Context: an optimization exercise on an open-source flow, tuned for small area. The choices shown serve that exercise and are no tape-out recipe. Only simulation tests tie the RTL to the original design; equivalence was not proved. Not every run is shown, and edits may drop behaviour that the tests do not exercise. Power figures rest on the tool's default switching activity, not on a simulated workload.

<file path="run.sh">
#!/bin/bash
# synth_recipe.tcl (not shown) runs the flow's synth.tcl, then flattens the netlist and writes it again
# the make line also repeats each setting of config.mk as NAME=value (left out here)
make -C /OpenROAD-flow-scripts/flow DESIGN_CONFIG=/design/flow/config.mk WORK_HOME=/design/flow/orfs CLKGATE_MAP_FILE= SYNTH_SCRIPT=/design/flow/synth_recipe.tcl finish
</file>
<file path="constraint.sdc">
create_clock -name core_clock -period 4.5 [get_ports {clk}]
set_input_delay 0.9000 -clock core_clock [delete_from_list [all_inputs] [get_ports {clk}]]
set_output_delay 0.9000 -clock core_clock [all_outputs]
set_load 0.01 [all_outputs]
</file>
<file path="design.v">
module eve_pe
#(
parameter WORD_SZ = 32,
parameter GENE_SZ = 64,
parameter ATTR_SZ = 8
)(
input clk,
input rst,
input setup,
input state,
input [GENE_SZ - 1: 0]  data_in1,
input [GENE_SZ - 1: 0]  data_in2,
input [GENE_SZ - 1: 0]  gene_in1,
input [GENE_SZ - 1: 0]  gene_in2,
input [GENE_SZ - 1: 0]  random_num_pack,
output [GENE_SZ - 1: 0]  gene_out1,
output [GENE_SZ - 1: 0]  gene_out2,
output [GENE_SZ - 1: 0]  gene_out3,
output [2 : 0]  out_valid
);
reg  [ATTR_SZ - 1: 0]   node_del_prob_reg;
reg  [ATTR_SZ - 1: 0]   conn_del_prob_reg;
reg  [ATTR_SZ - 1: 0]   node_add_prob_reg;
reg  [ATTR_SZ - 1: 0]   conn_add_prob_reg;
reg setup_stage1;     
reg setup_stage2;     
reg setup_d1;
reg setup_d2;
reg setup_d3;
reg setup_d4;
wire stage2_bypass_n;
wire setup_stage0_out;
wire inst_node_max_rst;
wire [GENE_SZ - 1: 0]   stage1_gene_in;
wire [GENE_SZ - 1: 0]   stage2_gene_in;
wire [ATTR_SZ - 1: 0]   genome_id;
wire [ATTR_SZ - 1: 0]   hidden_node_max_state0;
wire [ATTR_SZ - 1: 0]   hidden_node_max_state1;
wire [ATTR_SZ - 1: 0]   hidden_node_max_reg;
wire [64 - 1: 0]   tie_low;
wire [64 - 1: 0]   tie_high;
assign tie_low  = 64'b0;
assign tie_high = 64'hFFFF_FFFF_FFFF_FFFF;
assign hidden_node_max_reg = (state == 1'b0) ? hidden_node_max_state0 : hidden_node_max_state1;
always @(posedge clk, posedge rst)
begin
    if(rst == 1'b1)
    begin
        node_del_prob_reg <= tie_low[ATTR_SZ - 1: 0];
        node_add_prob_reg <= tie_low[ATTR_SZ - 1: 0];
        conn_del_prob_reg <= tie_low[ATTR_SZ - 1: 0];
        conn_add_prob_reg <= tie_low[ATTR_SZ - 1: 0];
    end
    else
    begin
        if(setup == 1'b1)
        begin
            node_add_prob_reg <= data_in2[2* ATTR_SZ - 1: ATTR_SZ];
            node_del_prob_reg <= data_in2[3* ATTR_SZ - 1: 2* ATTR_SZ];
            conn_add_prob_reg <= data_in2[4* ATTR_SZ - 1: 3* ATTR_SZ];
            conn_del_prob_reg <= data_in2[5* ATTR_SZ - 1: 4* ATTR_SZ];
        end
    end
end
always @(posedge clk, posedge rst)
begin
    if(rst == 1'b1)
    begin
        setup_stage1 <= 1'b0;
        setup_stage2 <= 1'b0;
        setup_d1 <= 1'b0;
        setup_d2 <= 1'b0;
        setup_d3 <= 1'b0;
        setup_d4 <= 1'b0;
    end
    else
    begin
        setup_stage1 <= setup_stage0_out;
        setup_stage2 <= setup_stage1;
        setup_d1 <= setup;
        setup_d2 <= setup_d1;
        setup_d3 <= setup_d2;
        setup_d4 <= setup_d3;
    end
end
wire bubble;
wire bias_ext;
wire [GENE_SZ - 1: 0] gene1_stg0;
wire [GENE_SZ - 1: 0] gene2_stg0;
pe_front_end #(
    .GENE_SZ(GENE_SZ),
    .ATTR_SZ(ATTR_SZ)
) front_end(
    .clk(clk),
    .rst(rst),
    .gene1_in(gene_in1),
    .gene2_in(gene_in2),
    .bubble(bubble),
    .bias(bias_ext),
    .gene1_out(gene1_stg0),
    .gene2_out(gene2_stg0)
);
crossover_perturb #(
    .WORD_SZ(WORD_SZ),
    .GENE_SZ(GENE_SZ),
    .ATTR_SZ(ATTR_SZ)
) stage0(
    .clk(clk),
    .rst(rst),
    .setup(setup),
    .bubble(bubble),
    .bias_ext(bias_ext),
    .data_in1(data_in1),
    .data_in2(data_in2),
    .gene1_in(gene1_stg0),
    .gene2_in(gene2_stg0),
    .random_num_pack(random_num_pack[WORD_SZ -1 : 0]),
    .setup_out(setup_stage0_out),
    .child_genome_id(genome_id),
    .child_gene(stage1_gene_in)
);
assign inst_node_max_rst = setup;
lane_stage0 #(
    .GENE_SZ(GENE_SZ),
    .ATTR_SZ(ATTR_SZ)
) inst_node_max(
    .clk(clk),
    .rst(rst),
    .clear(inst_node_max_rst),
    .state(state),
    .gene_in(stage1_gene_in),
    .hidden_node_max(hidden_node_max_state0)
);
del_node_conn #(
    .GENE_SZ(GENE_SZ),
    .ATTR_SZ(ATTR_SZ),
    .LIM_DEL_NODE(GENE_SZ / ATTR_SZ)
) stage1(
    .clk(clk),
    .rst(rst),
    .state(state),
    .setup(setup_d3),
    .bubble(setup_stage1),
    .gene_in(stage1_gene_in),
    .node_del_prob(node_del_prob_reg),
    .conn_del_prob(conn_del_prob_reg),
    .random(random_num_pack[(WORD_SZ + ATTR_SZ) - 1: WORD_SZ]),
    .gene_out(stage2_gene_in),
    .out_valid(stage2_bypass_n)
);
add_node_conn #(
    .GENE_SZ(GENE_SZ),
    .ATTR_SZ(ATTR_SZ)
) stage2(
    .clk(clk),
    .rst(rst),
    .state(state),
    .setup(setup_d4),
    .bubble(~stage2_bypass_n),
    .gene_in(stage2_gene_in),
    .node_add_prob(node_add_prob_reg),
    .conn_add_prob(conn_add_prob_reg),
    .random(random_num_pack[(2 * ATTR_SZ + WORD_SZ) - 1: (ATTR_SZ + WORD_SZ)]),
    .genome_id(genome_id),
    .global_hidden_node_max(hidden_node_max_reg),
    .hidden_node_max(hidden_node_max_state1),
    .gene_out1(gene_out1),
    .gene_out2(gene_out2),
    .gene_out3(gene_out3),
    .out_valid(out_valid)
);
endmodule
module pe_front_end
#(
parameter GENE_SZ = 64,
parameter ATTR_SZ = 8
)(
input clk,
input rst,
output reg bubble,
output reg bias,
input [GENE_SZ -1: 0] gene1_in,
input [GENE_SZ -1: 0] gene2_in,
output reg [GENE_SZ -1: 0] gene1_out,
output reg [GENE_SZ -1: 0] gene2_out
);
wire [GENE_SZ - 1: 0] tie_low;
reg gene1_rd;
wire gene1_wr;
wire [GENE_SZ -1: 0] gene1_q_out;
reg gene2_rd;
wire gene2_wr;
wire [GENE_SZ -1: 0] gene2_q_out;
wire [ATTR_SZ -1: 0] gene1_src1;
wire [ATTR_SZ -1: 0] gene1_src2;
wire [ATTR_SZ -1: 0] gene2_src1;
wire [ATTR_SZ -1: 0] gene2_src2;
assign tie_low = 0;
assign gene1_wr = 1'b1;          
circ_q #(
    .WORD_SZ(GENE_SZ)
) 
gene1_q(
    .clk(clk),
    .rst(rst),
    .rd(gene1_rd),
    .wr(gene1_wr),
    .data_in(gene1_in),
    .data_out(gene1_q_out)
    );
assign gene2_wr = 1'b1;          
circ_q #(
    .WORD_SZ(GENE_SZ)
) 
gene2_q(
    .clk(clk),
    .rst(rst),
    .rd(gene2_rd),
    .wr(gene2_wr),
    .data_in(gene2_in),
    .data_out(gene2_q_out)
    );
assign gene1_src1 = gene1_q_out[6 * ATTR_SZ - 1 : 5 * ATTR_SZ];
assign gene1_src2 = gene1_q_out[5 * ATTR_SZ - 1 : 4 * ATTR_SZ];
assign gene2_src1 = gene2_q_out[6 * ATTR_SZ - 1 : 5 * ATTR_SZ];
assign gene2_src2 = gene2_q_out[5 * ATTR_SZ - 1 : 4 * ATTR_SZ];
always @(posedge clk)
begin 
    if(rst == 1'b1)
    begin
        gene1_out <= tie_low;
        gene2_out <= tie_low;
        gene1_rd <= 1'b1;
        gene2_rd <= 1'b1;
        bubble <= 1'b1;
        bias <= 1'b0;
    end
    begin
        if (gene1_src1 == gene2_src1)
        begin
            if (gene1_src2 == gene2_src2)
            begin
                gene1_out <= gene1_q_out;
                gene2_out <= gene2_q_out;
                bubble <= 1'b0;
                bias <= 1'b0;
                gene1_rd <= 1'b1;
                gene2_rd <= 1'b1;
            end
            else if (gene1_src2 < gene2_src2)
            begin
                gene1_out <= gene1_q_out;
                gene2_out <= tie_low;
                bubble <= 1'b0;
                bias <= 1'b1;
                gene1_rd <= 1'b1;
                gene2_rd <= 1'b0;
            end
            else
            begin
                gene2_out <= tie_low;
                gene1_out <= tie_low;
                bubble <= 1'b1;
                bias <= 1'b0;
                gene2_rd <= 1'b1;
                gene1_rd <= 1'b0;
            end
        end
        else if (gene1_src1 < gene2_src1)
        begin
            gene1_out <= gene1_q_out;
            gene2_out <= tie_low;
            bubble <= 1'b0;
            bias <= 1'b1;
            gene1_rd <= 1'b1;
            gene2_rd <= 1'b0;
        end
        else
        begin
            gene1_out <= tie_low;
            gene2_out <= tie_low;
            bubble <= 1'b1;
            bias <= 1'b0;
            gene1_rd <= 1'b0;
            gene2_rd <= 1'b1;
        end
    end
end
endmodule
module circ_q
#(
parameter DEPTH = 2,   
parameter WORD_SZ = 32
)(
input clk,
input rst,
input rd,
input wr,
output reg full,
output reg empty,
input [WORD_SZ - 1: 0] data_in,
output reg [WORD_SZ - 1: 0] data_out
);
always @(posedge clk, posedge rst)
begin
    if(rst == 1'b1)
    begin
        full     <= 1'b0;
        empty    <= 1'b1;
        data_out <= {WORD_SZ{1'b0}};
    end
    else
    begin
        full  <= 1'b0;
        empty <= ~wr;
        if(wr == 1'b1)
            data_out <= data_in;
    end
end
endmodule
module crossover_perturb
#(
parameter WORD_SZ = 32,
parameter GENE_SZ = 64,
parameter ATTR_SZ = 8
)(
input clk,
input rst,
input setup,
input bubble,
input bias_ext,
input [GENE_SZ - 1: 0] data_in1,
input [GENE_SZ - 1: 0] data_in2,
input [GENE_SZ - 1: 0] gene1_in,
input [GENE_SZ - 1: 0] gene2_in,
input [WORD_SZ - 1: 0] random_num_pack,      
output setup_out,
output reg [ATTR_SZ - 1: 0] child_genome_id,
output reg [GENE_SZ - 1: 0] child_gene
);
reg [GENE_SZ  -1 : 0]   gene1;                   
reg [GENE_SZ  -1 : 0]   gene2;                   
reg [4*ATTR_SZ - 1 : 0] res_crossover;           
reg skip_crossover;
reg bias_reg;                                    
reg gene_type_reg;                               
reg [3*ATTR_SZ - 1 : 0] res_key;                 
reg skip_mutate;
reg [7:0] parent1_fitness;
reg [7:0] parent2_fitness;
reg [7:0] mutation_prob_node_bias;
reg [7:0] mutation_prob_node_response;
reg [7:0] mutation_prob_node_activation;
reg [7:0] mutation_prob_node_aggregation;
reg [7:0] mutation_prob_conn_weight;
reg [7:0] mutation_prob_conn_enable;
reg [7:0] random0;
reg [7:0] random1;
reg [7:0] random2;
reg [7:0] random3;
wire gene_type;
wire crossover_sel_bias;                            
wire sel_attr0;
wire sel_attr1;
wire sel_attr2;
wire sel_attr3;
wire mutation_sel0;
wire mutation_sel1;
wire mutation_sel2;
wire mutation_sel3;
wire [7:0] mutation_prob_attr0;
wire [7:0] mutation_prob_attr1;
wire [7:0] mutation_prob_attr2;
wire [7:0] mutation_prob_attr3;
wire [7:0] mutated_val_attr0;
wire [7:0] mutated_val_attr1;
wire [7:0] mutated_val_attr2;
wire [7:0] mutated_val_attr3;
wire [127:0] tie_low;
assign tie_low = 128'b0;
always @(posedge clk, posedge rst)
begin
    if(rst == 1'b1)
    begin
        parent1_fitness         <= tie_low[ATTR_SZ - 1: 0];
        parent2_fitness         <= tie_low[ATTR_SZ - 1: 0];
        child_genome_id         <= tie_low[ATTR_SZ - 1: 0];
        mutation_prob_node_bias         <= tie_low[ATTR_SZ - 1: 0];
        mutation_prob_node_response     <= tie_low[ATTR_SZ - 1: 0];
        mutation_prob_node_activation   <= tie_low[ATTR_SZ - 1: 0];
        mutation_prob_node_aggregation  <= tie_low[ATTR_SZ - 1: 0];
        mutation_prob_conn_weight       <= tie_low[ATTR_SZ - 1: 0];
        mutation_prob_conn_enable       <= tie_low[ATTR_SZ - 1: 0];
        gene1   <= tie_low[GENE_SZ - 1: 0];
        gene2   <= tie_low[GENE_SZ - 1: 0];
        bias_reg <= 1'b0;
    end
    else
    begin
        if(setup == 1'b1)
        begin
            parent1_fitness                 <= data_in1[8*ATTR_SZ - 1: 7*ATTR_SZ];
            parent2_fitness                 <= data_in1[7*ATTR_SZ - 1: 6*ATTR_SZ];
            mutation_prob_node_bias         <= data_in1[6*ATTR_SZ - 1: 5*ATTR_SZ];
            mutation_prob_node_response     <= data_in1[5*ATTR_SZ - 1: 4*ATTR_SZ];
            mutation_prob_node_activation   <= data_in1[4*ATTR_SZ - 1: 3*ATTR_SZ];
            mutation_prob_node_aggregation  <= data_in1[3*ATTR_SZ - 1: 2*ATTR_SZ];
            mutation_prob_conn_weight       <= data_in1[2*ATTR_SZ - 1: ATTR_SZ];
            mutation_prob_conn_enable       <= data_in1[ATTR_SZ - 1 : 0];
            child_genome_id                 <= data_in2[ATTR_SZ - 1 : 0];
        end
        else
        begin
            gene1 <= gene1_in;
            gene2 <= gene2_in;
            bias_reg <= bias_ext;
        end
    end
end
wire bubble_insertion;
assign bubble_insertion = setup | bubble;
always @(posedge clk, posedge rst)
begin
    if(rst == 1'b1)
    begin
        skip_crossover  <= 1'b1;
        skip_mutate     <= 1'b1;
    end
    else
    begin
        skip_crossover <= bubble_insertion;
        skip_mutate    <= skip_crossover;
    end
end
assign setup_out = skip_mutate;
always @(posedge clk, posedge rst)
begin
    if(rst == 1'b1)
    begin
        random0 <= tie_low[ATTR_SZ - 1: 0];
        random1 <= tie_low[ATTR_SZ - 1: 0];
        random2 <= tie_low[ATTR_SZ - 1: 0];
        random3 <= tie_low[ATTR_SZ - 1: 0];
    end
    else
    begin
        random0 <= random_num_pack[ATTR_SZ - 1: 0]; 
        random1 <= random_num_pack[2* ATTR_SZ - 1: ATTR_SZ]; 
        random2 <= random_num_pack[3* ATTR_SZ - 1: 2* ATTR_SZ]; 
        random3 <= random_num_pack[4* ATTR_SZ - 1: 3* ATTR_SZ]; 
    end
end
assign crossover_sel_bias = (bias_reg == 1'b0) && (parent2_fitness > parent1_fitness);
crossover_sel_gen sel0_gen( .bias(bias_reg),
                            .random(random0),
                            .gene1_key(gene1[7*ATTR_SZ - 1: 5*ATTR_SZ]),
                            .gene2_key(gene2[7*ATTR_SZ - 1: 5*ATTR_SZ]),
                            .sel(sel_attr0));
crossover_sel_gen sel1_gen( .bias(bias_reg),
                            .random(random1),
                            .gene1_key(gene1[7*ATTR_SZ - 1: 5*ATTR_SZ]),
                            .gene2_key(gene2[7*ATTR_SZ - 1: 5*ATTR_SZ]),
                            .sel(sel_attr1));
crossover_sel_gen sel2_gen( .bias(bias_reg),
                            .random(random2),
                            .gene1_key(gene1[7*ATTR_SZ - 1: 5*ATTR_SZ]),
                            .gene2_key(gene2[7*ATTR_SZ - 1: 5*ATTR_SZ]),
                            .sel(sel_attr2));
crossover_sel_gen sel3_gen( .bias(bias_reg),
                            .random(random3),
                            .gene1_key(gene1[7*ATTR_SZ - 1: 5*ATTR_SZ]),
                            .gene2_key(gene2[7*ATTR_SZ - 1: 5*ATTR_SZ]),
                            .sel(sel_attr3));
always@(posedge clk, posedge rst)
begin
    if(rst == 1'b1)
    begin
        res_crossover[4*ATTR_SZ - 1: 0] <= tie_low[4 * ATTR_SZ - 1 : 0];
        res_key       <= tie_low[3 * ATTR_SZ - 1 : 0];
        gene_type_reg <= 1'b0;
    end
    else
    begin
        if(skip_crossover == 1'b1)
        begin
            res_crossover[4*ATTR_SZ - 1: 0] <= tie_low[4 * ATTR_SZ - 1 : 0];
            res_key       <= tie_low[3 * ATTR_SZ - 1 : 0];
            gene_type_reg <= 1'b0;
        end
        else
        begin
            gene_type_reg <= gene_type;
            if(crossover_sel_bias == 1'b0)
                res_key <= gene1[7*ATTR_SZ - 1: 4*ATTR_SZ];
            else
                res_key <= gene2[7*ATTR_SZ - 1: 4*ATTR_SZ];
            if(sel_attr0 == 1'b0)
                res_crossover[ATTR_SZ - 1: 0] <= gene1[ATTR_SZ - 1: 0];
            else
                res_crossover[ATTR_SZ - 1: 0] <= gene2[ATTR_SZ - 1: 0];
            if(sel_attr1 == 1'b0)
                res_crossover[2*ATTR_SZ - 1: ATTR_SZ] <= gene1[2*ATTR_SZ - 1: ATTR_SZ];
            else
                res_crossover[2*ATTR_SZ - 1: ATTR_SZ] <= gene2[2*ATTR_SZ - 1: ATTR_SZ];
            if(sel_attr2 == 1'b0)
                res_crossover[3*ATTR_SZ - 1: 2* ATTR_SZ] <= gene1[3*ATTR_SZ - 1: 2* ATTR_SZ];
            else
                res_crossover[3*ATTR_SZ - 1: 2* ATTR_SZ] <= gene2[3*ATTR_SZ - 1: 2* ATTR_SZ];
            if(sel_attr3 == 1'b0)
                res_crossover[4*ATTR_SZ - 1: 3* ATTR_SZ] <= gene1[4*ATTR_SZ - 1: 3* ATTR_SZ];
            else
                res_crossover[4*ATTR_SZ - 1: 3* ATTR_SZ] <= gene2[4*ATTR_SZ - 1: 3* ATTR_SZ];
        end
    end
end
assign gene_type = (crossover_sel_bias == 1'b0)? gene1[GENE_SZ - ATTR_SZ -1] :gene2[GENE_SZ - ATTR_SZ -1];  
assign mutation_prob_attr0 = (gene_type_reg == 1'b0)? mutation_prob_node_bias : mutation_prob_conn_weight;
assign mutation_prob_attr1 = (gene_type_reg == 1'b0)? mutation_prob_node_response : mutation_prob_conn_enable;
assign mutation_prob_attr2 = (gene_type_reg == 1'b0)? mutation_prob_node_activation : tie_low[ATTR_SZ -1];
assign mutation_prob_attr3 = (gene_type_reg == 1'b0)? mutation_prob_node_aggregation: tie_low[ATTR_SZ -1];
mutation_sel_gen mutation_sel_gen0( .random(random0),
                                    .mutation_prob(mutation_prob_attr0),
                                    .sel(mutation_sel0));
mutation_sel_gen mutation_sel_gen1( .random(random1),
                                    .mutation_prob(mutation_prob_attr1),
                                    .sel(mutation_sel1));
mutation_sel_gen mutation_sel_gen2( .random(random2),
                                    .mutation_prob(mutation_prob_attr2),
                                    .sel(mutation_sel2));
mutation_sel_gen mutation_sel_gen3( .random(random3),
                                    .mutation_prob(mutation_prob_attr3),
                                    .sel(mutation_sel3));
assign mutated_val_attr0 = random0;
mutate_val_gen_attr1 mval_gen1( .random(random1),
                                .gene_type(gene_type_reg),
                                .mutated_val(mutated_val_attr1)
);
mutate_val_gen_attr2 mval_gen2( .random(random2),
                                .gene_type(gene_type_reg),
                                .mutated_val(mutated_val_attr2)
);
mutate_val_gen_attr3 mval_gen3( .random(random3),
                                .gene_type(gene_type_reg),
                                .mutated_val(mutated_val_attr3)
);
always @(posedge clk, posedge rst)
begin
    if(rst == 1'b1)
    begin 
        child_gene <= tie_low[8*ATTR_SZ - 1 : 0];
    end
    else
    begin
        if(skip_mutate == 1'b1)
        begin
            child_gene <= tie_low[8*ATTR_SZ - 1 : 0];
        end
        else
        begin
            if(mutation_sel0 == 1'b1)
                child_gene[ATTR_SZ - 1 : 0] <= mutated_val_attr0;
            else
                child_gene[ATTR_SZ - 1 : 0] <= res_crossover[ATTR_SZ - 1: 0];
            if(mutation_sel1 == 1'b1)
                child_gene[2*ATTR_SZ - 1 : ATTR_SZ] <= mutated_val_attr1;
            else
                child_gene[2*ATTR_SZ - 1 : ATTR_SZ] <= res_crossover[2*ATTR_SZ - 1: ATTR_SZ];
            if(mutation_sel2 == 1'b1)
                child_gene[3*ATTR_SZ - 1 : 2* ATTR_SZ] <= mutated_val_attr2;
            else
                child_gene[3*ATTR_SZ - 1 : 2* ATTR_SZ] <= res_crossover[3*ATTR_SZ - 1: 2* ATTR_SZ];
            if(mutation_sel3 == 1'b1)
                child_gene[4*ATTR_SZ - 1 : 3* ATTR_SZ] <= mutated_val_attr3;
            else
                child_gene[4*ATTR_SZ - 1 : 3* ATTR_SZ] <= res_crossover[4*ATTR_SZ - 1: 3* ATTR_SZ];
            child_gene[7*ATTR_SZ - 1: 4*ATTR_SZ] <= res_key;
            child_gene[8*ATTR_SZ - 1: 7*ATTR_SZ] <= child_genome_id;
        end
    end
end
endmodule
module crossover_sel_gen(
    input bias,
    input [7:0]  random,
    input [15:0] gene1_key,
    input [15:0] gene2_key,
    output reg sel
);
    wire [7:0] half;
    assign half = 8'b0100_0000;      
    always @(*)
    begin
        if(bias == 1'b0)
        begin 
            if(random > half)
                sel = 1'b1;
            else
                sel = 1'b0;
        end
        else
            sel = 1'b0;
    end
endmodule
module mutation_sel_gen(
    input [7:0] random,
    input [7:0] mutation_prob,
    output reg sel
);
    always @(*)
    begin
        if(random > mutation_prob)
            sel = 1'b1;
        else
            sel = 1'b0;
    end
endmodule
module mutate_val_gen_attr1(
    input   [7:0]   random,
    input           gene_type,
    output reg [7:0]   mutated_val
);
    always @*
    begin
        if(gene_type == 1'b0)                        
            mutated_val = random;                    
        else                                         
            mutated_val = 8'b0000_0001 & random;     
    end
endmodule
module mutate_val_gen_attr2(
    input       [7:0]   random,
    input               gene_type,
    output reg  [7:0]   mutated_val
);
    always @*
    begin
        if(gene_type == 1'b0)                        
            mutated_val = 8'b0000_1111 & random;     
        else                                         
            mutated_val = 8'b0000_0000;              
    end
endmodule
module mutate_val_gen_attr3(
    input       [7:0]   random,
    input               gene_type,
    output reg  [7:0]   mutated_val
);
    always @*
    begin
        if(gene_type == 1'b0)                        
            mutated_val = 8'b0000_0111 & random;     
        else                                         
            mutated_val = 8'b0000_0000;              
    end
endmodule
module lane_stage0
#(
parameter GENE_SZ = 64,
parameter ATTR_SZ = 8
)(
input clk,
input rst,
input clear,
input state,
input [GENE_SZ - 1 : 0] gene_in,
output reg [ATTR_SZ - 1 : 0] hidden_node_max
);
wire [63 : 0] tie_low;
wire [63 : 0] tie_high;
wire [ATTR_SZ - 1 : 0] node_id;
wire [1:0] layer;         
assign tie_high = 64'hFFFF_FFFF_FFFF_FFFF;
assign tie_low  = 64'b0;
assign node_id = gene_in[6* ATTR_SZ - 1: 5* ATTR_SZ];
assign layer   = gene_in[7* ATTR_SZ - 2: 7* ATTR_SZ - 3];
always @(posedge clk, posedge rst)
begin
    if(rst == 1'b1)
    begin 
        hidden_node_max <= tie_low[ATTR_SZ - 1: 0];
    end
    else if(clear == 1'b1)
    begin 
        hidden_node_max <= tie_low[ATTR_SZ - 1: 0];
    end
    else
    begin
        if(state == 1'b0)
        begin
            if(layer == 2'b00)
            begin
                if(node_id > hidden_node_max)
                    hidden_node_max <= node_id; 
            end
        end
    end
end
endmodule
module del_node_conn
#(
parameter GENE_SZ = 64,
parameter ATTR_SZ = 8,
parameter LIM_DEL_NODE = 8  
)(
input clk,
input rst,
input state,
input setup,
input bubble,
input [GENE_SZ - 1 : 0] gene_in,
input [ATTR_SZ - 1 : 0] node_del_prob,
input [ATTR_SZ - 1 : 0] conn_del_prob,
input [ATTR_SZ - 1 : 0] random,
output reg [GENE_SZ - 1 : 0] gene_out,
output reg out_valid
);
wire [63 : 0] tie_low;
wire [63 : 0] tie_high;
assign tie_low  = 64'b0;
assign tie_high = 64'hFFFF_FFFF_FFFF_FFFF;
wire del_node_match;
wire [1:0] node_type;
wire [ATTR_SZ - 1 : 0] node_id;          
wire [ATTR_SZ - 1 : 0] src_node_id;      
wire [ATTR_SZ - 1 : 0] dest_node_id;     
reg [ATTR_SZ - 1: 0] node_del_prob_reg;
reg [ATTR_SZ - 1: 0] conn_del_prob_reg;
reg [ATTR_SZ - 1: 0] del_node_ctr;
reg [GENE_SZ - 1: 0] del_node_list;
assign src_node_id  = gene_in[6* ATTR_SZ - 1: 5* ATTR_SZ];
assign dest_node_id = gene_in[5* ATTR_SZ - 1: 4* ATTR_SZ];
assign node_id      = gene_in[6* ATTR_SZ - 1: 5* ATTR_SZ];
assign node_type    = gene_in[7* ATTR_SZ - 2: 7* ATTR_SZ - 3];
del_list_node_match#(.GENE_SZ(GENE_SZ),
                     .ATTR_SZ(ATTR_SZ)
                   )
                    match_logic(.src_node(src_node_id),
                                .dest_node(dest_node_id),
                                .del_node_list(del_node_list),
                                .del_node_ctr(del_node_ctr),
                                .match(del_node_match)
                    );
always @(posedge clk, posedge rst)
begin
    if(rst == 1'b1)
    begin
        node_del_prob_reg <= tie_low[ATTR_SZ - 1: 0];
        conn_del_prob_reg <= tie_low[ATTR_SZ - 1: 0];
    end
    else
    begin
        if(setup == 1'b1)
        begin
            node_del_prob_reg <= node_del_prob;
            conn_del_prob_reg <= conn_del_prob;
        end
    end
end
always @(posedge clk, posedge rst)
begin
    if(rst == 1'b1)
    begin
        gene_out        <= tie_low[GENE_SZ - 1: 0];
        del_node_list   <= tie_low[GENE_SZ - 1: 0];
        del_node_ctr    <= tie_low[ATTR_SZ - 1: 0];
        out_valid       <= tie_low[0];
    end
    else if(setup == 1'b1)
    begin
        gene_out        <= tie_low[GENE_SZ - 1: 0];
        del_node_list   <= tie_low[GENE_SZ - 1: 0];
        del_node_ctr    <= tie_low[ATTR_SZ - 1: 0];
        out_valid       <= tie_low[0];
    end
    else if(bubble == 1'b1)
    begin
        gene_out        <= tie_low[GENE_SZ - 1: 0];
        out_valid       <= tie_low[0];
    end
    else
    begin
        if(state == 1'b0)
        begin
            if((random > node_del_prob_reg) && (del_node_ctr < LIM_DEL_NODE) && (node_type == 2'b00))
            begin
                gene_out    <= tie_low[GENE_SZ - 1: 0];
                out_valid   <= tie_low[0];
                del_node_ctr <= del_node_ctr + 1;
                case(del_node_ctr)
                    8'h7: del_node_list[8* ATTR_SZ - 1: 7* ATTR_SZ] <= node_id;   
                    8'h6: del_node_list[7* ATTR_SZ - 1: 6* ATTR_SZ] <= node_id;   
                    8'h5: del_node_list[6* ATTR_SZ - 1: 5* ATTR_SZ] <= node_id;   
                    8'h4: del_node_list[5* ATTR_SZ - 1: 4* ATTR_SZ] <= node_id;   
                    8'h3: del_node_list[4* ATTR_SZ - 1: 3* ATTR_SZ] <= node_id;   
                    8'h2: del_node_list[3* ATTR_SZ - 1: 2* ATTR_SZ] <= node_id;   
                    8'h1: del_node_list[2* ATTR_SZ - 1: 1* ATTR_SZ] <= node_id;   
                    8'h0: del_node_list[   ATTR_SZ - 1:          0] <= node_id;   
                endcase
            end
            else
            begin
                gene_out <= gene_in;
                out_valid <= tie_high[0];
            end
        end
        else if(state == 1'b1)
        begin
            if((del_node_match == 1'b1) || (random > conn_del_prob_reg))
            begin
                gene_out    <= tie_low[GENE_SZ - 1: 0];
                out_valid   <= tie_low[0];
            end
            else
            begin
                gene_out <= gene_in;
                out_valid <= tie_high[0];
            end
        end
    end
end
endmodule
module add_node_conn
#(
parameter GENE_SZ = 64,
parameter ATTR_SZ = 8
)(
input clk,
input rst,
input state,
input setup,
input bubble,
input [GENE_SZ - 1 : 0] gene_in,
input [ATTR_SZ - 1 : 0] node_add_prob,
input [ATTR_SZ - 1 : 0] conn_add_prob,
input [ATTR_SZ - 1 : 0] random,
input [ATTR_SZ - 1 : 0] genome_id,
input [ATTR_SZ - 1 : 0] global_hidden_node_max,
output reg [ATTR_SZ - 1 : 0] hidden_node_max,
output reg [GENE_SZ - 1 : 0] gene_out1,
output reg [GENE_SZ - 1 : 0] gene_out2,
output reg [GENE_SZ - 1 : 0] gene_out3,
output reg [2 : 0] out_valid
);
reg next_flag;
reg [ATTR_SZ - 1: 0] src_reg;
reg [ATTR_SZ - 1: 0] node_add_prob_reg;
reg [ATTR_SZ - 1: 0] conn_add_prob_reg;
wire [63 : 0] tie_low;
wire [63 : 0] tie_high;
wire [GENE_SZ - 1 : 0] new_node_gene;
wire [GENE_SZ - 1 : 0] new_conn1_gene;
wire [GENE_SZ - 1 : 0] new_conn2_gene;
wire [GENE_SZ - 1 : 0] new_conn_gene;
wire [ATTR_SZ - 1 : 0] src;
wire [ATTR_SZ - 1 : 0] dest;
assign tie_high = 64'hFFFF_FFFF_FFFF_FFFF;
assign tie_low  = 64'b0;
add_node_mutation #(.GENE_SZ(GENE_SZ),
                    .ATTR_SZ(ATTR_SZ)
                    )
                    add_node_block(.max_node_id(global_hidden_node_max),
                                   .gene_in(gene_in),
                                   .node_gene_out(new_node_gene),
                                   .conn1_gene_out(new_conn1_gene),
                                   .conn2_gene_out(new_conn2_gene)
                    );
assign src  = gene_in[6* ATTR_SZ - 1: 5* ATTR_SZ];
assign dest = gene_in[5* ATTR_SZ - 1: 4* ATTR_SZ];
assign new_conn_gene[8* ATTR_SZ - 1: 7* ATTR_SZ] = genome_id;
assign new_conn_gene[7* ATTR_SZ - 1: 6* ATTR_SZ] = {1'b1, tie_low[ATTR_SZ -2: 0]};
assign new_conn_gene[6* ATTR_SZ - 1: 5* ATTR_SZ] = src_reg; 
assign new_conn_gene[5* ATTR_SZ - 1: 4* ATTR_SZ] = dest; 
assign new_conn_gene[4* ATTR_SZ - 1: 3* ATTR_SZ] = {tie_low[ATTR_SZ -2:0], 1'b1}; 
assign new_conn_gene[3* ATTR_SZ - 1: 2* ATTR_SZ] = {tie_low[ATTR_SZ -2:0], 1'b1}; 
assign new_conn_gene[2* ATTR_SZ - 1:    ATTR_SZ] = tie_low[ATTR_SZ -1:0]; 
assign new_conn_gene[   ATTR_SZ - 1:          0] = tie_low[ATTR_SZ -1:0]; 
always @(posedge clk, posedge rst)
begin
    if(rst == 1'b1)
    begin
        node_add_prob_reg <= tie_low[ATTR_SZ - 1: 0];
        conn_add_prob_reg <= tie_low[ATTR_SZ - 1: 0];
    end
    else
    begin
        if(setup == 1'b1)
        begin
            node_add_prob_reg <= node_add_prob;
            conn_add_prob_reg <= conn_add_prob;
        end
    end
end
always @(posedge clk, posedge rst)
begin
    if(rst == 1'b1)
    begin
        out_valid       <= tie_low[2:0];
        gene_out1       <= tie_low[GENE_SZ - 1: 0];
        gene_out2       <= tie_low[GENE_SZ - 1: 0];
        gene_out3       <= tie_low[GENE_SZ - 1: 0];
        src_reg         <= tie_low[ATTR_SZ - 1: 0];
        hidden_node_max <= tie_low[ATTR_SZ - 1: 0];
        next_flag       <= 1'b0;
    end
    else if(setup == 1'b1)
    begin
        out_valid       <= tie_low[2:0];
        gene_out1       <= tie_low[GENE_SZ - 1: 0];
        gene_out2       <= tie_low[GENE_SZ - 1: 0];
        gene_out3       <= tie_low[GENE_SZ - 1: 0];
        src_reg         <= tie_low[ATTR_SZ - 1: 0];
        hidden_node_max <= tie_low[ATTR_SZ - 1: 0];
        next_flag       <= 1'b0;
    end
    else if(bubble == 1'b1)
    begin
        out_valid       <= tie_low[2:0];
        gene_out1       <= tie_low[GENE_SZ - 1: 0];
        gene_out2       <= tie_low[GENE_SZ - 1: 0];
        gene_out3       <= tie_low[GENE_SZ - 1: 0];
    end
    else
    begin
        if(state == 1'b0)
        begin
            hidden_node_max <= global_hidden_node_max;
            gene_out1       <= gene_in;
            gene_out2       <= tie_low[GENE_SZ - 1: 0];
            gene_out3       <= tie_low[GENE_SZ - 1: 0];
            out_valid       <= 3'b001;
        end
        else if(state == 1'b1)
        begin
            if(random > node_add_prob_reg)
            begin
                hidden_node_max <= new_node_gene[6* ATTR_SZ - 1: 5* ATTR_SZ];
                gene_out1       <= new_node_gene;
                gene_out2       <= new_conn1_gene;
                gene_out3       <= new_conn2_gene;
                out_valid       <= 3'b111;
            end
            else if((random > conn_add_prob_reg) && (next_flag == 1'b0))
            begin
                hidden_node_max <= global_hidden_node_max;
                gene_out1       <= gene_in;
                gene_out2       <= tie_low[GENE_SZ - 1: 0];
                out_valid       <= 3'b001;
                src_reg         <= src;
                next_flag       <= 1'b1; 
            end
            else
            begin
                hidden_node_max <= global_hidden_node_max;
                gene_out1       <= gene_in;
                if(next_flag == 1'b1)
                begin
                    gene_out2   <= new_conn_gene;
                    out_valid   <= 3'b011;
                    next_flag   <= 1'b0;
                end
                else
                begin
                    gene_out2       <= tie_low[GENE_SZ - 1: 0];
                    out_valid       <= 3'b001;
                end
                gene_out3       <= tie_low[GENE_SZ - 1: 0];
            end
        end
    end
end
endmodule
module add_node_mutation
#(
parameter ATTR_SZ = 8,
parameter GENE_SZ = 64
)(
input [ATTR_SZ - 1 : 0] max_node_id,
input [GENE_SZ - 1 : 0] gene_in,
output reg [GENE_SZ - 1 : 0] node_gene_out,
output reg [GENE_SZ - 1 : 0] conn1_gene_out,
output reg [GENE_SZ - 1 : 0] conn2_gene_out
);
wire [63 : 0] tie_low;
wire [ATTR_SZ - 1 : 0] genome_id;
wire [ATTR_SZ - 1 : 0] default_bias;
wire [ATTR_SZ - 1 : 0] default_response;
wire [ATTR_SZ - 1 : 0] default_activation;
wire [ATTR_SZ - 1 : 0] default_aggregation;
wire [ATTR_SZ - 1 : 0] default_weight;
wire [ATTR_SZ - 1 : 0] default_enable;
wire [ATTR_SZ  -1 : 0] node_id; 
wire [ATTR_SZ  -1 : 0] node_gene_identifier;
wire [ATTR_SZ  -1 : 0] conn_gene_identifier;
assign tie_low = 64'b0;
assign genome_id            = gene_in[GENE_SZ - 1: (GENE_SZ - ATTR_SZ)];
assign node_gene_identifier = tie_low[ATTR_SZ - 1:0];
assign conn_gene_identifier = {1'b1, tie_low[ATTR_SZ - 2 : 0]};
assign  node_id              = max_node_id + 1;   
assign  default_bias         = 8'b0000_0001;
assign  default_response     = 8'b0000_0001;
assign  default_activation   = 8'b0000_0001;
assign  default_aggregation  = 8'b0000_0001;
assign  default_weight       = 8'b0000_0001;
assign  default_enable       = 8'b0000_0001;
always @(*)
begin
    node_gene_out[GENE_SZ - 1: (GENE_SZ - ATTR_SZ)] = genome_id;
    node_gene_out[7* ATTR_SZ - 1: 6* ATTR_SZ]       = node_gene_identifier;
    node_gene_out[6* ATTR_SZ - 1: 5* ATTR_SZ]       = node_id;
    node_gene_out[5* ATTR_SZ - 1: 4* ATTR_SZ]       = tie_low[ATTR_SZ -1: 0];
    node_gene_out[4* ATTR_SZ - 1: 3* ATTR_SZ]       = default_bias;
    node_gene_out[3* ATTR_SZ - 1: 2* ATTR_SZ]       = default_response;
    node_gene_out[2* ATTR_SZ - 1:    ATTR_SZ]       = default_activation;
    node_gene_out[   ATTR_SZ - 1:          0]       = default_aggregation;
    conn1_gene_out[GENE_SZ - 1: (GENE_SZ - ATTR_SZ)]    = genome_id;
    conn1_gene_out[7* ATTR_SZ - 1: 6* ATTR_SZ]          = conn_gene_identifier;
    conn1_gene_out[6* ATTR_SZ - 1: 5* ATTR_SZ]          = gene_in[6* ATTR_SZ - 1: 5* ATTR_SZ];
    conn1_gene_out[5* ATTR_SZ - 1: 4* ATTR_SZ]          = node_id;
    conn1_gene_out[4* ATTR_SZ - 1: 3* ATTR_SZ]          = gene_in[4* ATTR_SZ - 1: 3* ATTR_SZ];
    conn1_gene_out[3* ATTR_SZ - 1: 2* ATTR_SZ]          = gene_in[3* ATTR_SZ - 1: 2* ATTR_SZ];
    conn1_gene_out[2* ATTR_SZ - 1: 1* ATTR_SZ]          = gene_in[2* ATTR_SZ - 1: 1* ATTR_SZ];
    conn1_gene_out[   ATTR_SZ - 1:          0]          = gene_in[   ATTR_SZ - 1:          0];
    conn2_gene_out[GENE_SZ - 1: (GENE_SZ - ATTR_SZ)]    = genome_id;
    conn2_gene_out[7* ATTR_SZ - 1: 6* ATTR_SZ]          = conn_gene_identifier;
    conn2_gene_out[6* ATTR_SZ - 1: 5* ATTR_SZ]          = node_id;
    conn2_gene_out[5* ATTR_SZ - 1: 4* ATTR_SZ]          = gene_in[5* ATTR_SZ - 1: 4* ATTR_SZ];
    conn2_gene_out[4* ATTR_SZ - 1: 3* ATTR_SZ]          = default_weight;
    conn2_gene_out[3* ATTR_SZ - 1: 2* ATTR_SZ]          = default_enable;
    conn2_gene_out[2* ATTR_SZ - 1: 1* ATTR_SZ]          = tie_low[ATTR_SZ - 1: 0];
    conn2_gene_out[   ATTR_SZ - 1:          0]          = tie_low[ATTR_SZ - 1: 0];
end
endmodule
module del_list_node_match
#(
parameter GENE_SZ = 64,
parameter ATTR_SZ = 8
)(
input [ATTR_SZ - 1: 0] src_node,
input [ATTR_SZ - 1: 0] dest_node,
input [GENE_SZ - 1: 0] del_node_list,
input [ATTR_SZ - 1: 0] del_node_ctr,
output match
);
wire [(GENE_SZ / ATTR_SZ) - 1: 0] match_bits_src;
wire [(GENE_SZ / ATTR_SZ) - 1: 0] match_bits_dest;
genvar i;
generate
    for(i = 0; i < (GENE_SZ / ATTR_SZ); i = i+1)
    begin
        assign match_bits_src[i] = (del_node_ctr > i) && (src_node == del_node_list[(i+1) * ATTR_SZ - 1: i* ATTR_SZ]);
    end
endgenerate
genvar j;
generate
    for(j = 0; j < (GENE_SZ / ATTR_SZ); j = j+1)
    begin
        assign match_bits_dest[j] = (del_node_ctr > j) && (dest_node == del_node_list[(j+1) * ATTR_SZ - 1: j* ATTR_SZ]);
    end
endgenerate
assign match = |{match_bits_src, match_bits_dest};
endmodule
module add_conn_mutation
#(
parameter GENE_SZ = 64,
parameter ATTR_SZ = 8
)(
input [ATTR_SZ - 1 : 0] genome_id,
output reg [GENE_SZ - 1 : 0] new_node_gene,
output reg [GENE_SZ - 1 : 0] new_conn1_gene,
output reg [GENE_SZ - 1 : 0] new_conn2_gene
);
wire [ATTR_SZ - 1: 0] src;
wire [ATTR_SZ - 1: 0] dest;
endmodule
</file>
<file path="config.mk">
export PLATFORM = sky130hd
export DESIGN_NAME = eve_pe
export DESIGN_NICKNAME = eve_pe
export VERILOG_FILES = /design/flow/design.v
export SDC_FILE = /design/flow/constraint.sdc
export NUM_CORES = 4
export LEC_CHECK = 0
export CAP_MARGIN = 20
export CORE_MARGIN = 2
export CORE_UTILIZATION = 40
export SLEW_MARGIN = 20
</file>
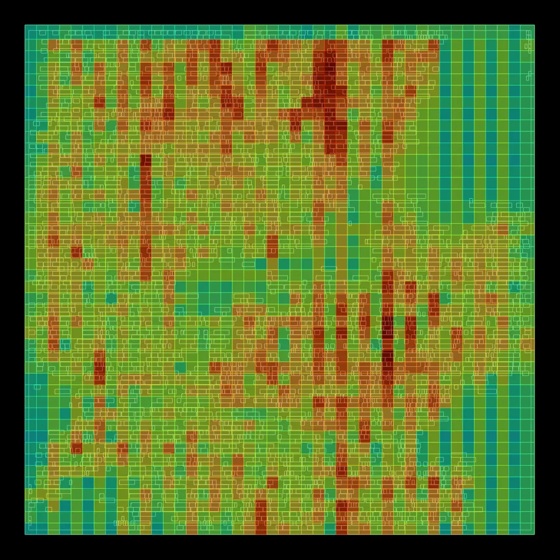
Figure 1: run 1, routing congestion map.
gr usage total: 0.1889
gr busiest metal: met2
GR Util met2: 0.3157
met3 Track Usage GR: 0.03730
final core utilization: 0.5042

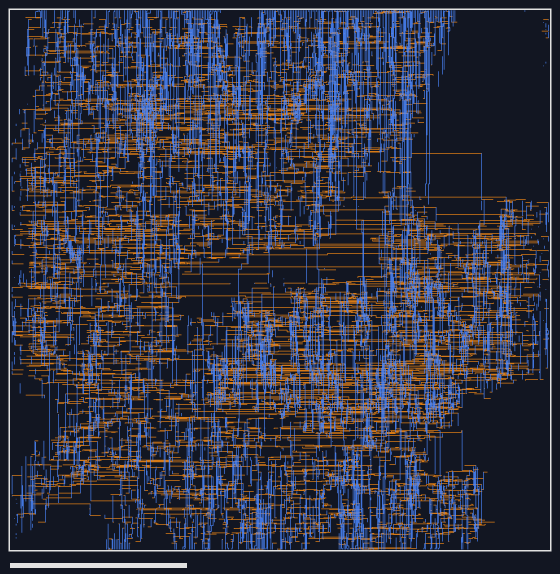
Figure 2: run 1, wiring by layer.
Bar = 100 microns. Two of the layers only.
metal 2 -> blue  # wire length 42.5 mm
metal 1 -> orange  # wire length 37.7 mm
DRT Wirelength: 86.93 mm
WL/cell: 19.37 microns
Vias: 21611

==> results_dict.tcl, run 1 <==
set metrics [dict create \
    crit_family "compound AO/OA/AOI/OAI gates" \
    rr_endpoint "stage1.gene_out[13]" \
    hp-start "setup_d2" \
    synthToLayoutAreaGrowth_pct 25.05 \
    post_cts.repair.setup_buffers 0 \
    dieArea_sq_um 93160 \
    finClkSkew_ns 0.02509 \
    vias_per_cell 4.814 \
    grt_pass1_wl_mm 136.3 \
    syn-cell-area_sq_um 36290 \
    max_slew_margin 0.2754 \
    synth_edf_count 0 \
    clkTransAtPathRegs_ns 0.06 \
    slew_violations 0 \
    r2r_setup_slack_ns 1.38 \
    synthMuxAreaShare 0.1106 \
    finalSetupViolCount 0 \
    rows 110 \
    slowest_stage "o31ai_4" \
    ctsHoldBuffers 0 \
    drt_pass1_iterations 5 \
    synth_compound_area_frac 0.04420 \
    overflow 0 \
    finalInstanceArea_sq_um 45380 \
    cp_cell_sequence "clkdlybuf4s50_1, ha_1, a21o_1, a2bb2oi_1, a21oi_1, o31ai_1, o2111ai_1, o31ai_4, buf_12, and2_1" \
    synth.largest_area_cell "dfrtp_1" \
    start_util 0.4032 \
    grt_max_degree 105 \
    fin_crit_sh 0.7575 \
    final_antenna_net_count 0 \
    gp_congestion 0.8630 \
    fmax_mhz 293.4 \
    post_dp_cell_area_sq_um 41910 \
    whs_endpoint "setup_d3" \
    hold_depth 0 \
    ys.flop_type "dfrtp_1" \
    drc 0 \
    fin_crit_ns 3.409 \
    antenna_found_initial 13 \
    hold_viol_final 0 \
    first_global_vias 23122 \
    crit_arrival_ns 3.98 \
    path_buf_inv 2 \
    clk_latency_ns 0.65 \
    synthArstFlopShare 0.8792 \
    layout-drive-gt1-share 0.1393 \
    yosysMostFrequentCell "dfrtp_1" \
    drt-initial-drc-count 1063 \
    timing.rr.start "stage0.child_gene[47]" \
    cp_max_fo 58 \
    dp_hpwl_mm 61.72 \
    tightest_slew_ns 1.087 \
    cts_sinks 944 \
    final_nets 3651 \
    synth-simple-area-share 0.1078 \
    h-tree-depth 3 \
    synth_commonest_cells "dfrtp_1, and2_1, mux2_2" \
    cap_violations 0 \
    ys_ff_latch 944 \
    cts_made_buffers 99 \
    yosys.area.top_type_share 0.5709 \
    netlist_instances 2789 \
    synth_area_leaders "dfrtp_1, mux2_2, dfxtp_1, and2_1, mux2i_1" \
    io_buffers 418 \
    syn_avg_cell_area_sq_um 13.01 \
    r2r_cells 8 \
    die_w_microns 305.2 \
    coreArea_sq_um 90010 \
    synthAdderAreaFrac 0.03551 \
    synth_cell_types 63 \
    start_kind "input port" \
    synthXorXnorAreaFrac 0.03258 \
    yosysSeqAreaShare 0.6352 \
    p_leak_nw 21.12 \
    status "finished clean" \
    die_h_microns 305.2 \
    powerDensity_nw_per_um2 420.7 \
    cts-root-buf "clkbuf_16" \
    ctsResizeCount 0 \
    cts_tree "yes" \
    cts_buffer_depth 3 \
    synth_top_family_by_area "multiplexers" \
    required_ns 5.07 \
    grt_setup_unrepaired "no" \
    cp-end-kind "flop" \
    criticalPathCategory "in2reg" \
    hp-class "reg2reg" \
    ys_warn_count 13 \
    ir_worst_vdd_v 0.0002979 \
    num_io_pins 519 \
    max_stage_delay_ns 0.50 \
]
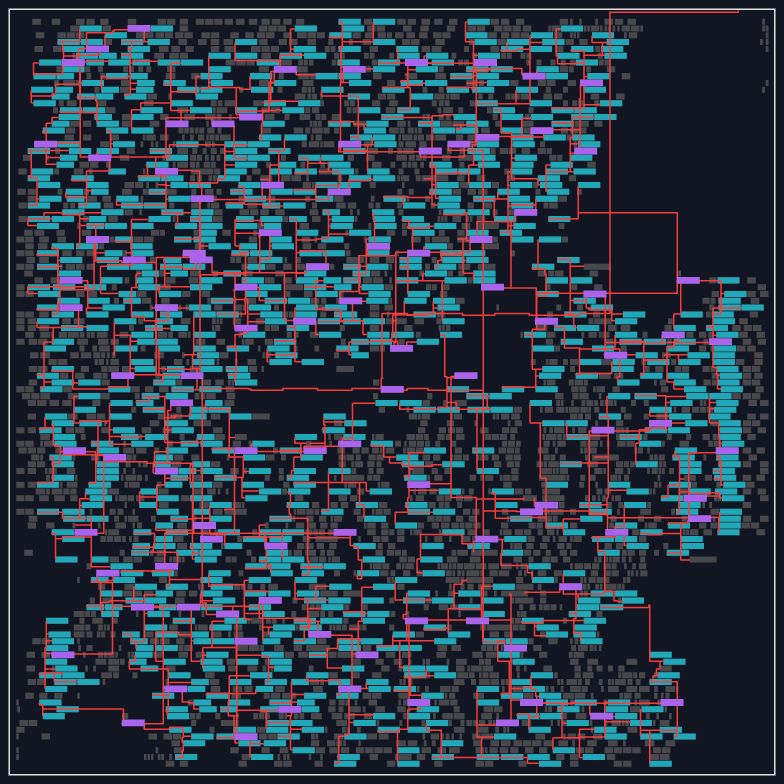
Figure 3: run 1, routed clock nets over the placement.
clock wires -> red  # length 11000 microns
flip-flops -> cyan  # count 944
clock drivers -> purple  # count 99
flops lie = all over the die
routed clock nets = 100

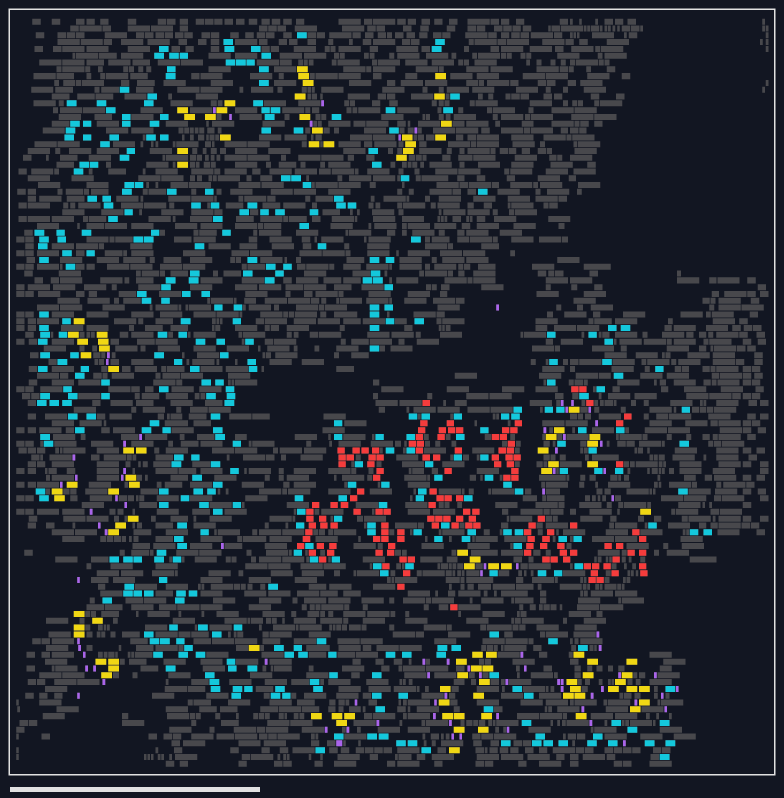
Figure 4: run 1, selected gate families.
Bar = 100 microns.
XOR/XNOR gates -> red  # cells 135
inverters -> purple  # cells 84
adder and majority cells -> yellow  # cells 103, where all over the die
multiplexers -> cyan  # cells 374, where all over the die
fraction of standard cell area in multi-input logic: 0.2697
final std cells w/o fill: 4489
commonest non-fill, non-tap cell in the layout: dfrtp_1

run 1: layout make-up:
class                      instances  area [sq um]
antenna                            3         7.507
clock buffer                     158          3095
clock inverter                    29         375.4
fill                            7872         44630
inverter                          84         319.1
multi-input combinational       1620         12240
sequential                       944         23060
tap                             1176          1471
timing repair buffer             475          4817
run 1: layer usage:
layer	share of wire	vias to the layer above	GRT usage	routed length, microns
li1	-	10099	-	-
met1	0.43	10889	0.2471	37720
met2	0.49	476	0.3157	42460
met3	0.049	137	0.03730	4297
met4	0.028	10	0.06186	2397
met5	0.00070	-	0	61
run 1: cell usage in the layout, fill, tap and decap left out, types with 53 or more instances in the layout:
| master | count |
|---|---|
| dfrtp_1 | 826 |
| clkdlybuf4s50_1 | 417 |
| and2_1 | 256 |
| mux2_2 | 216 |
| nor2_1 | 193 |
| mux2i_1 | 158 |
| dfxtp_1 | 114 |
| clkbuf_16 | 104 |
| ha_1 | 103 |
| xnor2_1 | 85 |
| nand2_1 | 83 |
| inv_1 | 83 |
| nor2b_1 | 53 |
| a21oi_1 | 53 |
| o21ai_0 | 53 |
run 1: power breakdown:
| part | total [mW] | internal (mW) | switching (mW) |
|---|---|---|---|
| logic | 1.60 | 0.770 | 0.832 |
| clock network | 8.40 | 5.12 | 3.28 |
| registers | 9.09 | 8.86 | 0.224 |
| total | 19.1 | 14.8 | 4.34 |
run 1: worst max path at each step:
stage                              startpoint                    to  cells after the start
after floorplan                           rst  conn_add_prob_reg[0]                      1
after global placement    random_num_pack[34]   stage1.gene_out[11]                     10
after detailed placement  random_num_pack[34]   stage1.gene_out[35]                     10
after CTS                 random_num_pack[34]   stage1.gene_out[13]                     10
after global routing      random_num_pack[34]   stage1.gene_out[13]                     10
final                     random_num_pack[34]   stage1.gene_out[13]                     10
run 1: through the flow:
step / cells / setup TNS [ns] / hold WS, ns / setup slack (ns) / total power [mW]
after floorplan: 2832 / -6466.44 / 0.3312 / -7.799 / 10.21
after global placement: 4299 / 0 / 0.3339 / 0.4964 / 10.83
after detailed placement: 4299 / 0 / 0.3381 / 0.4194 / 10.88
after CTS: 4486 / 0 / 0.3426 / 1.111 / 19.37
after global routing: 4489 / 0 / 0.3524 / 0.9377 / 19.94
final: 4489 / 0 / 0.3424 / 1.091 / 19.09
==> run 2: a larger rewrite; changed files in full <==
==> design.v <==
module eve_pe
#(
parameter WORD_SZ = 32,
parameter GENE_SZ = 64,
parameter ATTR_SZ = 8
)(
input clk,
input rst,
input setup,
input state,
input [GENE_SZ - 1: 0]  data_in1,
input [GENE_SZ - 1: 0]  data_in2,
input [GENE_SZ - 1: 0]  gene_in1,
input [GENE_SZ - 1: 0]  gene_in2,
input [GENE_SZ - 1: 0]  random_num_pack,
output [GENE_SZ - 1: 0]  gene_out1,
output [GENE_SZ - 1: 0]  gene_out2,
output [GENE_SZ - 1: 0]  gene_out3,
output reg [2 : 0]  out_valid
);
reg        fit_gt;           
reg  [7:0] mp_node_bias;
reg  [7:0] mp_node_resp;
reg  [7:0] mp_node_act;
reg  [7:0] mp_node_agg;
reg  [7:0] mp_conn_weight;
reg  [7:0] mp_conn_enable;
reg  [7:0] child_genome_id;
reg  [7:0] node_add_prob;
reg  [7:0] node_del_prob;
reg  [7:0] conn_add_prob;
reg  [7:0] conn_del_prob;
reg  [7:0] del_node_prob;    
reg  [7:0] del_conn_prob;
reg  [7:0] add_node_prob;    
reg  [7:0] add_conn_prob;
reg setup_d1, setup_d2, setup_d3, setup_d4;
wire fit_gt_in = data_in1[55:48] > data_in1[63:56];
wire fit_gt_nx = setup ? fit_gt_in : fit_gt;
wire [7:0] mp_node_bias_nx   = setup ? data_in1[47:40] : mp_node_bias;
wire [7:0] mp_node_resp_nx   = setup ? data_in1[39:32] : mp_node_resp;
wire [7:0] mp_node_act_nx    = setup ? data_in1[31:24] : mp_node_act;
wire [7:0] mp_node_agg_nx    = setup ? data_in1[23:16] : mp_node_agg;
wire [7:0] mp_conn_weight_nx = setup ? data_in1[15:8]  : mp_conn_weight;
wire [7:0] mp_conn_enable_nx = setup ? data_in1[7:0]   : mp_conn_enable;
always @(posedge clk, posedge rst)
begin
    if (rst) begin
        fit_gt          <= 1'b0;
        mp_node_bias    <= 8'd0;
        mp_node_resp    <= 8'd0;
        mp_node_act     <= 8'd0;
        mp_node_agg     <= 8'd0;
        mp_conn_weight  <= 8'd0;
        mp_conn_enable  <= 8'd0;
        child_genome_id <= 8'd0;
        node_add_prob   <= 8'd0;
        node_del_prob   <= 8'd0;
        conn_add_prob   <= 8'd0;
        conn_del_prob   <= 8'd0;
    end else begin
        fit_gt         <= fit_gt_nx;
        mp_node_bias   <= mp_node_bias_nx;
        mp_node_resp   <= mp_node_resp_nx;
        mp_node_act    <= mp_node_act_nx;
        mp_node_agg    <= mp_node_agg_nx;
        mp_conn_weight <= mp_conn_weight_nx;
        mp_conn_enable <= mp_conn_enable_nx;
        if (setup) begin
            child_genome_id <= data_in2[7:0];
            node_add_prob   <= data_in2[15:8];
            node_del_prob   <= data_in2[23:16];
            conn_add_prob   <= data_in2[31:24];
            conn_del_prob   <= data_in2[39:32];
        end
    end
end
always @(posedge clk, posedge rst)
begin
    if (rst) begin
        setup_d1 <= 1'b0;
        setup_d2 <= 1'b0;
        setup_d3 <= 1'b0;
        setup_d4 <= 1'b0;
        del_node_prob <= 8'd0;
        del_conn_prob <= 8'd0;
        add_node_prob <= 8'd0;
        add_conn_prob <= 8'd0;
    end else begin
        setup_d1 <= setup;
        setup_d2 <= setup_d1;
        setup_d3 <= setup_d2;
        setup_d4 <= setup_d3;
        if (setup_d3) begin
            del_node_prob <= node_del_prob;
            del_conn_prob <= conn_del_prob;
        end
        if (setup_d4) begin
            add_node_prob <= node_add_prob;
            add_conn_prob <= conn_add_prob;
        end
    end
end
wire [15:0] key1 = gene_in1[47:32];
wire [15:0] key2 = gene_in2[47:32];
reg  [55:0] a_g1;            
reg  [7:0]  a_g2_type;       
reg  [31:0] a_g2_attr;       
reg         a_bubble;        
reg         a_bias;          
always @(posedge clk, posedge rst)
begin
    if (rst) begin
        a_g1      <= 56'd0;
        a_g2_type <= 8'd0;
        a_g2_attr <= 32'd0;
        a_bubble  <= 1'b0;
        a_bias    <= 1'b0;
    end else begin
        a_g1      <= gene_in1[55:0];
        a_g2_type <= gene_in2[55:48];
        a_g2_attr <= gene_in2[31:0];
        a_bubble  <= key1 > key2;
        a_bias    <= key1 < key2;
    end
end
reg  [15:0] b_key;
reg  [7:0]  b_type;
reg  [31:0] b_g1_attr;
reg  [31:0] b_g2_attr;
reg         b_bubble;
reg         b_bias;
always @(posedge clk)
begin
    b_key     <= a_g1[47:32];
    b_type    <= (!a_bias && fit_gt_nx) ? a_g2_type : a_g1[55:48];
    b_g1_attr <= a_g1[31:0];
    b_g2_attr <= a_g2_attr;
    b_bubble  <= a_bubble;
    b_bias    <= a_bias;
end
reg         c_skip;
reg  [15:0] c_key;
reg  [7:0]  c_type;
reg  [31:0] c_attr;
wire [3:0] xsel;
genvar gi;
generate
    for (gi = 0; gi < 4; gi = gi + 1) begin : g_xsel
        assign xsel[gi] = !b_bias && (random_num_pack[8*gi+7:8*gi] > 8'h40);
    end
endgenerate
always @(posedge clk, posedge rst)
begin
    if (rst)
        c_skip <= 1'b1;
    else
        c_skip <= setup | b_bubble;
end
always @(posedge clk)
begin
    c_key  <= b_key;
    c_type <= b_type;
    c_attr[7:0]   <= xsel[0] ? b_g2_attr[7:0]   : b_g1_attr[7:0];
    c_attr[15:8]  <= xsel[1] ? b_g2_attr[15:8]  : b_g1_attr[15:8];
    c_attr[23:16] <= xsel[2] ? b_g2_attr[23:16] : b_g1_attr[23:16];
    c_attr[31:24] <= xsel[3] ? b_g2_attr[31:24] : b_g1_attr[31:24];
end
reg         d_skip;
reg  [15:0] d_key;
reg  [7:0]  d_type;
reg  [31:0] d_attr;
wire       gtype = c_type[7];
wire [7:0] r0 = random_num_pack[7:0];
wire [7:0] r1 = random_num_pack[15:8];
wire [7:0] r2 = random_num_pack[23:16];
wire [7:0] r3 = random_num_pack[31:24];
wire [7:0] th0 = gtype ? mp_conn_weight_nx : mp_node_bias_nx;
wire [7:0] th1 = gtype ? mp_conn_enable_nx : mp_node_resp_nx;
wire [7:0] th2 = gtype ? 8'd0 : mp_node_act_nx;
wire [7:0] th3 = gtype ? 8'd0 : mp_node_agg_nx;
wire [7:0] mv1 = gtype ? {7'd0, r1[0]} : r1;
wire [7:0] mv2 = gtype ? 8'd0 : {4'd0, r2[3:0]};
wire [7:0] mv3 = gtype ? 8'd0 : {5'd0, r3[2:0]};
always @(posedge clk, posedge rst)
begin
    if (rst)
        d_skip <= 1'b1;
    else
        d_skip <= c_skip;
end
always @(posedge clk)
begin
    d_key  <= c_key;
    d_type <= c_type;
    d_attr[7:0]   <= (r0 > th0) ? r0  : c_attr[7:0];
    d_attr[15:8]  <= (r1 > th1) ? mv1 : c_attr[15:8];
    d_attr[23:16] <= (r2 > th2) ? mv2 : c_attr[23:16];
    d_attr[31:24] <= (r3 > th3) ? mv3 : c_attr[31:24];
end
reg  [63:0] e_gene;
reg         e_bubble;
always @(posedge clk, posedge rst)
begin
    if (rst) begin
        e_gene   <= 64'd0;
        e_bubble <= 1'b0;
    end else begin
        e_gene   <= {child_genome_id, d_type, d_key, d_attr};
        e_bubble <= d_skip;
    end
end
wire [7:0] e_src  = e_gene[47:40];
wire [7:0] e_dst  = e_gene[39:32];
wire       e_hidden = (e_gene[54:53] == 2'b00);
reg  [7:0] hidden_max0;
always @(posedge clk, posedge rst)
begin
    if (rst)
        hidden_max0 <= 8'd0;
    else if (setup)
        hidden_max0 <= 8'd0;
    else if (!state && !e_bubble && e_hidden && (e_src > hidden_max0))
        hidden_max0 <= e_src;
end
wire [7:0] r5 = random_num_pack[39:32];
reg  [63:0] f_gene;
reg         f_valid;
reg  [3:0]  del_ctr;
reg  [63:0] del_list;            
wire [7:0] del_hit;
generate
    for (gi = 0; gi < 8; gi = gi + 1) begin : g_match
        assign del_hit[gi] = (del_ctr > gi) && ((e_src == del_list[8*gi+7:8*gi]) || (e_dst == del_list[8*gi+7:8*gi]));
    end
endgenerate
wire del_node = !setup_d3 && !e_bubble && !state && (r5 > del_node_prob) && !del_ctr[3] && e_hidden;
always @(posedge clk, posedge rst)
begin
    if (rst) begin
        f_valid <= 1'b0;
        del_ctr <= 4'd0;
    end else if (setup_d3) begin
        f_valid <= 1'b0;
        del_ctr <= 4'd0;
    end else if (e_bubble) begin
        f_valid <= 1'b0;
    end else if (!state) begin
        if (del_node) begin
            f_valid <= 1'b0;
            del_ctr <= del_ctr + 4'd1;
        end else begin
            f_valid <= 1'b1;
        end
    end else begin
        f_valid <= !((|del_hit) || (r5 > del_conn_prob));
    end
end
always @(posedge clk)
begin
    f_gene <= e_gene;
    if (del_node)
        del_list <= {del_list[55:0], e_src};
end
wire [7:0] r6 = random_num_pack[47:40];
reg  [63:0] g_gene;
reg  [7:0]  g_genome_id;
reg  [7:0]  src_reg;
reg  [7:0]  hidden_max1;
reg         next_flag;
always @(posedge clk, posedge rst)
begin
    if (rst) begin
        out_valid   <= 3'b000;
        hidden_max1 <= 8'd0;
        next_flag   <= 1'b0;
    end else if (setup_d4) begin
        out_valid   <= 3'b000;
        hidden_max1 <= 8'd0;
        next_flag   <= 1'b0;
    end else if (!f_valid) begin
        out_valid   <= 3'b000;
    end else if (!state) begin
        hidden_max1 <= hidden_max0;
        out_valid   <= 3'b001;
    end else if (r6 > add_node_prob) begin
        hidden_max1 <= hidden_max1 + 8'd1;
        out_valid   <= 3'b111;
    end else if ((r6 > add_conn_prob) && !next_flag) begin
        out_valid   <= 3'b001;
        next_flag   <= 1'b1;
    end else if (next_flag) begin
        out_valid   <= 3'b011;
        next_flag   <= 1'b0;
    end else begin
        out_valid   <= 3'b001;
    end
end
wire rec_src = !setup_d4 && f_valid && state && !(r6 > add_node_prob) && (r6 > add_conn_prob) && !next_flag;
always @(posedge clk)
begin
    g_gene      <= f_gene;
    g_genome_id <= child_genome_id;
    if (rec_src)
        src_reg <= f_gene[47:40];
end
wire split = out_valid[2];
assign gene_out1 = split ? {g_gene[63:56], 8'h00, hidden_max1, 8'h00, 32'h01010101}
                         : g_gene;
assign gene_out2 = split ? {g_gene[63:56], 8'h80, g_gene[47:40], hidden_max1, g_gene[31:0]}
                         : {g_genome_id, 8'h80, src_reg, g_gene[39:32], 32'h01010000};
assign gene_out3 = {g_gene[63:56], 8'h80, hidden_max1, g_gene[39:32], 32'h01010000};
endmodule
==> config.mk <==
export PLATFORM = sky130hd
export DESIGN_NAME = eve_pe
export DESIGN_NICKNAME = eve_pe
export VERILOG_FILES = /design/flow/design.v
export SDC_FILE = /design/flow/constraint.sdc
export NUM_CORES = 4
export LEC_CHECK = 0
export ABC_AREA = 1
export CAP_MARGIN = 20
export CORE_MARGIN = 2
export CORE_UTILIZATION = 40
export SLEW_MARGIN = 20
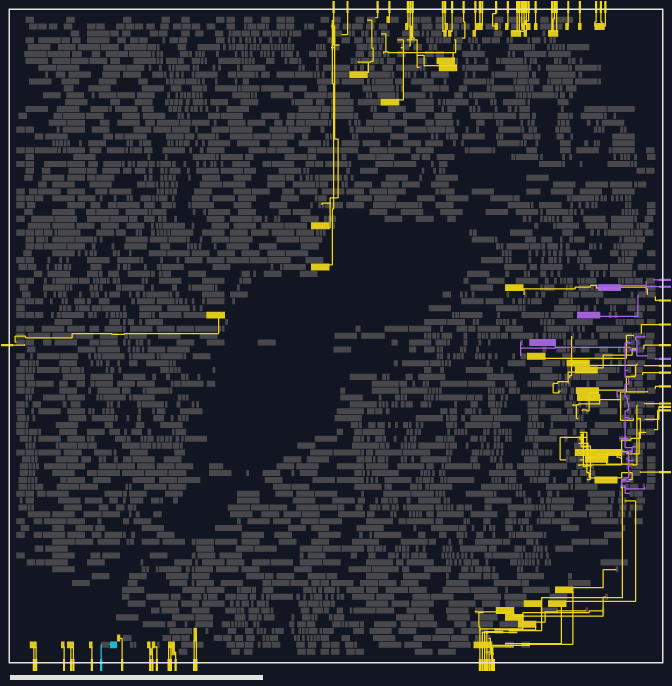
Figure 5: run 2, nets reached from selected ports.
Bar = 100 microns.
gene_out3 -> yellow  # direction output, edge 31 top, 22 bottom, 10 right, 1 left, end cells 64, buffers 24, wire 1990 microns
out_valid -> purple  # direction output, edge right, end cells 3, buffers 3, wire 238 microns
rst -> cyan  # direction input, edge bottom, end cells 1, buffers 1, wire 7.10 microns

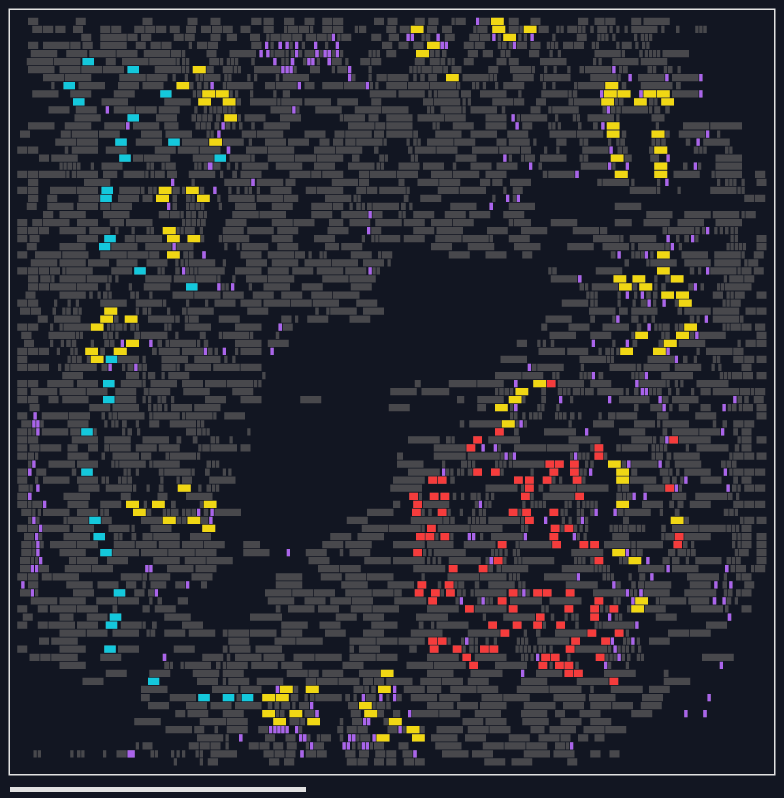
Figure 6: run 2, selected gate families.
Bar = 100 microns.
final std cells w/o fill: 3789
fraction of standard cell area in multi-input logic: 0.2238
commonest non-fill, non-tap cell in the layout: nand2_1

==> results_dict.tcl, run 2 <==
set metrics [dict create \
    start_util 0.4030 \
    synth_edf_count 72 \
    grt_setup_unrepaired "no" \
    criticalPathCategory "reg2out" \
    ys_warn_count 1 \
    rows 93 \
    yosysSeqAreaShare 0.6508 \
    drt-initial-drc-count 879 \
    cts_buffer_depth 3 \
    yosysMostFrequentCell "nand2_1" \
    cts_tree "yes" \
    ctsHoldBuffers 0 \
    cts_sinks 725 \
    coreArea_sq_um 64120 \
    synth_cell_types 47 \
    rr_endpoint "d_attr[0]" \
    mostFrequentLayoutCells "nand2_1, clkdlybuf4s50_1, dfxtp_1" \
    post_cts.repair.setup_buffers 0 \
    h-tree-depth 3 \
    antenna_found_initial 14 \
    slowest_stage "buf_4" \
    powerDensity_nw_per_um2 456.4 \
    r2r_cells 8 \
    slew_violations 0 \
    ctsResizeCount 0 \
    synthToLayoutAreaGrowth_pct 27.94 \
    fin_util 0.5156 \
    layout-drive-gt1-share 0.06799 \
    die_h_microns 258.2 \
    gp_congestion 0.8510 \
    hp-start "d_key[7]" \
    status "finished clean" \
    max_slew_margin 0.3164 \
    clkTransAtPathRegs_ns 0.06 \
    yosys.area.top_type_share 0.3031 \
    hp-class "reg2reg" \
    die_w_microns 258.2 \
    synth.largest_area_cell "dfrtp_1" \
    whs_endpoint "e_gene[39]" \
    routed_wl_mm 60.35 \
    tightest_slew_ns 1.024 \
    grt_pass1_wl_mm 93.58 \
    crit_family "buffers and inverters" \
    required_ns 3.60 \
    clk_latency_ns 0.61 \
    syn_avg_cell_area_sq_um 10.55 \
    finClkSkew_ns 0.02585 \
    synth_area_leaders "dfrtp_1, dfxtp_1, nand2_1, edfxtp_1, ha_1" \
    fin_crit_sh 0.8358 \
    finalInstanceArea_sq_um 33060 \
    drt_pass1_iterations 5 \
    hold_viol_final 0 \
    ys.flop_type "dfxtp_1" \
    io_buffers 414 \
    final_antenna_net_count 0 \
    total_power_mw 15.09 \
    placed_cells 3643 \
    overflow 0 \
    drc 0 \
    netlist_instances 2450 \
    grt_max_degree 94 \
]
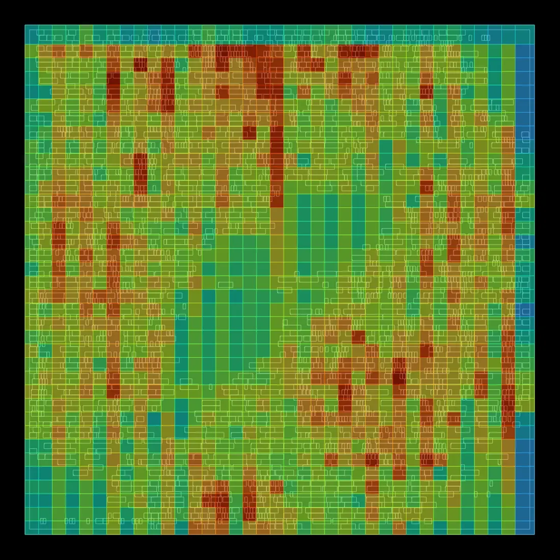
Figure 7: run 2, routing congestion map.
WL/cell: 15.93 microns
M1 GR Usage: 0.2115
gr usage total: 0.1812

## run 2: cell count changes after synthesis, sizes merged, moves of 48 or more
cell / before / now
nand2: 83 / 679
mux2i: 158 / 0
nor2: 193 / 125
mux2: 216 / 32
clkbuf: 98 / 34
dfxtp: 114 / 338
inv: 84 / 243
nor2b: 54 / 0
dfrtp: 828 / 313
nand3: 10 / 58
edfxtp: 0 / 72
o21ai: 53 / 135
and2: 256 / 0
## run 2: through the flow
step                worst slack [ns]  setup TNS [ns]
floorplan                    -0.5952         -186.31
global placement              0.8412               0
detailed placement            0.8037               0
CTS                           0.6805               0
global route                  0.4826               0
finish                        0.7391               0
## run 2: power by group
group	leakage [nW]	total, mW	switching (mW)	internal, mW
registers	7.32	7.44	0.271	7.17
clock network	1.24	6.13	2.48	3.65
logic	6.57	1.52	0.783	0.734
## run 2: per-layer routing
layer / share of wire / track usage / wire (microns)
met1: 0.40 / 0.2115 / 24400
met2: 0.50 / 0.3171 / 30350
met3: 0.058 / 0.04790 / 3486
met4: 0.033 / 0.07193 / 2011
met5: 0.0015 / 0 / 92
## run 2: cell families after synthesis
logic type,after synthesis,share of synthesized area
adders and majority gates,102,0.04939
DFF,725,0.6508
and+or+nand+nor,886,0.1345
xor gates and xnor gates,98,0.03322
muxes,32,0.01395
AOI/OAI and AO/OA,223,0.04828
buffers and inverters,382,0.06959
other,2,0.0002907
## run 2: how the worst max path moves through the flow
stage	startpoint	end	slack [ns]	cells past startpoint
floorplan	rst	a_bias	-0.60	1
global placement	setup	d_attr[5]	0.84	12
detailed placement	setup	d_attr[5]	0.80	12
CTS	out_valid[2]	gene_out2[59]	0.68	4
global route	out_valid[2]	gene_out2[59]	0.48	4
finish	out_valid[2]	gene_out2[59]	0.74	4
## run 2: layout make-up
class / instances / area (sq um)
well taps: 855 / 1070
clock buffers: 109 / 2198
flip-flops and latches: 725 / 16820
multi-input cells: 1389 / 7398
inverters: 244 / 920.9
diodes: 7 / 17.52
fillers: 5640 / 31060
clock inverters: 30 / 310.3
repair buffers: 430 / 4324
--- run 3 (diff from run 2) ---
--- a/config.mk
+++ b/config.mk
@@ -7,3 +7,2 @@
 export LEC_CHECK = 0
-export ABC_AREA = 1
 export CAP_MARGIN = 20
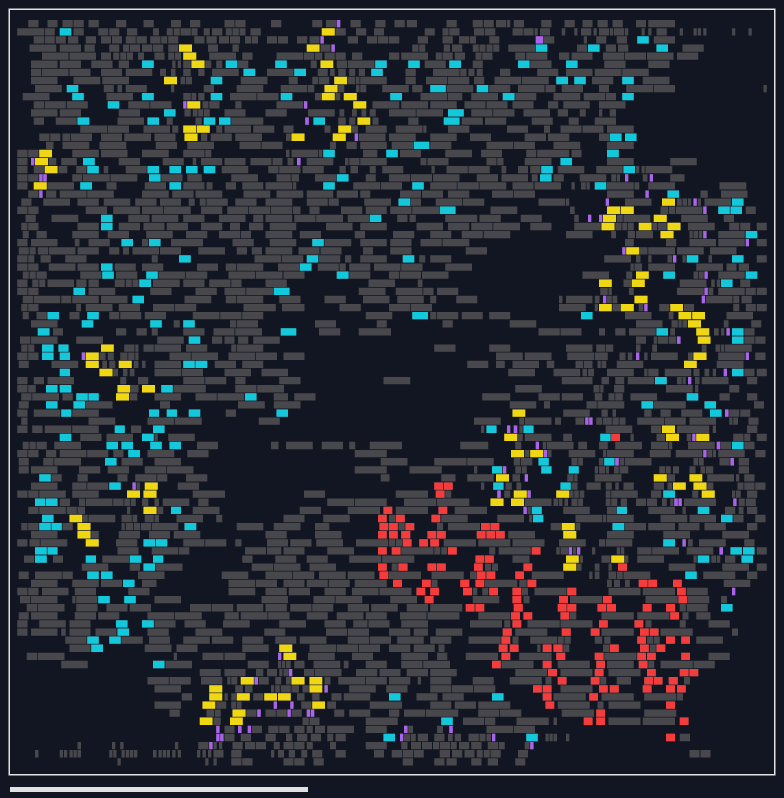
Figure 8: run 3, selected gate families.
Bar = 100 microns.
fraction of standard cell area in multi-input logic: 0.2328
commonest non-fill, non-tap cell in the layout: clkdlybuf4s50_1
final std cells w/o fill: 3192

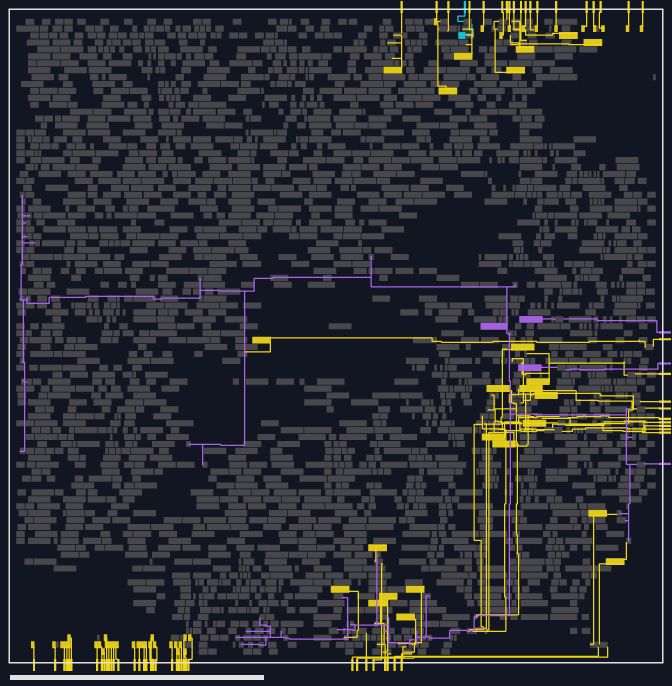
Figure 9: run 3, nets reached from selected ports.
Bar = 100 microns.
rst -> cyan  # direction input, edge top, end cells 1, buffers 1, wire 18.5 microns
out_valid -> purple  # direction output, edge right, end cells 3, buffers 3, wire 1040 microns
gene_out3 -> yellow  # direction output, edge 36 bottom, 19 top, 9 right, end cells 64, buffers 24, wire 2430 microns
I/O pins: 519
IO buf count: 414

==> results_dict.tcl, run 3 <==
set metrics [dict create \
    ir_worst_vdd_v 0.0002857 \
    ctsResizeCount 0 \
    hp-class "reg2reg" \
    first_global_vias 15772 \
    powerDensity_nw_per_um2 467.7 \
    p_clk_frac 0.424 \
    status "finished clean" \
    netlist_instances 1861 \
    die_h_microns 256.2 \
    combPwrFrac 0.095 \
    synthArstFlopShare 0.4345 \
    drc 0 \
    cp_max_fo 65 \
    synth.largest_area_cell "dfrtp_1" \
    coreArea_sq_um 62970 \
    cts_tree "yes" \
    start_util 0.4041 \
    hold_depth 0 \
    mostFrequentLayoutCells "clkdlybuf4s50_1, dfxtp_1, dfrtp_1" \
    final_nets 2706 \
    hold_viol_final 0 \
    synth_commonest_cells "dfxtp_1, dfrtp_1, mux2_2" \
    synth_edf_count 72 \
    p_sw_frac 0.2219 \
    met1_length_mm 25.25 \
    ys_ff_latch 725 \
    fmax_mhz 272.6 \
    tightest_slew_ns 0.8444 \
    dpl_worst_slack_ns 0.7149 \
    switchingPower_mw 3.411 \
    maxUsedRoutingLayer "met5" \
    slowest_stage "dfrtp_4" \
    gp_congestion 0.8273 \
    finalSetupViolCount 0 \
    ctsHoldBuffers 0 \
    synth_area_leaders "dfrtp_1, dfxtp_1, edfxtp_1, mux2_2, ha_1" \
    drt_pass1_iterations 4 \
    dieArea_sq_um 65640 \
    p_int_mw 11.96 \
    cap_violations 0 \
    yosysSeqAreaShare 0.6609 \
    max_stage_delay_ns 0.95 \
    synth_cell_types 56 \
    cts-root-buf "clkbuf_16" \
    rows 92 \
]
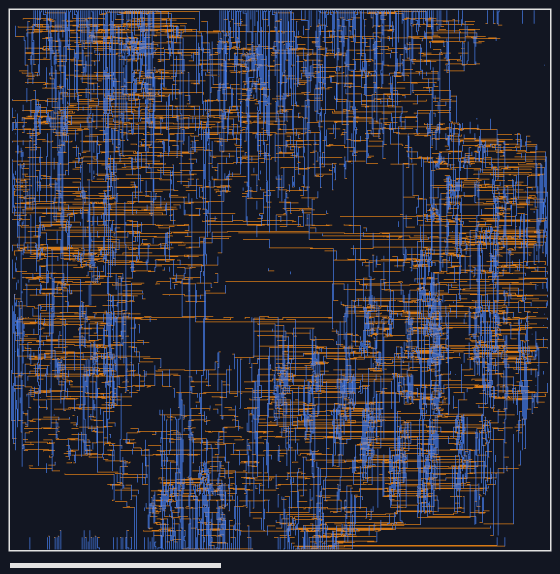
Figure 10: run 3, wiring by layer.
Bar = 100 microns. Two of the layers only.
metal 1 -> orange  # wire length 25.3 mm
metal 2 -> blue  # wire length 29.2 mm
gr usage total: 0.1811
DRT Wirelength: 59.25 mm
Vias: 14632
WL/cell: 18.56 microns

[run 3: worst paths after layout]
path / slack (ns) / to / start
setup / recovery: 0.83 / gene_out2[57] / out_valid[2]
hold / removal: 0.31 / g_gene[8] / f_gene[8]
setup reg to reg: 1.61 / d_attr[16] / c_type[7]
hold reg to reg: 0.31 / g_gene[8] / f_gene[8]
max in group asynchronous: 2.59 / c_skip / rst
min in group asynchronous: 0.76 / child_genome_id[3] / rst
[run 3: layer usage]
metal,vias up,GRT usage
met3,104,0.04903
met5,-,0
met1,7167,0.2232
li1,6998,-
met2,351,0.3078
met4,12,0.05913
[run 3: kinds of logic after synthesis]
logic type,count (synthesis),synth area share
flops,725,0.6609
simple gates,324,0.07097
buf+inv,218,0.04583
mux,201,0.08882
compound gates,159,0.03831
xor+xnor,130,0.04475
fa+ha+maj,102,0.05016
other cells,2,0.0002952
[run 3: critical path: cells and delay by family (launching register included)]
kind	cells	cell delay, ns
buffers and inverters	2	0.81
multiplexers	1	0.36
flip-flops	1	0.95
[run 3: cell type report]
class	count	share of cell area
multi-input cells	964	0.2328
clock buffers	106	0.06806
inverters	84	0.009707
diodes	4	0.0003045
flip-flops and latches	725	0.5117
repair buffers	431	0.1318
well taps	846	0.03220
clock inverters	32	0.01347
[run 3: through the flow]
step           cell area, sq um  power [mW]  setup TNS [ns]  instances    util
2_1_floorplan             25620       8.273         -186.31       1907       -
3_3_place_gp              30180       8.965               0       3050  0.4793
3_5_place_dp              30180       9.008               0       3050  0.4793
4_1_cts                   32860       15.60               0       3188  0.5219
5_1_grt                   32870       16.03               0       3191  0.5220
6_report                  32870       15.37               0       3192  0.5220
[run 3: power by group through the flow]
stage	clock (mW)	sequential [mW]	combinational, mW
after floorplan	0	7.37	0.899
after global placement	0	7.52	1.45
after detailed placement	0	7.54	1.47
after CTS	6.70	7.41	1.48
after global routing	6.96	7.46	1.61
final	6.52	7.40	1.46
--- run 4 (diff from run 3) ---
--- a/design.v
+++ b/design.v
@@ -56,6 +56,2 @@
         child_genome_id <= 8'd0;
-        node_add_prob   <= 8'd0;
-        node_del_prob   <= 8'd0;
-        conn_add_prob   <= 8'd0;
-        conn_del_prob   <= 8'd0;
     end else begin
@@ -68,9 +64,13 @@
         mp_conn_enable <= mp_conn_enable_nx;
-        if (setup) begin
+        if (setup)
             child_genome_id <= data_in2[7:0];
-            node_add_prob   <= data_in2[15:8];
-            node_del_prob   <= data_in2[23:16];
-            conn_add_prob   <= data_in2[31:24];
-            conn_del_prob   <= data_in2[39:32];
-        end
+    end
+end
+always @(posedge clk)
+begin
+    if (setup) begin
+        node_add_prob <= data_in2[15:8];
+        node_del_prob <= data_in2[23:16];
+        conn_add_prob <= data_in2[31:24];
+        conn_del_prob <= data_in2[39:32];
     end
@@ -110,2 +110,3 @@
 reg         a_bias;          
+reg         a_zero;          
 always @(posedge clk, posedge rst)
@@ -113,15 +114,17 @@
     if (rst) begin
-        a_g1      <= 56'd0;
-        a_g2_type <= 8'd0;
-        a_g2_attr <= 32'd0;
         a_bubble  <= 1'b0;
         a_bias    <= 1'b0;
+        a_zero    <= 1'b1;
     end else begin
-        a_g1      <= gene_in1[55:0];
-        a_g2_type <= gene_in2[55:48];
-        a_g2_attr <= gene_in2[31:0];
         a_bubble  <= key1 > key2;
         a_bias    <= key1 < key2;
+        a_zero    <= 1'b0;
     end
 end
+always @(posedge clk)
+begin
+    a_g1      <= gene_in1[55:0];
+    a_g2_type <= gene_in2[55:48];
+    a_g2_attr <= gene_in2[31:0];
+end
 reg  [15:0] b_key;
@@ -132,2 +135,3 @@
 reg         b_bias;
+reg         b_zero;
 always @(posedge clk)
@@ -140,2 +144,3 @@
     b_bias    <= a_bias;
+    b_zero    <= a_zero;
 end
@@ -161,8 +166,8 @@
 begin
-    c_key  <= b_key;
-    c_type <= b_type;
-    c_attr[7:0]   <= xsel[0] ? b_g2_attr[7:0]   : b_g1_attr[7:0];
-    c_attr[15:8]  <= xsel[1] ? b_g2_attr[15:8]  : b_g1_attr[15:8];
-    c_attr[23:16] <= xsel[2] ? b_g2_attr[23:16] : b_g1_attr[23:16];
-    c_attr[31:24] <= xsel[3] ? b_g2_attr[31:24] : b_g1_attr[31:24];
+    c_key  <= b_zero ? 16'd0 : b_key;
+    c_type <= b_zero ? 8'd0  : b_type;
+    c_attr[7:0]   <= b_zero ? 8'd0 : xsel[0] ? b_g2_attr[7:0]   : b_g1_attr[7:0];
+    c_attr[15:8]  <= b_zero ? 8'd0 : xsel[1] ? b_g2_attr[15:8]  : b_g1_attr[15:8];
+    c_attr[23:16] <= b_zero ? 8'd0 : xsel[2] ? b_g2_attr[23:16] : b_g1_attr[23:16];
+    c_attr[31:24] <= b_zero ? 8'd0 : xsel[3] ? b_g2_attr[31:24] : b_g1_attr[31:24];
 end
==> results_dict.tcl, run 4 <==
set metrics [dict create \
    grt_setup_unrepaired "no" \
    drc 0 \
    fmax_mhz 261.0 \
    yosysSeqAreaShare 0.6602 \
    antenna_found_initial 18 \
    gp_congestion 0.8585 \
    synth_cell_types 56 \
    cts_buffer_depth 3 \
    grt_max_degree 88 \
    path_buf_inv 2 \
    cp_cell_sequence "buf_4, and2_1, clkdlybuf4s50_1" \
    post_dp_cell_area_sq_um 29730 \
    finClkSkew_ns 0.02889 \
    synth_area_leaders "dfxtp_1, dfrtp_1, edfxtp_1, ha_1, mux2_2" \
    drt_pass1_iterations 5 \
    first_global_vias 15039 \
    start_util 0.4052 \
    rows 91 \
    ys_ff_latch 727 \
    cp_max_fo 67 \
    tightest_slew_ns 0.9471 \
    p_sw_frac 0.2228 \
    wl_per_cell_microns 17.22 \
    groute.usage.overall 0.1697 \
    finalSetupViolCount 0 \
    cts_tree "yes" \
    ctsResizeCount 0 \
    syn_avg_cell_area_sq_um 13.27 \
    cts-root-buf "clkbuf_16" \
    slowest_stage "dfrtp_4" \
    dp_hpwl_mm 40.10 \
    hp-class "reg2reg" \
    clk_latency_ns 0.61 \
    finalInstanceArea_sq_um 32420 \
    hold_slack_ns 0.3141 \
    ys.flop_type "dfxtp_1" \
    overflow 0 \
    p_int_mw 11.78 \
    crit_family "buffers and inverters" \
    switchingPower_mw 3.376 \
    grt_pass1_wl_mm 83.41 \
    required_ns 3.60 \
    vias_per_cell 4.493 \
    placed_cells 3067 \
    cp.depth 3 \
    ctsHoldBuffers 0 \
    hold_depth 0 \
    status "finished clean" \
    p_leak_nw 13.31 \
    cts_made_buffers 78 \
    h-tree-depth 3 \
    die_h_microns 254.3 \
    tns_ns 0 \
    p_clk_frac 0.427 \
    final_antenna_net_count 0 \
    slew_violations 0 \
    synth_edf_count 104 \
    num_io_pins 519 \
    coreArea_sq_um 61830 \
    post_cts.repair.setup_buffers 0 \
    criticalPathCategory "reg2out" \
    hold_viol_final 0 \
    layout-drive-gt1-share 0.1151 \
    fin_util 0.5244 \
    synth.largest_area_cell "dfxtp_1" \
    mostFrequentLayoutCells "dfxtp_1, clkdlybuf4s50_1, dfrtp_1" \
    yosysMostFrequentCell "dfxtp_1" \
    max_stage_delay_ns 0.95 \
    powerDensity_nw_per_um2 467.5 \
    dieArea_sq_um 64650 \
    final_nets 2736 \
    netlist_instances 1888 \
    ys_warn_count 1 \
    start_kind "flop" \
    fin_crit_sh 0.8514 \
    io_buffers 414 \
    synthArstFlopShare 0.2586 \
    clkTransAtPathRegs_ns 0.06 \
    mostFrequentLayoutCell "dfxtp_1" \
    ir_worst_vdd_v 0.0002748 \
    cap_violations 0 \
    fin_crit_ns 3.831 \
    drt-initial-drc-count 638 \
    crit_arrival_ns 2.93 \
    die_w_microns 254.3 \
    syn-cell-area_sq_um 25050 \
    fin_cells 3214 \
    cts_sinks 727 \
    combPwrFrac 0.088 \
    max_slew_margin 0.3662 \
    p_seq_frac 0.485 \
    cp-end-kind "primary output" \
    yosys.area.top_type_share 0.3476 \
    synth_commonest_cells "dfxtp_1, dfrtp_1, xnor2_1" \
    synthToLayoutAreaGrowth_pct 29.41 \
    r2r_cells 9 \
]
[run 4: cell types whose count changed after synthesis, moves of 9 or more]
cell,before,now
mux2i_1,27,58
edfxtp_1,72,104
nor2b_1,83,104
xnor2_1,97,112
dfxtp_1,338,435
nor2_1,34,69
dfrtp_1,313,185
xor2_1,33,17
mux2_2,166,110
buf_4,89,80
[run 4: area by class of cell]
| cell class | count | area, sq um |
|---|---|---|
| fillers | 5279 | 29410 |
| inverters | 83 | 315.3 |
| clock buffers | 114 | 2312 |
| well taps | 837 | 1047 |
| repair buffers | 431 | 4307 |
| diodes | 5 | 12.51 |
| multi-input cells | 989 | 7515 |
| flip-flops and latches | 727 | 16550 |
| clock inverters | 28 | 364.1 |
[run 4: path summary, 6_finish.rpt]
kind / from / to / slack [ns]
max: out_valid[2] / gene_out2[12] / 0.67
min: f_gene[3] / g_gene[3] / 0.31
max reg2reg: c_type[7] / d_attr[26] / 1.65
min reg2reg: f_gene[3] / g_gene[3] / 0.31
max in group asynchronous: rst / e_gene[5] / 2.75
min in group asynchronous: rst / mp_node_agg[5] / 0.79
[run 4: logic make-up (layout without fill, tap and decap cells)]
family                   count (synthesis)  count (layout)  share of synthesized area
AO/OA/AOI/OAI                          167             167                    0.04235
XOR/XNOR                               129             129                    0.04510
adder cells (fa/ha/maj)                102             102                    0.05094
buffers and inverters                  219             656                    0.04750
flip-flops                             727             727                     0.6602
multiplexers                           168             168                    0.07262
other                                    2              54                  0.0002998
AND/OR/NAND/NOR                        374             374                    0.08096
[run 4: metrics by stage]
| stage | setup WS [ns] | power (mW) |
|---|---|---|
| finish | 0.6689 | 15.15 |
| global route | 0.4919 | 15.80 |
| CTS | 0.6134 | 15.37 |
| detailed placement | 0.7362 | 8.838 |
| global placement | 0.7634 | 8.802 |
| floorplan | 0.4285 | 8.190 |
[run 4: power groups by stage]
stage | clock (mW) | sequential [mW] | combinational, mW
6_report | 6.47 | 7.35 | 1.33
5_1_grt | 6.92 | 7.40 | 1.48
4_1_cts | 6.66 | 7.36 | 1.36
3_5_place_dp | 0 | 7.49 | 1.35
3_3_place_gp | 0 | 7.48 | 1.32
2_1_floorplan | 0 | 7.36 | 0.830
[run 4: layer usage]
metal	vias to the layer above	track usage	routed length [microns]
li1	7098	-	-
met1	6858	0.1916	21470
met2	336	0.2943	28110
met3	123	0.06256	4120
met4	26	0.06000	1484
met5	-	0	149
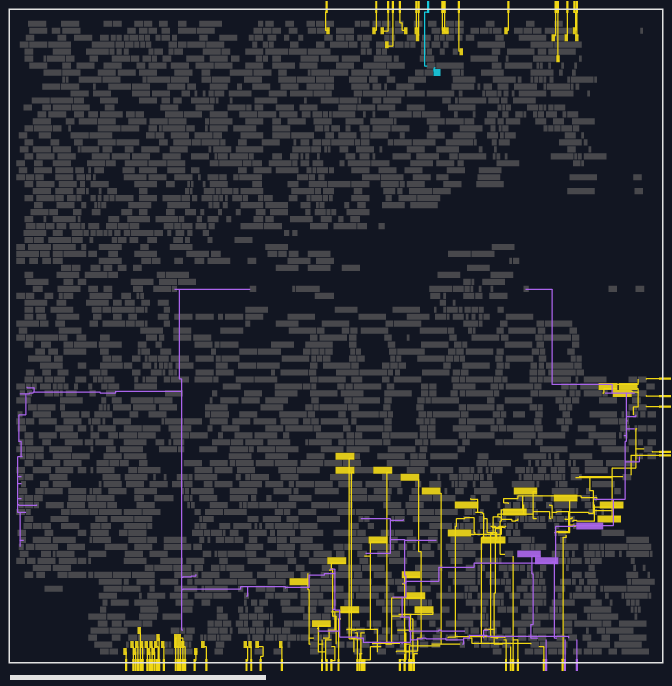
Figure 11: run 4, nets reached from selected ports.
Bar = 100 microns.
rst -> cyan  # direction input, edge top, end cells 1, buffers 1, wire 25.7 microns
gene_out3 -> yellow  # direction output, edge 43 bottom, 16 top, 5 right, end cells 64, buffers 24, wire 1970 microns
out_valid -> purple  # direction output, edge bottom, end cells 3, buffers 3, wire 1030 microns

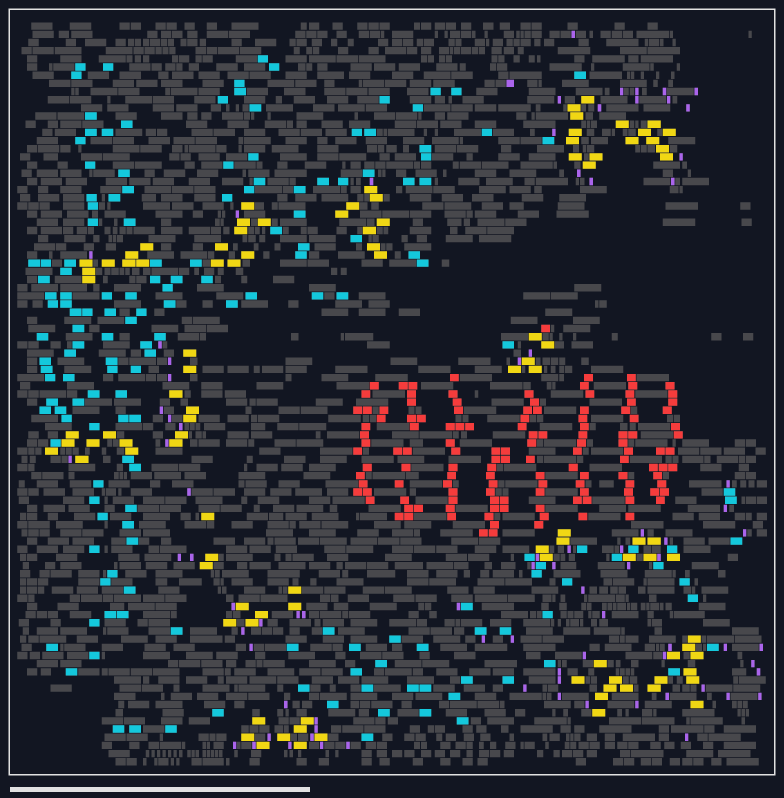
Figure 12: run 4, selected gate families.
Bar = 100 microns.
inverters -> purple  # cells 83, where all over the die
multiplexers -> cyan  # cells 168, where all over the die
adder and majority cells -> yellow  # cells 102, where all over the die
XOR/XNOR gates -> red  # cells 129

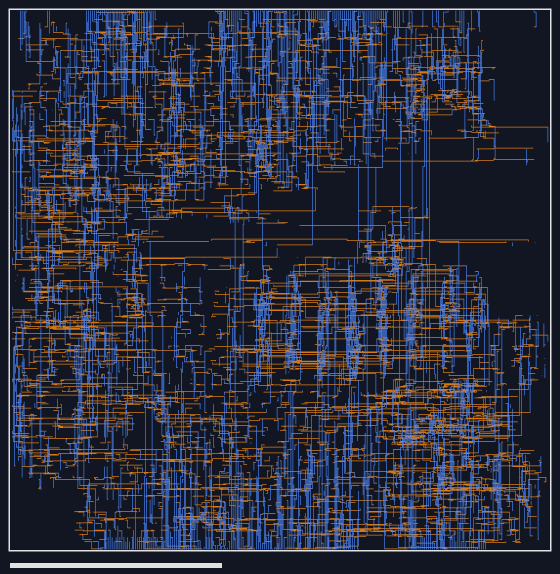
Figure 13: run 4, wiring by layer.
Bar = 100 microns. Two of the layers only.
Vias: 14441
DRT Wirelength: 55.34 mm

--- run 5 (diff from run 4) ---
--- a/design.v
+++ b/design.v
@@ -20,2 +20,26 @@
 );
+function gt8;
+    input [7:0] a;
+    input [7:0] b;
+    integer i;
+    reg g;
+    begin
+        g = 1'b0;
+        for (i = 0; i < 8; i = i + 1)
+            g = (a[i] & ~b[i]) | ((a[i] | ~b[i]) & g);
+        gt8 = g;
+    end
+endfunction
+function gt16;
+    input [15:0] a;
+    input [15:0] b;
+    integer i;
+    reg g;
+    begin
+        g = 1'b0;
+        for (i = 0; i < 16; i = i + 1)
+            g = (a[i] & ~b[i]) | ((a[i] | ~b[i]) & g);
+        gt16 = g;
+    end
+endfunction
 reg        fit_gt;           
@@ -37,3 +61,3 @@
 reg setup_d1, setup_d2, setup_d3, setup_d4;
-wire fit_gt_in = data_in1[55:48] > data_in1[63:56];
+wire fit_gt_in = gt8(data_in1[55:48], data_in1[63:56]);
 wire fit_gt_nx = setup ? fit_gt_in : fit_gt;
@@ -118,4 +142,4 @@
     end else begin
-        a_bubble  <= key1 > key2;
-        a_bias    <= key1 < key2;
+        a_bubble  <= gt16(key1, key2);
+        a_bias    <= gt16(key2, key1);
         a_zero    <= 1'b0;
@@ -200,6 +224,6 @@
     d_type <= c_type;
-    d_attr[7:0]   <= (r0 > th0) ? r0  : c_attr[7:0];
-    d_attr[15:8]  <= (r1 > th1) ? mv1 : c_attr[15:8];
-    d_attr[23:16] <= (r2 > th2) ? mv2 : c_attr[23:16];
-    d_attr[31:24] <= (r3 > th3) ? mv3 : c_attr[31:24];
+    d_attr[7:0]   <= gt8(r0, th0) ? r0  : c_attr[7:0];
+    d_attr[15:8]  <= gt8(r1, th1) ? mv1 : c_attr[15:8];
+    d_attr[23:16] <= gt8(r2, th2) ? mv2 : c_attr[23:16];
+    d_attr[31:24] <= gt8(r3, th3) ? mv3 : c_attr[31:24];
 end
@@ -227,3 +251,3 @@
         hidden_max0 <= 8'd0;
-    else if (!state && !e_bubble && e_hidden && (e_src > hidden_max0))
+    else if (!state && !e_bubble && e_hidden && gt8(e_src, hidden_max0))
         hidden_max0 <= e_src;
@@ -241,3 +265,3 @@
 endgenerate
-wire del_node = !setup_d3 && !e_bubble && !state && (r5 > del_node_prob) && !del_ctr[3] && e_hidden;
+wire del_node = !setup_d3 && !e_bubble && !state && gt8(r5, del_node_prob) && !del_ctr[3] && e_hidden;
 always @(posedge clk, posedge rst)
@@ -260,3 +284,3 @@
     end else begin
-        f_valid <= !((|del_hit) || (r5 > del_conn_prob));
+        f_valid <= !((|del_hit) || gt8(r5, del_conn_prob));
     end
@@ -290,6 +314,6 @@
         out_valid   <= 3'b001;
-    end else if (r6 > add_node_prob) begin
+    end else if (gt8(r6, add_node_prob)) begin
         hidden_max1 <= hidden_max1 + 8'd1;
         out_valid   <= 3'b111;
-    end else if ((r6 > add_conn_prob) && !next_flag) begin
+    end else if (gt8(r6, add_conn_prob) && !next_flag) begin
         out_valid   <= 3'b001;
@@ -303,3 +327,3 @@
 end
-wire rec_src = !setup_d4 && f_valid && state && !(r6 > add_node_prob) && (r6 > add_conn_prob) && !next_flag;
+wire rec_src = !setup_d4 && f_valid && state && !gt8(r6, add_node_prob) && gt8(r6, add_conn_prob) && !next_flag;
 always @(posedge clk)
--- a/config.mk
+++ b/config.mk
@@ -10,2 +10,5 @@
 export CORE_UTILIZATION = 40
+export CTS_BUF_LIST = sky130_fd_sc_hd__clkbuf_4 sky130_fd_sc_hd__clkbuf_8
+export CTS_CLUSTER_DIAMETER = 40
+export CTS_CLUSTER_SIZE = 10
 export SLEW_MARGIN = 20
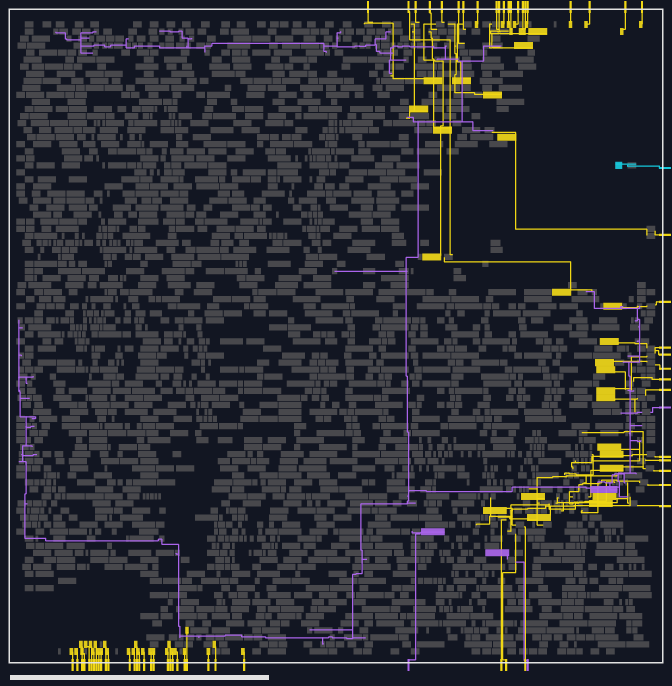
Figure 14: run 5, nets reached from selected ports.
Bar = 100 microns.
rst -> cyan  # direction input, edge right, end cells 1, buffers 1, wire 21.8 microns
out_valid -> purple  # direction output, edge 2 bottom, 1 right, end cells 3, buffers 4, wire 1310 microns
gene_out3 -> yellow  # direction output, edge 31 bottom, 21 top, 12 right, end cells 64, buffers 24, wire 1760 microns

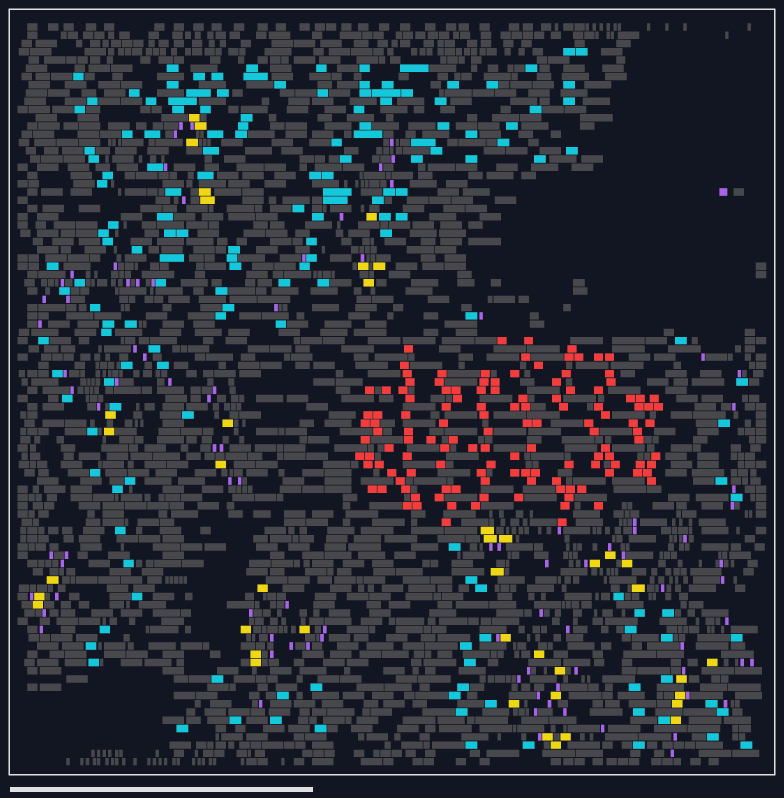
Figure 15: run 5, selected gate families.
Bar = 100 microns.
final std cells w/o fill: 3208
fraction of standard cell area in multi-input logic: 0.2221

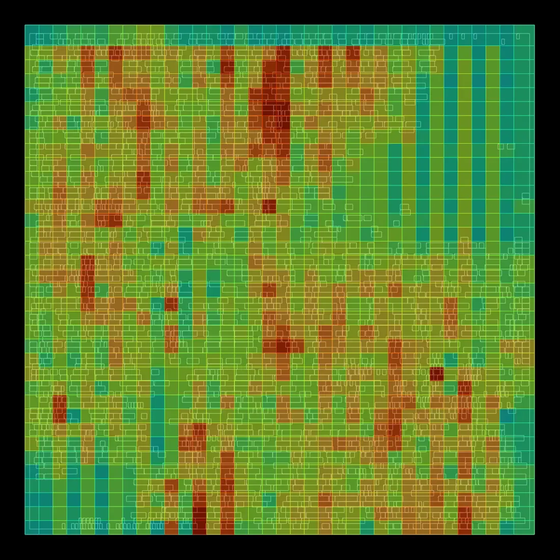
Figure 16: run 5, routing congestion map.
WL/cell: 18.11 microns
M1 GR Usage: 0.2114
met3 Track Usage GR: 0.05210

==> results_dict.tcl, run 5 <==
set metrics [dict create \
    yosysSeqAreaShare 0.6737 \
    drt-initial-drc-count 673 \
    synth_edf_count 104 \
    total_power_mw 14.78 \
    crit_family "adder cells" \
    syn-cell-area_sq_um 24550 \
    grt_setup_unrepaired "no" \
    vias_per_cell 4.687 \
    clk_latency_ns 0.71 \
    h-tree-depth 3 \
    max_slew_margin 0.2396 \
    rr_endpoint "d_attr[1]" \
    fmax_mhz 276.6 \
    cts_tree "yes" \
    fin_util 0.5269 \
    cts_sinks 727 \
    dieArea_sq_um 63380 \
    ys_warn_count 1 \
    whs_endpoint "g_gene[61]" \
    post_cts.repair.setup_buffers 0 \
    gp_congestion 0.8573 \
    mostFrequentLayoutCell "dfxtp_1" \
    cts_made_buffers 104 \
    cp_max_fo 8 \
    dpl_worst_slack_ns 0.2048 \
    r2r_setup_slack_ns 1.04 \
    slowest_stage "clkdlybuf4s50_1" \
    finalSetupViolCount 0 \
    grt_pass1_wl_mm 88.69 \
    io_buffers 414 \
    criticalPathCategory "in2reg" \
    status "finished clean" \
    die_w_microns 251.7 \
    powerDensity_nw_per_um2 463.7 \
    final_antenna_net_count 0 \
    synth_area_leaders "dfxtp_1, dfrtp_1, edfxtp_1, mux2_2, xor2_1" \
    grt_max_degree 110 \
    fin_ws_ns 0.8849 \
    finClkSkew_ns 0.04807 \
    hold_slack_ns 0.3061 \
    synthToLayoutAreaGrowth_pct 29.78 \
    placed_cells 3010 \
    tns_ns 0 \
    drc 0 \
    synthArstFlopShare 0.2586 \
    hold_depth 0 \
    cp_cell_sequence "clkdlybuf4s50_1, nor2b_1, maj3_1, maj3_1, maj3_1, maj3_1, maj3_1, o31a_1, nand3_1, inv_1" \
    clkTransAtPathRegs_ns 0.07 \
    ctsHoldBuffers 0 \
    antenna_found_initial 18 \
    post_dp_cell_area_sq_um 29310 \
    max_stage_delay_ns 0.42 \
    ys.flop_type "dfxtp_1" \
    synth_commonest_cells "dfxtp_1, dfrtp_1, edfxtp_1" \
    ctsResizeCount 0 \
    hold_viol_final 0 \
    tightest_slew_ns 1.141 \
    num-fill-cells 5105 \
    final_nets 2664 \
    fin_crit_ns 3.615 \
    synth.largest_area_cell "dfxtp_1" \
    overflow 0 \
    drt_pass1_iterations 5 \
    hp-class "reg2reg" \
    first_global_vias 15813 \
    crit_arrival_ns 3.95 \
    cts-root-buf "clkbuf_8" \
    rows 90 \
    fin_crit_sh 0.8034 \
    ir_worst_vdd_v 0.0002955 \
    netlist_instances 1873 \
    hp-start "f_gene[61]" \
    syn_avg_cell_area_sq_um 13.11 \
    yosys.area.top_type_share 0.3547 \
    yosysMostFrequentCell "dfxtp_1" \
    ys_ff_latch 727 \
    p_leak_nw 13.08 \
    r2r_cells 10 \
    required_ns 4.83 \
]
[run 5: cell count changes in the layout (fill, tap and decap cells not counted), sizes merged, moves of 17 or more]
cell,delta
a21o,-17
clkbuf,+37
ha,-97
maj3,+37
nand4,-38
nor4,+18
xnor2,-64
xor2,+63
[run 5: kinds of logic after synthesis]
logic type / count (synthesis) / synth area share
compound gates: 200 / 0.05341
xor+xnor: 128 / 0.04566
fa+ha+maj: 42 / 0.01804
buf+inv: 221 / 0.04571
flops: 727 / 0.6737
mux: 164 / 0.07915
other cells: 2 / 0.0003059
simple gates: 389 / 0.08404
[run 5: worst register-to-register path, stage by stage, from the launching register on]
cell and delay, ns:
dfxtp_1 0.64, buf_4 0.40, mux4_1 0.42, a211oi_1 0.32
o21ai_0 0.13, a22oi_1 0.19, maj3_1 0.23, o21ai_1 0.10
a21oi_1 0.22, maj3_2 0.33, mux2_2 0.35
[run 5: per-layer routing]
| metal | global-route usage | wire, microns |
|---|---|---|
| met1 | 0.2114 | 23250 |
| met5 | 0 | 166 |
| met4 | 0.05918 | 1406 |
| met2 | 0.3245 | 29820 |
| met3 | 0.05210 | 3450 |
[run 5: worst max path at each step]
stage,to,startpoint,cells after the start
after global placement,src_reg[2],random_num_pack[40],10
after global routing,d_attr[1],c_type[7],10
after CTS,src_reg[3],random_num_pack[40],10
after floorplan,del_ctr[2],random_num_pack[34],9
after detailed placement,src_reg[2],random_num_pack[40],10
final,src_reg[3],random_num_pack[40],10
[run 5: final cells by class]
type | count | area [sq um] | area share
Inverter | 93 | 352.8 | 0.01107
Clock inverter | 43 | 640.6 | 0.02011
Timing Repair Buffer | 437 | 4364 | 0.1370
Tap cell | 782 | 978.4 | 0.03071
Sequential cell | 727 | 16540 | 0.5192
Clock buffer | 150 | 1896 | 0.05949
Antenna cell | 4 | 10.01 | 0.0003141
Multi-Input combinational cell | 972 | 7077 | 0.2221
[run 5: power by group]
part | total [mW] | switching, mW | internal [mW]
clock | 6.08 | 2.55 | 3.52
combinational | 1.33 | 0.584 | 0.745
sequential | 7.37 | 0.246 | 7.12
Figure 17. Routed clock nets over the placement (run 5).
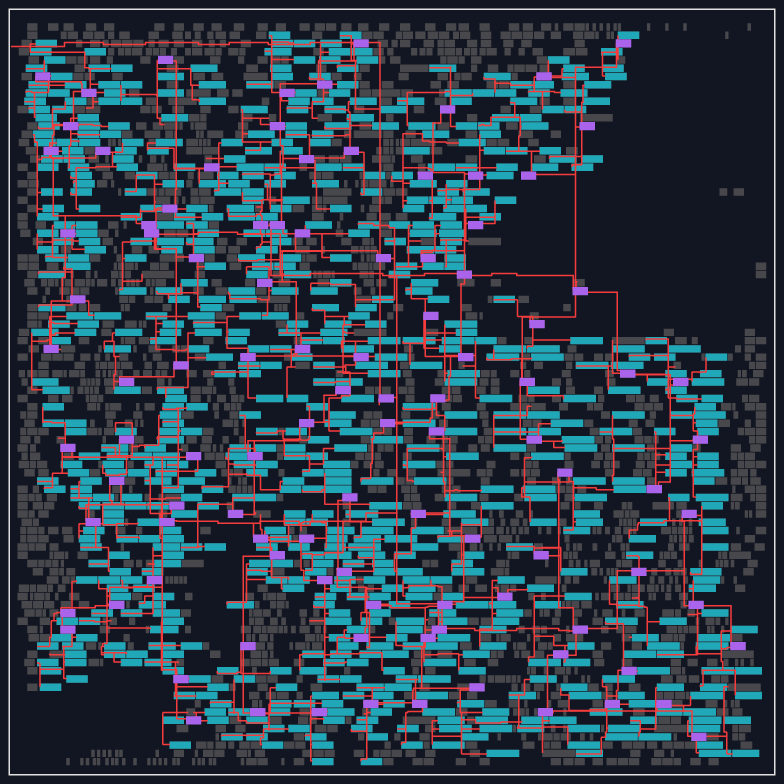

--- run 6 (diff from run 5) ---
--- a/config.mk
+++ b/config.mk
@@ -10,5 +10,5 @@
 export CORE_UTILIZATION = 40
-export CTS_BUF_LIST = sky130_fd_sc_hd__clkbuf_4 sky130_fd_sc_hd__clkbuf_8
-export CTS_CLUSTER_DIAMETER = 40
-export CTS_CLUSTER_SIZE = 10
+export CTS_BUF_LIST = sky130_fd_sc_hd__clkbuf_8
+export CTS_CLUSTER_DIAMETER = 50
+export CTS_CLUSTER_SIZE = 16
 export SLEW_MARGIN = 20
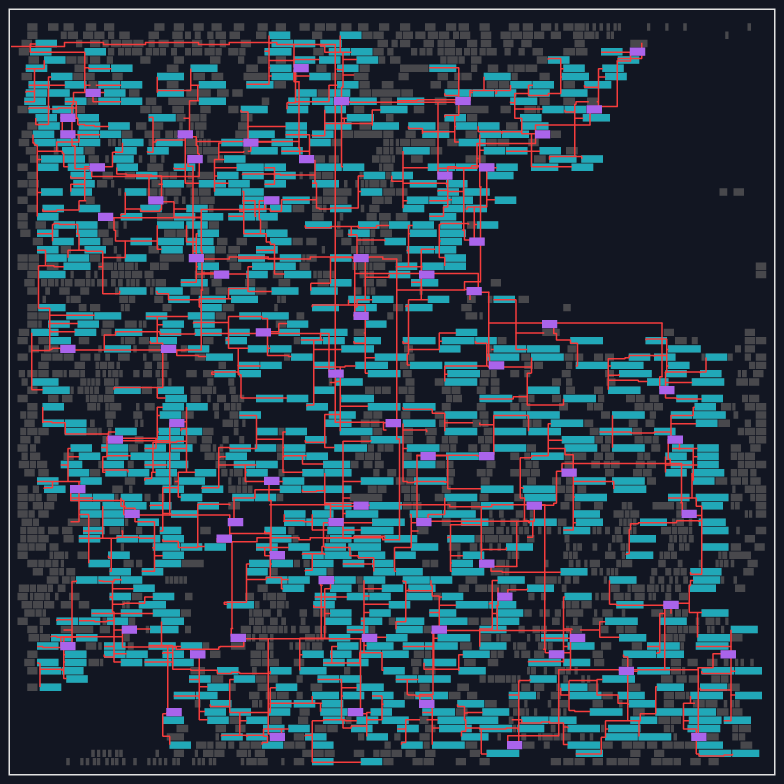
Figure 18: run 6, routed clock nets over the placement.
flip-flops -> cyan  # count 727
clock drivers -> purple  # count 71
clock wires -> red  # length 7980 microns
flops lie = all over the die
Clock Skews: 0.03496 ns
clock latency (worst-skew pair): 0.66 ns
Clock net power: 4.39 mW

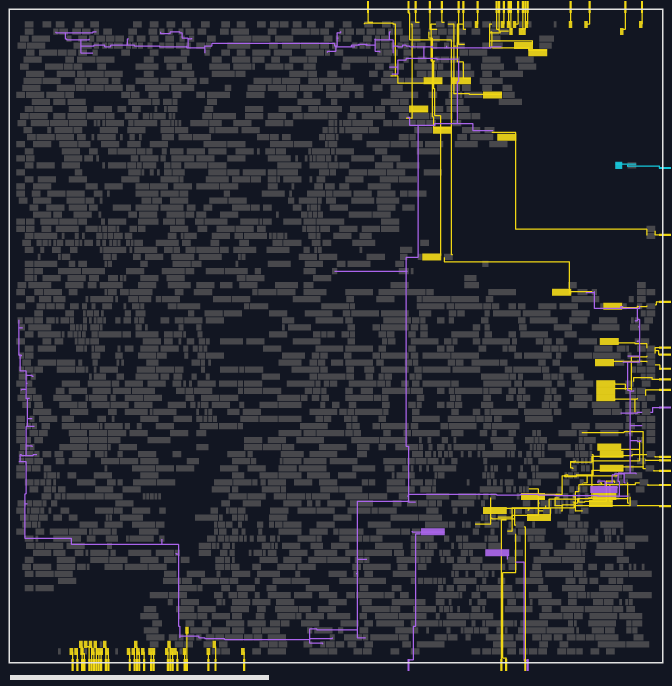
Figure 19: run 6, nets reached from selected ports.
Bar = 100 microns.
out_valid -> purple  # direction output, edge 2 bottom, 1 right, end cells 3, buffers 4, wire 1320 microns
gene_out3 -> yellow  # direction output, edge 31 bottom, 21 top, 12 right, end cells 64, buffers 24, wire 1730 microns
rst -> cyan  # direction input, edge right, end cells 1, buffers 1, wire 21.8 microns

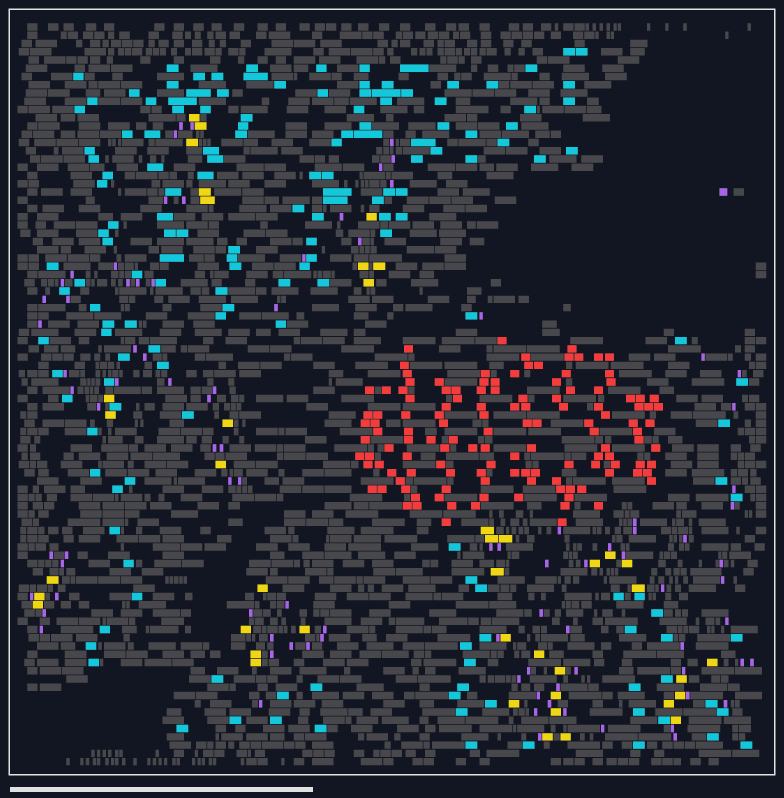
Figure 20: run 6, selected gate families.
Bar = 100 microns.
inverters -> purple  # cells 93, where all over the die
multiplexers -> cyan  # cells 164, where all over the die
adder and majority cells -> yellow  # cells 42, where all over the die
XOR/XNOR gates -> red  # cells 128
final std cells w/o fill: 3144
commonest non-fill, non-tap cell in the layout: dfxtp_1
fraction of standard cell area in multi-input logic: 0.2290

==> results_dict.tcl, run 6 <==
set metrics [dict create \
    max_stage_delay_ns 0.42 \
    tightest_slew_ns 1.146 \
    groute.usage.overall 0.1804 \
    synth_area_leaders "dfxtp_1, dfrtp_1, edfxtp_1, mux2_2, xor2_1" \
    drt_pass1_iterations 5 \
    rows 90 \
    p_leak_nw 12.62 \
    post_dp_cell_area_sq_um 29310 \
    yosysSeqAreaShare 0.6737 \
    vias 14850 \
    ir_worst_vdd_v 0.0002671 \
    crit_family "adder cells" \
    start_util 0.4060 \
    first_global_vias 15370 \
    clkTransAtPathRegs_ns 0.09 \
    drt-initial-drc-count 768 \
    post_cts.repair.setup_buffers 0 \
    grt_use_met1 0.2136 \
    yosysMostFrequentCell "dfxtp_1" \
    wl_per_cell_microns 18.21 \
    fin_util 0.5110 \
    cts_buffer_depth 3 \
    cp.depth 10 \
    r2r_cells 10 \
    dieArea_sq_um 63380 \
    fin_crit_sh 0.8063 \
    cp-end-kind "flop" \
    finalInstanceArea_sq_um 30900 \
    cts-root-buf "clkbuf_8" \
    synth_commonest_cells "dfxtp_1, dfrtp_1, edfxtp_1" \
    slowest_stage "clkdlybuf4s50_1" \
    synth.largest_area_cell "dfxtp_1" \
    vias_per_cell 4.723 \
    yosys.area.top_type_share 0.3547 \
    die_w_microns 251.7 \
    grt_setup_unrepaired "no" \
    drc 0 \
    fin_ws_ns 0.8718 \
    start_kind "input port" \
    required_ns 4.81 \
    ctsHoldBuffers 0 \
    overflow 0 \
    hold_depth 0 \
    powerDensity_nw_per_um2 423.1 \
    tns_ns 0 \
    cp_cell_sequence "clkdlybuf4s50_1, nor2b_1, maj3_1, maj3_1, maj3_1, maj3_1, maj3_1, o31a_1, nand3_1, inv_1" \
    dp_hpwl_mm 42.31 \
    final_antenna_net_count 0 \
    crit_arrival_ns 3.94 \
    io_buffers 414 \
    criticalPathCategory "in2reg" \
    dpl_worst_slack_ns 0.2048 \
    netlist_instances 1873 \
    num-fill-cells 5207 \
    routed_wl_mm 57.24 \
    syn-cell-area_sq_um 24550 \
    antenna_found_initial 17 \
    die_h_microns 251.7 \
    grt_max_degree 110 \
    slew_violations 0 \
    status "finished clean" \
    ys_ff_latch 727 \
    grt.busiest_layer "met2" \
    cts_made_buffers 71 \
    cap_violations 0 \
    mostFrequentLayoutCells "dfxtp_1, clkdlybuf4s50_1, dfrtp_1" \
    final_nets 2631 \
    max_slew_margin 0.2357 \
    h-tree-depth 3 \
    grtUsageMet3 0.04993 \
    grt.met2_usage 0.3178 \
    hp-class "reg2reg" \
    ys_warn_count 1 \
    cp_max_fo 8 \
    layout-drive-gt1-share 0.1171 \
    cts_sinks 727 \
    gp_congestion 0.8573 \
    finalSetupViolCount 0 \
    path_buf_inv 2 \
    fin_crit_ns 3.628 \
    synth_cell_types 72 \
    coreArea_sq_um 60470 \
    synth_edf_count 104 \
    num_io_pins 519 \
    ctsResizeCount 0 \
    synthToLayoutAreaGrowth_pct 25.87 \
    cts_tree "yes" \
    fmax_mhz 275.6 \
    hold_viol_final 0 \
    syn_avg_cell_area_sq_um 13.11 \
    cp_common_cell "maj3_1" \
    ys.flop_type "dfxtp_1" \
    grt_pass1_wl_mm 87.31 \
    synthArstFlopShare 0.2586 \
]
-- run 6: cell counts after synthesis --
No cell type changed its count.
-- run 6: final timing paths --
kind                                     start                  to  slack [ns]
max                        random_num_pack[40]          src_reg[3]        0.87
min                                   d_key[8]          e_gene[40]        0.31
max reg2reg                          c_type[7]           d_attr[1]        0.99
min reg2reg                           d_key[8]          e_gene[40]        0.31
max in group asynchronous                  rst              a_bias        2.68
min in group asynchronous                  rst  child_genome_id[0]        0.73
-- run 6: kinds of logic (layout without fill, tap and decap cells) --
family | count (synthesis) | after routing | share of synthesized area
AO/OA/AOI/OAI | 200 | 200 | 0.05341
AND/OR/NAND/NOR | 389 | 389 | 0.08404
other | 2 | 54 | 0.0003059
adder cells (fa/ha/maj) | 42 | 42 | 0.01804
buffers and inverters | 221 | 658 | 0.04571
multiplexers | 164 | 164 | 0.07915
flip-flops | 727 | 727 | 0.6737
XOR/XNOR | 128 | 128 | 0.04566
-- run 6: stage by stage --
stage               cells  power [mW]  hold slack (ns)
detailed placement   3010       8.849           0.3121
global placement     3010       8.810           0.3102
floorplan            1920       8.165           0.3096
finish               3144       13.07           0.3138
global route         3142       13.70           0.3074
CTS                  3138       13.27           0.3147
-- run 6: cell type report --
cell class / instances / area (sq um) / share of cell area
sequential: 727 / 16540 / 0.5354
multi-input combinational: 972 / 7077 / 0.2290
timing repair buffer: 437 / 4364 / 0.1412
clock buffer: 77 / 1060 / 0.03429
tap: 782 / 978.4 / 0.03166
clock inverter: 51 / 514.2 / 0.01664
inverter: 93 / 352.8 / 0.01142
antenna: 5 / 12.51 / 0.0004049
-- run 6: worst register-to-register path, delay by kind of cell (launching register included) --
family	cells	cell delay (ns)
adders and majority gates	2	0.57
buffers and inverters	1	0.41
DFF	1	0.66
AOI/OAI and AO/OA	5	0.96
muxes	2	0.78
-- run 6: report_power, final --
| group | internal, mW | switching (mW) |
|---|---|---|
| clock network | 2.00 | 2.39 |
| registers | 7.11 | 0.245 |
| logic | 0.745 | 0.583 |
| total | 9.86 | 3.22 |
-- run 6: routing by layer --
metal	vias to the layer above	routed length (microns)
met5	-	140
met4	24	1256
met3	111	3591
met2	397	29230
met1	7220	23030
li1	7098	-
--- run 7 (diff from run 6) ---
--- a/config.mk
+++ b/config.mk
@@ -9,3 +9,3 @@
 export CORE_MARGIN = 2
-export CORE_UTILIZATION = 40
+export CORE_UTILIZATION = 60
 export CTS_BUF_LIST = sky130_fd_sc_hd__clkbuf_8
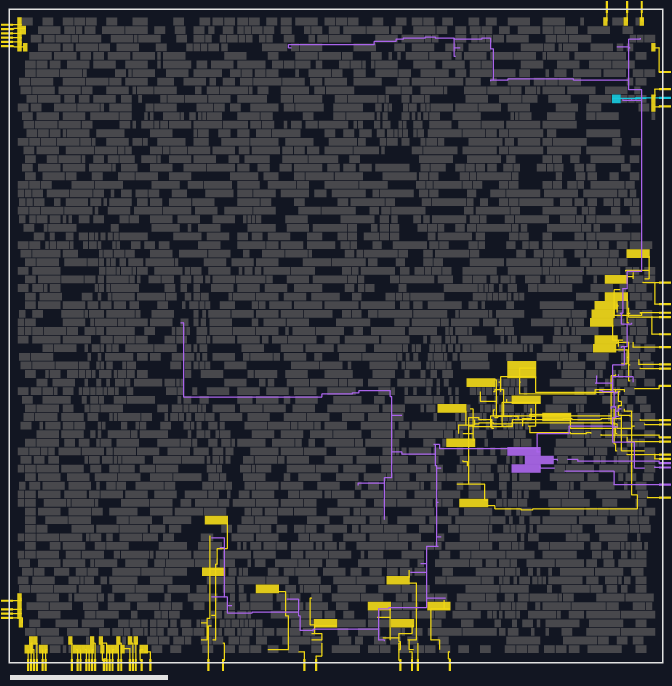
Figure 21: run 7, nets reached from selected ports.
Bar = 50 microns.
rst -> cyan  # direction input, edge right, end cells 1, buffers 1, wire 19.0 microns
gene_out3 -> yellow  # direction output, edge 32 bottom, 19 right, 10 left, 3 top, end cells 64, buffers 24, wire 1290 microns
out_valid -> purple  # direction output, edge right, end cells 3, buffers 3, wire 850 microns

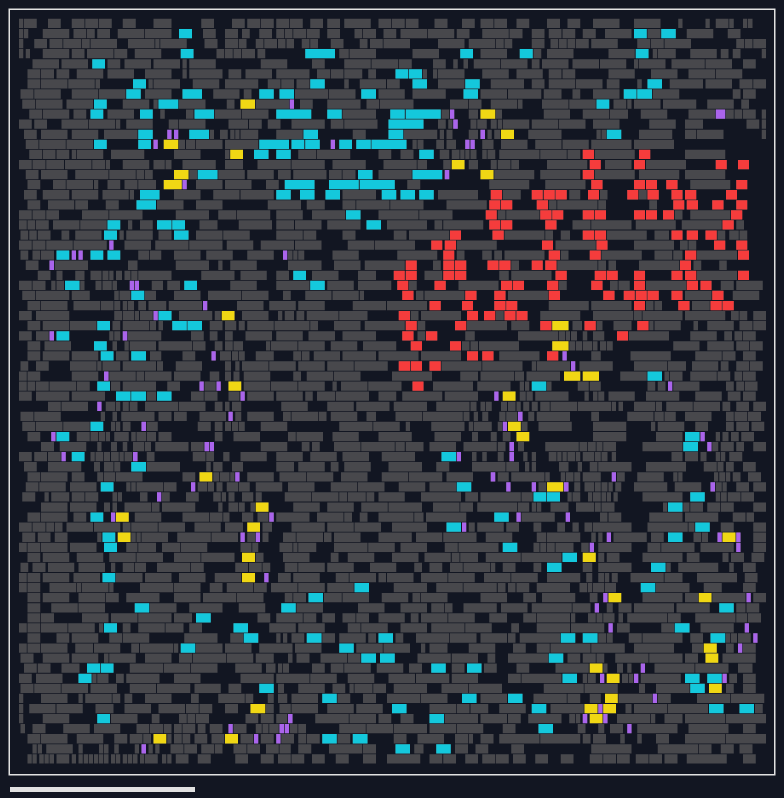
Figure 22: run 7, selected gate families.
Bar = 50 microns.
inverters -> purple  # cells 93, where all over the die
multiplexers -> cyan  # cells 164, where all over the die
adder and majority cells -> yellow  # cells 42, where all over the die
XOR/XNOR gates -> red  # cells 128

==> results_dict.tcl, run 7 <==
set metrics [dict create \
    synthAdderAreaFrac 0.01804 \
    dp_hpwl_mm 37.00 \
    drt-initial-drc-count 760 \
    ir_worst_vdd_v 0.0003137 \
    ys.flop_type "dfxtp_1" \
    first_global_vias 14640 \
    multi_input_area_sq_um 7077 \
    max_stage_delay_ns 0.96 \
    switchingPower_mw 2.851 \
    synthArstFlopShare 0.2586 \
    hp-start "c_type[0]" \
    tightest_slew_ns 1.093 \
    yosysMostFrequentCell "dfxtp_1" \
    hold_depth 0 \
    cap_violations 0 \
    fin_cells 2861 \
    cts_made_buffers 56 \
    synth_top_family_by_area "simple AND/OR/NAND/NOR gates" \
    fin_crit_ns 3.700 \
    drc 0 \
    ys_warn_count 1 \
    overflow 0 \
    start_util 0.6040 \
    powerDensity_nw_per_um2 404.5 \
    cp-end-kind "primary output" \
    combPwrFrac 0.107 \
    ys_ff_latch 727 \
    whs_endpoint "d_type[0]" \
    cts_tree "yes" \
    crit_family "flip-flops" \
    gp_congestion 0.8611 \
    yosysSeqAreaShare 0.6737 \
    mostFrequentLayoutCells "dfxtp_1, clkdlybuf4s50_1, dfrtp_1" \
    die_w_microns 206.3 \
    synth.largest_area_cell "dfxtp_1" \
    cts_sinks 727 \
    ctsHoldBuffers 0 \
    synth_cell_types 72 \
    syn_avg_cell_area_sq_um 13.11 \
    synthToLayoutAreaGrowth_pct 22.64 \
    timing.rr.start "add_conn_prob[0]" \
    tns_ns 0 \
    synth-simple-area-share 0.08404 \
    hold_viol_final 0 \
    status "finished clean" \
    placed_cells 2754 \
    path_buf_inv 2 \
    drt_pass1_iterations 5 \
    netlist_instances 1873 \
    clk_latency_ns 0.67 \
    p_int_mw 9.329 \
    p_seq_frac 0.604 \
    hp-class "reg2reg" \
    regArea_sq_um 16550 \
    synth_edf_count 104 \
    syn-cell-area_sq_um 24550 \
    slew_violations 0 \
    dpl_worst_slack_ns 0.3247 \
    r2r_setup_slack_ns 1.37 \
    rows 74 \
]
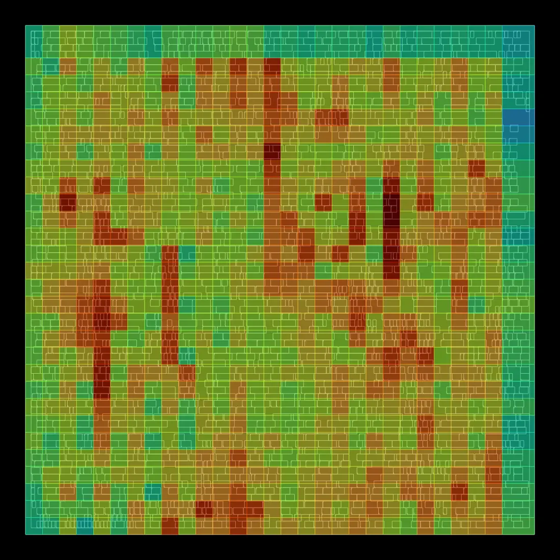
Figure 23: run 7, routing congestion map.
WL/cell: 17.78 microns
final core utilization: 0.7408
gr usage total: 0.2377
met3 Track Usage GR: 0.06055

==> run 7: cell types whose count changed in the layout (fill, tap and decap cells not counted), moves of 5 or more <==
| cell | delta |
|---|---|
| clkbuf_8 | -15 |
| inv_1 | +15 |
| inv_8 | -7 |
| buf_4 | -6 |
| inv_6 | -6 |
| clkinvlp_4 | -5 |
==> run 7: worst max path at each step <==
| stage | depth (start not counted) | slack, ns | startpoint | endpoint |
|---|---|---|---|---|
| 2_1_floorplan | 9 | 0.09 | random_num_pack[34] | del_ctr[2] |
| 6_report | 3 | 0.80 | out_valid[2] | gene_out2[27] |
| 4_1_cts | 3 | 0.71 | out_valid[2] | gene_out2[23] |
| 3_5_place_dp | 10 | 0.32 | random_num_pack[40] | src_reg[3] |
| 3_3_place_gp | 10 | 0.33 | random_num_pack[40] | src_reg[3] |
| 5_1_grt | 3 | 0.65 | out_valid[2] | gene_out2[26] |
==> run 7: power groups by stage <==
stage	clock, mW	sequential, mW	combinational, mW
2_1_floorplan	0	7.37	0.796
3_3_place_gp	0	7.48	1.27
3_5_place_dp	0	7.51	1.30
4_1_cts	3.63	7.36	1.31
5_1_grt	3.87	7.41	1.41
6_report	3.53	7.35	1.30
==> run 7: kinds of logic (layout without fill, tap and decap cells) <==
family	Yosys count	in the layout
buffers and inverters	221	627
other	2	52
adders and majority gates	42	42
and+or+nand+nor	389	389
xor gates and xnor gates	128	128
muxes	164	164
DFF	727	727
AOI/OAI and AO/OA	200	200
==> run 7: metal layers <==
metal	routed length, microns	track usage
met2	25400	0.4144
met4	1217	0.07653
met1	20540	0.2892
met3	3643	0.06055
met5	81	0
==> run 7: worst reg2reg max path, cell delays in order, from the launching register on <==
cell,delay [ns]
dfrtp_1,0.36
nor2b_1,0.05
maj3_1,0.35
maj3_1,0.36
maj3_1,0.36
maj3_1,0.40
maj3_1,0.36
o31a_1,0.28
nand3_1,0.10
inv_1,0.19
==> run 7: cell type report <==
class	count	area share
multi-input cells	972	0.2350
clock buffers	62	0.02834
clock inverters	42	0.009683
repair buffers	430	0.1432
inverters	93	0.01172
flip-flops and latches	727	0.5497
well taps	532	0.02211
diodes	3	0.0002493
Figure 24. Wiring by layer (run 7).
Bar = 50 microns. Two of the layers only.
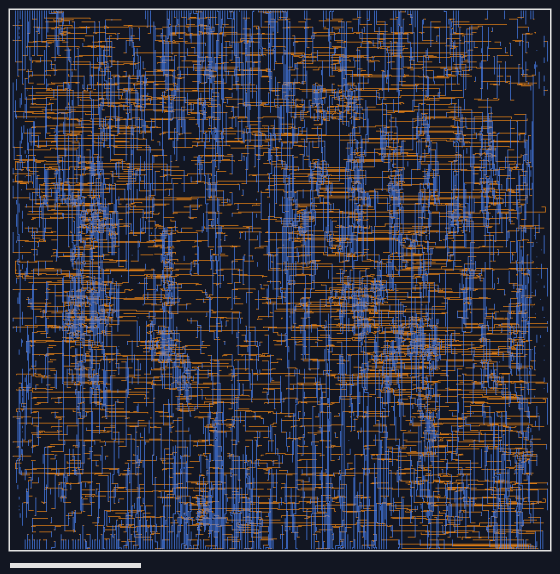

--- run 8 (diff from run 7) ---
--- a/config.mk
+++ b/config.mk
@@ -9,6 +9,6 @@
 export CORE_MARGIN = 2
-export CORE_UTILIZATION = 60
+export CORE_UTILIZATION = 70
 export CTS_BUF_LIST = sky130_fd_sc_hd__clkbuf_8
 export CTS_CLUSTER_DIAMETER = 50
-export CTS_CLUSTER_SIZE = 16
+export CTS_CLUSTER_SIZE = 18
 export SLEW_MARGIN = 20
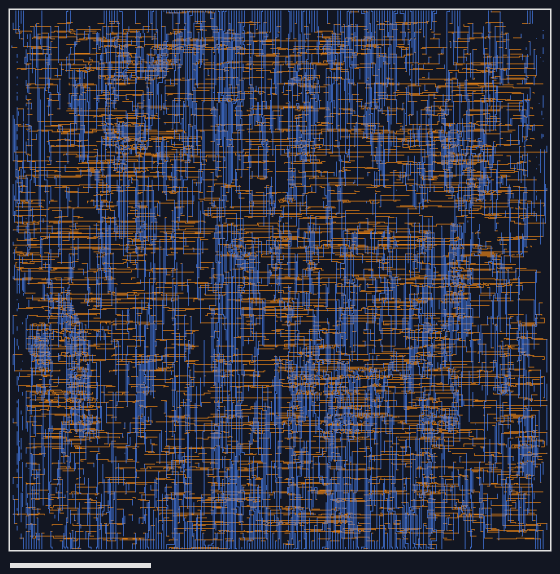
Figure 25: run 8, wiring by layer.
Bar = 50 microns. Two of the layers only.
metal 1 -> orange  # wire length 19600 microns
metal 2 -> blue  # wire length 27.4 mm

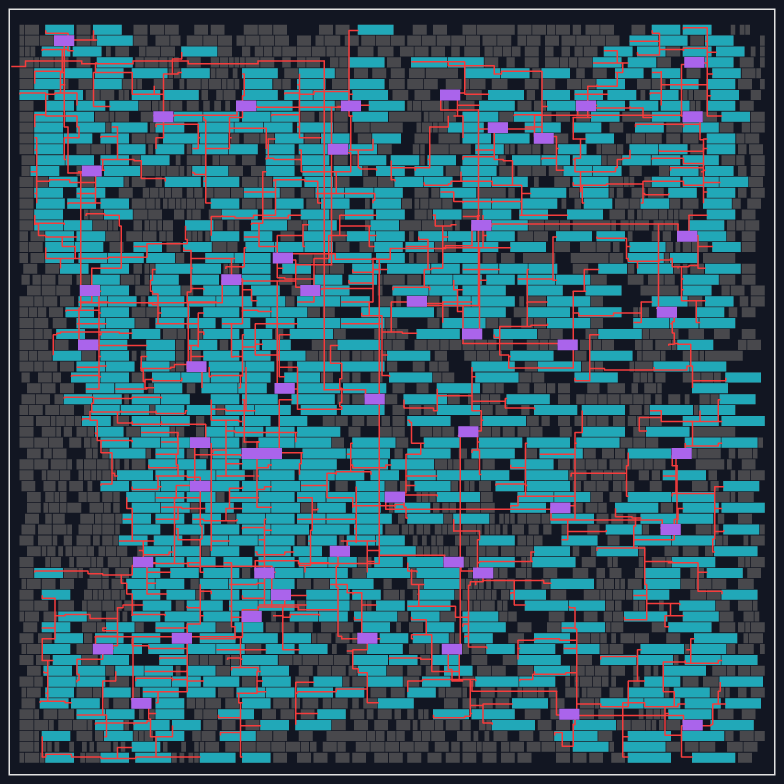
Figure 26: run 8, routed clock nets over the placement.
clock drivers -> purple  # count 49
flip-flops -> cyan  # count 727
clock wires -> red  # length 6310 microns
routed clock nets = 50
flops lie = all over the die
Clock Skews: 0.03387 ns
clock power share: 0.266

==> results_dict.tcl, run 8 <==
set metrics [dict create \
    status "finished clean" \
    dpl_worst_slack_ns 0.2755 \
    routed_wl_mm 51.58 \
    num_io_pins 519 \
    total_power_mw 11.82 \
    hold_viol_final 0 \
    yosysSeqAreaShare 0.6737 \
    slew_violations 0 \
    gp_congestion 0.8302 \
    placed_cells 2672 \
    yosys.area.top_type_share 0.3547 \
    layout-drive-gt1-share 0.09315 \
    clk_latency_ns 0.61 \
    required_ns 4.81 \
    synth_edf_count 104 \
    wl_per_cell_microns 18.63 \
    fmax_mhz 272.5 \
    fin_crit_ns 3.669 \
    fin_ws_ns 0.8308 \
    final_nets 2598 \
    ys_ff_latch 727 \
    dieArea_sq_um 36590 \
    ctsHoldBuffers 0 \
    rows 68 \
    vias_per_cell 5.388 \
    tns_ns 0 \
    io_buffers 414 \
    r2r_cells 9 \
    start_kind "input port" \
    synthToLayoutAreaGrowth_pct 21.40 \
    synthArstFlopShare 0.2586 \
    yosysMostFrequentCell "dfxtp_1" \
    synth.largest_area_cell "dfxtp_1" \
    hp-class "reg2reg" \
    cts_made_buffers 49 \
    finalInstanceArea_sq_um 29810 \
    ys.flop_type "dfxtp_1" \
    synth_cell_types 72 \
    num-fill-cells 1687 \
    dp_hpwl_mm 36.98 \
    drt_pass1_iterations 7 \
    die_h_microns 191.3 \
    cts_sinks 727 \
    antenna_found_initial 0 \
    coreArea_sq_um 34540 \
    criticalPathCategory "in2reg" \
    ir_worst_vdd_v 0.0003255 \
    drt-initial-drc-count 1034 \
    clkTransAtPathRegs_ns 0.10 \
    fin_crit_sh 0.8154 \
    ys_warn_count 1 \
    post_cts.repair.setup_buffers 0 \
    vias 14914 \
    mostFrequentLayoutCell "dfxtp_1" \
    cp_max_fo 8 \
    crit_arrival_ns 3.98 \
    powerDensity_nw_per_um2 396.4 \
    start_util 0.7107 \
    drc 0 \
    synth_area_leaders "dfxtp_1, dfrtp_1, edfxtp_1, mux2_2, xor2_1" \
    syn_avg_cell_area_sq_um 13.11 \
    groute.usage.overall 0.2769 \
    p_leak_nw 12.32 \
    first_global_vias 15319 \
]
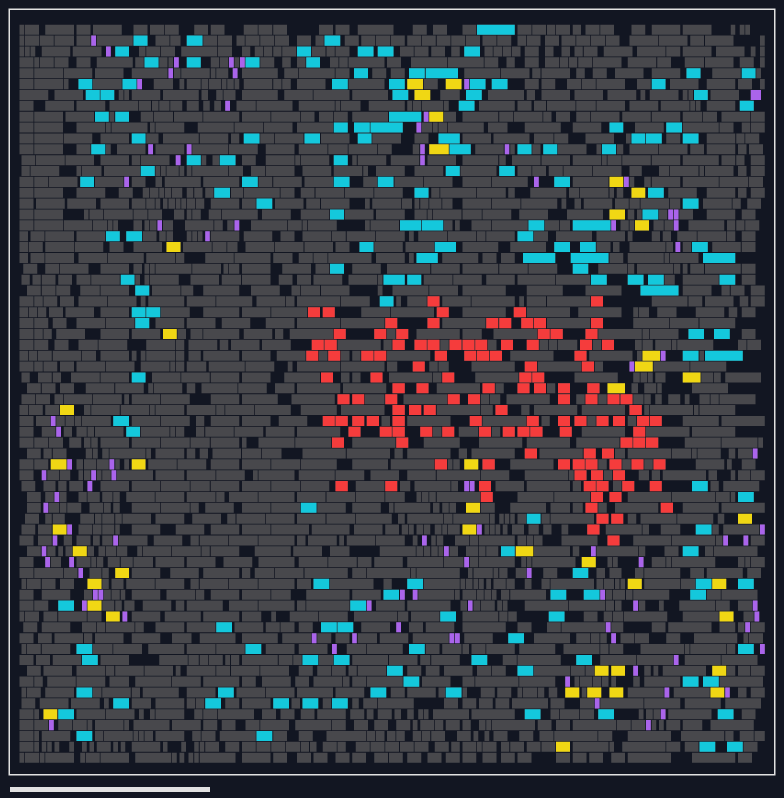
Figure 27: run 8, selected gate families.
Bar = 50 microns.
adder and majority cells -> yellow  # cells 42, where all over the die
inverters -> purple  # cells 93, where all over the die
multiplexers -> cyan  # cells 164, where all over the die
XOR/XNOR gates -> red  # cells 128
fraction of standard cell area in multi-input logic: 0.2376
final std cells w/o fill: 2768

[run 8: cell count changes in the layout (fill, tap and decap cells not counted), sizes merged]
cell / delta
diode: +2
bufinv: -2
clkbuf: -8
buf: -4
clkinv: -4
[run 8: area by class of cell]
type / instances / area [sq um] / area share
Clock buffer: 54 / 743.2 / 0.02493
Antenna cell: 5 / 12.51 / 0.0004198
Tap cell: 455 / 569.3 / 0.01910
Clock inverter: 36 / 197.7 / 0.006633
Multi-Input combinational cell: 972 / 7081 / 0.2376
Inverter: 93 / 352.8 / 0.01184
Timing Repair Buffer: 426 / 4302 / 0.1443
Sequential cell: 727 / 16550 / 0.5552
[run 8: critical path, stage by stage]
cell,delay [ns]
clkdlybuf4s50_1,0.41
nor2b_1,0.14
maj3_1,0.37
maj3_1,0.37
maj3_1,0.36
maj3_1,0.40
maj3_1,0.37
o31a_1,0.28
nand3_1,0.17
inv_1,0.21
[run 8: path summary, 6_finish.rpt]
check                                      to                 from  slack (ns)
min in group asynchronous     mp_node_bias[5]                  rst        0.64
max in group asynchronous  child_genome_id[4]                  rst        2.96
max                                src_reg[6]  random_num_pack[40]        0.83
min                                  d_key[8]             c_key[8]        0.31
min reg2reg                          d_key[8]             c_key[8]        0.31
max reg2reg                        d_attr[13]            c_type[7]        1.04
[run 8: where the power goes]
part	internal (mW)	leakage, nW	switching, mW
combinational	0.738	4.81	0.564
sequential	7.11	6.93	0.262
clock	1.20	0.578	1.94
[run 8: cells by family (layout without fill, tap and decap cells)]
family | count (synthesis) | after routing | share of synthesized area
other | 2 | 54 | 0.0003059
AO/OA/AOI/OAI | 200 | 200 | 0.05341
multiplexers | 164 | 164 | 0.07915
adder cells (fa/ha/maj) | 42 | 42 | 0.01804
buffers and inverters | 221 | 609 | 0.04571
XOR/XNOR | 128 | 128 | 0.04566
flip-flops | 727 | 727 | 0.6737
AND/OR/NAND/NOR | 389 | 389 | 0.08404
[run 8: layer usage]
metal / vias to the layer above / global-route usage / wire, microns
met5: - / 0 / 0
met1: 7244 / 0.3338 / 19630
met2: 563 / 0.5035 / 27390
met4: 0 / 0.09615 / 1425
met3: 97 / 0.04443 / 3141
li1: 7010 / - / -
--- run 9 (diff from run 8) ---
==> flow/run.sh (new file) <==
#!/bin/bash
# The standard layout (standard.sh: standard synthesis, floorplan,
# placement, CTS, routing), with two changes:
#  - the port buffers that placement puts on every input and output are the
#    platform's smallest buffer, sky130_fd_sc_hd__buf_1;
#  - CTS inserts no dummy loads.
# make's full output goes to standard.log in the folder this runs in.
set -euo pipefail
export BUFFER_PORTS_ARGS="-buffer_cell sky130_fd_sc_hd__buf_1"
export CTS_ARGS="-sink_clustering_enable -repair_clock_nets -sink_clustering_size 16 -sink_clustering_max_diameter 50 -buf_list sky130_fd_sc_hd__clkbuf_8 -dont_use_dummy_load"
bash standard.sh > standard.log 2>&1
==> standard.sh (new file) <==
#!/bin/bash
# synth_recipe.tcl (not shown) runs the flow's synth.tcl, then flattens the netlist and writes it again
# the make line also repeats each setting of config.mk as NAME=value (left out here)
make -C /OpenROAD-flow-scripts/flow DESIGN_CONFIG=/design/flow/config.mk WORK_HOME=/design/flow/orfs CLKGATE_MAP_FILE= SYNTH_SCRIPT=/design/flow/synth_recipe.tcl "${@:-finish}"
--- a/config.mk
+++ b/config.mk
@@ -9,6 +9,6 @@
 export CORE_MARGIN = 2
-export CORE_UTILIZATION = 70
+export CORE_UTILIZATION = 40
 export CTS_BUF_LIST = sky130_fd_sc_hd__clkbuf_8
 export CTS_CLUSTER_DIAMETER = 50
-export CTS_CLUSTER_SIZE = 18
+export CTS_CLUSTER_SIZE = 16
 export SLEW_MARGIN = 20
removed: run.sh
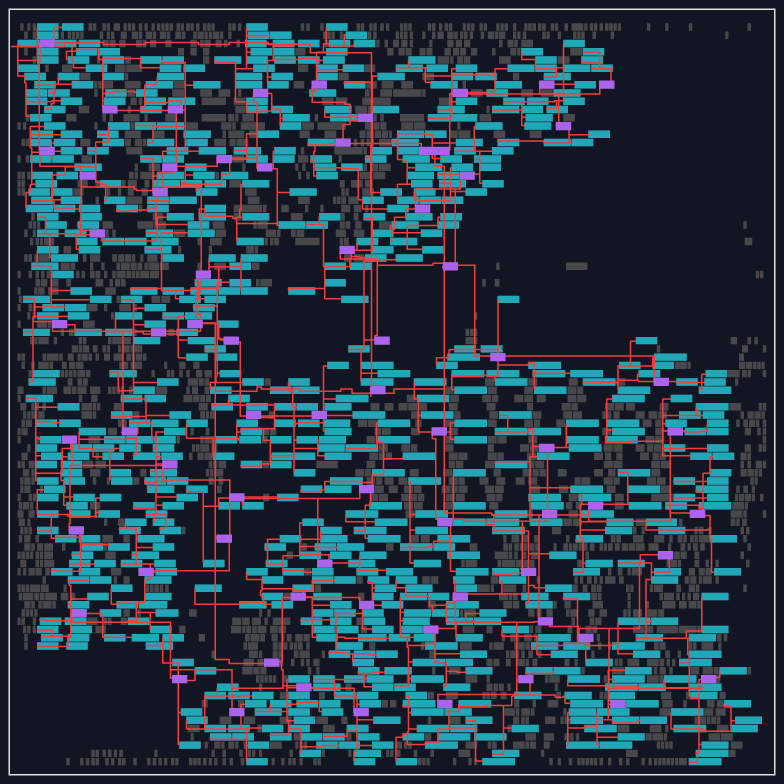
Figure 28: run 9, routed clock nets over the placement.
flip-flops -> cyan  # count 727
clock wires -> red  # length 7700 microns
clock drivers -> purple  # count 69
flops lie = all over the die

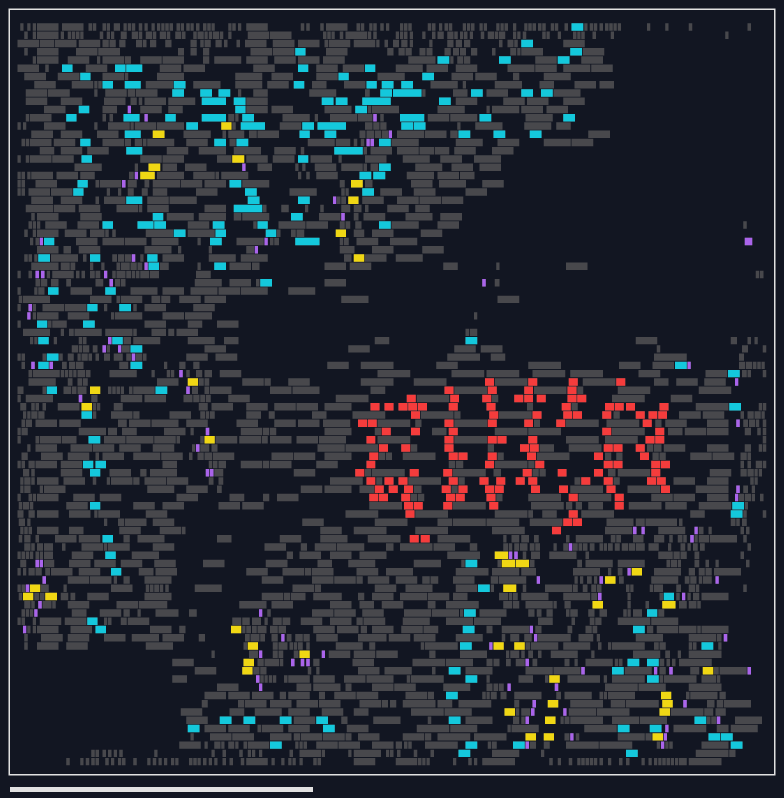
Figure 29: run 9, selected gate families.
Bar = 100 microns.
final std cells w/o fill: 3083
fraction of standard cell area in multi-input logic: 0.2557

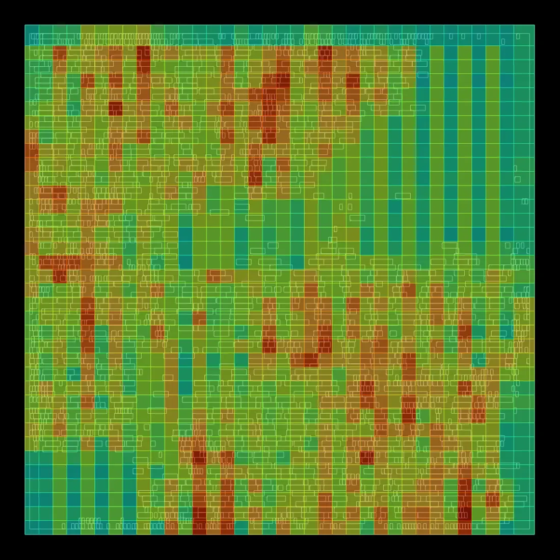
Figure 30: run 9, routing congestion map.
gr usage total: 0.1675
M1 GR Usage: 0.1999
met3 Track Usage GR: 0.04581

==> results_dict.tcl, run 9 <==
set metrics [dict create \
    p_clk_frac 0.283 \
    p_seq_frac 0.628 \
    synthToLayoutAreaGrowth_pct 12.75 \
    required_ns 4.99 \
    p_int_mw 8.965 \
    status "finished clean" \
    rows 90 \
    finalInstanceArea_sq_um 27680 \
    fin_crit_ns 3.550 \
    cp-end-kind "flop" \
    ys_warn_count 1 \
    drt-initial-drc-count 960 \
    mostFrequentLayoutCell "dfxtp_1" \
    antenna_found_initial 17 \
    routed_wl_mm 53.72 \
    dieArea_sq_um 63380 \
    netlist_instances 1873 \
    placed_cells 3009 \
    total_power_mw 11.72 \
    combPwrFrac 0.090 \
    criticalPathCategory "reg2reg" \
    final_nets 2627 \
    yosysSeqAreaShare 0.6737 \
    synth_area_leaders "dfxtp_1, dfrtp_1, edfxtp_1, mux2_2, xor2_1" \
    die_w_microns 251.7 \
    clkTransAtPathRegs_ns 0.09 \
    syn-cell-area_sq_um 24550 \
    vias 14569 \
    gp_congestion 0.8545 \
    p_sw_frac 0.2350 \
    slew_violations 0 \
    num_io_pins 519 \
    synth_commonest_cells "dfxtp_1, dfrtp_1, edfxtp_1" \
    hold_viol_final 0 \
    ys_ff_latch 727 \
    cp_cell_sequence "buf_4, mux4_1, a211oi_1, o21ai_0, a22oi_1, maj3_1, o21ai_1, a21oi_1, maj3_2, mux2_2" \
    ir_worst_vdd_v 0.0003106 \
    cp_max_fo 17 \
    cts_tree "yes" \
    crit_arrival_ns 4.04 \
    grt_pass1_wl_mm 80.72 \
    grt_setup_unrepaired "no" \
    mostFrequentLayoutCells "dfxtp_1, buf_1, dfrtp_1" \
    fmax_mhz 281.7 \
    yosys.area.top_type_share 0.3547 \
    cts-root-buf "clkbuf_8" \
    finClkSkew_ns 0.05798 \
    start_util 0.4060 \
    slowest_stage "dfxtp_1" \
    wl_per_cell_microns 17.42 \
    finalSetupViolCount 0 \
    post_cts.repair.setup_buffers 0 \
    grt_max_degree 89 \
    drc 0 \
    first_global_vias 14460 \
    p_leak_nw 11.19 \
    switchingPower_mw 2.753 \
    max_stage_delay_ns 0.79 \
    post_dp_cell_area_sq_um 26720 \
    synth_cell_types 72 \
    synth.largest_area_cell "dfxtp_1" \
    max_slew_margin 0.3084 \
    overflow 0 \
    cts_made_buffers 69 \
    h-tree-depth 3 \
    ctsHoldBuffers 0 \
]
[run 9: cell types whose count changed in the layout (fill, tap and decap cells not counted), sizes merged]
cell / before / now
inv: 124 / 92
buf: 13 / 434
bufinv: 1 / 0
clkbuf: 54 / 70
clkinv: 2 / 0
clkinvlp: 2 / 1
clkdlybuf4s50: 413 / 0
[run 9: routing by layer]
layer	global-route usage	up-vias	part of all wire
li1	-	7026	-
met4	0.06582	28	0.029
met5	0	-	0.0033
met2	0.2871	380	0.50
met3	0.04581	125	0.064
met1	0.1999	7010	0.41
[run 9: path summary, 6_finish.rpt]
check,from,to,cells after the start
max,c_type[7],d_attr[4],10
min,c_key[6],d_key[6],0
max reg2reg,c_type[7],d_attr[4],10
min reg2reg,c_key[6],d_key[6],0
max in group asynchronous,rst,mp_node_act[0],3
min in group asynchronous,rst,del_conn_prob[5],2
[run 9: cells by family after synthesis]
logic type | share of synthesized area
XOR/XNOR | 0.04566
AO/OA/AOI/OAI | 0.05341
multiplexers | 0.07915
flip-flops | 0.6737
AND/OR/NAND/NOR | 0.08404
buffers and inverters | 0.04571
adder cells (fa/ha/maj) | 0.01804
other | 0.0003059
[run 9: power by group through the flow]
stage / Combinational, mW / Sequential [mW] / Clock, mW
after floorplan: 0.796 / 7.37 / 0
after global placement: 1.04 / 7.49 / 0
after detailed placement: 1.06 / 7.51 / 0
after CTS: 1.07 / 7.36 / 3.48
after global routing: 1.17 / 7.41 / 3.71
final: 1.05 / 7.35 / 3.31
[run 9: layout make-up]
type,count,area [sq um]
antenna,5,12.51
multi-input combinational,972,7077
fill,5511,32790
clock buffer,69,949.7
sequential,727,16540
tap,782,978.4
timing repair buffer,435,1765
inverter,93,352.8
[run 9: worst max-delay path, delay by kind of cell, from the launching register on]
family                     cells  cell delay [ns]
muxes                          2             0.73
DFF                            1             0.79
adders and majority gates      2             0.58
AOI/OAI and AO/OA              5             0.97
buffers and inverters          1             0.33
[run 9: per-stage QoR]
step	worst slack, ns	utilization
global route	0.6647	0.4576
finish	0.9495	0.4577
floorplan	0.08571	-
CTS	0.9252	0.4575
detailed placement	0.4114	0.4418
global placement	0.4802	0.4418
Figure 31. Nets reached from selected ports (run 9).
Bar = 100 microns.
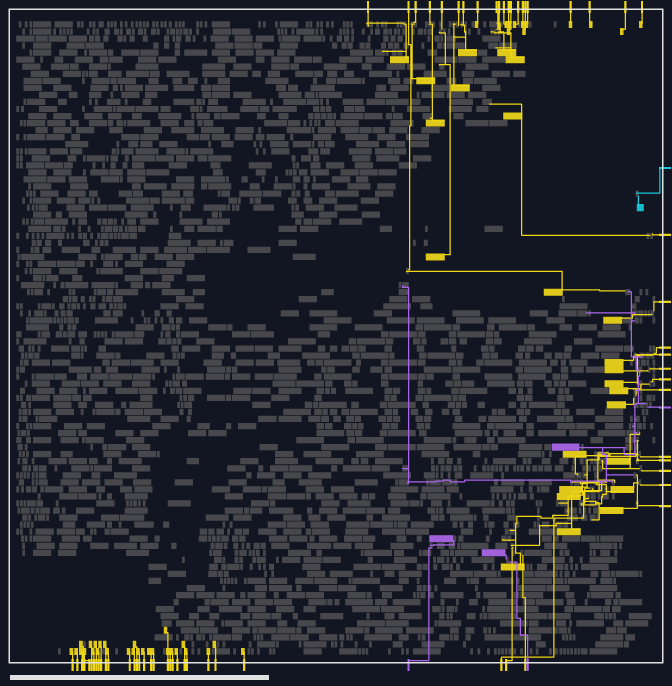

--- run 10 (diff from run 9) ---
--- a/design.v
+++ b/design.v
@@ -215,15 +215,16 @@
 begin
-    if (rst)
+    if (rst) begin
         d_skip <= 1'b1;
-    else
+        d_key  <= 16'd0;
+        d_type <= 8'd0;
+        d_attr <= 32'd0;
+    end else begin
         d_skip <= c_skip;
-end
-always @(posedge clk)
-begin
-    d_key  <= c_key;
-    d_type <= c_type;
-    d_attr[7:0]   <= gt8(r0, th0) ? r0  : c_attr[7:0];
-    d_attr[15:8]  <= gt8(r1, th1) ? mv1 : c_attr[15:8];
-    d_attr[23:16] <= gt8(r2, th2) ? mv2 : c_attr[23:16];
-    d_attr[31:24] <= gt8(r3, th3) ? mv3 : c_attr[31:24];
+        d_key  <= c_key;
+        d_type <= c_type;
+        d_attr[7:0]   <= gt8(r0, th0) ? r0  : c_attr[7:0];
+        d_attr[15:8]  <= gt8(r1, th1) ? mv1 : c_attr[15:8];
+        d_attr[23:16] <= gt8(r2, th2) ? mv2 : c_attr[23:16];
+        d_attr[31:24] <= gt8(r3, th3) ? mv3 : c_attr[31:24];
+    end
 end
@@ -233,10 +234,9 @@
 begin
-    if (rst) begin
-        e_gene   <= 64'd0;
+    if (rst)
         e_bubble <= 1'b0;
-    end else begin
-        e_gene   <= {child_genome_id, d_type, d_key, d_attr};
+    else
         e_bubble <= d_skip;
-    end
 end
+always @(posedge clk)
+    e_gene <= {child_genome_id, d_type, d_key, d_attr};
 wire [7:0] e_src  = e_gene[47:40];
--- a/flow/run.sh
+++ b/flow/run.sh
@@ -9,3 +9,3 @@
 export BUFFER_PORTS_ARGS="-buffer_cell sky130_fd_sc_hd__buf_1"
-export CTS_ARGS="-sink_clustering_enable -repair_clock_nets -sink_clustering_size 16 -sink_clustering_max_diameter 50 -buf_list sky130_fd_sc_hd__clkbuf_8 -dont_use_dummy_load"
+export CTS_ARGS="-sink_clustering_enable -repair_clock_nets -sink_clustering_size 10 -sink_clustering_max_diameter 35 -buf_list sky130_fd_sc_hd__clkbuf_4 -dont_use_dummy_load"
 bash standard.sh > standard.log 2>&1
--- a/config.mk
+++ b/config.mk
@@ -9,6 +9,3 @@
 export CORE_MARGIN = 2
-export CORE_UTILIZATION = 40
-export CTS_BUF_LIST = sky130_fd_sc_hd__clkbuf_8
-export CTS_CLUSTER_DIAMETER = 50
-export CTS_CLUSTER_SIZE = 16
+export CORE_UTILIZATION = 70
 export SLEW_MARGIN = 20
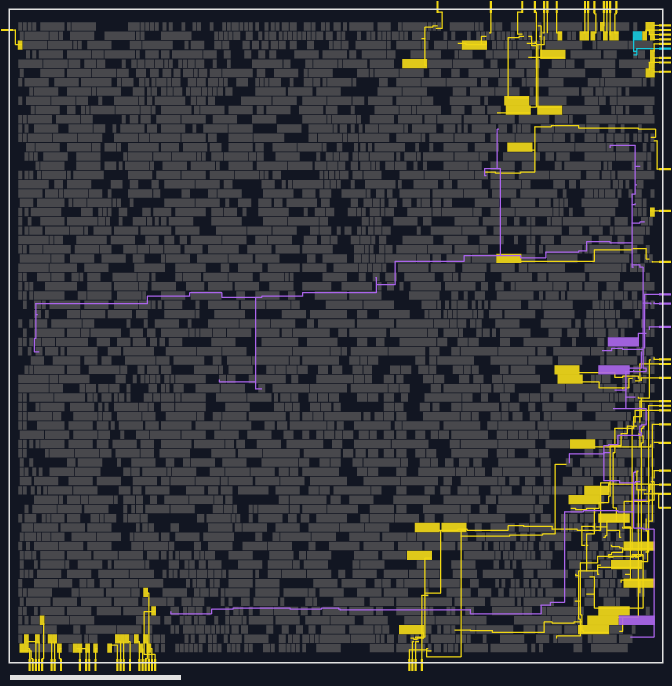
Figure 32: run 10, nets reached from selected ports.
Bar = 50 microns.
rst -> cyan  # direction input, edge right, end cells 1, buffers 1, wire 14.9 microns
out_valid -> purple  # direction output, edge right, end cells 3, buffers 3, wire 776 microns
gene_out3 -> yellow  # direction output, edge 26 bottom, 23 right, 14 top, 1 left, end cells 64, buffers 24, wire 1650 microns

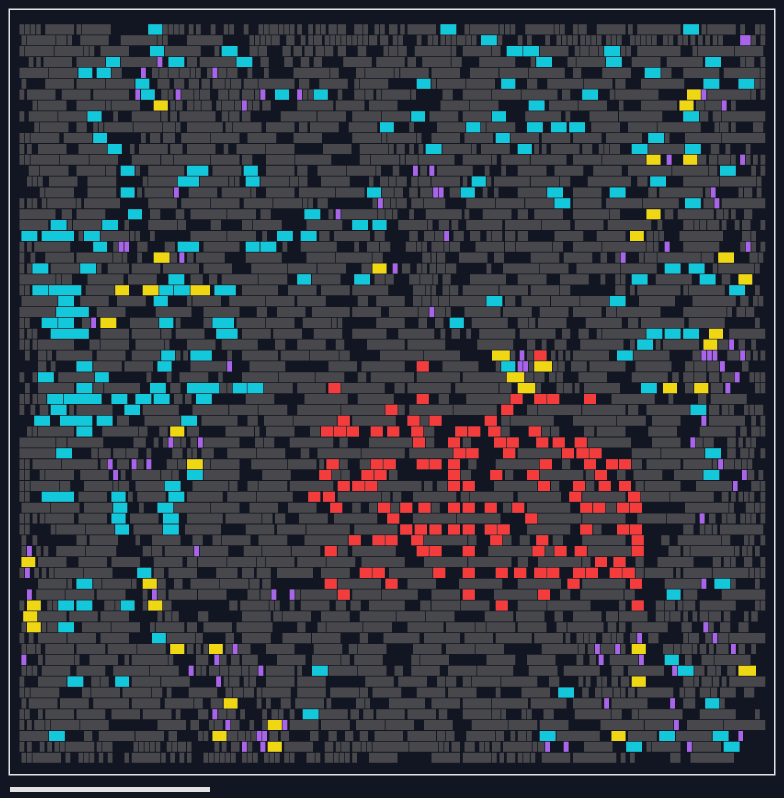
Figure 33: run 10, selected gate families.
Bar = 50 microns.
XOR/XNOR gates -> red  # cells 129
inverters -> purple  # cells 93, where all over the die
adder and majority cells -> yellow  # cells 41, where all over the die
multiplexers -> cyan  # cells 171, where all over the die
fraction of standard cell area in multi-input logic: 0.2684
final std cells w/o fill: 2770

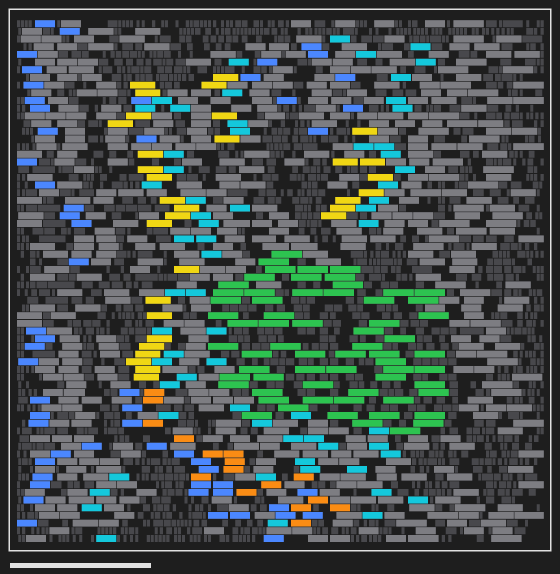
Figure 34: run 10, sequential cells colored by netlist name.
Bar = 50 microns. Other sequential cells in the stronger gray, the rest of the logic in the fainter gray.
a_g1 -> blue  # sequential cells 56
b_key -> orange  # sequential cells 16, where bottom center
d_attr -> yellow  # sequential cells 32
e_gene -> cyan  # sequential cells 63
del_list -> green  # sequential cells 64
not colored = 488

==> results_dict.tcl, run 10 <==
set metrics [dict create \
    status "finished clean" \
    fin_crit_ns 3.519 \
    num_io_pins 519 \
    cp_max_fo 45 \
    cts_tree "yes" \
    first_global_vias 14689 \
    max_slew_margin 0.2945 \
    antenna_found_initial 5 \
    grtUsageMet3 0.06646 \
    synthArstFlopShare 0.2503 \
    cts-root-buf "clkbuf_4" \
    cp_cell_sequence "buf_4, mux2_2, buf_1" \
    yosys.area.top_type_share 0.3551 \
    dieArea_sq_um 36550 \
    netlist_instances 1869 \
    io_buffers 414 \
    vias_per_cell 5.409 \
    grt.busiest_layer "met2" \
    mostFrequentLayoutCells "dfxtp_1, buf_1, dfrtp_1" \
    path_buf_inv 2 \
    p_leak_nw 10.91 \
    grt_setup_unrepaired "no" \
    clk_latency_ns 0.81 \
    finalSetupViolCount 0 \
    groute.usage.overall 0.2714 \
    start_util 0.7099 \
    ys_ff_latch 719 \
    final_nets 2642 \
    required_ns 3.60 \
    synth_edf_count 104 \
    yosysMostFrequentCell "dfxtp_1" \
    ctsResizeCount 0 \
    grt_pass1_wl_mm 75.69 \
    grt_max_degree 120 \
    drt_pass1_iterations 7 \
    routed_wl_mm 49.64 \
    post_cts.repair.setup_buffers 0 \
    finalInstanceArea_sq_um 26970 \
    synthToLayoutAreaGrowth_pct 9.959 \
    coreArea_sq_um 34540 \
    fin_ws_ns 0.9808 \
    synth_commonest_cells "dfxtp_1, dfrtp_1, edfxtp_1" \
    placed_cells 2672 \
    cp-end-kind "primary output" \
    cts_made_buffers 94 \
    ys_warn_count 1 \
    cap_violations 0 \
    criticalPathCategory "reg2out" \
    drc 0 \
    overflow 0 \
    ctsHoldBuffers 0 \
    wl_per_cell_microns 17.92 \
    layout-drive-gt1-share 0.1116 \
    mostFrequentLayoutCell "dfxtp_1" \
    p_clk_frac 0.250 \
    synth_cell_types 76 \
    ys.flop_type "dfxtp_1" \
    p_sw_frac 0.2395 \
    dp_hpwl_mm 36.24 \
    finClkSkew_ns 0.06778 \
    reg_top3 "del_list: 64 flops, f_gene: 64 flops, g_gene: 64 flops" \
    hold_viol_final 0 \
    grt_use_met1 0.3373 \
    r2r_setup_slack_ns 1.37 \
    combPwrFrac 0.098 \
    crit_arrival_ns 2.62 \
    max_stage_delay_ns 0.82 \
    powerDensity_nw_per_um2 415.1 \
    yosysSeqAreaShare 0.6663 \
    hp-class "in2reg" \
    die_h_microns 191.2 \
    cts_buffer_depth 3 \
    clkTransAtPathRegs_ns 0.10 \
    synth.largest_area_cell "dfxtp_1" \
    syn_avg_cell_area_sq_um 13.12 \
    h-tree-depth 3 \
    fin_crit_sh 0.7821 \
    p_int_mw 8.512 \
    tightest_slew_ns 1.058 \
    p_seq_frac 0.652 \
    cts_sinks 719 \
    dpl_worst_slack_ns 0.4742 \
    slowest_stage "dfrtp_4" \
    post_dp_cell_area_sq_um 26240 \
    start_kind "flop" \
    grt.met2_usage 0.4571 \
    fin_util 0.7806 \
    syn-cell-area_sq_um 24520 \
    gp_congestion 0.8934 \
    final_antenna_net_count 0 \
    vias 14982 \
    drt-initial-drc-count 779 \
    die_w_microns 191.2 \
    ir_worst_vdd_v 0.0003536 \
    synth_area_leaders "dfxtp_1, dfrtp_1, edfxtp_1, mux2_2, nor2b_1" \
    fmax_mhz 284.2 \
    rows 68 \
    slew_violations 0 \
    tns_ns 0 \
    crit_family "flip-flops" \
    switchingPower_mw 2.681 \
]
[run 10: changes by cell type after synthesis, sizes merged, moves of 5 or more]
cell,before,now
o211ai,7,12
and2,44,35
nand2,65,52
mux2,105,111
dfrtp,185,177
xor2,80,64
xnor2,48,65
nor4,27,17
a21boi,1,9
o21ai,55,44
nand3b,1,10
a21oi,43,33
[run 10: cell type report]
class | instances | area, sq um
sequential | 719 | 16350
fill | 2289 | 7577
multi-input combinational | 973 | 7237
timing repair buffer | 432 | 1743
clock buffer | 94 | 705.7
tap | 455 | 569.3
inverter | 93 | 352.8
antenna | 4 | 10.01
[run 10: final timing paths]
path | endpoint | from | cells past startpoint
worst max register to register | src_reg[7] | add_conn_prob[0] | 8
worst min register to register | d_key[3] | c_key[3] | 0
worst max-delay path | gene_out2[58] | out_valid[2] | 3
min in group asynchronous | del_node_prob[0] | rst | 3
worst min-delay path | a_g2_attr[2] | gene_in2[2] | 1
max in group asynchronous | d_key[2] | rst | 3
[run 10: cells by family after synthesis]
group,share of synthesized area
buf+inv,0.04694
fa+ha+maj,0.01765
other cells,0.0003062
compound gates,0.05975
flops,0.6663
simple gates,0.08209
xor+xnor,0.04607
mux,0.08092
[run 10: through the flow]
step                hold WS [ns]  total power, mW
floorplan                 0.3096            8.143
CTS                      0.09504            11.29
detailed placement        0.3121            8.541
global placement          0.3100            8.477
finish                    0.1727            11.19
global route             0.09644            11.73
[run 10: power groups by stage]
| stage | Clock (mW) | Combinational, mW | Sequential (mW) |
|---|---|---|---|
| floorplan | 0 | 0.841 | 7.30 |
| global placement | 0 | 1.06 | 7.42 |
| detailed placement | 0 | 1.09 | 7.45 |
| CTS | 2.89 | 1.10 | 7.30 |
| global route | 3.17 | 1.21 | 7.35 |
| finish | 2.80 | 1.10 | 7.30 |
[run 10: worst register-to-register path: cells and delay by family (launching register included)]
| kind | cells | cell delay (ns) |
|---|---|---|
| AOI/OAI and AO/OA | 3 | 0.67 |
| DFF | 1 | 0.39 |
| and+or+nand+nor | 3 | 0.94 |
| adders and majority gates | 2 | 0.77 |
[run 10: routing by layer]
metal | routed length [microns] | vias up | share of wire
met2 | 24660 | 522 | 0.50
met3 | 3441 | 111 | 0.069
met5 | 11 | - | 0.00022
li1 | - | 7124 | -
met4 | 1627 | 2 | 0.033
met1 | 19900 | 7223 | 0.40
--- run 11 (diff from run 10) ---
--- a/flow/run.sh
+++ b/flow/run.sh
@@ -9,3 +9,3 @@
 export BUFFER_PORTS_ARGS="-buffer_cell sky130_fd_sc_hd__buf_1"
-export CTS_ARGS="-sink_clustering_enable -repair_clock_nets -sink_clustering_size 10 -sink_clustering_max_diameter 35 -buf_list sky130_fd_sc_hd__clkbuf_4 -dont_use_dummy_load"
+export CTS_ARGS="-sink_clustering_enable -repair_clock_nets -sink_clustering_size 20 -sink_clustering_max_diameter 50 -buf_list sky130_fd_sc_hd__clkbuf_8 -dont_use_dummy_load"
 bash standard.sh > standard.log 2>&1
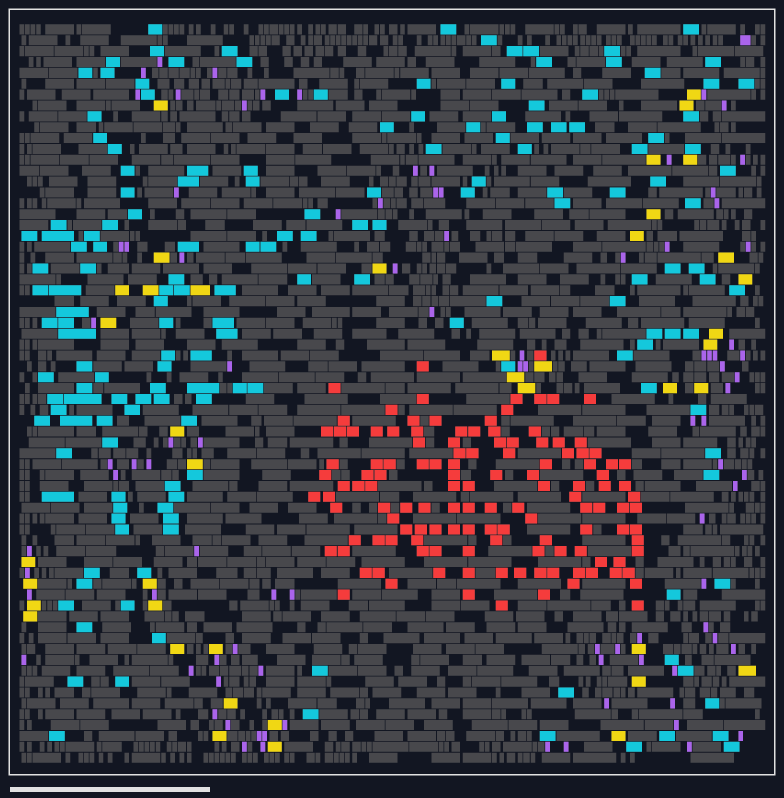
Figure 35: run 11, selected gate families.
Bar = 50 microns.
adder and majority cells -> yellow  # cells 41, where all over the die
inverters -> purple  # cells 93, where all over the die
XOR/XNOR gates -> red  # cells 129
multiplexers -> cyan  # cells 171, where all over the die
fraction of standard cell area in multi-input logic: 0.2687
final std cells w/o fill: 2723

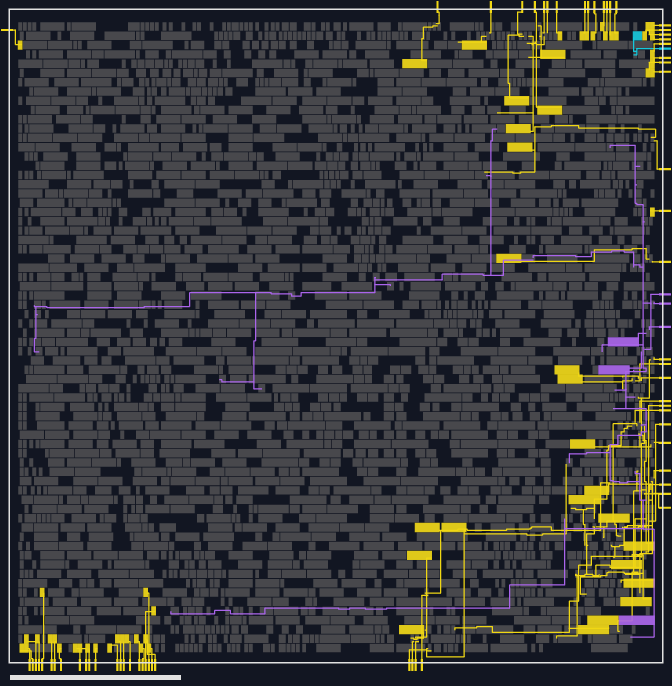
Figure 36: run 11, nets reached from selected ports.
Bar = 50 microns.
gene_out3 -> yellow  # direction output, edge 26 bottom, 23 right, 14 top, 1 left, end cells 64, buffers 24, wire 1660 microns
rst -> cyan  # direction input, edge right, end cells 1, buffers 1, wire 14.9 microns
out_valid -> purple  # direction output, edge right, end cells 3, buffers 3, wire 774 microns

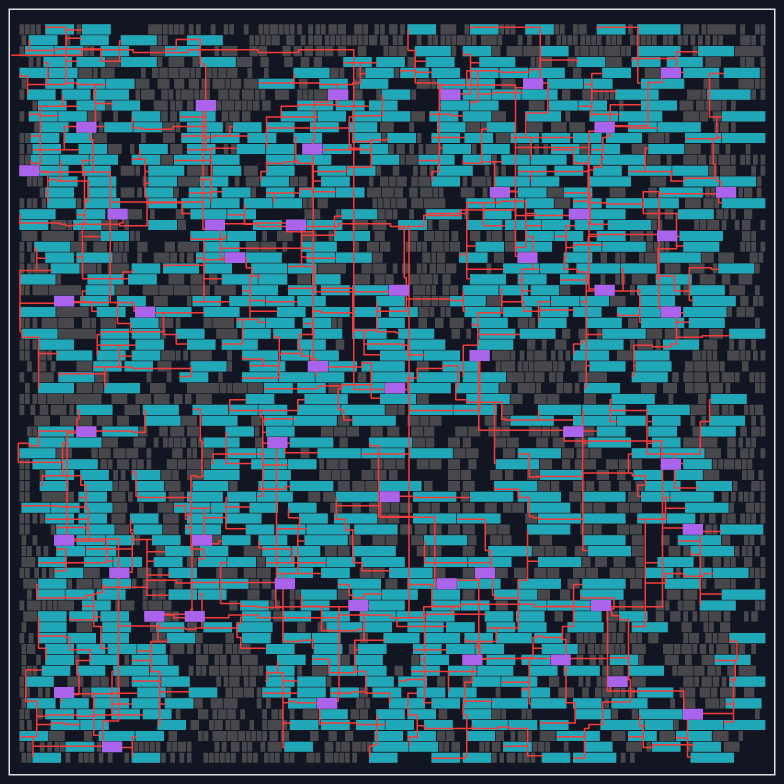
Figure 37: run 11, routed clock nets over the placement.
flip-flops -> cyan  # count 719
clock drivers -> purple  # count 49
clock wires -> red  # length 6340 microns
flops lie = all over the die

==> results_dict.tcl, run 11 <==
set metrics [dict create \
    status "finished clean" \
    required_ns 3.60 \
    grt_max_degree 120 \
    synth_commonest_cells "dfxtp_1, dfrtp_1, edfxtp_1" \
    ctsHoldBuffers 0 \
    r2r_cells 8 \
    reg_top3 "del_list: 64 flops, f_gene: 64 flops, g_gene: 64 flops" \
    start_kind "flop" \
    synth_area_leaders "dfxtp_1, dfrtp_1, edfxtp_1, mux2_2, nor2b_1" \
    io_buffers 414 \
    drt_pass1_iterations 5 \
    hold_depth 0 \
    slowest_stage "dfrtp_4" \
    fin_crit_ns 3.383 \
    finalSetupViolCount 0 \
    clk_latency_ns 0.65 \
    cp_max_fo 45 \
    cts_tree "yes" \
    synth_cell_types 76 \
    fmax_mhz 295.6 \
    tns_ns 0 \
    criticalPathCategory "reg2out" \
    antenna_found_initial 3 \
    cts_buffer_depth 3 \
    yosysSeqAreaShare 0.6663 \
    ys_ff_latch 719 \
    regArea_sq_um 16350 \
    rr_endpoint "src_reg[7]" \
    cp.depth 3 \
    netlist_instances 1869 \
    overflow 0 \
    ir_worst_vdd_v 0.0004143 \
    final_nets 2597 \
    cp_cell_sequence "buf_4, mux2_2, buf_1" \
    grt_pass1_wl_mm 75.02 \
    maxUsedRoutingLayer "met5" \
    r2r_setup_slack_ns 1.35 \
    start_util 0.7099 \
    hp-class "reg2reg" \
    mostFrequentLayoutCell "dfxtp_1" \
    syn-cell-area_sq_um 24520 \
    groute.usage.overall 0.2685 \
    tightest_slew_ns 1.041 \
    yosys.area.top_type_share 0.3551 \
    synthToLayoutAreaGrowth_pct 9.811 \
    coreArea_sq_um 34540 \
    vias 14689 \
    fin_crit_sh 0.7518 \
    powerDensity_nw_per_um2 413.8 \
    cts_made_buffers 49 \
    rows 68 \
    hold_viol_final 0 \
    timing.rr.start "add_conn_prob[0]" \
    drc 0 \
    finClkSkew_ns 0.07187 \
    h-tree-depth 2 \
    max_slew_margin 0.3059 \
    drt-initial-drc-count 849 \
    clkTransAtPathRegs_ns 0.11 \
    syn_avg_cell_area_sq_um 13.12 \
    synthArstFlopShare 0.2503 \
    first_global_vias 14389 \
    wl_per_cell_microns 18.13 \
    wl_met3_mm 3.332 \
    placed_cells 2672 \
    crit_family "flip-flops" \
    whs_endpoint "d_type[3]" \
    slew_violations 0 \
    max_stage_delay_ns 0.82 \
    crit_start "out_valid[2]" \
    die_h_microns 191.2 \
    met1_length_mm 19.83 \
    ys.flop_type "dfxtp_1" \
    post_cts.repair.setup_buffers 0 \
    die_w_microns 191.2 \
    ctsResizeCount 0 \
    layout-drive-gt1-share 0.09400 \
    path_buf_inv 2 \
    hp-start "c_type[3]" \
    cts_sinks 719 \
    cap_violations 0 \
    p_leak_nw 10.83 \
    num-fill-cells 2252 \
    multi_input_area_sq_um 7237 \
    yosysMostFrequentCell "dfxtp_1" \
    met2_length_mm 24.47 \
    grt_setup_unrepaired "no" \
    dp_hpwl_mm 36.24 \
    cp-end-kind "primary output" \
    mostFrequentLayoutCells "dfxtp_1, buf_1, dfrtp_1" \
    ys_warn_count 1 \
    gp_congestion 0.8934 \
    final_antenna_net_count 0 \
    routed_wl_mm 49.37 \
    vias_per_cell 5.394 \
    synth_edf_count 104 \
    crit_arrival_ns 2.48 \
]
## run 11: worst reg2reg max path: stages (launching register included)
cell and delay [ns]:
dfrtp_1 0.39, nand2b_1 0.15, maj3_1 0.36, o21ai_0 0.09, o221ai_1 0.15, a2111oi_0 0.43, nor3_1 0.10, maj3_1 0.41
nor4b_4 0.71
## run 11: stage by stage
step,instance area (sq um),total power [mW],hold slack [ns],utilization,setup WS (ns)
floorplan,24710,8.143,0.3096,-,0.3461
global placement,26240,8.477,0.3100,0.7596,0.5222
detailed placement,26240,8.541,0.3121,0.7597,0.4742
CTS,26920,11.24,0.2776,0.7792,1.030
global route,26930,11.63,0.2742,0.7795,0.8119
finish,26930,11.14,0.2806,0.7796,1.117
## run 11: cell type report
type,instances,share of cell area
flip-flops and latches,719,0.6071
multi-input cells,973,0.2687
repair buffers,432,0.06472
clock buffers,49,0.02504
well taps,455,0.02114
inverters,93,0.01310
diodes,2,0.0001858
## run 11: worst max-delay path by stage
stage and endpoint:
3_5_place_dp src_reg[5], 5_1_grt d_attr[29], 4_1_cts src_reg[5], 6_report gene_out2[58], 2_1_floorplan del_list[0], 3_3_place_gp src_reg[7]
## run 11: routing by layer
layer | vias up | GRT usage
met5 | - | 0
met4 | 2 | 0.09763
met3 | 115 | 0.05912
met2 | 513 | 0.4604
met1 | 7065 | 0.3365
li1 | 6994 | -
## run 11: cells by family (layout without fill, tap and decap cells)
kind of cell,Yosys count,in the layout,synth area share
AOI/OAI and AO/OA,210,210,0.05975
xor gates and xnor gates,129,129,0.04607
adders and majority gates,41,41,0.01765
buffers and inverters,224,574,0.04694
DFF,719,719,0.6663
muxes,171,171,0.08092
other,2,51,0.0003062
and+or+nand+nor,373,373,0.08209
## run 11: report_power, final
| part | internal (mW) | total, mW | switching (mW) |
|---|---|---|---|
| logic | 0.505 | 1.10 | 0.593 |
| clock network | 0.979 | 2.75 | 1.77 |
| registers | 7.05 | 7.30 | 0.249 |
| total | 8.53 | 11.1 | 2.61 |
--- run 12 (diff from run 11) ---
--- a/config.mk
+++ b/config.mk
@@ -7,5 +7,5 @@
 export LEC_CHECK = 0
-export CAP_MARGIN = 20
+export CAP_MARGIN = 0
 export CORE_MARGIN = 2
-export CORE_UTILIZATION = 70
-export SLEW_MARGIN = 20
+export CORE_UTILIZATION = 80
+export SLEW_MARGIN = 0
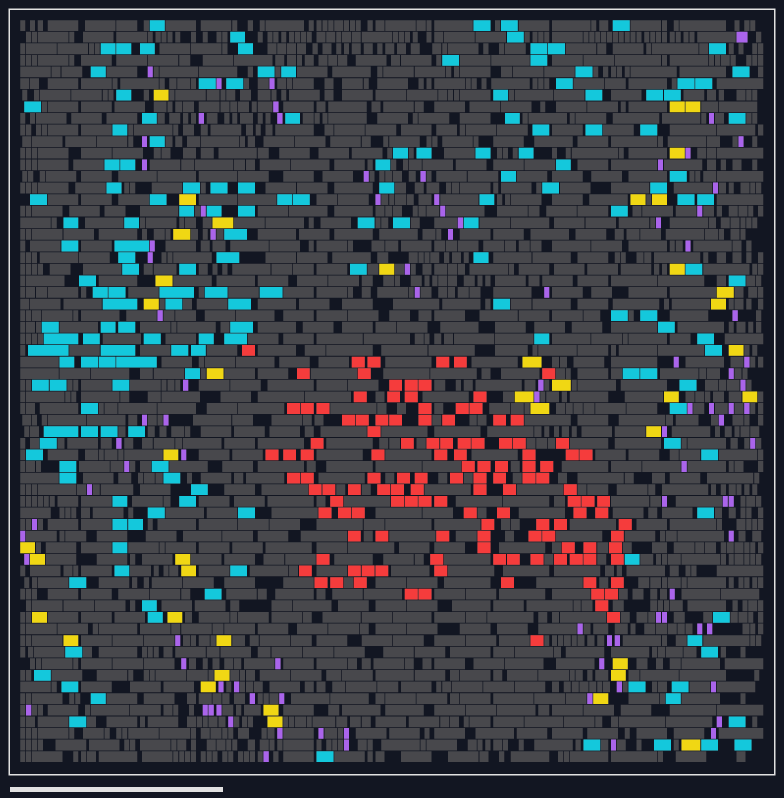
Figure 38: run 12, selected gate families.
Bar = 50 microns.
final std cells w/o fill: 2661
fraction of standard cell area in multi-input logic: 0.2698

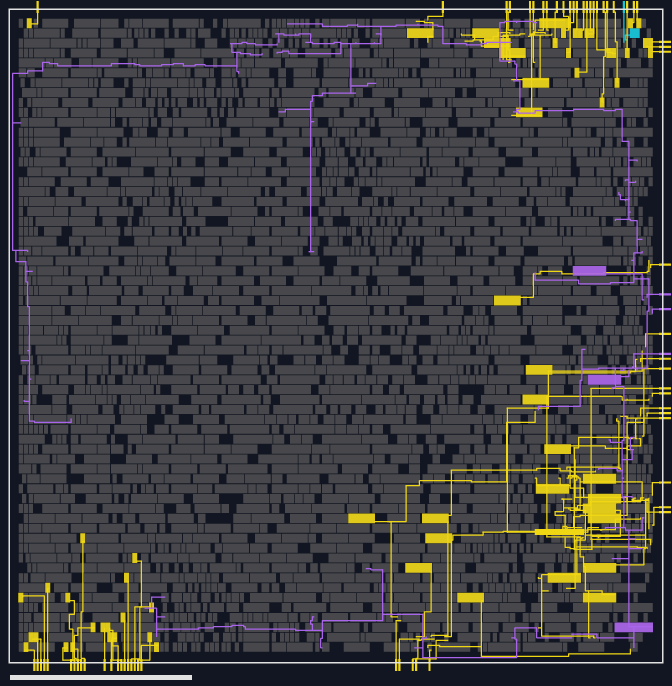
Figure 39: run 12, nets reached from selected ports.
Bar = 50 microns.
gene_out3 -> yellow  # direction output, edge 25 bottom, 24 top, 15 right, end cells 64, buffers 24, wire 2080 microns
out_valid -> purple  # direction output, edge right, end cells 3, buffers 3, wire 1110 microns
rst -> cyan  # direction input, edge top, end cells 1, buffers 1, wire 11.9 microns

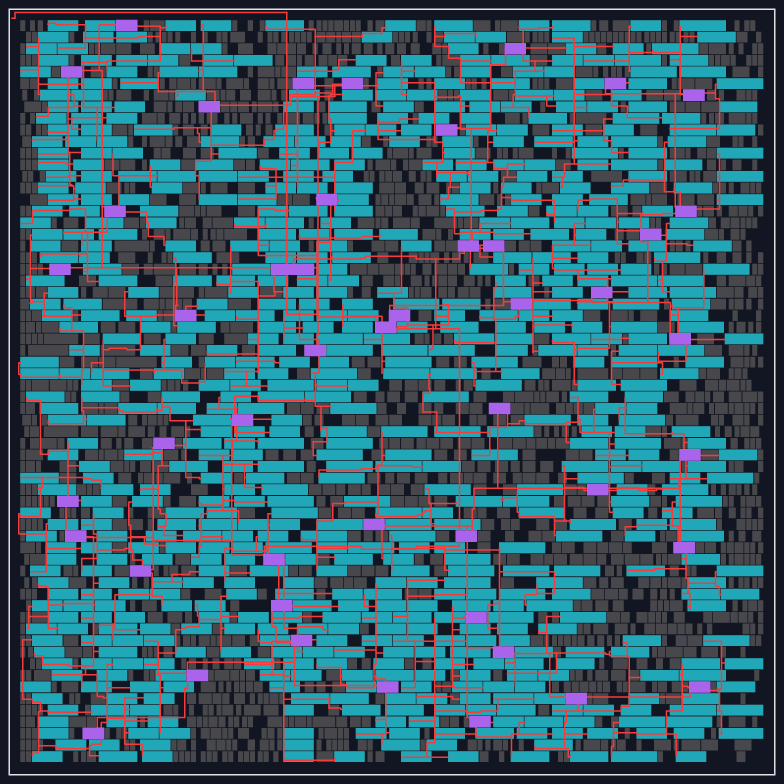
Figure 40: run 12, routed clock nets over the placement.
clock latency (worst-skew pair): 0.61 ns
clock power share: 0.243
Clock Skews: 0.04859 ns

==> results_dict.tcl, run 12 <==
set metrics [dict create \
    status "finished clean" \
    die_h_microns 179.1 \
    mostFrequentLayoutCell "dfxtp_1" \
    fin_crit_sh 0.7936 \
    ir_worst_vdd_v 0.0003387 \
    gp_congestion 0.8760 \
    coreArea_sq_um 30350 \
    mostFrequentLayoutCells "dfxtp_1, buf_1, dfrtp_1" \
    synth-simple-area-share 0.08209 \
    criticalPathCategory "in2reg" \
    die_w_microns 179.1 \
    netlist_instances 1869 \
    fin_ws_ns 0.9286 \
    dp_hpwl_mm 38.30 \
    grt_setup_unrepaired "no" \
    required_ns 5.06 \
    combPwrFrac 0.100 \
    p_sw_frac 0.2393 \
    ys_ff_latch 719 \
    routed_wl_mm 54.08 \
    cp-end-kind "flop" \
    clkTransAtPathRegs_ns 0.11 \
    synth_cell_types 76 \
    cts_buffer_depth 3 \
    tightest_slew_ns 1.335 \
    synth_top_family_by_area "simple AND/OR/NAND/NOR gates" \
    dieArea_sq_um 32070 \
    synthToLayoutAreaGrowth_pct 9.189 \
    grt_pass1_wl_mm 80.46 \
    ys_warn_count 1 \
    fmax_mhz 280.0 \
    synthXorXnorAreaFrac 0.04607 \
    reg_top3 "del_list: 64 flops, f_gene: 64 flops, g_gene: 64 flops" \
    hold_slack_ns 0.2052 \
    crit_arrival_ns 4.13 \
    ctsResizeCount 0 \
    layout-drive-gt1-share 0.09115 \
    synth.largest_area_cell "dfxtp_1" \
    rows 64 \
    synthMuxAreaShare 0.08092 \
    final_nets 2591 \
    start_kind "input port" \
    drt_pass1_iterations 6 \
    yosysMostFrequentCell "dfxtp_1" \
    p_leak_nw 10.78 \
    synth_edf_count 104 \
    antenna_found_initial 6 \
    ys.flop_type "dfxtp_1" \
    tns_ns 0 \
    cap_violations 0 \
    final_antenna_net_count 0 \
    cts_sinks 719 \
    cts_tree "yes" \
    groute.usage.overall 0.3318 \
    wl_per_cell_microns 20.32 \
    grt_max_degree 114 \
    p_seq_frac 0.657 \
    cts-root-buf "clkbuf_8" \
    finalSetupViolCount 0 \
    drc 0 \
    synth_compound_area_frac 0.05974 \
    synth_commonest_cells "dfxtp_1, dfrtp_1, edfxtp_1" \
    placed_cells 2609 \
    dpl_worst_slack_ns 0.3950 \
    vias 15298 \
    powerDensity_nw_per_um2 417.0 \
]
-- run 12: cell counts after synthesis --
Identical to the previous run, type by type.
-- run 12: kinds of logic after synthesis --
logic type / Yosys count
XOR/XNOR: 129
multiplexers: 171
other: 2
buffers and inverters: 224
flip-flops: 719
adder cells (fa/ha/maj): 41
AO/OA/AOI/OAI: 210
AND/OR/NAND/NOR: 373
-- run 12: final cells by class --
class | instances | area [sq um] | area share
Tap cell | 396 | 495.5 | 0.01850
Sequential cell | 719 | 16350 | 0.6104
Timing Repair Buffer | 428 | 1700 | 0.06350
Clock buffer | 47 | 646.9 | 0.02416
Antenna cell | 5 | 12.51 | 0.0004673
Inverter | 93 | 352.8 | 0.01318
Multi-Input combinational cell | 973 | 7223 | 0.2698
-- run 12: layer usage --
layer	up-vias	track usage	part of all wire
met5	-	0	0.00046
met4	4	0.1494	0.043
met3	166	0.07570	0.079
met2	703	0.5720	0.51
met1	7434	0.3994	0.37
li1	6991	-	-
-- run 12: critical path: stages --
cell and delay, ns:
clkbuf_4 0.45, buf_4 0.35, mux2i_1 0.31, a31oi_1 0.20
o211ai_1 0.25, a22oi_1 0.14, a41oi_1 0.38, o21a_1 0.17
o221ai_1 0.15, a211oi_1 0.57, a22o_1 0.22
-- run 12: path summary, 6_finish.rpt --
kind | from | to | depth (start not counted) | slack, ns
min in group core_clock | a_g1[38] | b_key[6] | 0 | 0.31
setup / recovery | setup | d_attr[17] | 11 | 0.93
hold reg to reg | a_g1[38] | b_key[6] | 0 | 0.31
max in group asynchronous | rst | mp_conn_weight[1] | 3 | 3.44
setup reg to reg | add_conn_prob[0] | src_reg[3] | 8 | 1.05
hold / removal | rst | del_conn_prob[3] | 2 | 0.21
-- run 12: through the flow --
stage          power [mW]  utilization  area (sq um)
5_1_grt             11.58       0.8822         26770
3_5_place_dp        8.562       0.8606         26120
6_report            11.16       0.8823         26780
3_3_place_gp        8.470       0.8606         26120
4_1_cts             11.18       0.8819         26760
2_1_floorplan       8.143            -         24710
-- run 12: power groups by stage --
stage,clock [mW],combinational (mW),sequential (mW)
final,2.71,1.12,7.33
after global placement,0,1.04,7.43
after floorplan,0,0.841,7.30
after CTS,2.74,1.11,7.33
after global routing,2.98,1.22,7.38
after detailed placement,0,1.09,7.47
--- run 13 (diff from run 12) ---
==> run.sh (new file) <==
#!/bin/bash
# synth_recipe.tcl (not shown) runs the flow's synth.tcl, then flattens the netlist and writes it again
# the make line also repeats each setting of config.mk as NAME=value (left out here)
make -C /OpenROAD-flow-scripts/flow DESIGN_CONFIG=/design/flow/config.mk WORK_HOME=/design/flow/orfs CLKGATE_MAP_FILE= SYNTH_SCRIPT=/design/flow/synth_recipe.tcl finish
--- a/config.mk
+++ b/config.mk
@@ -10,2 +10,5 @@
 export CORE_UTILIZATION = 80
+export CTS_BUF_LIST = sky130_fd_sc_hd__clkbuf_8
+export CTS_CLUSTER_DIAMETER = 50
+export CTS_CLUSTER_SIZE = 18
 export SLEW_MARGIN = 0
removed: flow/run.sh
removed: standard.sh
==> results_dict.tcl, run 13 <==
set metrics [dict create \
    status "did not finish" \
    lastStage "4_1_cts" \
    stop_error "[ERROR DPL-0033] detailed placement checks failed during check placement." \
    post_cts.repair.setup_buffers 0 \
    ys_ff_latch 719 \
    syn_avg_cell_area_sq_um 13.12 \
    start_util 0.8080 \
    synth_cell_types 76 \
    cts-root-buf "clkbuf_8" \
    ys_warn_count 1 \
    synth.largest_area_cell "dfxtp_1" \
    synth_edf_count 104 \
    synthArstFlopShare 0.2503 \
    ctsHoldBuffers 0 \
    num_io_pins 519 \
    cts_sinks 719 \
    dpl_worst_slack_ns 0.02782 \
    ctsResizeCount 0 \
    syn-cell-area_sq_um 24520 \
    synth_area_leaders "dfxtp_1, dfrtp_1, edfxtp_1, mux2_2, nor2b_1" \
    yosysSeqAreaShare 0.6663 \
    rows 64 \
    dp_hpwl_mm 48.81 \
    cts_made_buffers 48 \
    netlist_instances 1869 \
    synth_commonest_cells "dfxtp_1, dfrtp_1, edfxtp_1" \
    die_w_microns 179.1 \
    h-tree-depth 2 \
    ys.flop_type "dfxtp_1" \
    io_buffers 414 \
    yosys.area.top_type_share 0.3551 \
    die_h_microns 179.1 \
    cts_buffer_depth 3 \
    yosysMostFrequentCell "dfxtp_1" \
    gp_congestion 0.9132 \
]
-- run 13: cells by family after synthesis --
group | after synthesis | synth area share
and+or+nand+nor | 373 | 0.08209
DFF | 719 | 0.6663
other | 2 | 0.0003062
adders and majority gates | 41 | 0.01765
xor gates and xnor gates | 129 | 0.04607
muxes | 171 | 0.08092
AOI/OAI and AO/OA | 210 | 0.05975
buffers and inverters | 224 | 0.04694
-- run 13: per-stage QoR --
step	std cells	cell area [sq um]	hold slack (ns)	total power, mW
after floorplan	1916	24710	0.3096	8.143
after global placement	2614	28750	0.3100	8.737
after detailed placement	2614	28750	0.3121	8.916
-- run 13: how the worst min path moves through the flow --
stage	cells after the start	end	start	slack [ns]
after global placement	0	f_gene[18]	e_gene[18]	0.31
after floorplan	0	b_g1_attr[0]	a_g1[0]	0.31
after detailed placement	0	f_gene[26]	e_gene[26]	0.31
-- run 13: power groups by stage --
stage               Sequential (mW)  Clock, mW  Combinational, mW
floorplan                      7.30          0              0.841
global placement               7.42          0               1.32
detailed placement             7.48          0               1.43
--- run 14 (diff from run 13) ---
==> flow/run.sh (new file) <==
#!/bin/bash
# The standard layout (standard.sh: ORFS synthesis with the standard flow's
# synthesis script, floorplan, placement, CTS, routing), with three changes:
#  - synthesis maps the logic with ABC's area-oriented mapper (flow/abc_area.script
#    in place of ORFS's abc_speed.script); registers are mapped as before;
#  - the port buffers that placement puts on every input and output are the
#    platform's smallest buffer, sky130_fd_sc_hd__buf_1;
#  - CTS inserts no dummy loads.
# make's full output goes to standard.log in the folder this runs in.
set -euo pipefail
here=$(pwd)
rm -rf "$here/scripts"
cp -r "$FLOW_HOME/scripts" "$here/scripts"
cp "$here/flow/abc_area.script" "$here/scripts/abc_speed.script"
export BUFFER_PORTS_ARGS="-buffer_cell sky130_fd_sc_hd__buf_1"
export CTS_ARGS="-sink_clustering_enable -repair_clock_nets -sink_clustering_size 20 -sink_clustering_max_diameter 50 -buf_list sky130_fd_sc_hd__clkbuf_8 -dont_use_dummy_load"
bash standard.sh SCRIPTS_DIR="$here/scripts" finish > standard.log 2>&1
==> flow/abc_area.script (new file) <==
strash
dch -f
map -a
topo
mfs2 -a
strash
dch -f
map -a
topo
buffer -c
upsize -c
dnsize -c
==> standard.sh (new file) <==
#!/bin/bash
# synth_recipe.tcl (not shown) runs the flow's synth.tcl, then flattens the netlist and writes it again
# the make line also repeats each setting of config.mk as NAME=value (left out here)
make -C /OpenROAD-flow-scripts/flow DESIGN_CONFIG=/design/flow/config.mk WORK_HOME=/design/flow/orfs CLKGATE_MAP_FILE= SYNTH_SCRIPT=/design/flow/synth_recipe.tcl "${@:-finish}"
--- a/config.mk
+++ b/config.mk
@@ -10,5 +10,2 @@
 export CORE_UTILIZATION = 80
-export CTS_BUF_LIST = sky130_fd_sc_hd__clkbuf_8
-export CTS_CLUSTER_DIAMETER = 50
-export CTS_CLUSTER_SIZE = 18
 export SLEW_MARGIN = 0
removed: run.sh
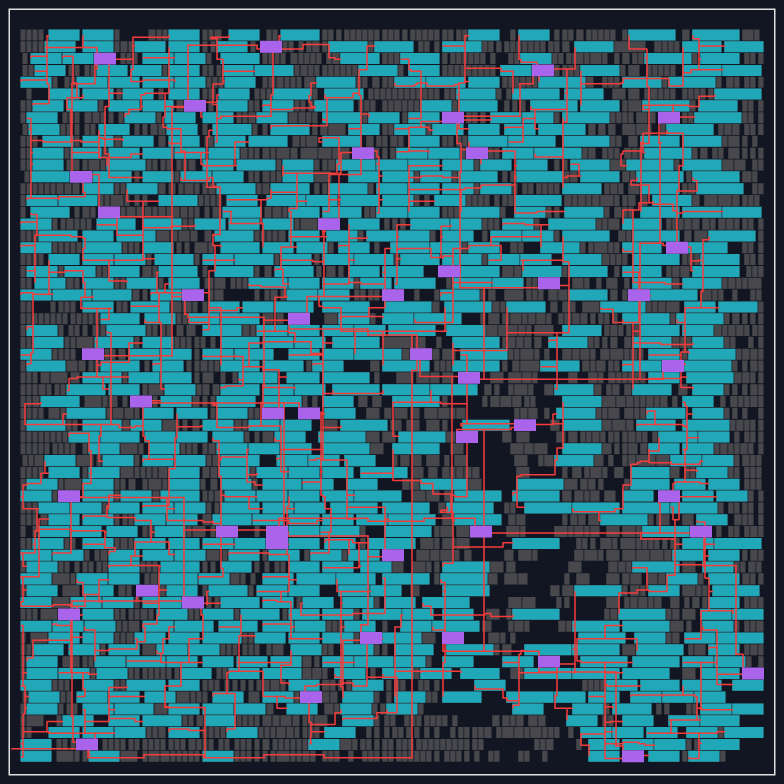
Figure 41: run 14, routed clock nets over the placement.
clock wires -> red  # length 6080 microns
flip-flops -> cyan  # count 719
clock drivers -> purple  # count 45
routed clock nets = 46
Clock Skews: 0.08217 ns
Clock net power: 2.71 mW
clock latency (worst-skew pair): 0.62 ns

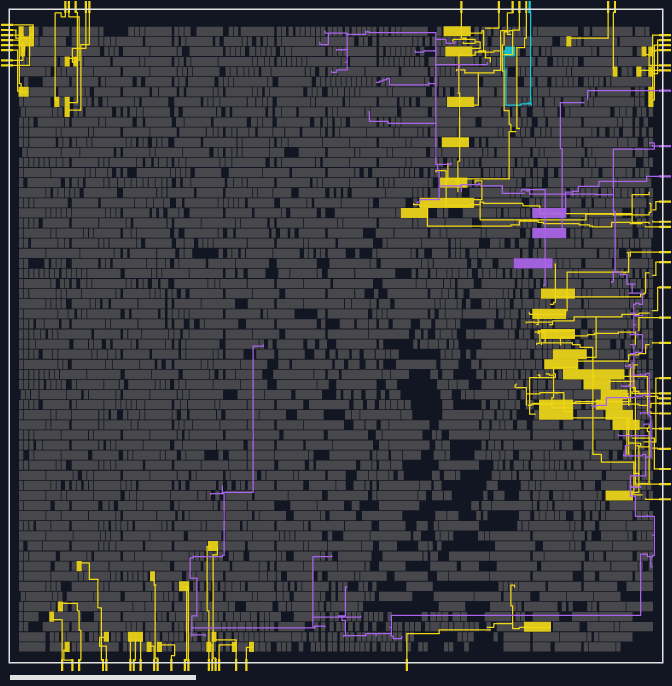
Figure 42: run 14, nets reached from selected ports.
Bar = 50 microns.
gene_out3 -> yellow  # direction output, edge 24 right, 20 bottom, 12 top, 8 left, end cells 64, buffers 24, wire 1810 microns
out_valid -> purple  # direction output, edge right, end cells 3, buffers 4, wire 931 microns
rst -> cyan  # direction input, edge top, end cells 1, buffers 1, wire 49.1 microns

==> results_dict.tcl, run 14 <==
set metrics [dict create \
    overflow 0 \
    clkTransAtPathRegs_ns 0.11 \
    max_slew_margin 0.1732 \
    regArea_sq_um 16340 \
    r2r_cells 12 \
    cp-end-kind "flop" \
    rows 62 \
    dp_hpwl_mm 43.85 \
    cts_buffer_depth 3 \
    cts_made_buffers 45 \
    synth.largest_area_cell "dfxtp_1" \
    syn-cell-area_sq_um 23590 \
    num-fill-cells 1149 \
    grt_max_degree 133 \
    synth_edf_count 104 \
    required_ns 5.01 \
    tightest_slew_ns 1.240 \
    finalSetupViolCount 0 \
    post_cts.repair.setup_buffers 0 \
    cts_tree "yes" \
    r2r_setup_slack_ns 1.19 \
    vias 18177 \
    num_io_pins 519 \
    drc 0 \
    io_buffers 414 \
    synth_area_leaders "dfxtp_1, dfrtp_1, edfxtp_1, nand2_1, inv_1" \
    yosysSeqAreaShare 0.6925 \
    reg_top3 "del_list: 64 flops, f_gene: 64 flops, g_gene: 64 flops" \
    cp_max_fo 24 \
    cts_sinks 719 \
    ir_worst_vdd_v 0.0003942 \
    syn_avg_cell_area_sq_um 10.74 \
    powerDensity_nw_per_um2 433.4 \
    antenna_found_initial 2 \
    final_antenna_net_count 0 \
    coreArea_sq_um 28860 \
    slew_violations 0 \
    grt_setup_unrepaired "no" \
    ctsResizeCount 0 \
    start_util 0.8176 \
    final_nets 2906 \
    ys.flop_type "dfxtp_1" \
    post_dp_cell_area_sq_um 25120 \
    start_kind "input port" \
    mostFrequentLayoutCell "dfxtp_1" \
    synth_commonest_cells "dfxtp_1, nand2_1, inv_1" \
    synthArstFlopShare 0.2503 \
    tns_ns 0 \
    dpl_worst_slack_ns 0.5736 \
    die_w_microns 175.7 \
    grt_pass1_wl_mm 96.60 \
    hold_viol_final 0 \
    yosys.area.top_type_share 0.3691 \
    ys_ff_latch 719 \
    vias_per_cell 6.139 \
    first_global_vias 18158 \
    timing.rr.start "c_type[7]" \
    drt-initial-drc-count 2631 \
    mostFrequentLayoutCells "dfxtp_1, buf_1, nand2_1" \
    wl_per_cell_microns 21.59 \
    h-tree-depth 2 \
    routed_wl_mm 63.92 \
    gp_congestion 0.9257 \
    rr_endpoint "d_attr[3]" \
    criticalPathCategory "in2reg" \
    multi_input_area_sq_um 5695 \
    yosysMostFrequentCell "dfxtp_1" \
    synth_cell_types 55 \
    fin_crit_ns 3.408 \
    fin_ws_ns 1.092 \
    total_power_mw 11.16 \
    layout-drive-gt1-share 0.04155 \
    crit_arrival_ns 3.92 \
    drt_pass1_iterations 14 \
    cts-root-buf "clkbuf_8" \
    status "finished clean" \
    finalInstanceArea_sq_um 25750 \
    fmax_mhz 293.4 \
    ctsHoldBuffers 0 \
    p_leak_nw 11.18 \
    hp-class "in2async" \
    synthToLayoutAreaGrowth_pct 9.121 \
    ys_warn_count 1 \
    cap_violations 0 \
    fin_crit_sh 0.7574 \
    dieArea_sq_um 30880 \
    die_h_microns 175.7 \
    netlist_instances 2196 \
]
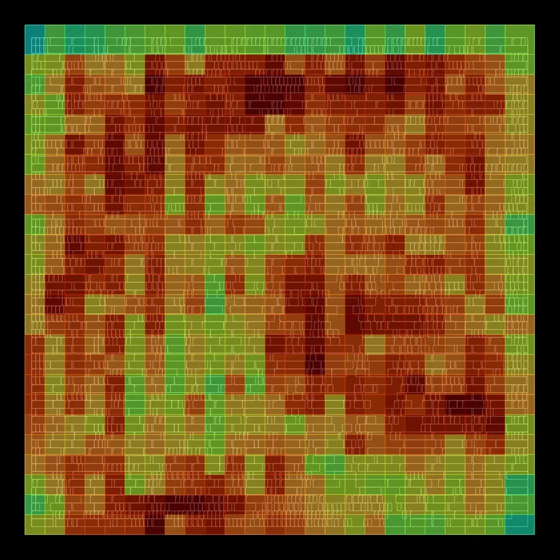
Figure 43: run 14, routing congestion map.
met3 Track Usage GR: 0.09524
gr usage total: 0.4123
final core utilization: 0.8922

## run 14: cell families after synthesis
| kind of cell | count (synthesis) | share of synthesized area |
|---|---|---|
| buffers and inverters | 382 | 0.07355 |
| AND/OR/NAND/NOR | 657 | 0.1097 |
| other | 2 | 0.0003183 |
| flip-flops | 719 | 0.6925 |
| XOR/XNOR | 37 | 0.01373 |
| multiplexers | 13 | 0.006205 |
| adder cells (fa/ha/maj) | 16 | 0.007743 |
| AO/OA/AOI/OAI | 370 | 0.09625 |
## run 14: worst max-delay path, stage by stage
cell and delay (ns):
clkbuf_4 0.29, clkinv_2 0.24, buf_4 0.31, nand2_1 0.13
nand2_1 0.11, nand2_1 0.07, a22oi_1 0.19, o21ai_1 0.09
maj3_2 0.30, maj3_2 0.30, maj3_1 0.34, maj3_2 0.43
nor2_1 0.15, a21oi_1 0.05
## run 14: how the worst max path moves through the flow
stage	from	to	slack, ns	cells after the start
floorplan	random_num_pack[34]	del_ctr[2]	0.88	13
global placement	setup	d_attr[17]	0.74	14
detailed placement	setup	d_attr[3]	0.57	15
CTS	setup	d_attr[17]	1.18	14
global route	setup	d_attr[3]	0.92	15
finish	setup	d_attr[17]	1.09	14
## run 14: cell type report
class,count,share of cell area
antenna,2,0.0001944
clock buffer,45,0.02406
inverter,240,0.03518
multi-input combinational,1142,0.2212
sequential,719,0.6348
tap,384,0.01866
timing repair buffer,429,0.06585
## run 14: through the flow
stage	std cells	hold WS (ns)
global route	2961	0.2027
CTS	2959	0.1946
floorplan	2243	0.3096
detailed placement	2914	0.3121
finish	2961	0.2067
global placement	2914	0.3096
## run 14: where the power goes
part           leakage (nW)  internal, mW  switching (mW)
registers              6.85          7.05           0.257
clock network         0.324         0.904            1.81
logic                  4.01         0.363           0.781
## run 14: routing by layer
layer,global-route usage,routed length (microns),vias to the layer above
met3,0.09524,7162,461
met2,0.6965,31350,1547
li1,-,-,7751
met1,0.4758,20440,8418
met5,0,0,-
met4,0.2665,4959,0
Figure 44. Selected gate families (run 14).
Bar = 50 microns.
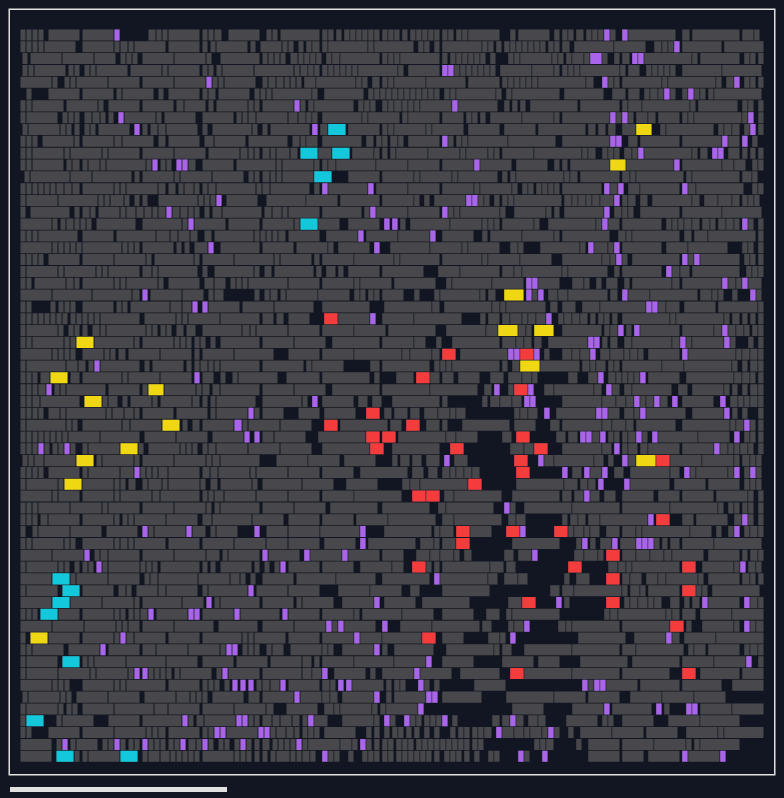

--- run 15 (diff from run 14) ---
==> flow/abc_area.script (replaced) <==
strash
dch -f
map -a
topo
mfs2 -a
strash
dch -f
map -a
topo
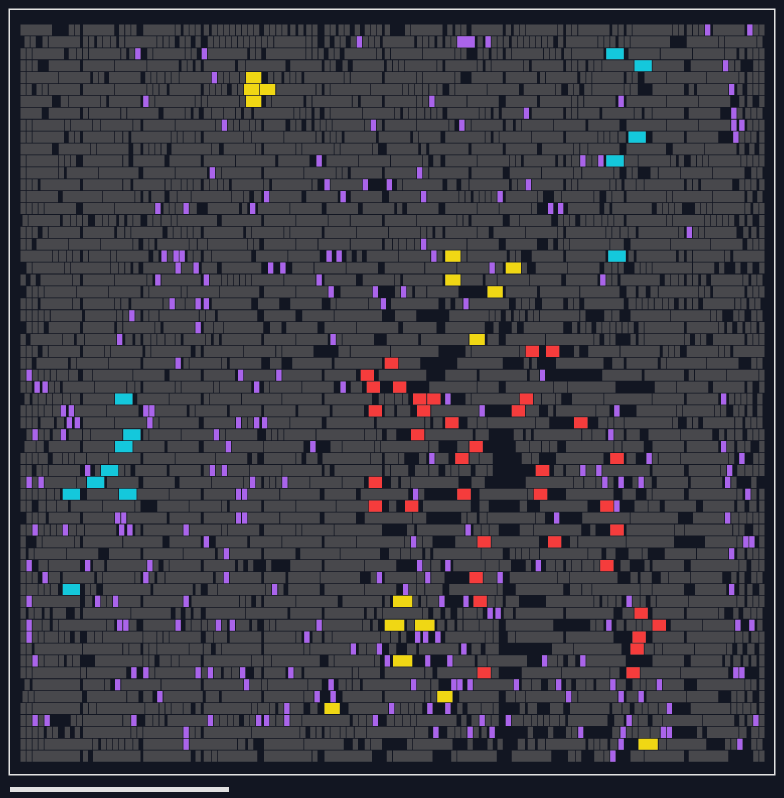
Figure 45: run 15, selected gate families.
Bar = 50 microns.
multiplexers -> cyan  # cells 13
XOR/XNOR gates -> red  # cells 37
inverters -> purple  # cells 240, where all over the die
adder and majority cells -> yellow  # cells 16

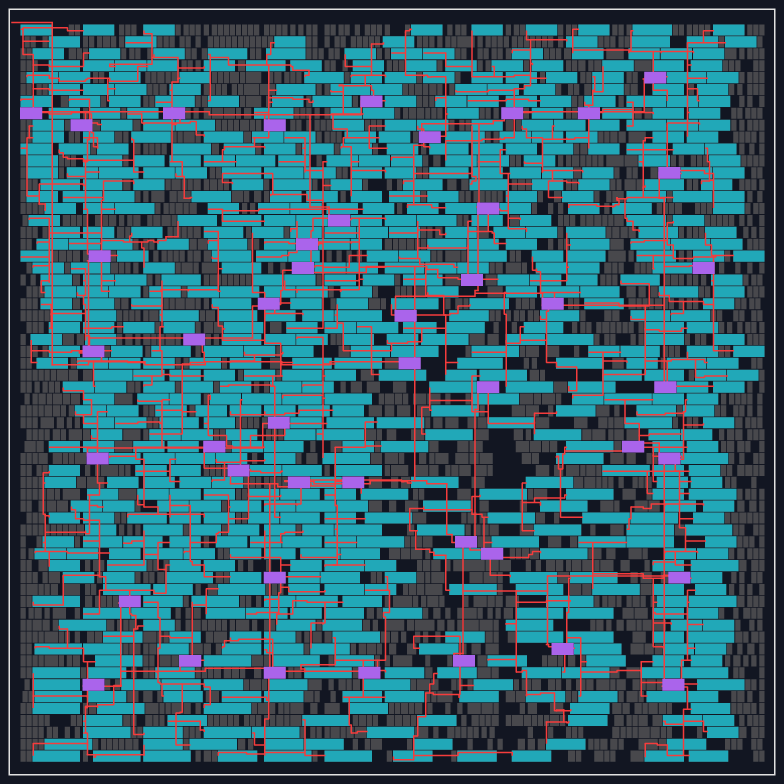
Figure 46: run 15, routed clock nets over the placement.
Clock Skews: 0.06991 ns
clock latency (worst-skew pair): 0.60 ns
Clock net power: 2.70 mW

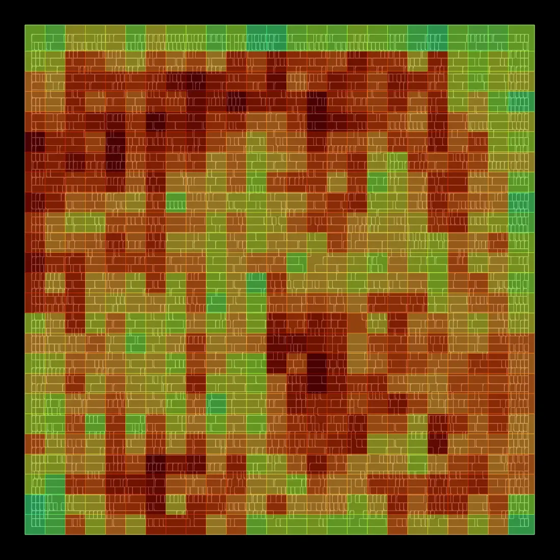
Figure 47: run 15, routing congestion map.
met3 Track Usage GR: 0.08071
final core utilization: 0.8971
M1 GR Usage: 0.4543
WL/cell: 20.57 microns

==> results_dict.tcl, run 15 <==
set metrics [dict create \
    drt-initial-drc-count 2030 \
    required_ns 4.95 \
    largestPowerGroup "sequential cells" \
    finalSetupViolCount 0 \
    final_antenna_net_count 0 \
    vias 17667 \
    cts_buffer_depth 3 \
    coreArea_sq_um 28700 \
    tns_ns 0 \
    die_w_microns 174.6 \
    cts_tree "yes" \
    p_seq_mw 7.30 \
    synthArstFlopShare 0.2503 \
    cts-root-buf "clkbuf_8" \
    cp-end-kind "flop" \
    start_kind "flop" \
    cp_max_fo 26 \
    first_global_vias 17548 \
    max_slew_margin 0.1656 \
    p_sw_frac 0.2529 \
    final_nets 2909 \
    fmax_mhz 266.0 \
    dp_hpwl_mm 42.22 \
    slew_violations 0 \
    p_int_mw 8.316 \
    post_cts.repair.setup_buffers 0 \
    ctsHoldBuffers 0 \
    hold_viol_final 0 \
    routed_wl_mm 61.19 \
    dieArea_sq_um 30470 \
    p_comb_mw 1.13 \
    tightest_slew_ns 1.244 \
    p_clk_frac 0.243 \
    mostFrequentLayoutCell "dfxtp_1" \
    total_power_mw 11.13 \
    synth_cell_types 43 \
    ys.flop_type "dfxtp_1" \
    ys_warn_count 1 \
    antenna_found_initial 8 \
    num-fill-cells 1179 \
    synth_area_leaders "dfxtp_1, dfrtp_1, edfxtp_1, nand2_1, clkinv_1" \
    vias_per_cell 5.940 \
    rows 62 \
    yosys.area.top_type_share 0.3742 \
    fin_crit_ns 3.760 \
    grt_setup_unrepaired "no" \
    cts_made_buffers 45 \
    criticalPathCategory "reg2reg" \
    overflow 0 \
    synth_edf_count 104 \
    syn-cell-area_sq_um 23270 \
    grt.busiest_layer "met2" \
    p_seq_frac 0.656 \
    grt_pass1_wl_mm 92.17 \
    clkTransAtPathRegs_ns 0.11 \
    mostFrequentLayoutCells "dfxtp_1, buf_1, nand2_1" \
    slowest_stage "maj3_1" \
    cts_sinks 719 \
    synth.largest_area_cell "dfxtp_1" \
    cap_violations 0 \
    synthToLayoutAreaGrowth_pct 10.64 \
    groute.usage.overall 0.3964 \
    combPwrFrac 0.101 \
    die_h_microns 174.6 \
    fin_ws_ns 0.7404 \
    cp_common_cell "maj3_1" \
    powerDensity_nw_per_um2 432.3 \
    max_stage_delay_ns 0.53 \
    grt_max_degree 125 \
    syn_avg_cell_area_sq_um 10.94 \
    status "finished clean" \
    hp-class "reg2reg" \
    h-tree-depth 2 \
    netlist_instances 2127 \
    reg_top3 "del_list: 64 flops, f_gene: 64 flops, g_gene: 64 flops" \
    layout-drive-gt1-share 0.03646 \
    synth_commonest_cells "dfxtp_1, nand2_1, clkinv_1" \
    ctsResizeCount 0 \
    ir_worst_vdd_v 0.0005206 \
    grt.met2_usage 0.6913 \
    crit_arrival_ns 4.21 \
    drc 0 \
    fin_crit_sh 0.8355 \
    gp_congestion 0.9360 \
    drt_pass1_iterations 9 \
    start_util 0.8109 \
    yosysMostFrequentCell "dfxtp_1" \
    dpl_worst_slack_ns 0.3070 \
    switchingPower_mw 2.815 \
    num_io_pins 519 \
    io_buffers 414 \
    p_leak_nw 10.56 \
    ys_ff_latch 719 \
    yosysSeqAreaShare 0.7021 \
    cp_cell_sequence "clkinv_1, buf_4, nand2_1, maj3_1, maj3_1, maj3_1, maj3_1, a21oi_1, o21ai_0, maj3_1, nor2_1, a21oi_1" \
]
-- run 15: cell count changes in the layout (fill, tap and decap cells not counted), moves of 8 or more --
| cell | change |
|---|---|
| inv_1 | -232 |
| clkinv_1 | +233 |
| maj3_2 | -8 |
| diode_2 | +10 |
| maj3_1 | +8 |
-- run 15: final timing paths --
kind	startpoint	endpoint	slack, ns	depth (start not counted)
setup / recovery	c_type[7]	d_attr[24]	0.74	12
hold / removal	d_type[7]	e_gene[55]	0.29	0
setup reg to reg	c_type[7]	d_attr[24]	0.74	12
hold reg to reg	d_type[7]	e_gene[55]	0.29	0
max in group asynchronous	rst	child_genome_id[3]	3.06	3
min in group asynchronous	rst	mp_node_act[5]	0.44	2
-- run 15: routing by layer --
metal	vias up	wire length, microns
met3	331	5918
li1	7798	-
met1	8252	20630
met5	-	0
met2	1286	30420
met4	0	4219
-- run 15: worst max-delay path: cells and delay by family, from the launching register on --
family	cells	cell delay, ns
simple gates	2	0.39
buf+inv	2	0.44
compound gates	3	0.30
flops	1	0.49
fa+ha+maj	5	1.97
-- run 15: cell type report --
cell class | instances | area (sq um) | share of cell area
sequential | 719 | 16340 | 0.6347
multi-input combinational | 1142 | 5662 | 0.2199
timing repair buffer | 432 | 1705 | 0.06623
inverter | 240 | 908.4 | 0.03528
clock buffer | 45 | 619.3 | 0.02405
tap | 384 | 480.5 | 0.01866
antenna | 12 | 30.03 | 0.001166
-- run 15: cell families (layout without fill, tap and decap cells) --
kind of cell / Yosys count / count (layout) / share of synthesized area
other: 2 / 61 / 0.0003227
xor gates and xnor gates: 37 / 37 / 0.01392
and+or+nand+nor: 657 / 657 / 0.1107
AOI/OAI and AO/OA: 370 / 370 / 0.09698
adders and majority gates: 16 / 16 / 0.007419
muxes: 13 / 13 / 0.006290
buffers and inverters: 313 / 717 / 0.06225
DFF: 719 / 719 / 0.7021
-- run 15: per-stage QoR --
step / cells / instance area, sq um / hold WS (ns)
6_report: 2974 / 25750 / 0.2943
5_1_grt: 2970 / 25740 / 0.2832
3_5_place_dp: 2917 / 25100 / 0.3121
2_1_floorplan: 2174 / 23450 / 0.3096
3_3_place_gp: 2917 / 25100 / 0.3097
4_1_cts: 2962 / 25720 / 0.2904
--- run 16 (diff from run 15) ---
--- a/flow/run.sh
+++ b/flow/run.sh
@@ -15,3 +15,3 @@
 export BUFFER_PORTS_ARGS="-buffer_cell sky130_fd_sc_hd__buf_1"
-export CTS_ARGS="-sink_clustering_enable -repair_clock_nets -sink_clustering_size 20 -sink_clustering_max_diameter 50 -buf_list sky130_fd_sc_hd__clkbuf_8 -dont_use_dummy_load"
+export CTS_ARGS="-sink_clustering_enable -repair_clock_nets -sink_clustering_size 16 -sink_clustering_max_diameter 45 -buf_list sky130_fd_sc_hd__clkbuf_8 -dont_use_dummy_load"
 bash standard.sh SCRIPTS_DIR="$here/scripts" finish > standard.log 2>&1
==> results_dict.tcl, run 16 <==
set metrics [dict create \
    status "finished clean" \
    cts-root-buf "clkbuf_8" \
    start_kind "flop" \
    rows 62 \
    die_h_microns 174.6 \
    synth_cell_types 43 \
    yosysSeqAreaShare 0.7021 \
    routed_wl_mm 66.14 \
    clkTransAtPathRegs_ns 0.10 \
    mostFrequentLayoutCells "dfxtp_1, buf_1, nand2_1" \
    ir_worst_vdd_v 0.0004185 \
    cts_buffer_depth 3 \
    cp-end-kind "flop" \
    cp_max_fo 26 \
    p_leak_nw 10.63 \
    final_antenna_net_count 0 \
    slew_violations 0 \
    powerDensity_nw_per_um2 442.7 \
    rr_endpoint "d_attr[18]" \
    fin_crit_ns 3.855 \
    synth_edf_count 104 \
    fmax_mhz 259.4 \
    crit_start "c_type[7]" \
    grt_pass1_wl_mm 96.25 \
    hold_viol_final 0 \
    cap_violations 0 \
    finalSetupViolCount 0 \
    tns_ns 0 \
    tightest_slew_ns 1.344 \
    cts_tree "yes" \
    post_cts.repair.setup_buffers 0 \
    io_buffers 414 \
    vias_per_cell 6.093 \
    vias 18174 \
    synthToLayoutAreaGrowth_pct 11.22 \
    yosys.area.top_type_share 0.3742 \
    syn-cell-area_sq_um 23270 \
    drc 0 \
    dieArea_sq_um 30470 \
    ctsResizeCount 0 \
    yosysMostFrequentCell "dfxtp_1" \
    overflow 0 \
    netlist_instances 2127 \
    start_util 0.8109 \
    hp-start "f_gene[60]" \
    mostFrequentLayoutCell "dfxtp_1" \
    antenna_found_initial 9 \
    drt-initial-drc-count 2308 \
    final_nets 2919 \
]
run 16: cell counts after synthesis:
Identical to the previous run, type by type.
run 16: per-layer routing:
metal / wire length [microns] / vias to the layer above / GRT usage / part of all wire
li1: - / 7800 / - / -
met1: 20900 / 8419 / 0.4636 / 0.32
met2: 32350 / 1516 / 0.7159 / 0.49
met3: 7520 / 435 / 0.1008 / 0.11
met4: 5344 / 4 / 0.2722 / 0.081
met5: 28 / - / 0 / 0.00042
run 16: power by group:
part	leakage, nW	internal, mW	switching, mW	total [mW]
logic	3.39	0.362	0.801	1.16
registers	6.85	7.05	0.258	7.31
clock network	0.396	1.09	1.90	2.99
run 16: cell families (layout without fill, tap and decap cells):
logic type	after synthesis	count (layout)	share of synthesized area
flip-flops	719	719	0.7021
multiplexers	13	13	0.006290
XOR/XNOR	37	37	0.01392
AND/OR/NAND/NOR	657	657	0.1107
adder cells (fa/ha/maj)	16	16	0.007419
AO/OA/AOI/OAI	370	370	0.09698
other	2	60	0.0003227
buffers and inverters	313	727	0.06225
run 16: per-stage QoR:
stage | std cells | power (mW) | cell area, sq um | worst slack (ns) | hold slack (ns)
floorplan | 2174 | 8.027 | 23450 | 0.2227 | 0.3096
global placement | 2917 | 8.363 | 25100 | 0.5106 | 0.3097
detailed placement | 2917 | 8.491 | 25100 | 0.3070 | 0.3121
CTS | 2972 | 11.34 | 25860 | 0.7340 | 0.2733
global route | 2980 | 11.79 | 25880 | 0.5714 | 0.2753
finish | 2983 | 11.46 | 25880 | 0.6454 | 0.2801
run 16: area by class of cell:
class,count,area [sq um]
antenna,11,27.53
inverter,240,908.4
clock buffer,55,757.0
tap,384,480.5
fill,1148,2818
multi-input combinational,1142,5662
timing repair buffer,432,1705
sequential,719,16340
run 16: how the worst min path moves through the flow:
stage	to	slack (ns)	cells after the start
floorplan	b_g1_attr[0]	0.31	0
global placement	f_gene[15]	0.31	0
detailed placement	f_gene[30]	0.31	0
CTS	g_gene[60]	0.27	0
global route	g_gene[60]	0.28	0
finish	g_gene[60]	0.28	0
run 16: critical path, delay by kind of cell (launching register included):
family          cells  cell delay (ns)
fa+ha+maj           4             1.68
flops               1             0.51
buf+inv             2             0.48
simple gates        3             0.49
compound gates      4             0.51
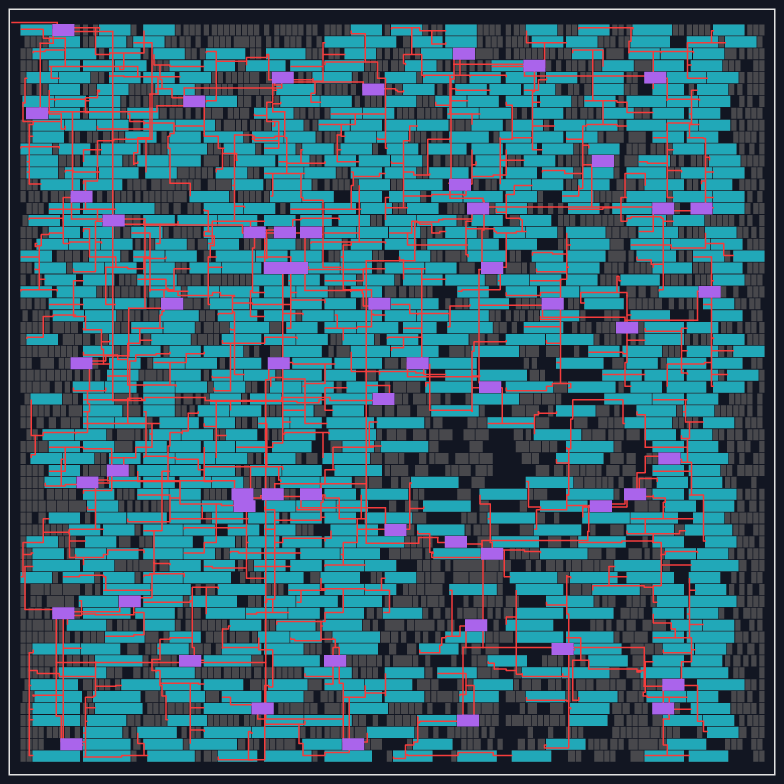
Figure 48: run 16, routed clock nets over the placement.
Clock net power: 2.99 mW
Clock Skews: 0.1299 ns

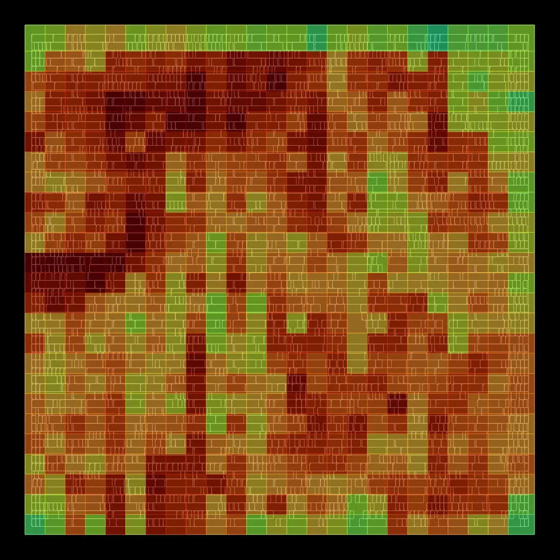
Figure 49: run 16, routing congestion map.
gr usage total: 0.4162
final core utilization: 0.9018
M1 GR Usage: 0.4636

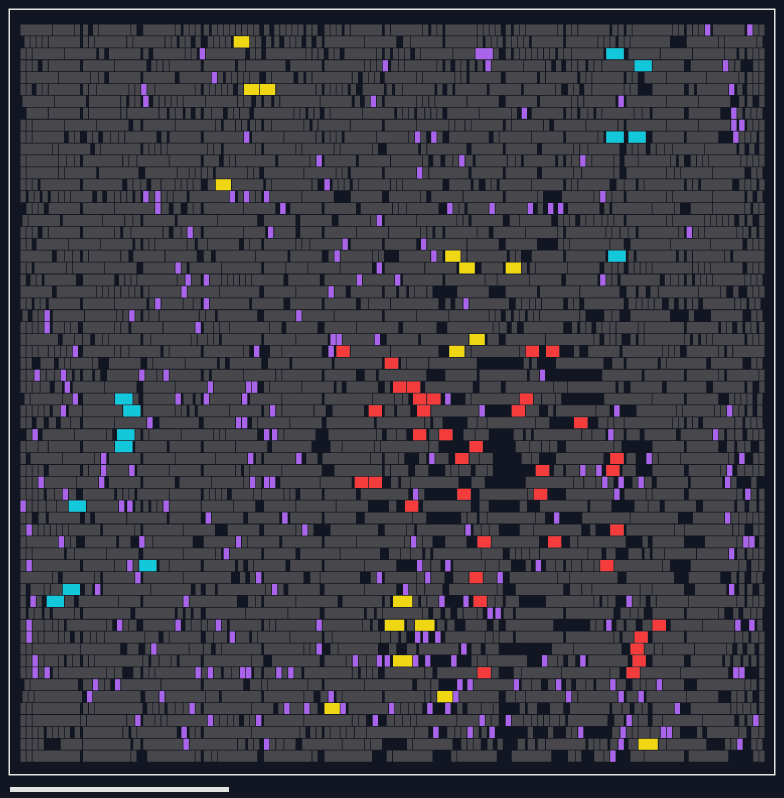
Figure 50: run 16, selected gate families.
Bar = 50 microns.
inverters -> purple  # cells 240, where all over the die
adder and majority cells -> yellow  # cells 16
multiplexers -> cyan  # cells 13, where all over the die
XOR/XNOR gates -> red  # cells 37

Figure 51. Nets reached from selected ports (run 16).
Bar = 50 microns.
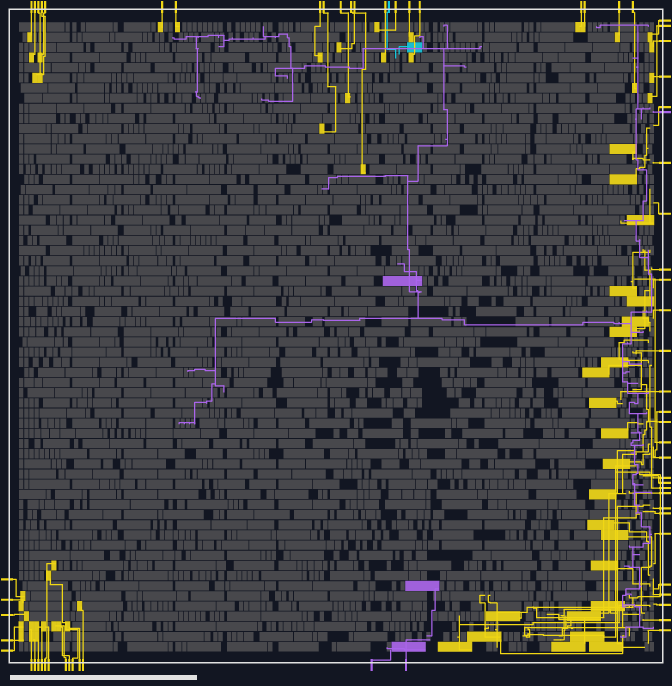

--- run 17 (diff from run 16) ---
--- a/design.v
+++ b/design.v
@@ -200,3 +200,3 @@
 reg  [7:0]  d_type;
-reg  [31:0] d_attr;
+reg  [31:0] d_attr_n;         
 wire       gtype = c_type[7];
@@ -219,3 +219,3 @@
         d_type <= 8'd0;
-        d_attr <= 32'd0;
+        d_attr_n <= 32'hffffffff;
     end else begin
@@ -224,9 +224,9 @@
         d_type <= c_type;
-        d_attr[7:0]   <= gt8(r0, th0) ? r0  : c_attr[7:0];
-        d_attr[15:8]  <= gt8(r1, th1) ? mv1 : c_attr[15:8];
-        d_attr[23:16] <= gt8(r2, th2) ? mv2 : c_attr[23:16];
-        d_attr[31:24] <= gt8(r3, th3) ? mv3 : c_attr[31:24];
+        d_attr_n[7:0]   <= ~(gt8(r0, th0) ? r0  : c_attr[7:0]);
+        d_attr_n[15:8]  <= ~(gt8(r1, th1) ? mv1 : c_attr[15:8]);
+        d_attr_n[23:16] <= ~(gt8(r2, th2) ? mv2 : c_attr[23:16]);
+        d_attr_n[31:24] <= ~(gt8(r3, th3) ? mv3 : c_attr[31:24]);
     end
 end
-reg  [63:0] e_gene;
+reg  [63:0] e_gene;          
 reg         e_bubble;
@@ -240,3 +240,3 @@
 always @(posedge clk)
-    e_gene <= {child_genome_id, d_type, d_key, d_attr};
+    e_gene <= {child_genome_id, d_type, d_key, d_attr_n};    
 wire [7:0] e_src  = e_gene[47:40];
@@ -255,3 +255,3 @@
 wire [7:0] r5 = random_num_pack[39:32];
-reg  [63:0] f_gene;
+reg  [63:0] f_gene;          
 reg         f_valid;
@@ -294,3 +294,3 @@
 wire [7:0] r6 = random_num_pack[47:40];
-reg  [63:0] g_gene;
+reg  [63:0] g_gene;          
 reg  [7:0]  g_genome_id;
@@ -337,4 +337,4 @@
 assign gene_out1 = split ? {g_gene[63:56], 8'h00, hidden_max1, 8'h00, 32'h01010101}
-                         : g_gene;
-assign gene_out2 = split ? {g_gene[63:56], 8'h80, g_gene[47:40], hidden_max1, g_gene[31:0]}
+                         : {g_gene[63:32], ~g_gene[31:0]};
+assign gene_out2 = split ? {g_gene[63:56], 8'h80, g_gene[47:40], hidden_max1, ~g_gene[31:0]}
                          : {g_genome_id, 8'h80, src_reg, g_gene[39:32], 32'h01010000};
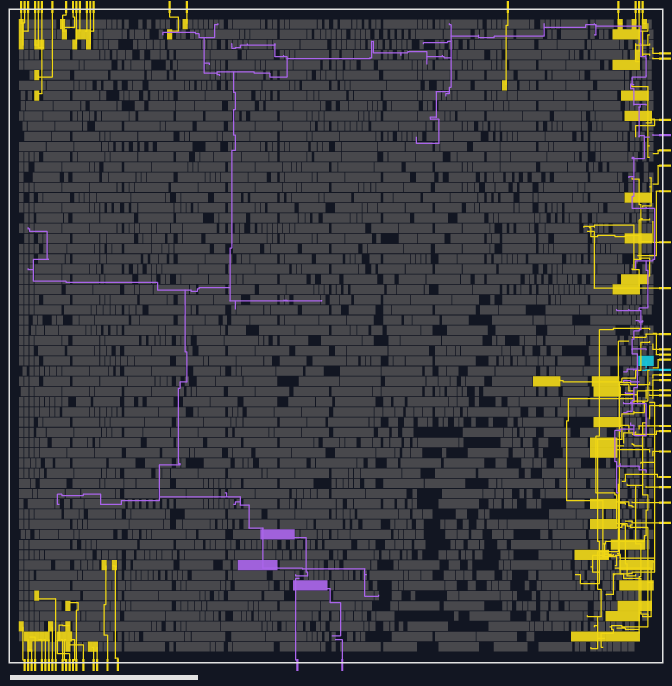
Figure 52: run 17, nets reached from selected ports.
Bar = 50 microns.
out_valid -> purple  # direction output, edge 2 bottom, 1 right, end cells 3, buffers 3, wire 921 microns
rst -> cyan  # direction input, edge right, end cells 1, buffers 1, wire 6.70 microns
gene_out3 -> yellow  # direction output, edge 24 right, 21 top, 19 bottom, end cells 64, buffers 24, wire 1520 microns

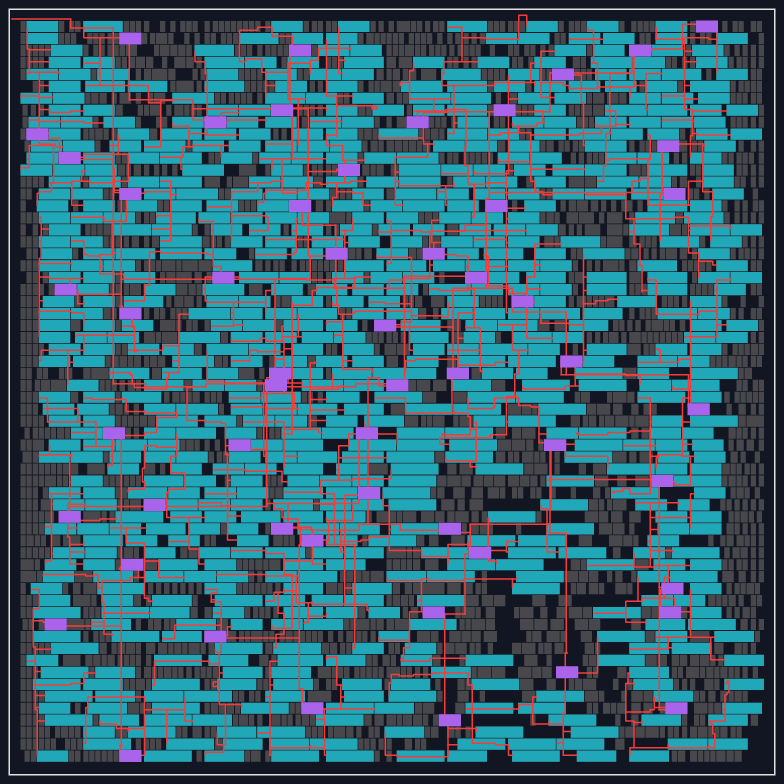
Figure 53: run 17, routed clock nets over the placement.
clock wires -> red  # length 6330 microns
clock drivers -> purple  # count 54
flip-flops -> cyan  # count 719
routed clock nets = 55

==> results_dict.tcl, run 17 <==
set metrics [dict create \
    h-tree-depth 2 \
    yosysMostFrequentCell "nand2_1" \
    die_w_microns 173.8 \
    mostFrequentLayoutCells "nand2_1, dfxtp_1, buf_1" \
    total_power_mw 11.33 \
    hold_slack_ns 0.3107 \
    grt_pass1_wl_mm 95.70 \
    cts_made_buffers 54 \
    synth_area_leaders "dfxtp_1, dfrtp_1, edfxtp_1, nand2_1, dfstp_2" \
    antenna_found_initial 9 \
    finalSetupViolCount 0 \
    hp-class "reg2reg" \
    cp-end-kind "flop" \
    timing.rr.start "c_type[7]" \
    slew_violations 0 \
    synth_commonest_cells "nand2_1, dfxtp_1, clkinv_1" \
    tightest_slew_ns 1.195 \
    coreArea_sq_um 28550 \
    layout-drive-gt1-share 0.05459 \
    first_global_vias 17820 \
    crit_start "c_type[7]" \
    required_ns 5.03 \
    synthArstFlopShare 0.2503 \
    ctsResizeCount 0 \
    cts_tree "yes" \
    fmax_mhz 250.5 \
    cts_sinks 719 \
    num-fill-cells 1155 \
    netlist_instances 2063 \
    max_slew_margin 0.2035 \
    clk_latency_ns 0.63 \
    fin_crit_sh 0.8870 \
    synthToLayoutAreaGrowth_pct 11.42 \
    tns_ns 0 \
    ys_ff_latch 719 \
    critPathCapture "d_attr_n[9]" \
    die_h_microns 173.8 \
    post_cts.repair.setup_buffers 0 \
    drc 0 \
    final_nets 2859 \
    rows 62 \
    vias_per_cell 6.073 \
    status "finished clean" \
    overflow 0 \
    criticalPathCategory "reg2reg" \
    cp_max_fo 25 \
    syn_avg_cell_area_sq_um 11.18 \
    finClkSkew_ns 0.08398 \
    dieArea_sq_um 30190 \
    yosys.area.top_type_share 0.3777 \
    dp_hpwl_mm 42.96 \
    p_leak_nw 10.56 \
    ys_warn_count 1 \
    fin_crit_ns 3.992 \
    grt_max_degree 139 \
    clkTransAtPathRegs_ns 0.09 \
    synth_edf_count 104 \
    grt_setup_unrepaired "no" \
    post_dp_cell_area_sq_um 24930 \
    syn-cell-area_sq_um 23050 \
    r2r_cells 14 \
    synth.largest_area_cell "dfxtp_1" \
]
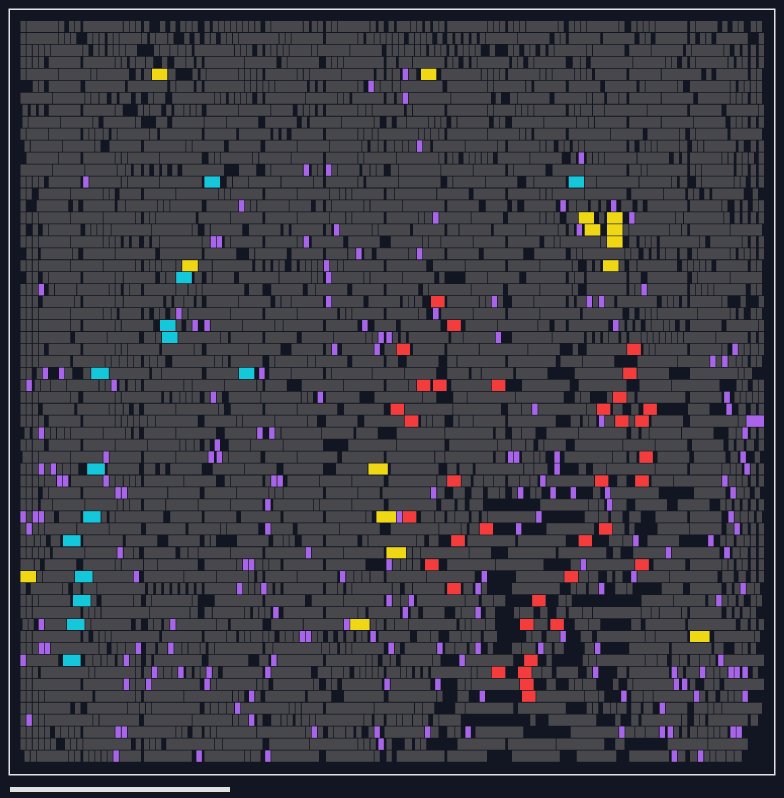
Figure 54: run 17, selected gate families.
Bar = 50 microns.
final std cells w/o fill: 2920
fraction of standard cell area in multi-input logic: 0.2184
commonest non-fill, non-tap cell in the layout: nand2_1

run 17: cell count changes in the layout (fill, tap and decap cells not counted), moves of 17 or more:
| cell | previous run | this run |
|---|---|---|
| clkinv_1 | 237 | 183 |
| dfstp_2 | 3 | 35 |
| nor2_1 | 202 | 166 |
| nand2_1 | 396 | 437 |
| a21oi_1 | 100 | 83 |
| dfrtp_1 | 176 | 144 |
run 17: critical path, stage by stage (launching register included):
cell and delay (ns):
dfxtp_1 0.54, clkinv_1 0.22, buf_4 0.28, a31oi_1 0.18, clkinv_1 0.13, maj3_1 0.36, maj3_1 0.34, maj3_1 0.35
maj3_1 0.34, maj3_1 0.36, a21oi_1 0.14, nor2_1 0.08, clkinv_1 0.15, nor2_1 0.14, a22oi_1 0.26
run 17: final cells by class:
class	instances	area [sq um]	area share
sequential	719	16380	0.6378
multi-input combinational	1132	5612	0.2184
timing repair buffer	437	1743	0.06785
clock buffer	54	743.2	0.02893
inverter	186	705.7	0.02747
tap	384	480.5	0.01870
antenna	8	20.02	0.0007793
run 17: power by group:
group,switching [mW],internal (mW),total [mW]
clock,1.87,1.07,2.94
sequential,0.266,7.07,7.33
combinational,0.718,0.343,1.06
run 17: worst min path at each step:
stage	start	to	slack (ns)	cells past startpoint
final	f_gene[45]	g_gene[45]	0.31	0
after global routing	f_gene[45]	g_gene[45]	0.30	0
after CTS	f_gene[45]	g_gene[45]	0.30	0
after detailed placement	a_g1[19]	b_g1_attr[19]	0.31	0
after global placement	a_g2_attr[11]	b_g2_attr[11]	0.31	0
after floorplan	a_g1[0]	b_g1_attr[0]	0.31	0
run 17: layer usage:
layer / wire, microns / GRT usage / vias up
li1: - / - / 7677
met1: 20310 / 0.4672 / 8269
met2: 31260 / 0.7090 / 1376
met3: 6444 / 0.09430 / 409
met4: 5200 / 0.2927 / 2
met5: 14 / 0 / -
run 17: cell families after synthesis:
group                      Yosys count  share of synthesized area
AOI/OAI and AO/OA                  366                    0.09736
xor gates and xnor gates            36                    0.01368
adders and majority gates           15                   0.007055
buffers and inverters              259                    0.05405
DFF                                719                     0.7105
muxes                               14                   0.006513
other                                2                  0.0003257
and+or+nand+nor                    652                     0.1105
Figure 55. Sequential cells colored by netlist name (run 17).
Bar = 50 microns. Other sequential cells in the stronger gray, the rest of the logic in the fainter gray.
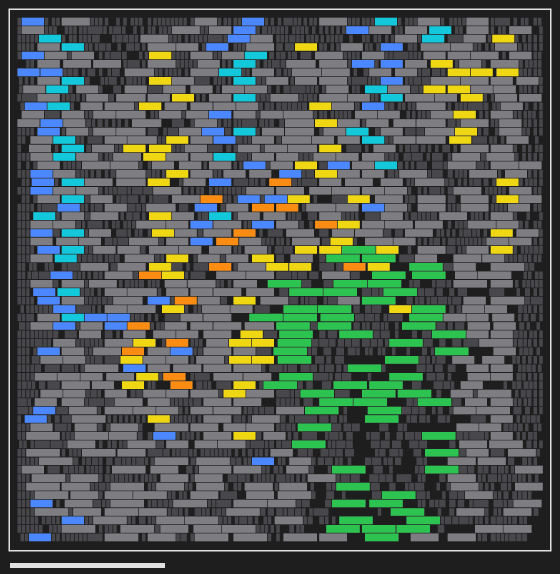

--- run 18 (diff from run 17) ---
--- a/flow/run.sh
+++ b/flow/run.sh
@@ -7,3 +7,4 @@
 #    platform's smallest buffer, sky130_fd_sc_hd__buf_1;
-#  - CTS inserts no dummy loads.
+#  - CTS inserts no dummy loads;
+#  - the constant outputs share one tie cell per value (no tie fanout repair).
 # make's full output goes to standard.log in the folder this runs in.
@@ -15,2 +16,3 @@
 export BUFFER_PORTS_ARGS="-buffer_cell sky130_fd_sc_hd__buf_1"
+export SKIP_REPAIR_TIE_FANOUT=1
 export CTS_ARGS="-sink_clustering_enable -repair_clock_nets -sink_clustering_size 16 -sink_clustering_max_diameter 45 -buf_list sky130_fd_sc_hd__clkbuf_8 -dont_use_dummy_load"
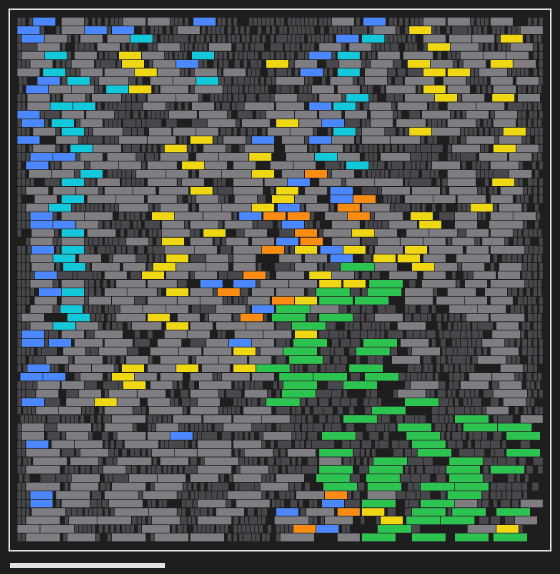
Figure 56: run 18, sequential cells colored by netlist name.
Bar = 50 microns. Other sequential cells in the stronger gray, the rest of the logic in the fainter gray.
a_g1 -> blue  # sequential cells 56
b_g2_attr -> cyan  # sequential cells 32
b_key -> orange  # sequential cells 16
del_list -> green  # sequential cells 64
e_gene -> yellow  # sequential cells 63
not colored = 488
Seq power: 7.32 mW
sequential cell area share: 0.6422
final core utilization: 0.8938
Register Area: 16380 sq um

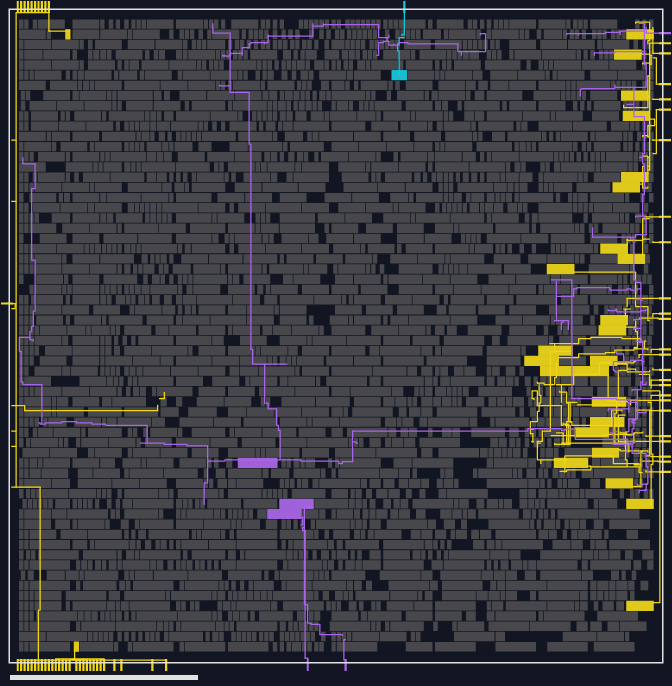
Figure 57: run 18, nets reached from selected ports.
Bar = 50 microns.
rst -> cyan  # direction input, edge top, end cells 1, buffers 1, wire 19.8 microns
out_valid -> purple  # direction output, edge 2 bottom, 1 right, end cells 3, buffers 4, wire 1060 microns
gene_out3 -> yellow  # direction output, edge 29 bottom, 24 right, 10 top, 1 left, end cells 26, buffers 24, wire 1200 microns

==> results_dict.tcl, run 18 <==
set metrics [dict create \
    vias_per_cell 5.892 \
    r2r_cells 16 \
    final_antenna_net_count 0 \
    clkTransAtPathRegs_ns 0.09 \
    total_power_mw 11.24 \
    ys.flop_type "dfxtp_1" \
    cts-root-buf "clkbuf_8" \
    ir_worst_vdd_v 0.0004068 \
    p_leak_nw 10.40 \
    coreArea_sq_um 28550 \
    max_stage_delay_ns 0.37 \
    cp_max_fo 13 \
    die_w_microns 173.8 \
    reg_top3 "del_list: 64 flops, f_gene: 64 flops, g_gene: 64 flops" \
    combPwrFrac 0.091 \
    cp_common_cell "maj3_1" \
    tns_ns 0 \
    fin_crit_ns 3.911 \
    synth_commonest_cells "nand2_1, dfxtp_1, clkinv_1" \
    hold_depth 0 \
    status "finished clean" \
    powerDensity_nw_per_um2 440.6 \
    yosysSeqAreaShare 0.7105 \
    num-fill-cells 1258 \
    syn-cell-area_sq_um 23050 \
    grt_setup_unrepaired "no" \
    die_h_microns 173.8 \
    r2r_setup_slack_ns 0.64 \
    p_clk_frac 0.258 \
    fin_crit_sh 0.8691 \
    finClkSkew_ns 0.04657 \
    grtUsageMet3 0.07917 \
    final_nets 2810 \
    cp-end-kind "flop" \
    synth_edf_count 104 \
    routed_wl_mm 57.27 \
    io_buffers 414 \
    cts_sinks 719 \
    p_seq_frac 0.651 \
    grt.met2_usage 0.6484 \
    hold_slack_ns 0.3078 \
    criticalPathCategory "in2reg" \
    clk_latency_ns 0.61 \
    cts_made_buffers 54 \
    start_util 0.8076 \
    synth.largest_area_cell "dfxtp_1" \
    required_ns 5.02 \
    h-tree-depth 2 \
    switchingPower_mw 2.759 \
    finalSetupViolCount 0 \
    first_global_vias 16862 \
    ys_ff_latch 719 \
    layout-drive-gt1-share 0.05486 \
    timing.rr.start "c_type[7]" \
    rows 62 \
    drc 0 \
    slew_violations 0 \
    grt_pass1_wl_mm 87.98 \
    gp_congestion 0.9878 \
    max_slew_margin 0.1808 \
    wl_per_cell_microns 19.93 \
    synth_cell_types 44 \
    cp_cell_sequence "clkbuf_4, inv_2, nand2_1, nand2_1, nand2_1, nand3_1, clkinv_1, maj3_1, maj3_1, maj3_1, maj3_1, maj3_1, maj3_1, a21oi_1, nor2_1, clkinv_1, nor2_1, a22oi_1" \
    synthArstFlopShare 0.2503 \
    tightest_slew_ns 1.229 \
    ctsHoldBuffers 0 \
    ctsResizeCount 0 \
    synth_area_leaders "dfxtp_1, dfrtp_1, edfxtp_1, nand2_1, dfstp_2" \
    multi_input_area_sq_um 5435 \
    crit_arrival_ns 4.43 \
    fmax_mhz 255.7 \
    rr_endpoint "d_attr_n[14]" \
    grt.busiest_layer "met2" \
    post_cts.repair.setup_buffers 0 \
    p_int_mw 8.482 \
]
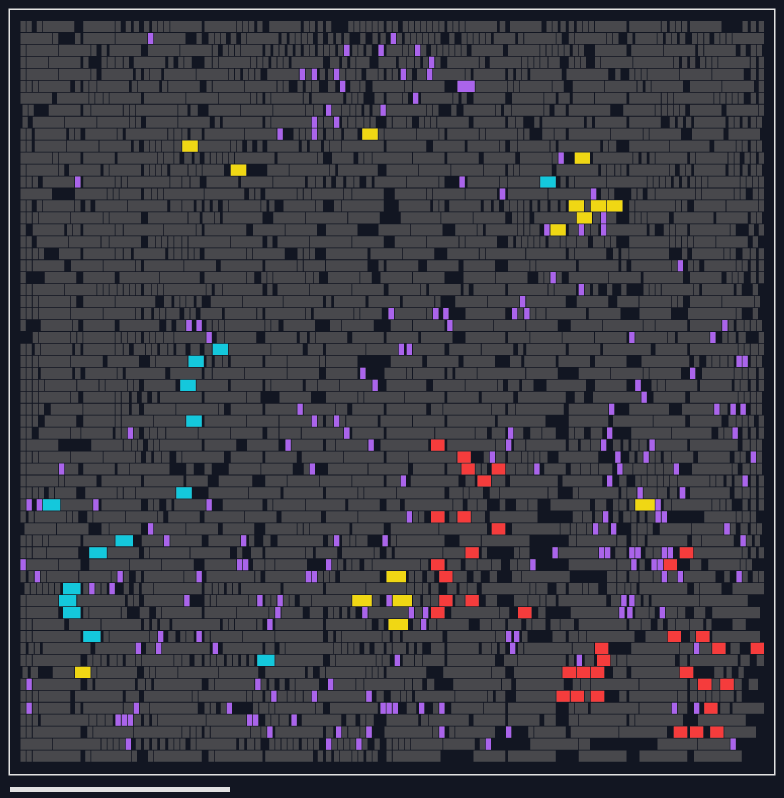
Figure 58: run 18, selected gate families.
Bar = 50 microns.
XOR/XNOR gates -> red  # cells 36
multiplexers -> cyan  # cells 14
adder and majority cells -> yellow  # cells 15
inverters -> purple  # cells 186, where all over the die
fraction of standard cell area in multi-input logic: 0.2130
final std cells w/o fill: 2873

[run 18: cell counts after synthesis]
Identical to the previous run, type by type.
[run 18: metal layers]
layer | share of wire | vias up
met5 | 0.00061 | -
met3 | 0.091 | 301
li1 | - | 7623
met4 | 0.067 | 4
met2 | 0.50 | 1080
met1 | 0.34 | 7919
[run 18: metrics by stage]
stage	utilization	worst slack (ns)	instances	cell area, sq um
final	0.8938	0.5891	2873	25510
after global routing	0.8938	0.2946	2873	25510
after CTS	0.8929	0.6319	2863	25490
after detailed placement	0.8668	0.008845	2809	24750
after global placement	0.8668	0.2035	2809	24750
after floorplan	-	0.05322	2063	23050
[run 18: cell type report]
class | instances | area share
timing repair buffer | 435 | 0.06821
inverter | 186 | 0.02766
sequential | 719 | 0.6422
clock buffer | 54 | 0.02913
multi-input combinational | 1085 | 0.2130
antenna | 10 | 0.0009808
tap | 384 | 0.01883
[run 18: kinds of logic after synthesis]
| kind of cell | Yosys count | synth area share |
|---|---|---|
| DFF | 719 | 0.7105 |
| and+or+nand+nor | 652 | 0.1105 |
| AOI/OAI and AO/OA | 366 | 0.09736 |
| buffers and inverters | 259 | 0.05405 |
| xor gates and xnor gates | 36 | 0.01368 |
| adders and majority gates | 15 | 0.007055 |
| muxes | 14 | 0.006513 |
| other | 2 | 0.0003257 |
[run 18: how the worst max path moves through the flow]
| stage | cells after the start | endpoint | slack (ns) | from |
|---|---|---|---|---|
| after global routing | 18 | d_attr_n[11] | 0.29 | setup |
| after floorplan | 17 | d_attr_n[10] | 0.05 | setup |
| after CTS | 18 | d_attr_n[14] | 0.63 | setup |
| after detailed placement | 18 | d_attr_n[14] | 0.009 | setup |
| final | 18 | d_attr_n[14] | 0.59 | setup |
| after global placement | 18 | d_attr_n[9] | 0.20 | setup |
[run 18: power groups by stage]
stage	clock network, mW	registers (mW)	logic (mW)
after floorplan	0	7.36	0.634
after global placement	0	7.42	0.927
after detailed placement	0	7.45	0.987
after CTS	2.90	7.31	1.00
after global routing	3.14	7.36	1.12
final	2.90	7.32	1.02
[run 18: critical path: cells and delay by family]
kind	cells	cell delay (ns)
AO/OA/AOI/OAI	2	0.36
adder cells (fa/ha/maj)	6	2.07
buffers and inverters	4	0.57
AND/OR/NAND/NOR	6	0.53
--- run 19 (diff from run 18) ---
--- a/flow/run.sh
+++ b/flow/run.sh
@@ -2,3 +2,3 @@
 # The standard layout (standard.sh: ORFS synthesis with the standard flow's
-# synthesis script, floorplan, placement, CTS, routing), with three changes:
+# synthesis script, floorplan, placement, CTS, routing), with four changes:
 #  - synthesis maps the logic with ABC's area-oriented mapper (flow/abc_area.script
--- a/config.mk
+++ b/config.mk
@@ -9,3 +9,3 @@
 export CORE_MARGIN = 2
-export CORE_UTILIZATION = 80
+export CORE_UTILIZATION = 88
 export SLEW_MARGIN = 0
==> results_dict.tcl, run 19 <==
set metrics [dict create \
    overflow 13 \
    start_util 0.8898 \
    synth_area_leaders "dfxtp_1, dfrtp_1, edfxtp_1, nand2_1, dfstp_2" \
    cts_buffer_depth 3 \
    ctsHoldBuffers 0 \
    post_dp_cell_area_sq_um 24660 \
    first_global_vias 23602 \
    status "did not finish" \
    die_w_microns 165.9 \
    io_buffers 414 \
    cts_made_buffers 53 \
    stop_error "[ERROR GRT-0116] Global routing finished with congestion. Check the congestion regions in the DRC Viewer." \
    yosysSeqAreaShare 0.7105 \
    cts-root-buf "clkbuf_8" \
    gp_congestion 0.9827 \
    synth_cell_types 44 \
    yosys.area.top_type_share 0.3777 \
    grt_pass1_wl_mm 144.7 \
    grt_max_degree 139 \
    dp_hpwl_mm 49.88 \
    ys_warn_count 1 \
    groute.usage.overall 0.7173 \
    ys.flop_type "dfxtp_1" \
    synth_edf_count 104 \
    yosysMostFrequentCell "nand2_1" \
    ys_ff_latch 719 \
    syn_avg_cell_area_sq_um 11.18 \
    synth_commonest_cells "nand2_1, dfxtp_1, clkinv_1" \
    lastStage "5_1_grt" \
    syn-cell-area_sq_um 23050 \
    synthArstFlopShare 0.2503 \
    cts_sinks 719 \
    dpl_worst_slack_ns -0.2218 \
    rows 59 \
    synth.largest_area_cell "dfxtp_1" \
    num_io_pins 519 \
    h-tree-depth 2 \
    die_h_microns 165.9 \
    netlist_instances 2063 \
    ctsResizeCount 0 \
    post_cts.repair.setup_buffers 0 \
]
run 19: cells by family after synthesis:
| logic type | Yosys count | synth area share |
|---|---|---|
| flops | 719 | 0.7105 |
| xor+xnor | 36 | 0.01368 |
| mux | 14 | 0.006513 |
| compound gates | 366 | 0.09736 |
| simple gates | 652 | 0.1105 |
| other cells | 2 | 0.0003257 |
| buf+inv | 259 | 0.05405 |
| fa+ha+maj | 15 | 0.007055 |
run 19: power by group through the flow:
| stage | Sequential, mW | Clock (mW) | Combinational [mW] |
|---|---|---|---|
| global placement | 7.42 | 0 | 0.901 |
| detailed placement | 7.48 | 0 | 1.03 |
| floorplan | 7.36 | 0 | 0.634 |
| CTS | 7.39 | 3.03 | 1.14 |
run 19: how the worst min path moves through the flow:
stage / endpoint / slack, ns / cells after the start
2_1_floorplan: b_g1_attr[0] / 0.31 / 0
3_3_place_gp: f_gene[6] / 0.31 / 0
3_5_place_dp: g_gene[48] / 0.31 / 0
4_1_cts: g_gene[32] / 0.30 / 0
run 19: stage by stage:
step	instances	TNS (ns)	power [mW]	utilization	hold slack [ns]
CTS	2812	0	11.56	0.9801	0.2977
detailed placement	2759	-1.319	8.516	0.9519	0.3121
global placement	2759	0	8.322	0.9519	0.3099
floorplan	2063	0	7.994	-	0.3096
run 19: routing by layer:
| layer | track usage | overflow |
|---|---|---|
| met1 | 0.7099 | 0 |
| met2 | 0.9434 | 6 |
| met3 | 0.4847 | 0 |
| met4 | 0.7766 | 7 |
| met5 | 0.03826 | 0 |
--- run 20 (diff from run 19) ---
==> flow/abc_area.script (replaced) <==
strash
dch -f
amap
topo
--- a/config.mk
+++ b/config.mk
@@ -9,3 +9,3 @@
 export CORE_MARGIN = 2
-export CORE_UTILIZATION = 88
+export CORE_UTILIZATION = 80
 export SLEW_MARGIN = 0
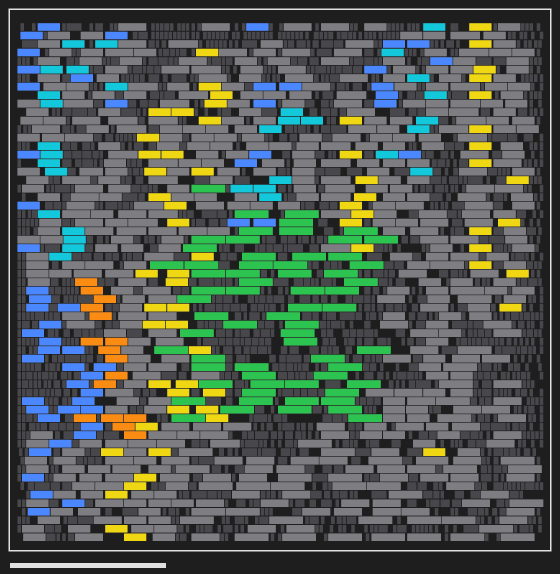
Figure 59: run 20, sequential cells colored by netlist name.
Bar = 50 microns. Other sequential cells in the stronger gray, the rest of the logic in the fainter gray.
e_gene -> yellow  # sequential cells 63, where all over the die
del_list -> green  # sequential cells 64, where center
a_g1 -> blue  # sequential cells 56, where all over the die
b_key -> orange  # sequential cells 16
b_g2_attr -> cyan  # sequential cells 32
sequential cell area share: 0.6487
final core utilization: 0.9042
Seq power: 7.34 mW

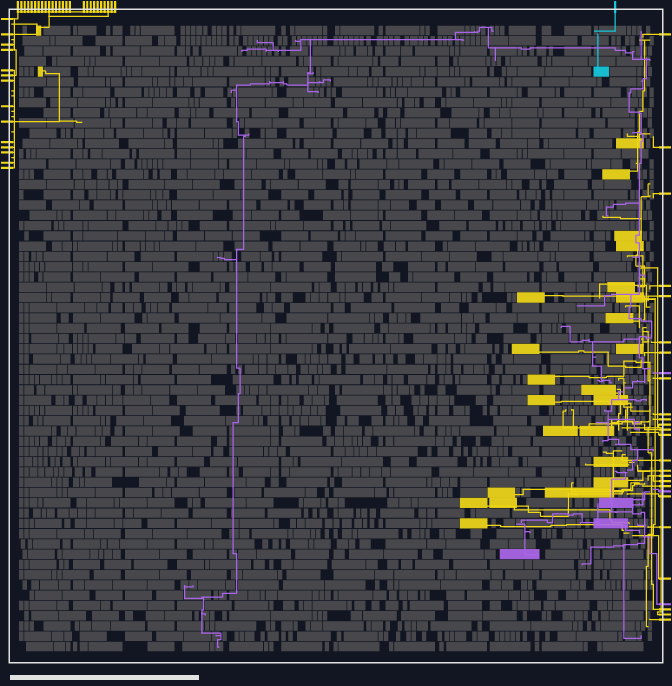
Figure 60: run 20, nets reached from selected ports.
Bar = 50 microns.

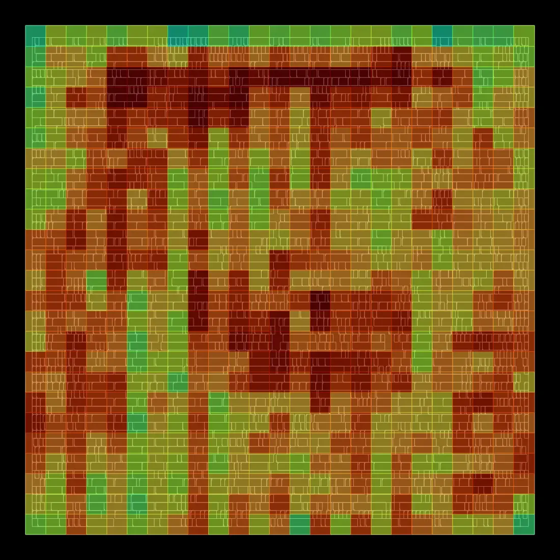
Figure 61: run 20, routing congestion map.
M1 GR Usage: 0.4454
gr usage total: 0.3869

==> results_dict.tcl, run 20 <==
set metrics [dict create \
    maxUsedRoutingLayer "met4" \
    ys.flop_type "dfxtp_1" \
    max_slew_margin 0.1623 \
    ys_ff_latch 719 \
    path_buf_inv 4 \
    dieArea_sq_um 29830 \
    clkTransAtPathRegs_ns 0.10 \
    rr_endpoint "d_attr_n[4]" \
    yosysSeqAreaShare 0.7192 \
    grt.busiest_layer "met2" \
    drt-initial-drc-count 1988 \
    die_w_microns 172.7 \
    antenna_found_initial 4 \
    finClkSkew_ns 0.06584 \
    ys_warn_count 1 \
    yosys.area.top_type_share 0.3824 \
    r2r_setup_slack_ns 1.11 \
    num-fill-cells 1123 \
    powerDensity_nw_per_um2 448.2 \
    fin_crit_sh 0.8633 \
    netlist_instances 1811 \
    syn-cell-area_sq_um 22770 \
    grt_max_degree 106 \
    ctsHoldBuffers 0 \
    clk_latency_ns 0.64 \
    total_power_mw 11.32 \
    mostFrequentLayoutCells "dfxtp_1, buf_1, nor2_1" \
    hp-class "reg2reg" \
    synthArstFlopShare 0.2503 \
    crit_family "compound AO/OA/AOI/OAI gates" \
    synth.largest_area_cell "dfxtp_1" \
    wl_met3_mm 5.678 \
    synth_commonest_cells "dfxtp_1, nor2_1, clkinv_1" \
    coreArea_sq_um 27930 \
    slew_violations 0 \
    grt_setup_unrepaired "no" \
    met2_length_mm 29.16 \
    max_stage_delay_ns 0.49 \
    cts_sinks 719 \
    h-tree-depth 2 \
    routed_wl_mm 57.78 \
    timing.rr.start "c_type[7]" \
    tightest_slew_ns 1.243 \
    ir_worst_vdd_v 0.0003929 \
    gp_congestion 0.9485 \
    hold_depth 0 \
    required_ns 5.04 \
    synthToLayoutAreaGrowth_pct 10.92 \
    ctsResizeCount 0 \
    grt.met2_usage 0.6724 \
    cp_common_cell "a21oi_1" \
    cts-root-buf "clkbuf_8" \
    synth_cell_types 40 \
    syn_avg_cell_area_sq_um 12.57 \
    overflow 0 \
    criticalPathCategory "in2reg" \
    fmax_mhz 257.4 \
    cts_made_buffers 54 \
    num_io_pins 519 \
    crit_arrival_ns 4.43 \
    cp-end-kind "flop" \
    cts_tree "yes" \
    post_cts.repair.setup_buffers 0 \
    cap_violations 0 \
    cp_cell_sequence "clkbuf_4, buf_4, o22a_1, o22ai_1, o211ai_1, a21oi_1, a221o_1, o221a_1, a21oi_1, nor2_1, a221o_1, o21ai_0, nor2_1, a21oi_1, buf_4, clkinv_1, o22ai_1" \
    start_kind "input port" \
    yosysMostFrequentCell "dfxtp_1" \
    slowest_stage "buf_4" \
    fin_crit_ns 3.885 \
    final_nets 2568 \
    wl_per_cell_microns 22.07 \
    rows 61 \
    whs_endpoint "e_gene[33]" \
    multi_input_area_sq_um 5196 \
    final_antenna_net_count 0 \
    tns_ns 0 \
    vias 16932 \
    dp_hpwl_mm 37.85 \
    cp_max_fo 43 \
    drt_pass1_iterations 7 \
    io_buffers 414 \
    r2r_cells 15 \
    grtUsageMet3 0.07564 \
    vias_per_cell 6.468 \
    first_global_vias 17162 \
    mostFrequentLayoutCell "dfxtp_1" \
    status "finished clean" \
    synth_edf_count 104 \
    hold_viol_final 0 \
]
[run 20: cell count changes after synthesis, sizes merged, moves of 16 or more]
cell,before,now
nand2,437,68
o22a,0,104
o21ai,105,27
o22ai,74,149
nor2b,0,57
a21oi,83,38
o221ai,7,32
xor2,25,0
nor2,166,186
nand3,17,1
[run 20: through the flow]
step                      utilization  setup slack (ns)  instances  hold slack [ns]  instance area, sq um
after floorplan                     -            0.1241       1811           0.3096                 22780
after global placement         0.8774            0.6195       2561           0.3097                 24510
after detailed placement       0.8774            0.3538       2561           0.3121                 24510
after CTS                      0.9040            0.8213       2615           0.3021                 25250
after global routing           0.9042            0.5592       2618           0.3093                 25260
final                          0.9042            0.6153       2618           0.3019                 25260
[run 20: worst max-delay path by stage]
stage	start	to	slack, ns	depth (start not counted)
global route	setup	d_attr_n[4]	0.56	17
global placement	setup	d_attr_n[9]	0.62	17
finish	setup	d_attr_n[4]	0.62	17
detailed placement	setup	d_attr_n[12]	0.35	17
floorplan	rst	out_valid[2]	0.12	1
CTS	setup	d_attr_n[4]	0.82	17
[run 20: worst reg2reg max path, cell delays in order, from the launching register on]
cell and delay (ns):
dfxtp_1 0.36, buf_4 0.35, o22ai_1 0.22, o211ai_1 0.31, a21oi_1 0.17, a221o_1 0.30
o221a_1 0.14, a21oi_1 0.13, nor2_1 0.07, a221o_1 0.27, o21ai_0 0.10, nor2_1 0.07
a21oi_1 0.14, buf_4 0.19, clkinv_1 0.24, o22ai_1 0.28
[run 20: final cells by class]
type                       count  share of cell area
tap                          378             0.01872
timing repair buffer         445             0.07088
inverter                     175             0.02630
clock buffer                  54             0.02942
multi-input combinational    844              0.2057
sequential                   719              0.6487
antenna                        3           0.0002972
[run 20: kinds of logic (layout without fill, tap and decap cells)]
| kind of cell | after synthesis | after routing | synth area share |
|---|---|---|---|
| and+or+nand+nor | 363 | 363 | 0.07126 |
| adders and majority gates | 5 | 5 | 0.002747 |
| AOI/OAI and AO/OA | 474 | 474 | 0.1535 |
| other | 2 | 5 | 0.0003298 |
| DFF | 719 | 719 | 0.7192 |
| buffers and inverters | 248 | 674 | 0.05291 |
[run 20: report_power, final]
part / leakage [nW] / internal [mW] / switching (mW) / total, mW
Sequential: 6.70 / 7.10 / 0.247 / 7.34
Combinational: 2.51 / 0.390 / 0.683 / 1.07
Clock: 0.388 / 1.07 / 1.83 / 2.90
Total: 9.60 / 8.56 / 2.76 / 11.3
--- run 21 (diff from run 20) ---
==> flow/abc_area.script (replaced) <==
strash
dch -f
map -a
topo
mfs2 -a
strash
dch -f
map -a
topo
==> results_dict.tcl, run 21 <==
set metrics [dict create \
    slew_violations 0 \
    num-fill-cells 1258 \
    yosysMostFrequentCell "nand2_1" \
    grt_max_degree 144 \
    drt-initial-drc-count 1803 \
    fmax_mhz 255.7 \
    status "finished clean" \
    mostFrequentLayoutCell "nand2_1" \
    drt_pass1_iterations 7 \
    num_io_pins 519 \
    gp_congestion 0.9878 \
    synth_edf_count 104 \
    cp_common_cell "maj3_1" \
    dp_hpwl_mm 40.47 \
    routed_wl_mm 57.27 \
    ctsHoldBuffers 0 \
    rr_endpoint "d_attr_n[14]" \
    ys_ff_latch 719 \
    r2r_setup_slack_ns 0.64 \
    max_slew_margin 0.1808 \
    h-tree-depth 2 \
    cap_violations 0 \
    clkTransAtPathRegs_ns 0.09 \
    coreArea_sq_um 28550 \
    final_antenna_net_count 0 \
    dpl_worst_slack_ns 0.008845 \
    drc 0 \
    synth_commonest_cells "nand2_1, dfxtp_1, clkinv_1" \
    hp-start "a_g1[32]" \
    yosysSeqAreaShare 0.7105 \
    cp_max_fo 13 \
    p_seq_frac 0.651 \
    required_ns 5.02 \
    start_util 0.8076 \
    p_sw_frac 0.2454 \
    tns_ns 0 \
    whs_endpoint "b_key[0]" \
    syn-cell-area_sq_um 23050 \
    ys_warn_count 1 \
    criticalPathCategory "in2reg" \
    start_kind "input port" \
    grt_setup_unrepaired "no" \
    synthToLayoutAreaGrowth_pct 10.67 \
    post_cts.repair.setup_buffers 0 \
    vias 16927 \
    switchingPower_mw 2.759 \
    overflow 0 \
    hp-class "reg2reg" \
    first_global_vias 16862 \
    antenna_found_initial 12 \
    cts_buffer_depth 3 \
    combPwrFrac 0.091 \
    timing.rr.start "c_type[7]" \
    fin_crit_ns 3.911 \
]
==> run 21: routing by layer <==
| layer | wire (microns) | up-vias | global-route usage |
|---|---|---|---|
| met5 | 35 | - | 0 |
| met1 | 19730 | 7919 | 0.4441 |
| met2 | 28420 | 1080 | 0.6484 |
| met3 | 5225 | 301 | 0.07917 |
| li1 | - | 7623 | - |
| met4 | 3856 | 4 | 0.2335 |
==> run 21: area by class of cell <==
cell class	count	area (sq um)	share of cell area
diodes	10	25.02	0.0009808
inverters	186	705.7	0.02766
clock buffers	54	743.2	0.02913
flip-flops and latches	719	16380	0.6422
repair buffers	435	1740	0.06821
multi-input cells	1085	5435	0.2130
well taps	384	480.5	0.01883
==> run 21: worst max-delay path, delay by kind of cell <==
kind                       cells  cell delay, ns
buffers and inverters          4            0.57
and+or+nand+nor                6            0.53
adders and majority gates      6            2.07
AOI/OAI and AO/OA              2            0.36
==> run 21: worst max-delay path by stage <==
stage          startpoint           end  slack, ns
4_1_cts             setup  d_attr_n[14]       0.63
3_3_place_gp        setup   d_attr_n[9]       0.20
5_1_grt             setup  d_attr_n[11]       0.29
6_report            setup  d_attr_n[14]       0.59
2_1_floorplan       setup  d_attr_n[10]       0.05
3_5_place_dp        setup  d_attr_n[14]      0.009
==> run 21: metrics by stage <==
stage	hold WS, ns	util	cells	power (mW)	instance area, sq um
floorplan	0.3096	-	2063	7.994	23050
global placement	0.3097	0.8668	2809	8.342	24750
detailed placement	0.3121	0.8668	2809	8.439	24750
CTS	0.2966	0.8929	2863	11.22	25490
global route	0.2980	0.8938	2873	11.62	25510
finish	0.3078	0.8938	2873	11.24	25510
==> run 21: cells by family (layout without fill, tap and decap cells) <==
family | count (synthesis) | after routing | share of synthesized area
DFF | 719 | 719 | 0.7105
other | 2 | 12 | 0.0003257
xor gates and xnor gates | 36 | 36 | 0.01368
muxes | 14 | 14 | 0.006513
buffers and inverters | 259 | 675 | 0.05405
AOI/OAI and AO/OA | 366 | 366 | 0.09736
adders and majority gates | 15 | 15 | 0.007055
and+or+nand+nor | 652 | 652 | 0.1105
==> run 21: power groups by stage <==
stage	clock network [mW]	registers, mW	logic (mW)
4_1_cts	2.90	7.31	1.00
3_3_place_gp	0	7.42	0.927
2_1_floorplan	0	7.36	0.634
5_1_grt	3.14	7.36	1.12
6_report	2.90	7.32	1.02
3_5_place_dp	0	7.45	0.987
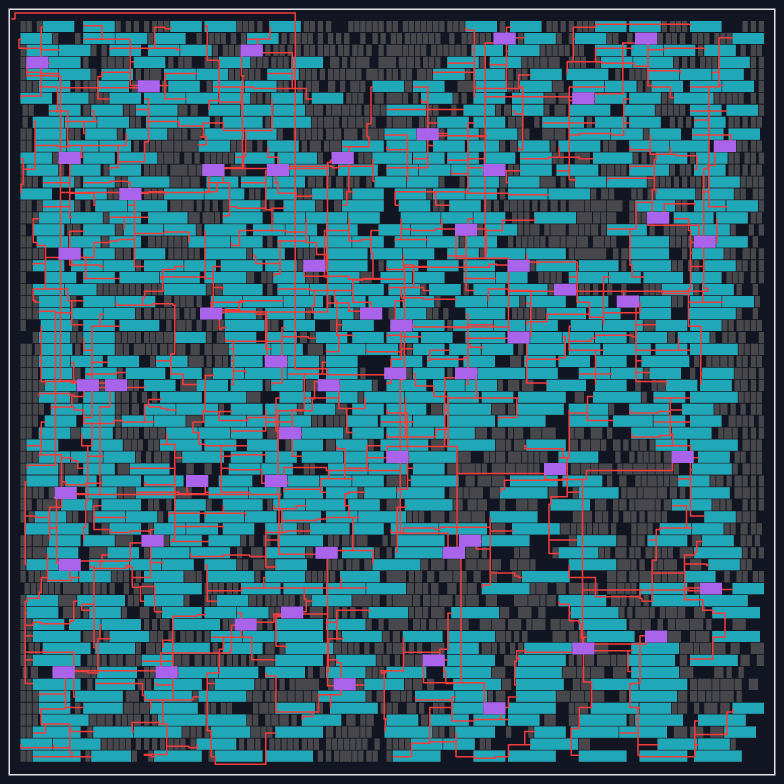
Figure 62: run 21, routed clock nets over the placement.
Clock Skews: 0.04657 ns
clock latency (worst-skew pair): 0.61 ns

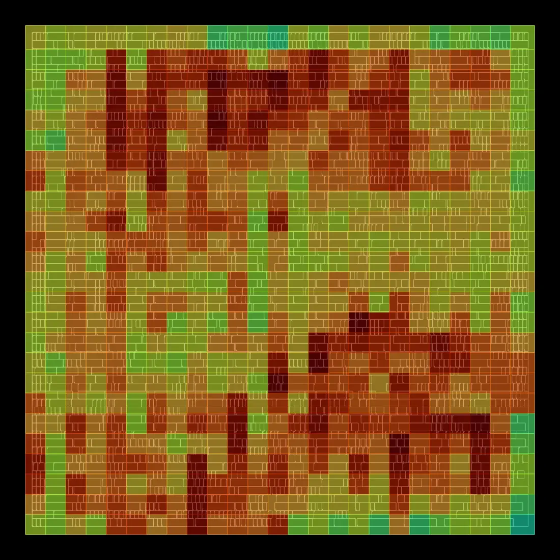
Figure 63: run 21, routing congestion map.
met3 Track Usage GR: 0.07917
final core utilization: 0.8938
gr usage total: 0.3799
M1 GR Usage: 0.4441
WL/cell: 19.93 microns

## static timing again, ports no longer ideal
How much do the figures lean on ideal ports? The routed layouts below were timed once more, with nothing changed but the port constraints.
Step 1 sets driving cells, clkbuf_16 on the clock port and buf_2 on the other inputs (assumed; they add their load-dependent delay and slew).
Step 2 also shifts input and output timing later by t, the mid clock arrival at the registers, as if the neighbouring blocks saw the same clock.
Three values: no drivers, after step 1, after step 2; two values: the first two.
run	shift t [ns]	setup WS [ns]
run 1	0.702	1.091 / 1.133 / 0.430
run 2	0.658	0.739 / 0.674 / 0.835
run 3	0.659	0.831 / 0.768 / 0.720
run 4	0.657	0.669 / 0.611 / 0.780
run 5	0.744	0.885 / 0.918 / 0.174
run 6	0.708	0.872 / 0.906 / 0.197
run 7	0.710	0.800 / 0.747 / 0.331
run 8	0.649	0.831 / 0.857 / 0.208
run 9	0.681	0.950 / 0.950 / 0.393
run 10	0.820	0.981 / 0.927 / 0.343
run 11	0.666	1.117 / 1.020 / 0.354
run 12	0.627	0.929 / 0.888 / 0.261
run 14	0.635	1.092 / 1.119 / 0.484
run 15	0.615	0.740 / 0.740 / 0.156
run 16	0.633	0.645 / 0.633 / 0.086
run 17	0.646	0.508 / 0.508 / -0.103
run 18	0.641	0.589 / 0.617 / -0.024
run 20	0.651	0.615 / 0.622 / -0.030
run 21	0.641	0.589 / 0.617 / -0.024
Met with ideal ports but missed after step 2: setup timing in run 17, run 18, run 20 and run 21.
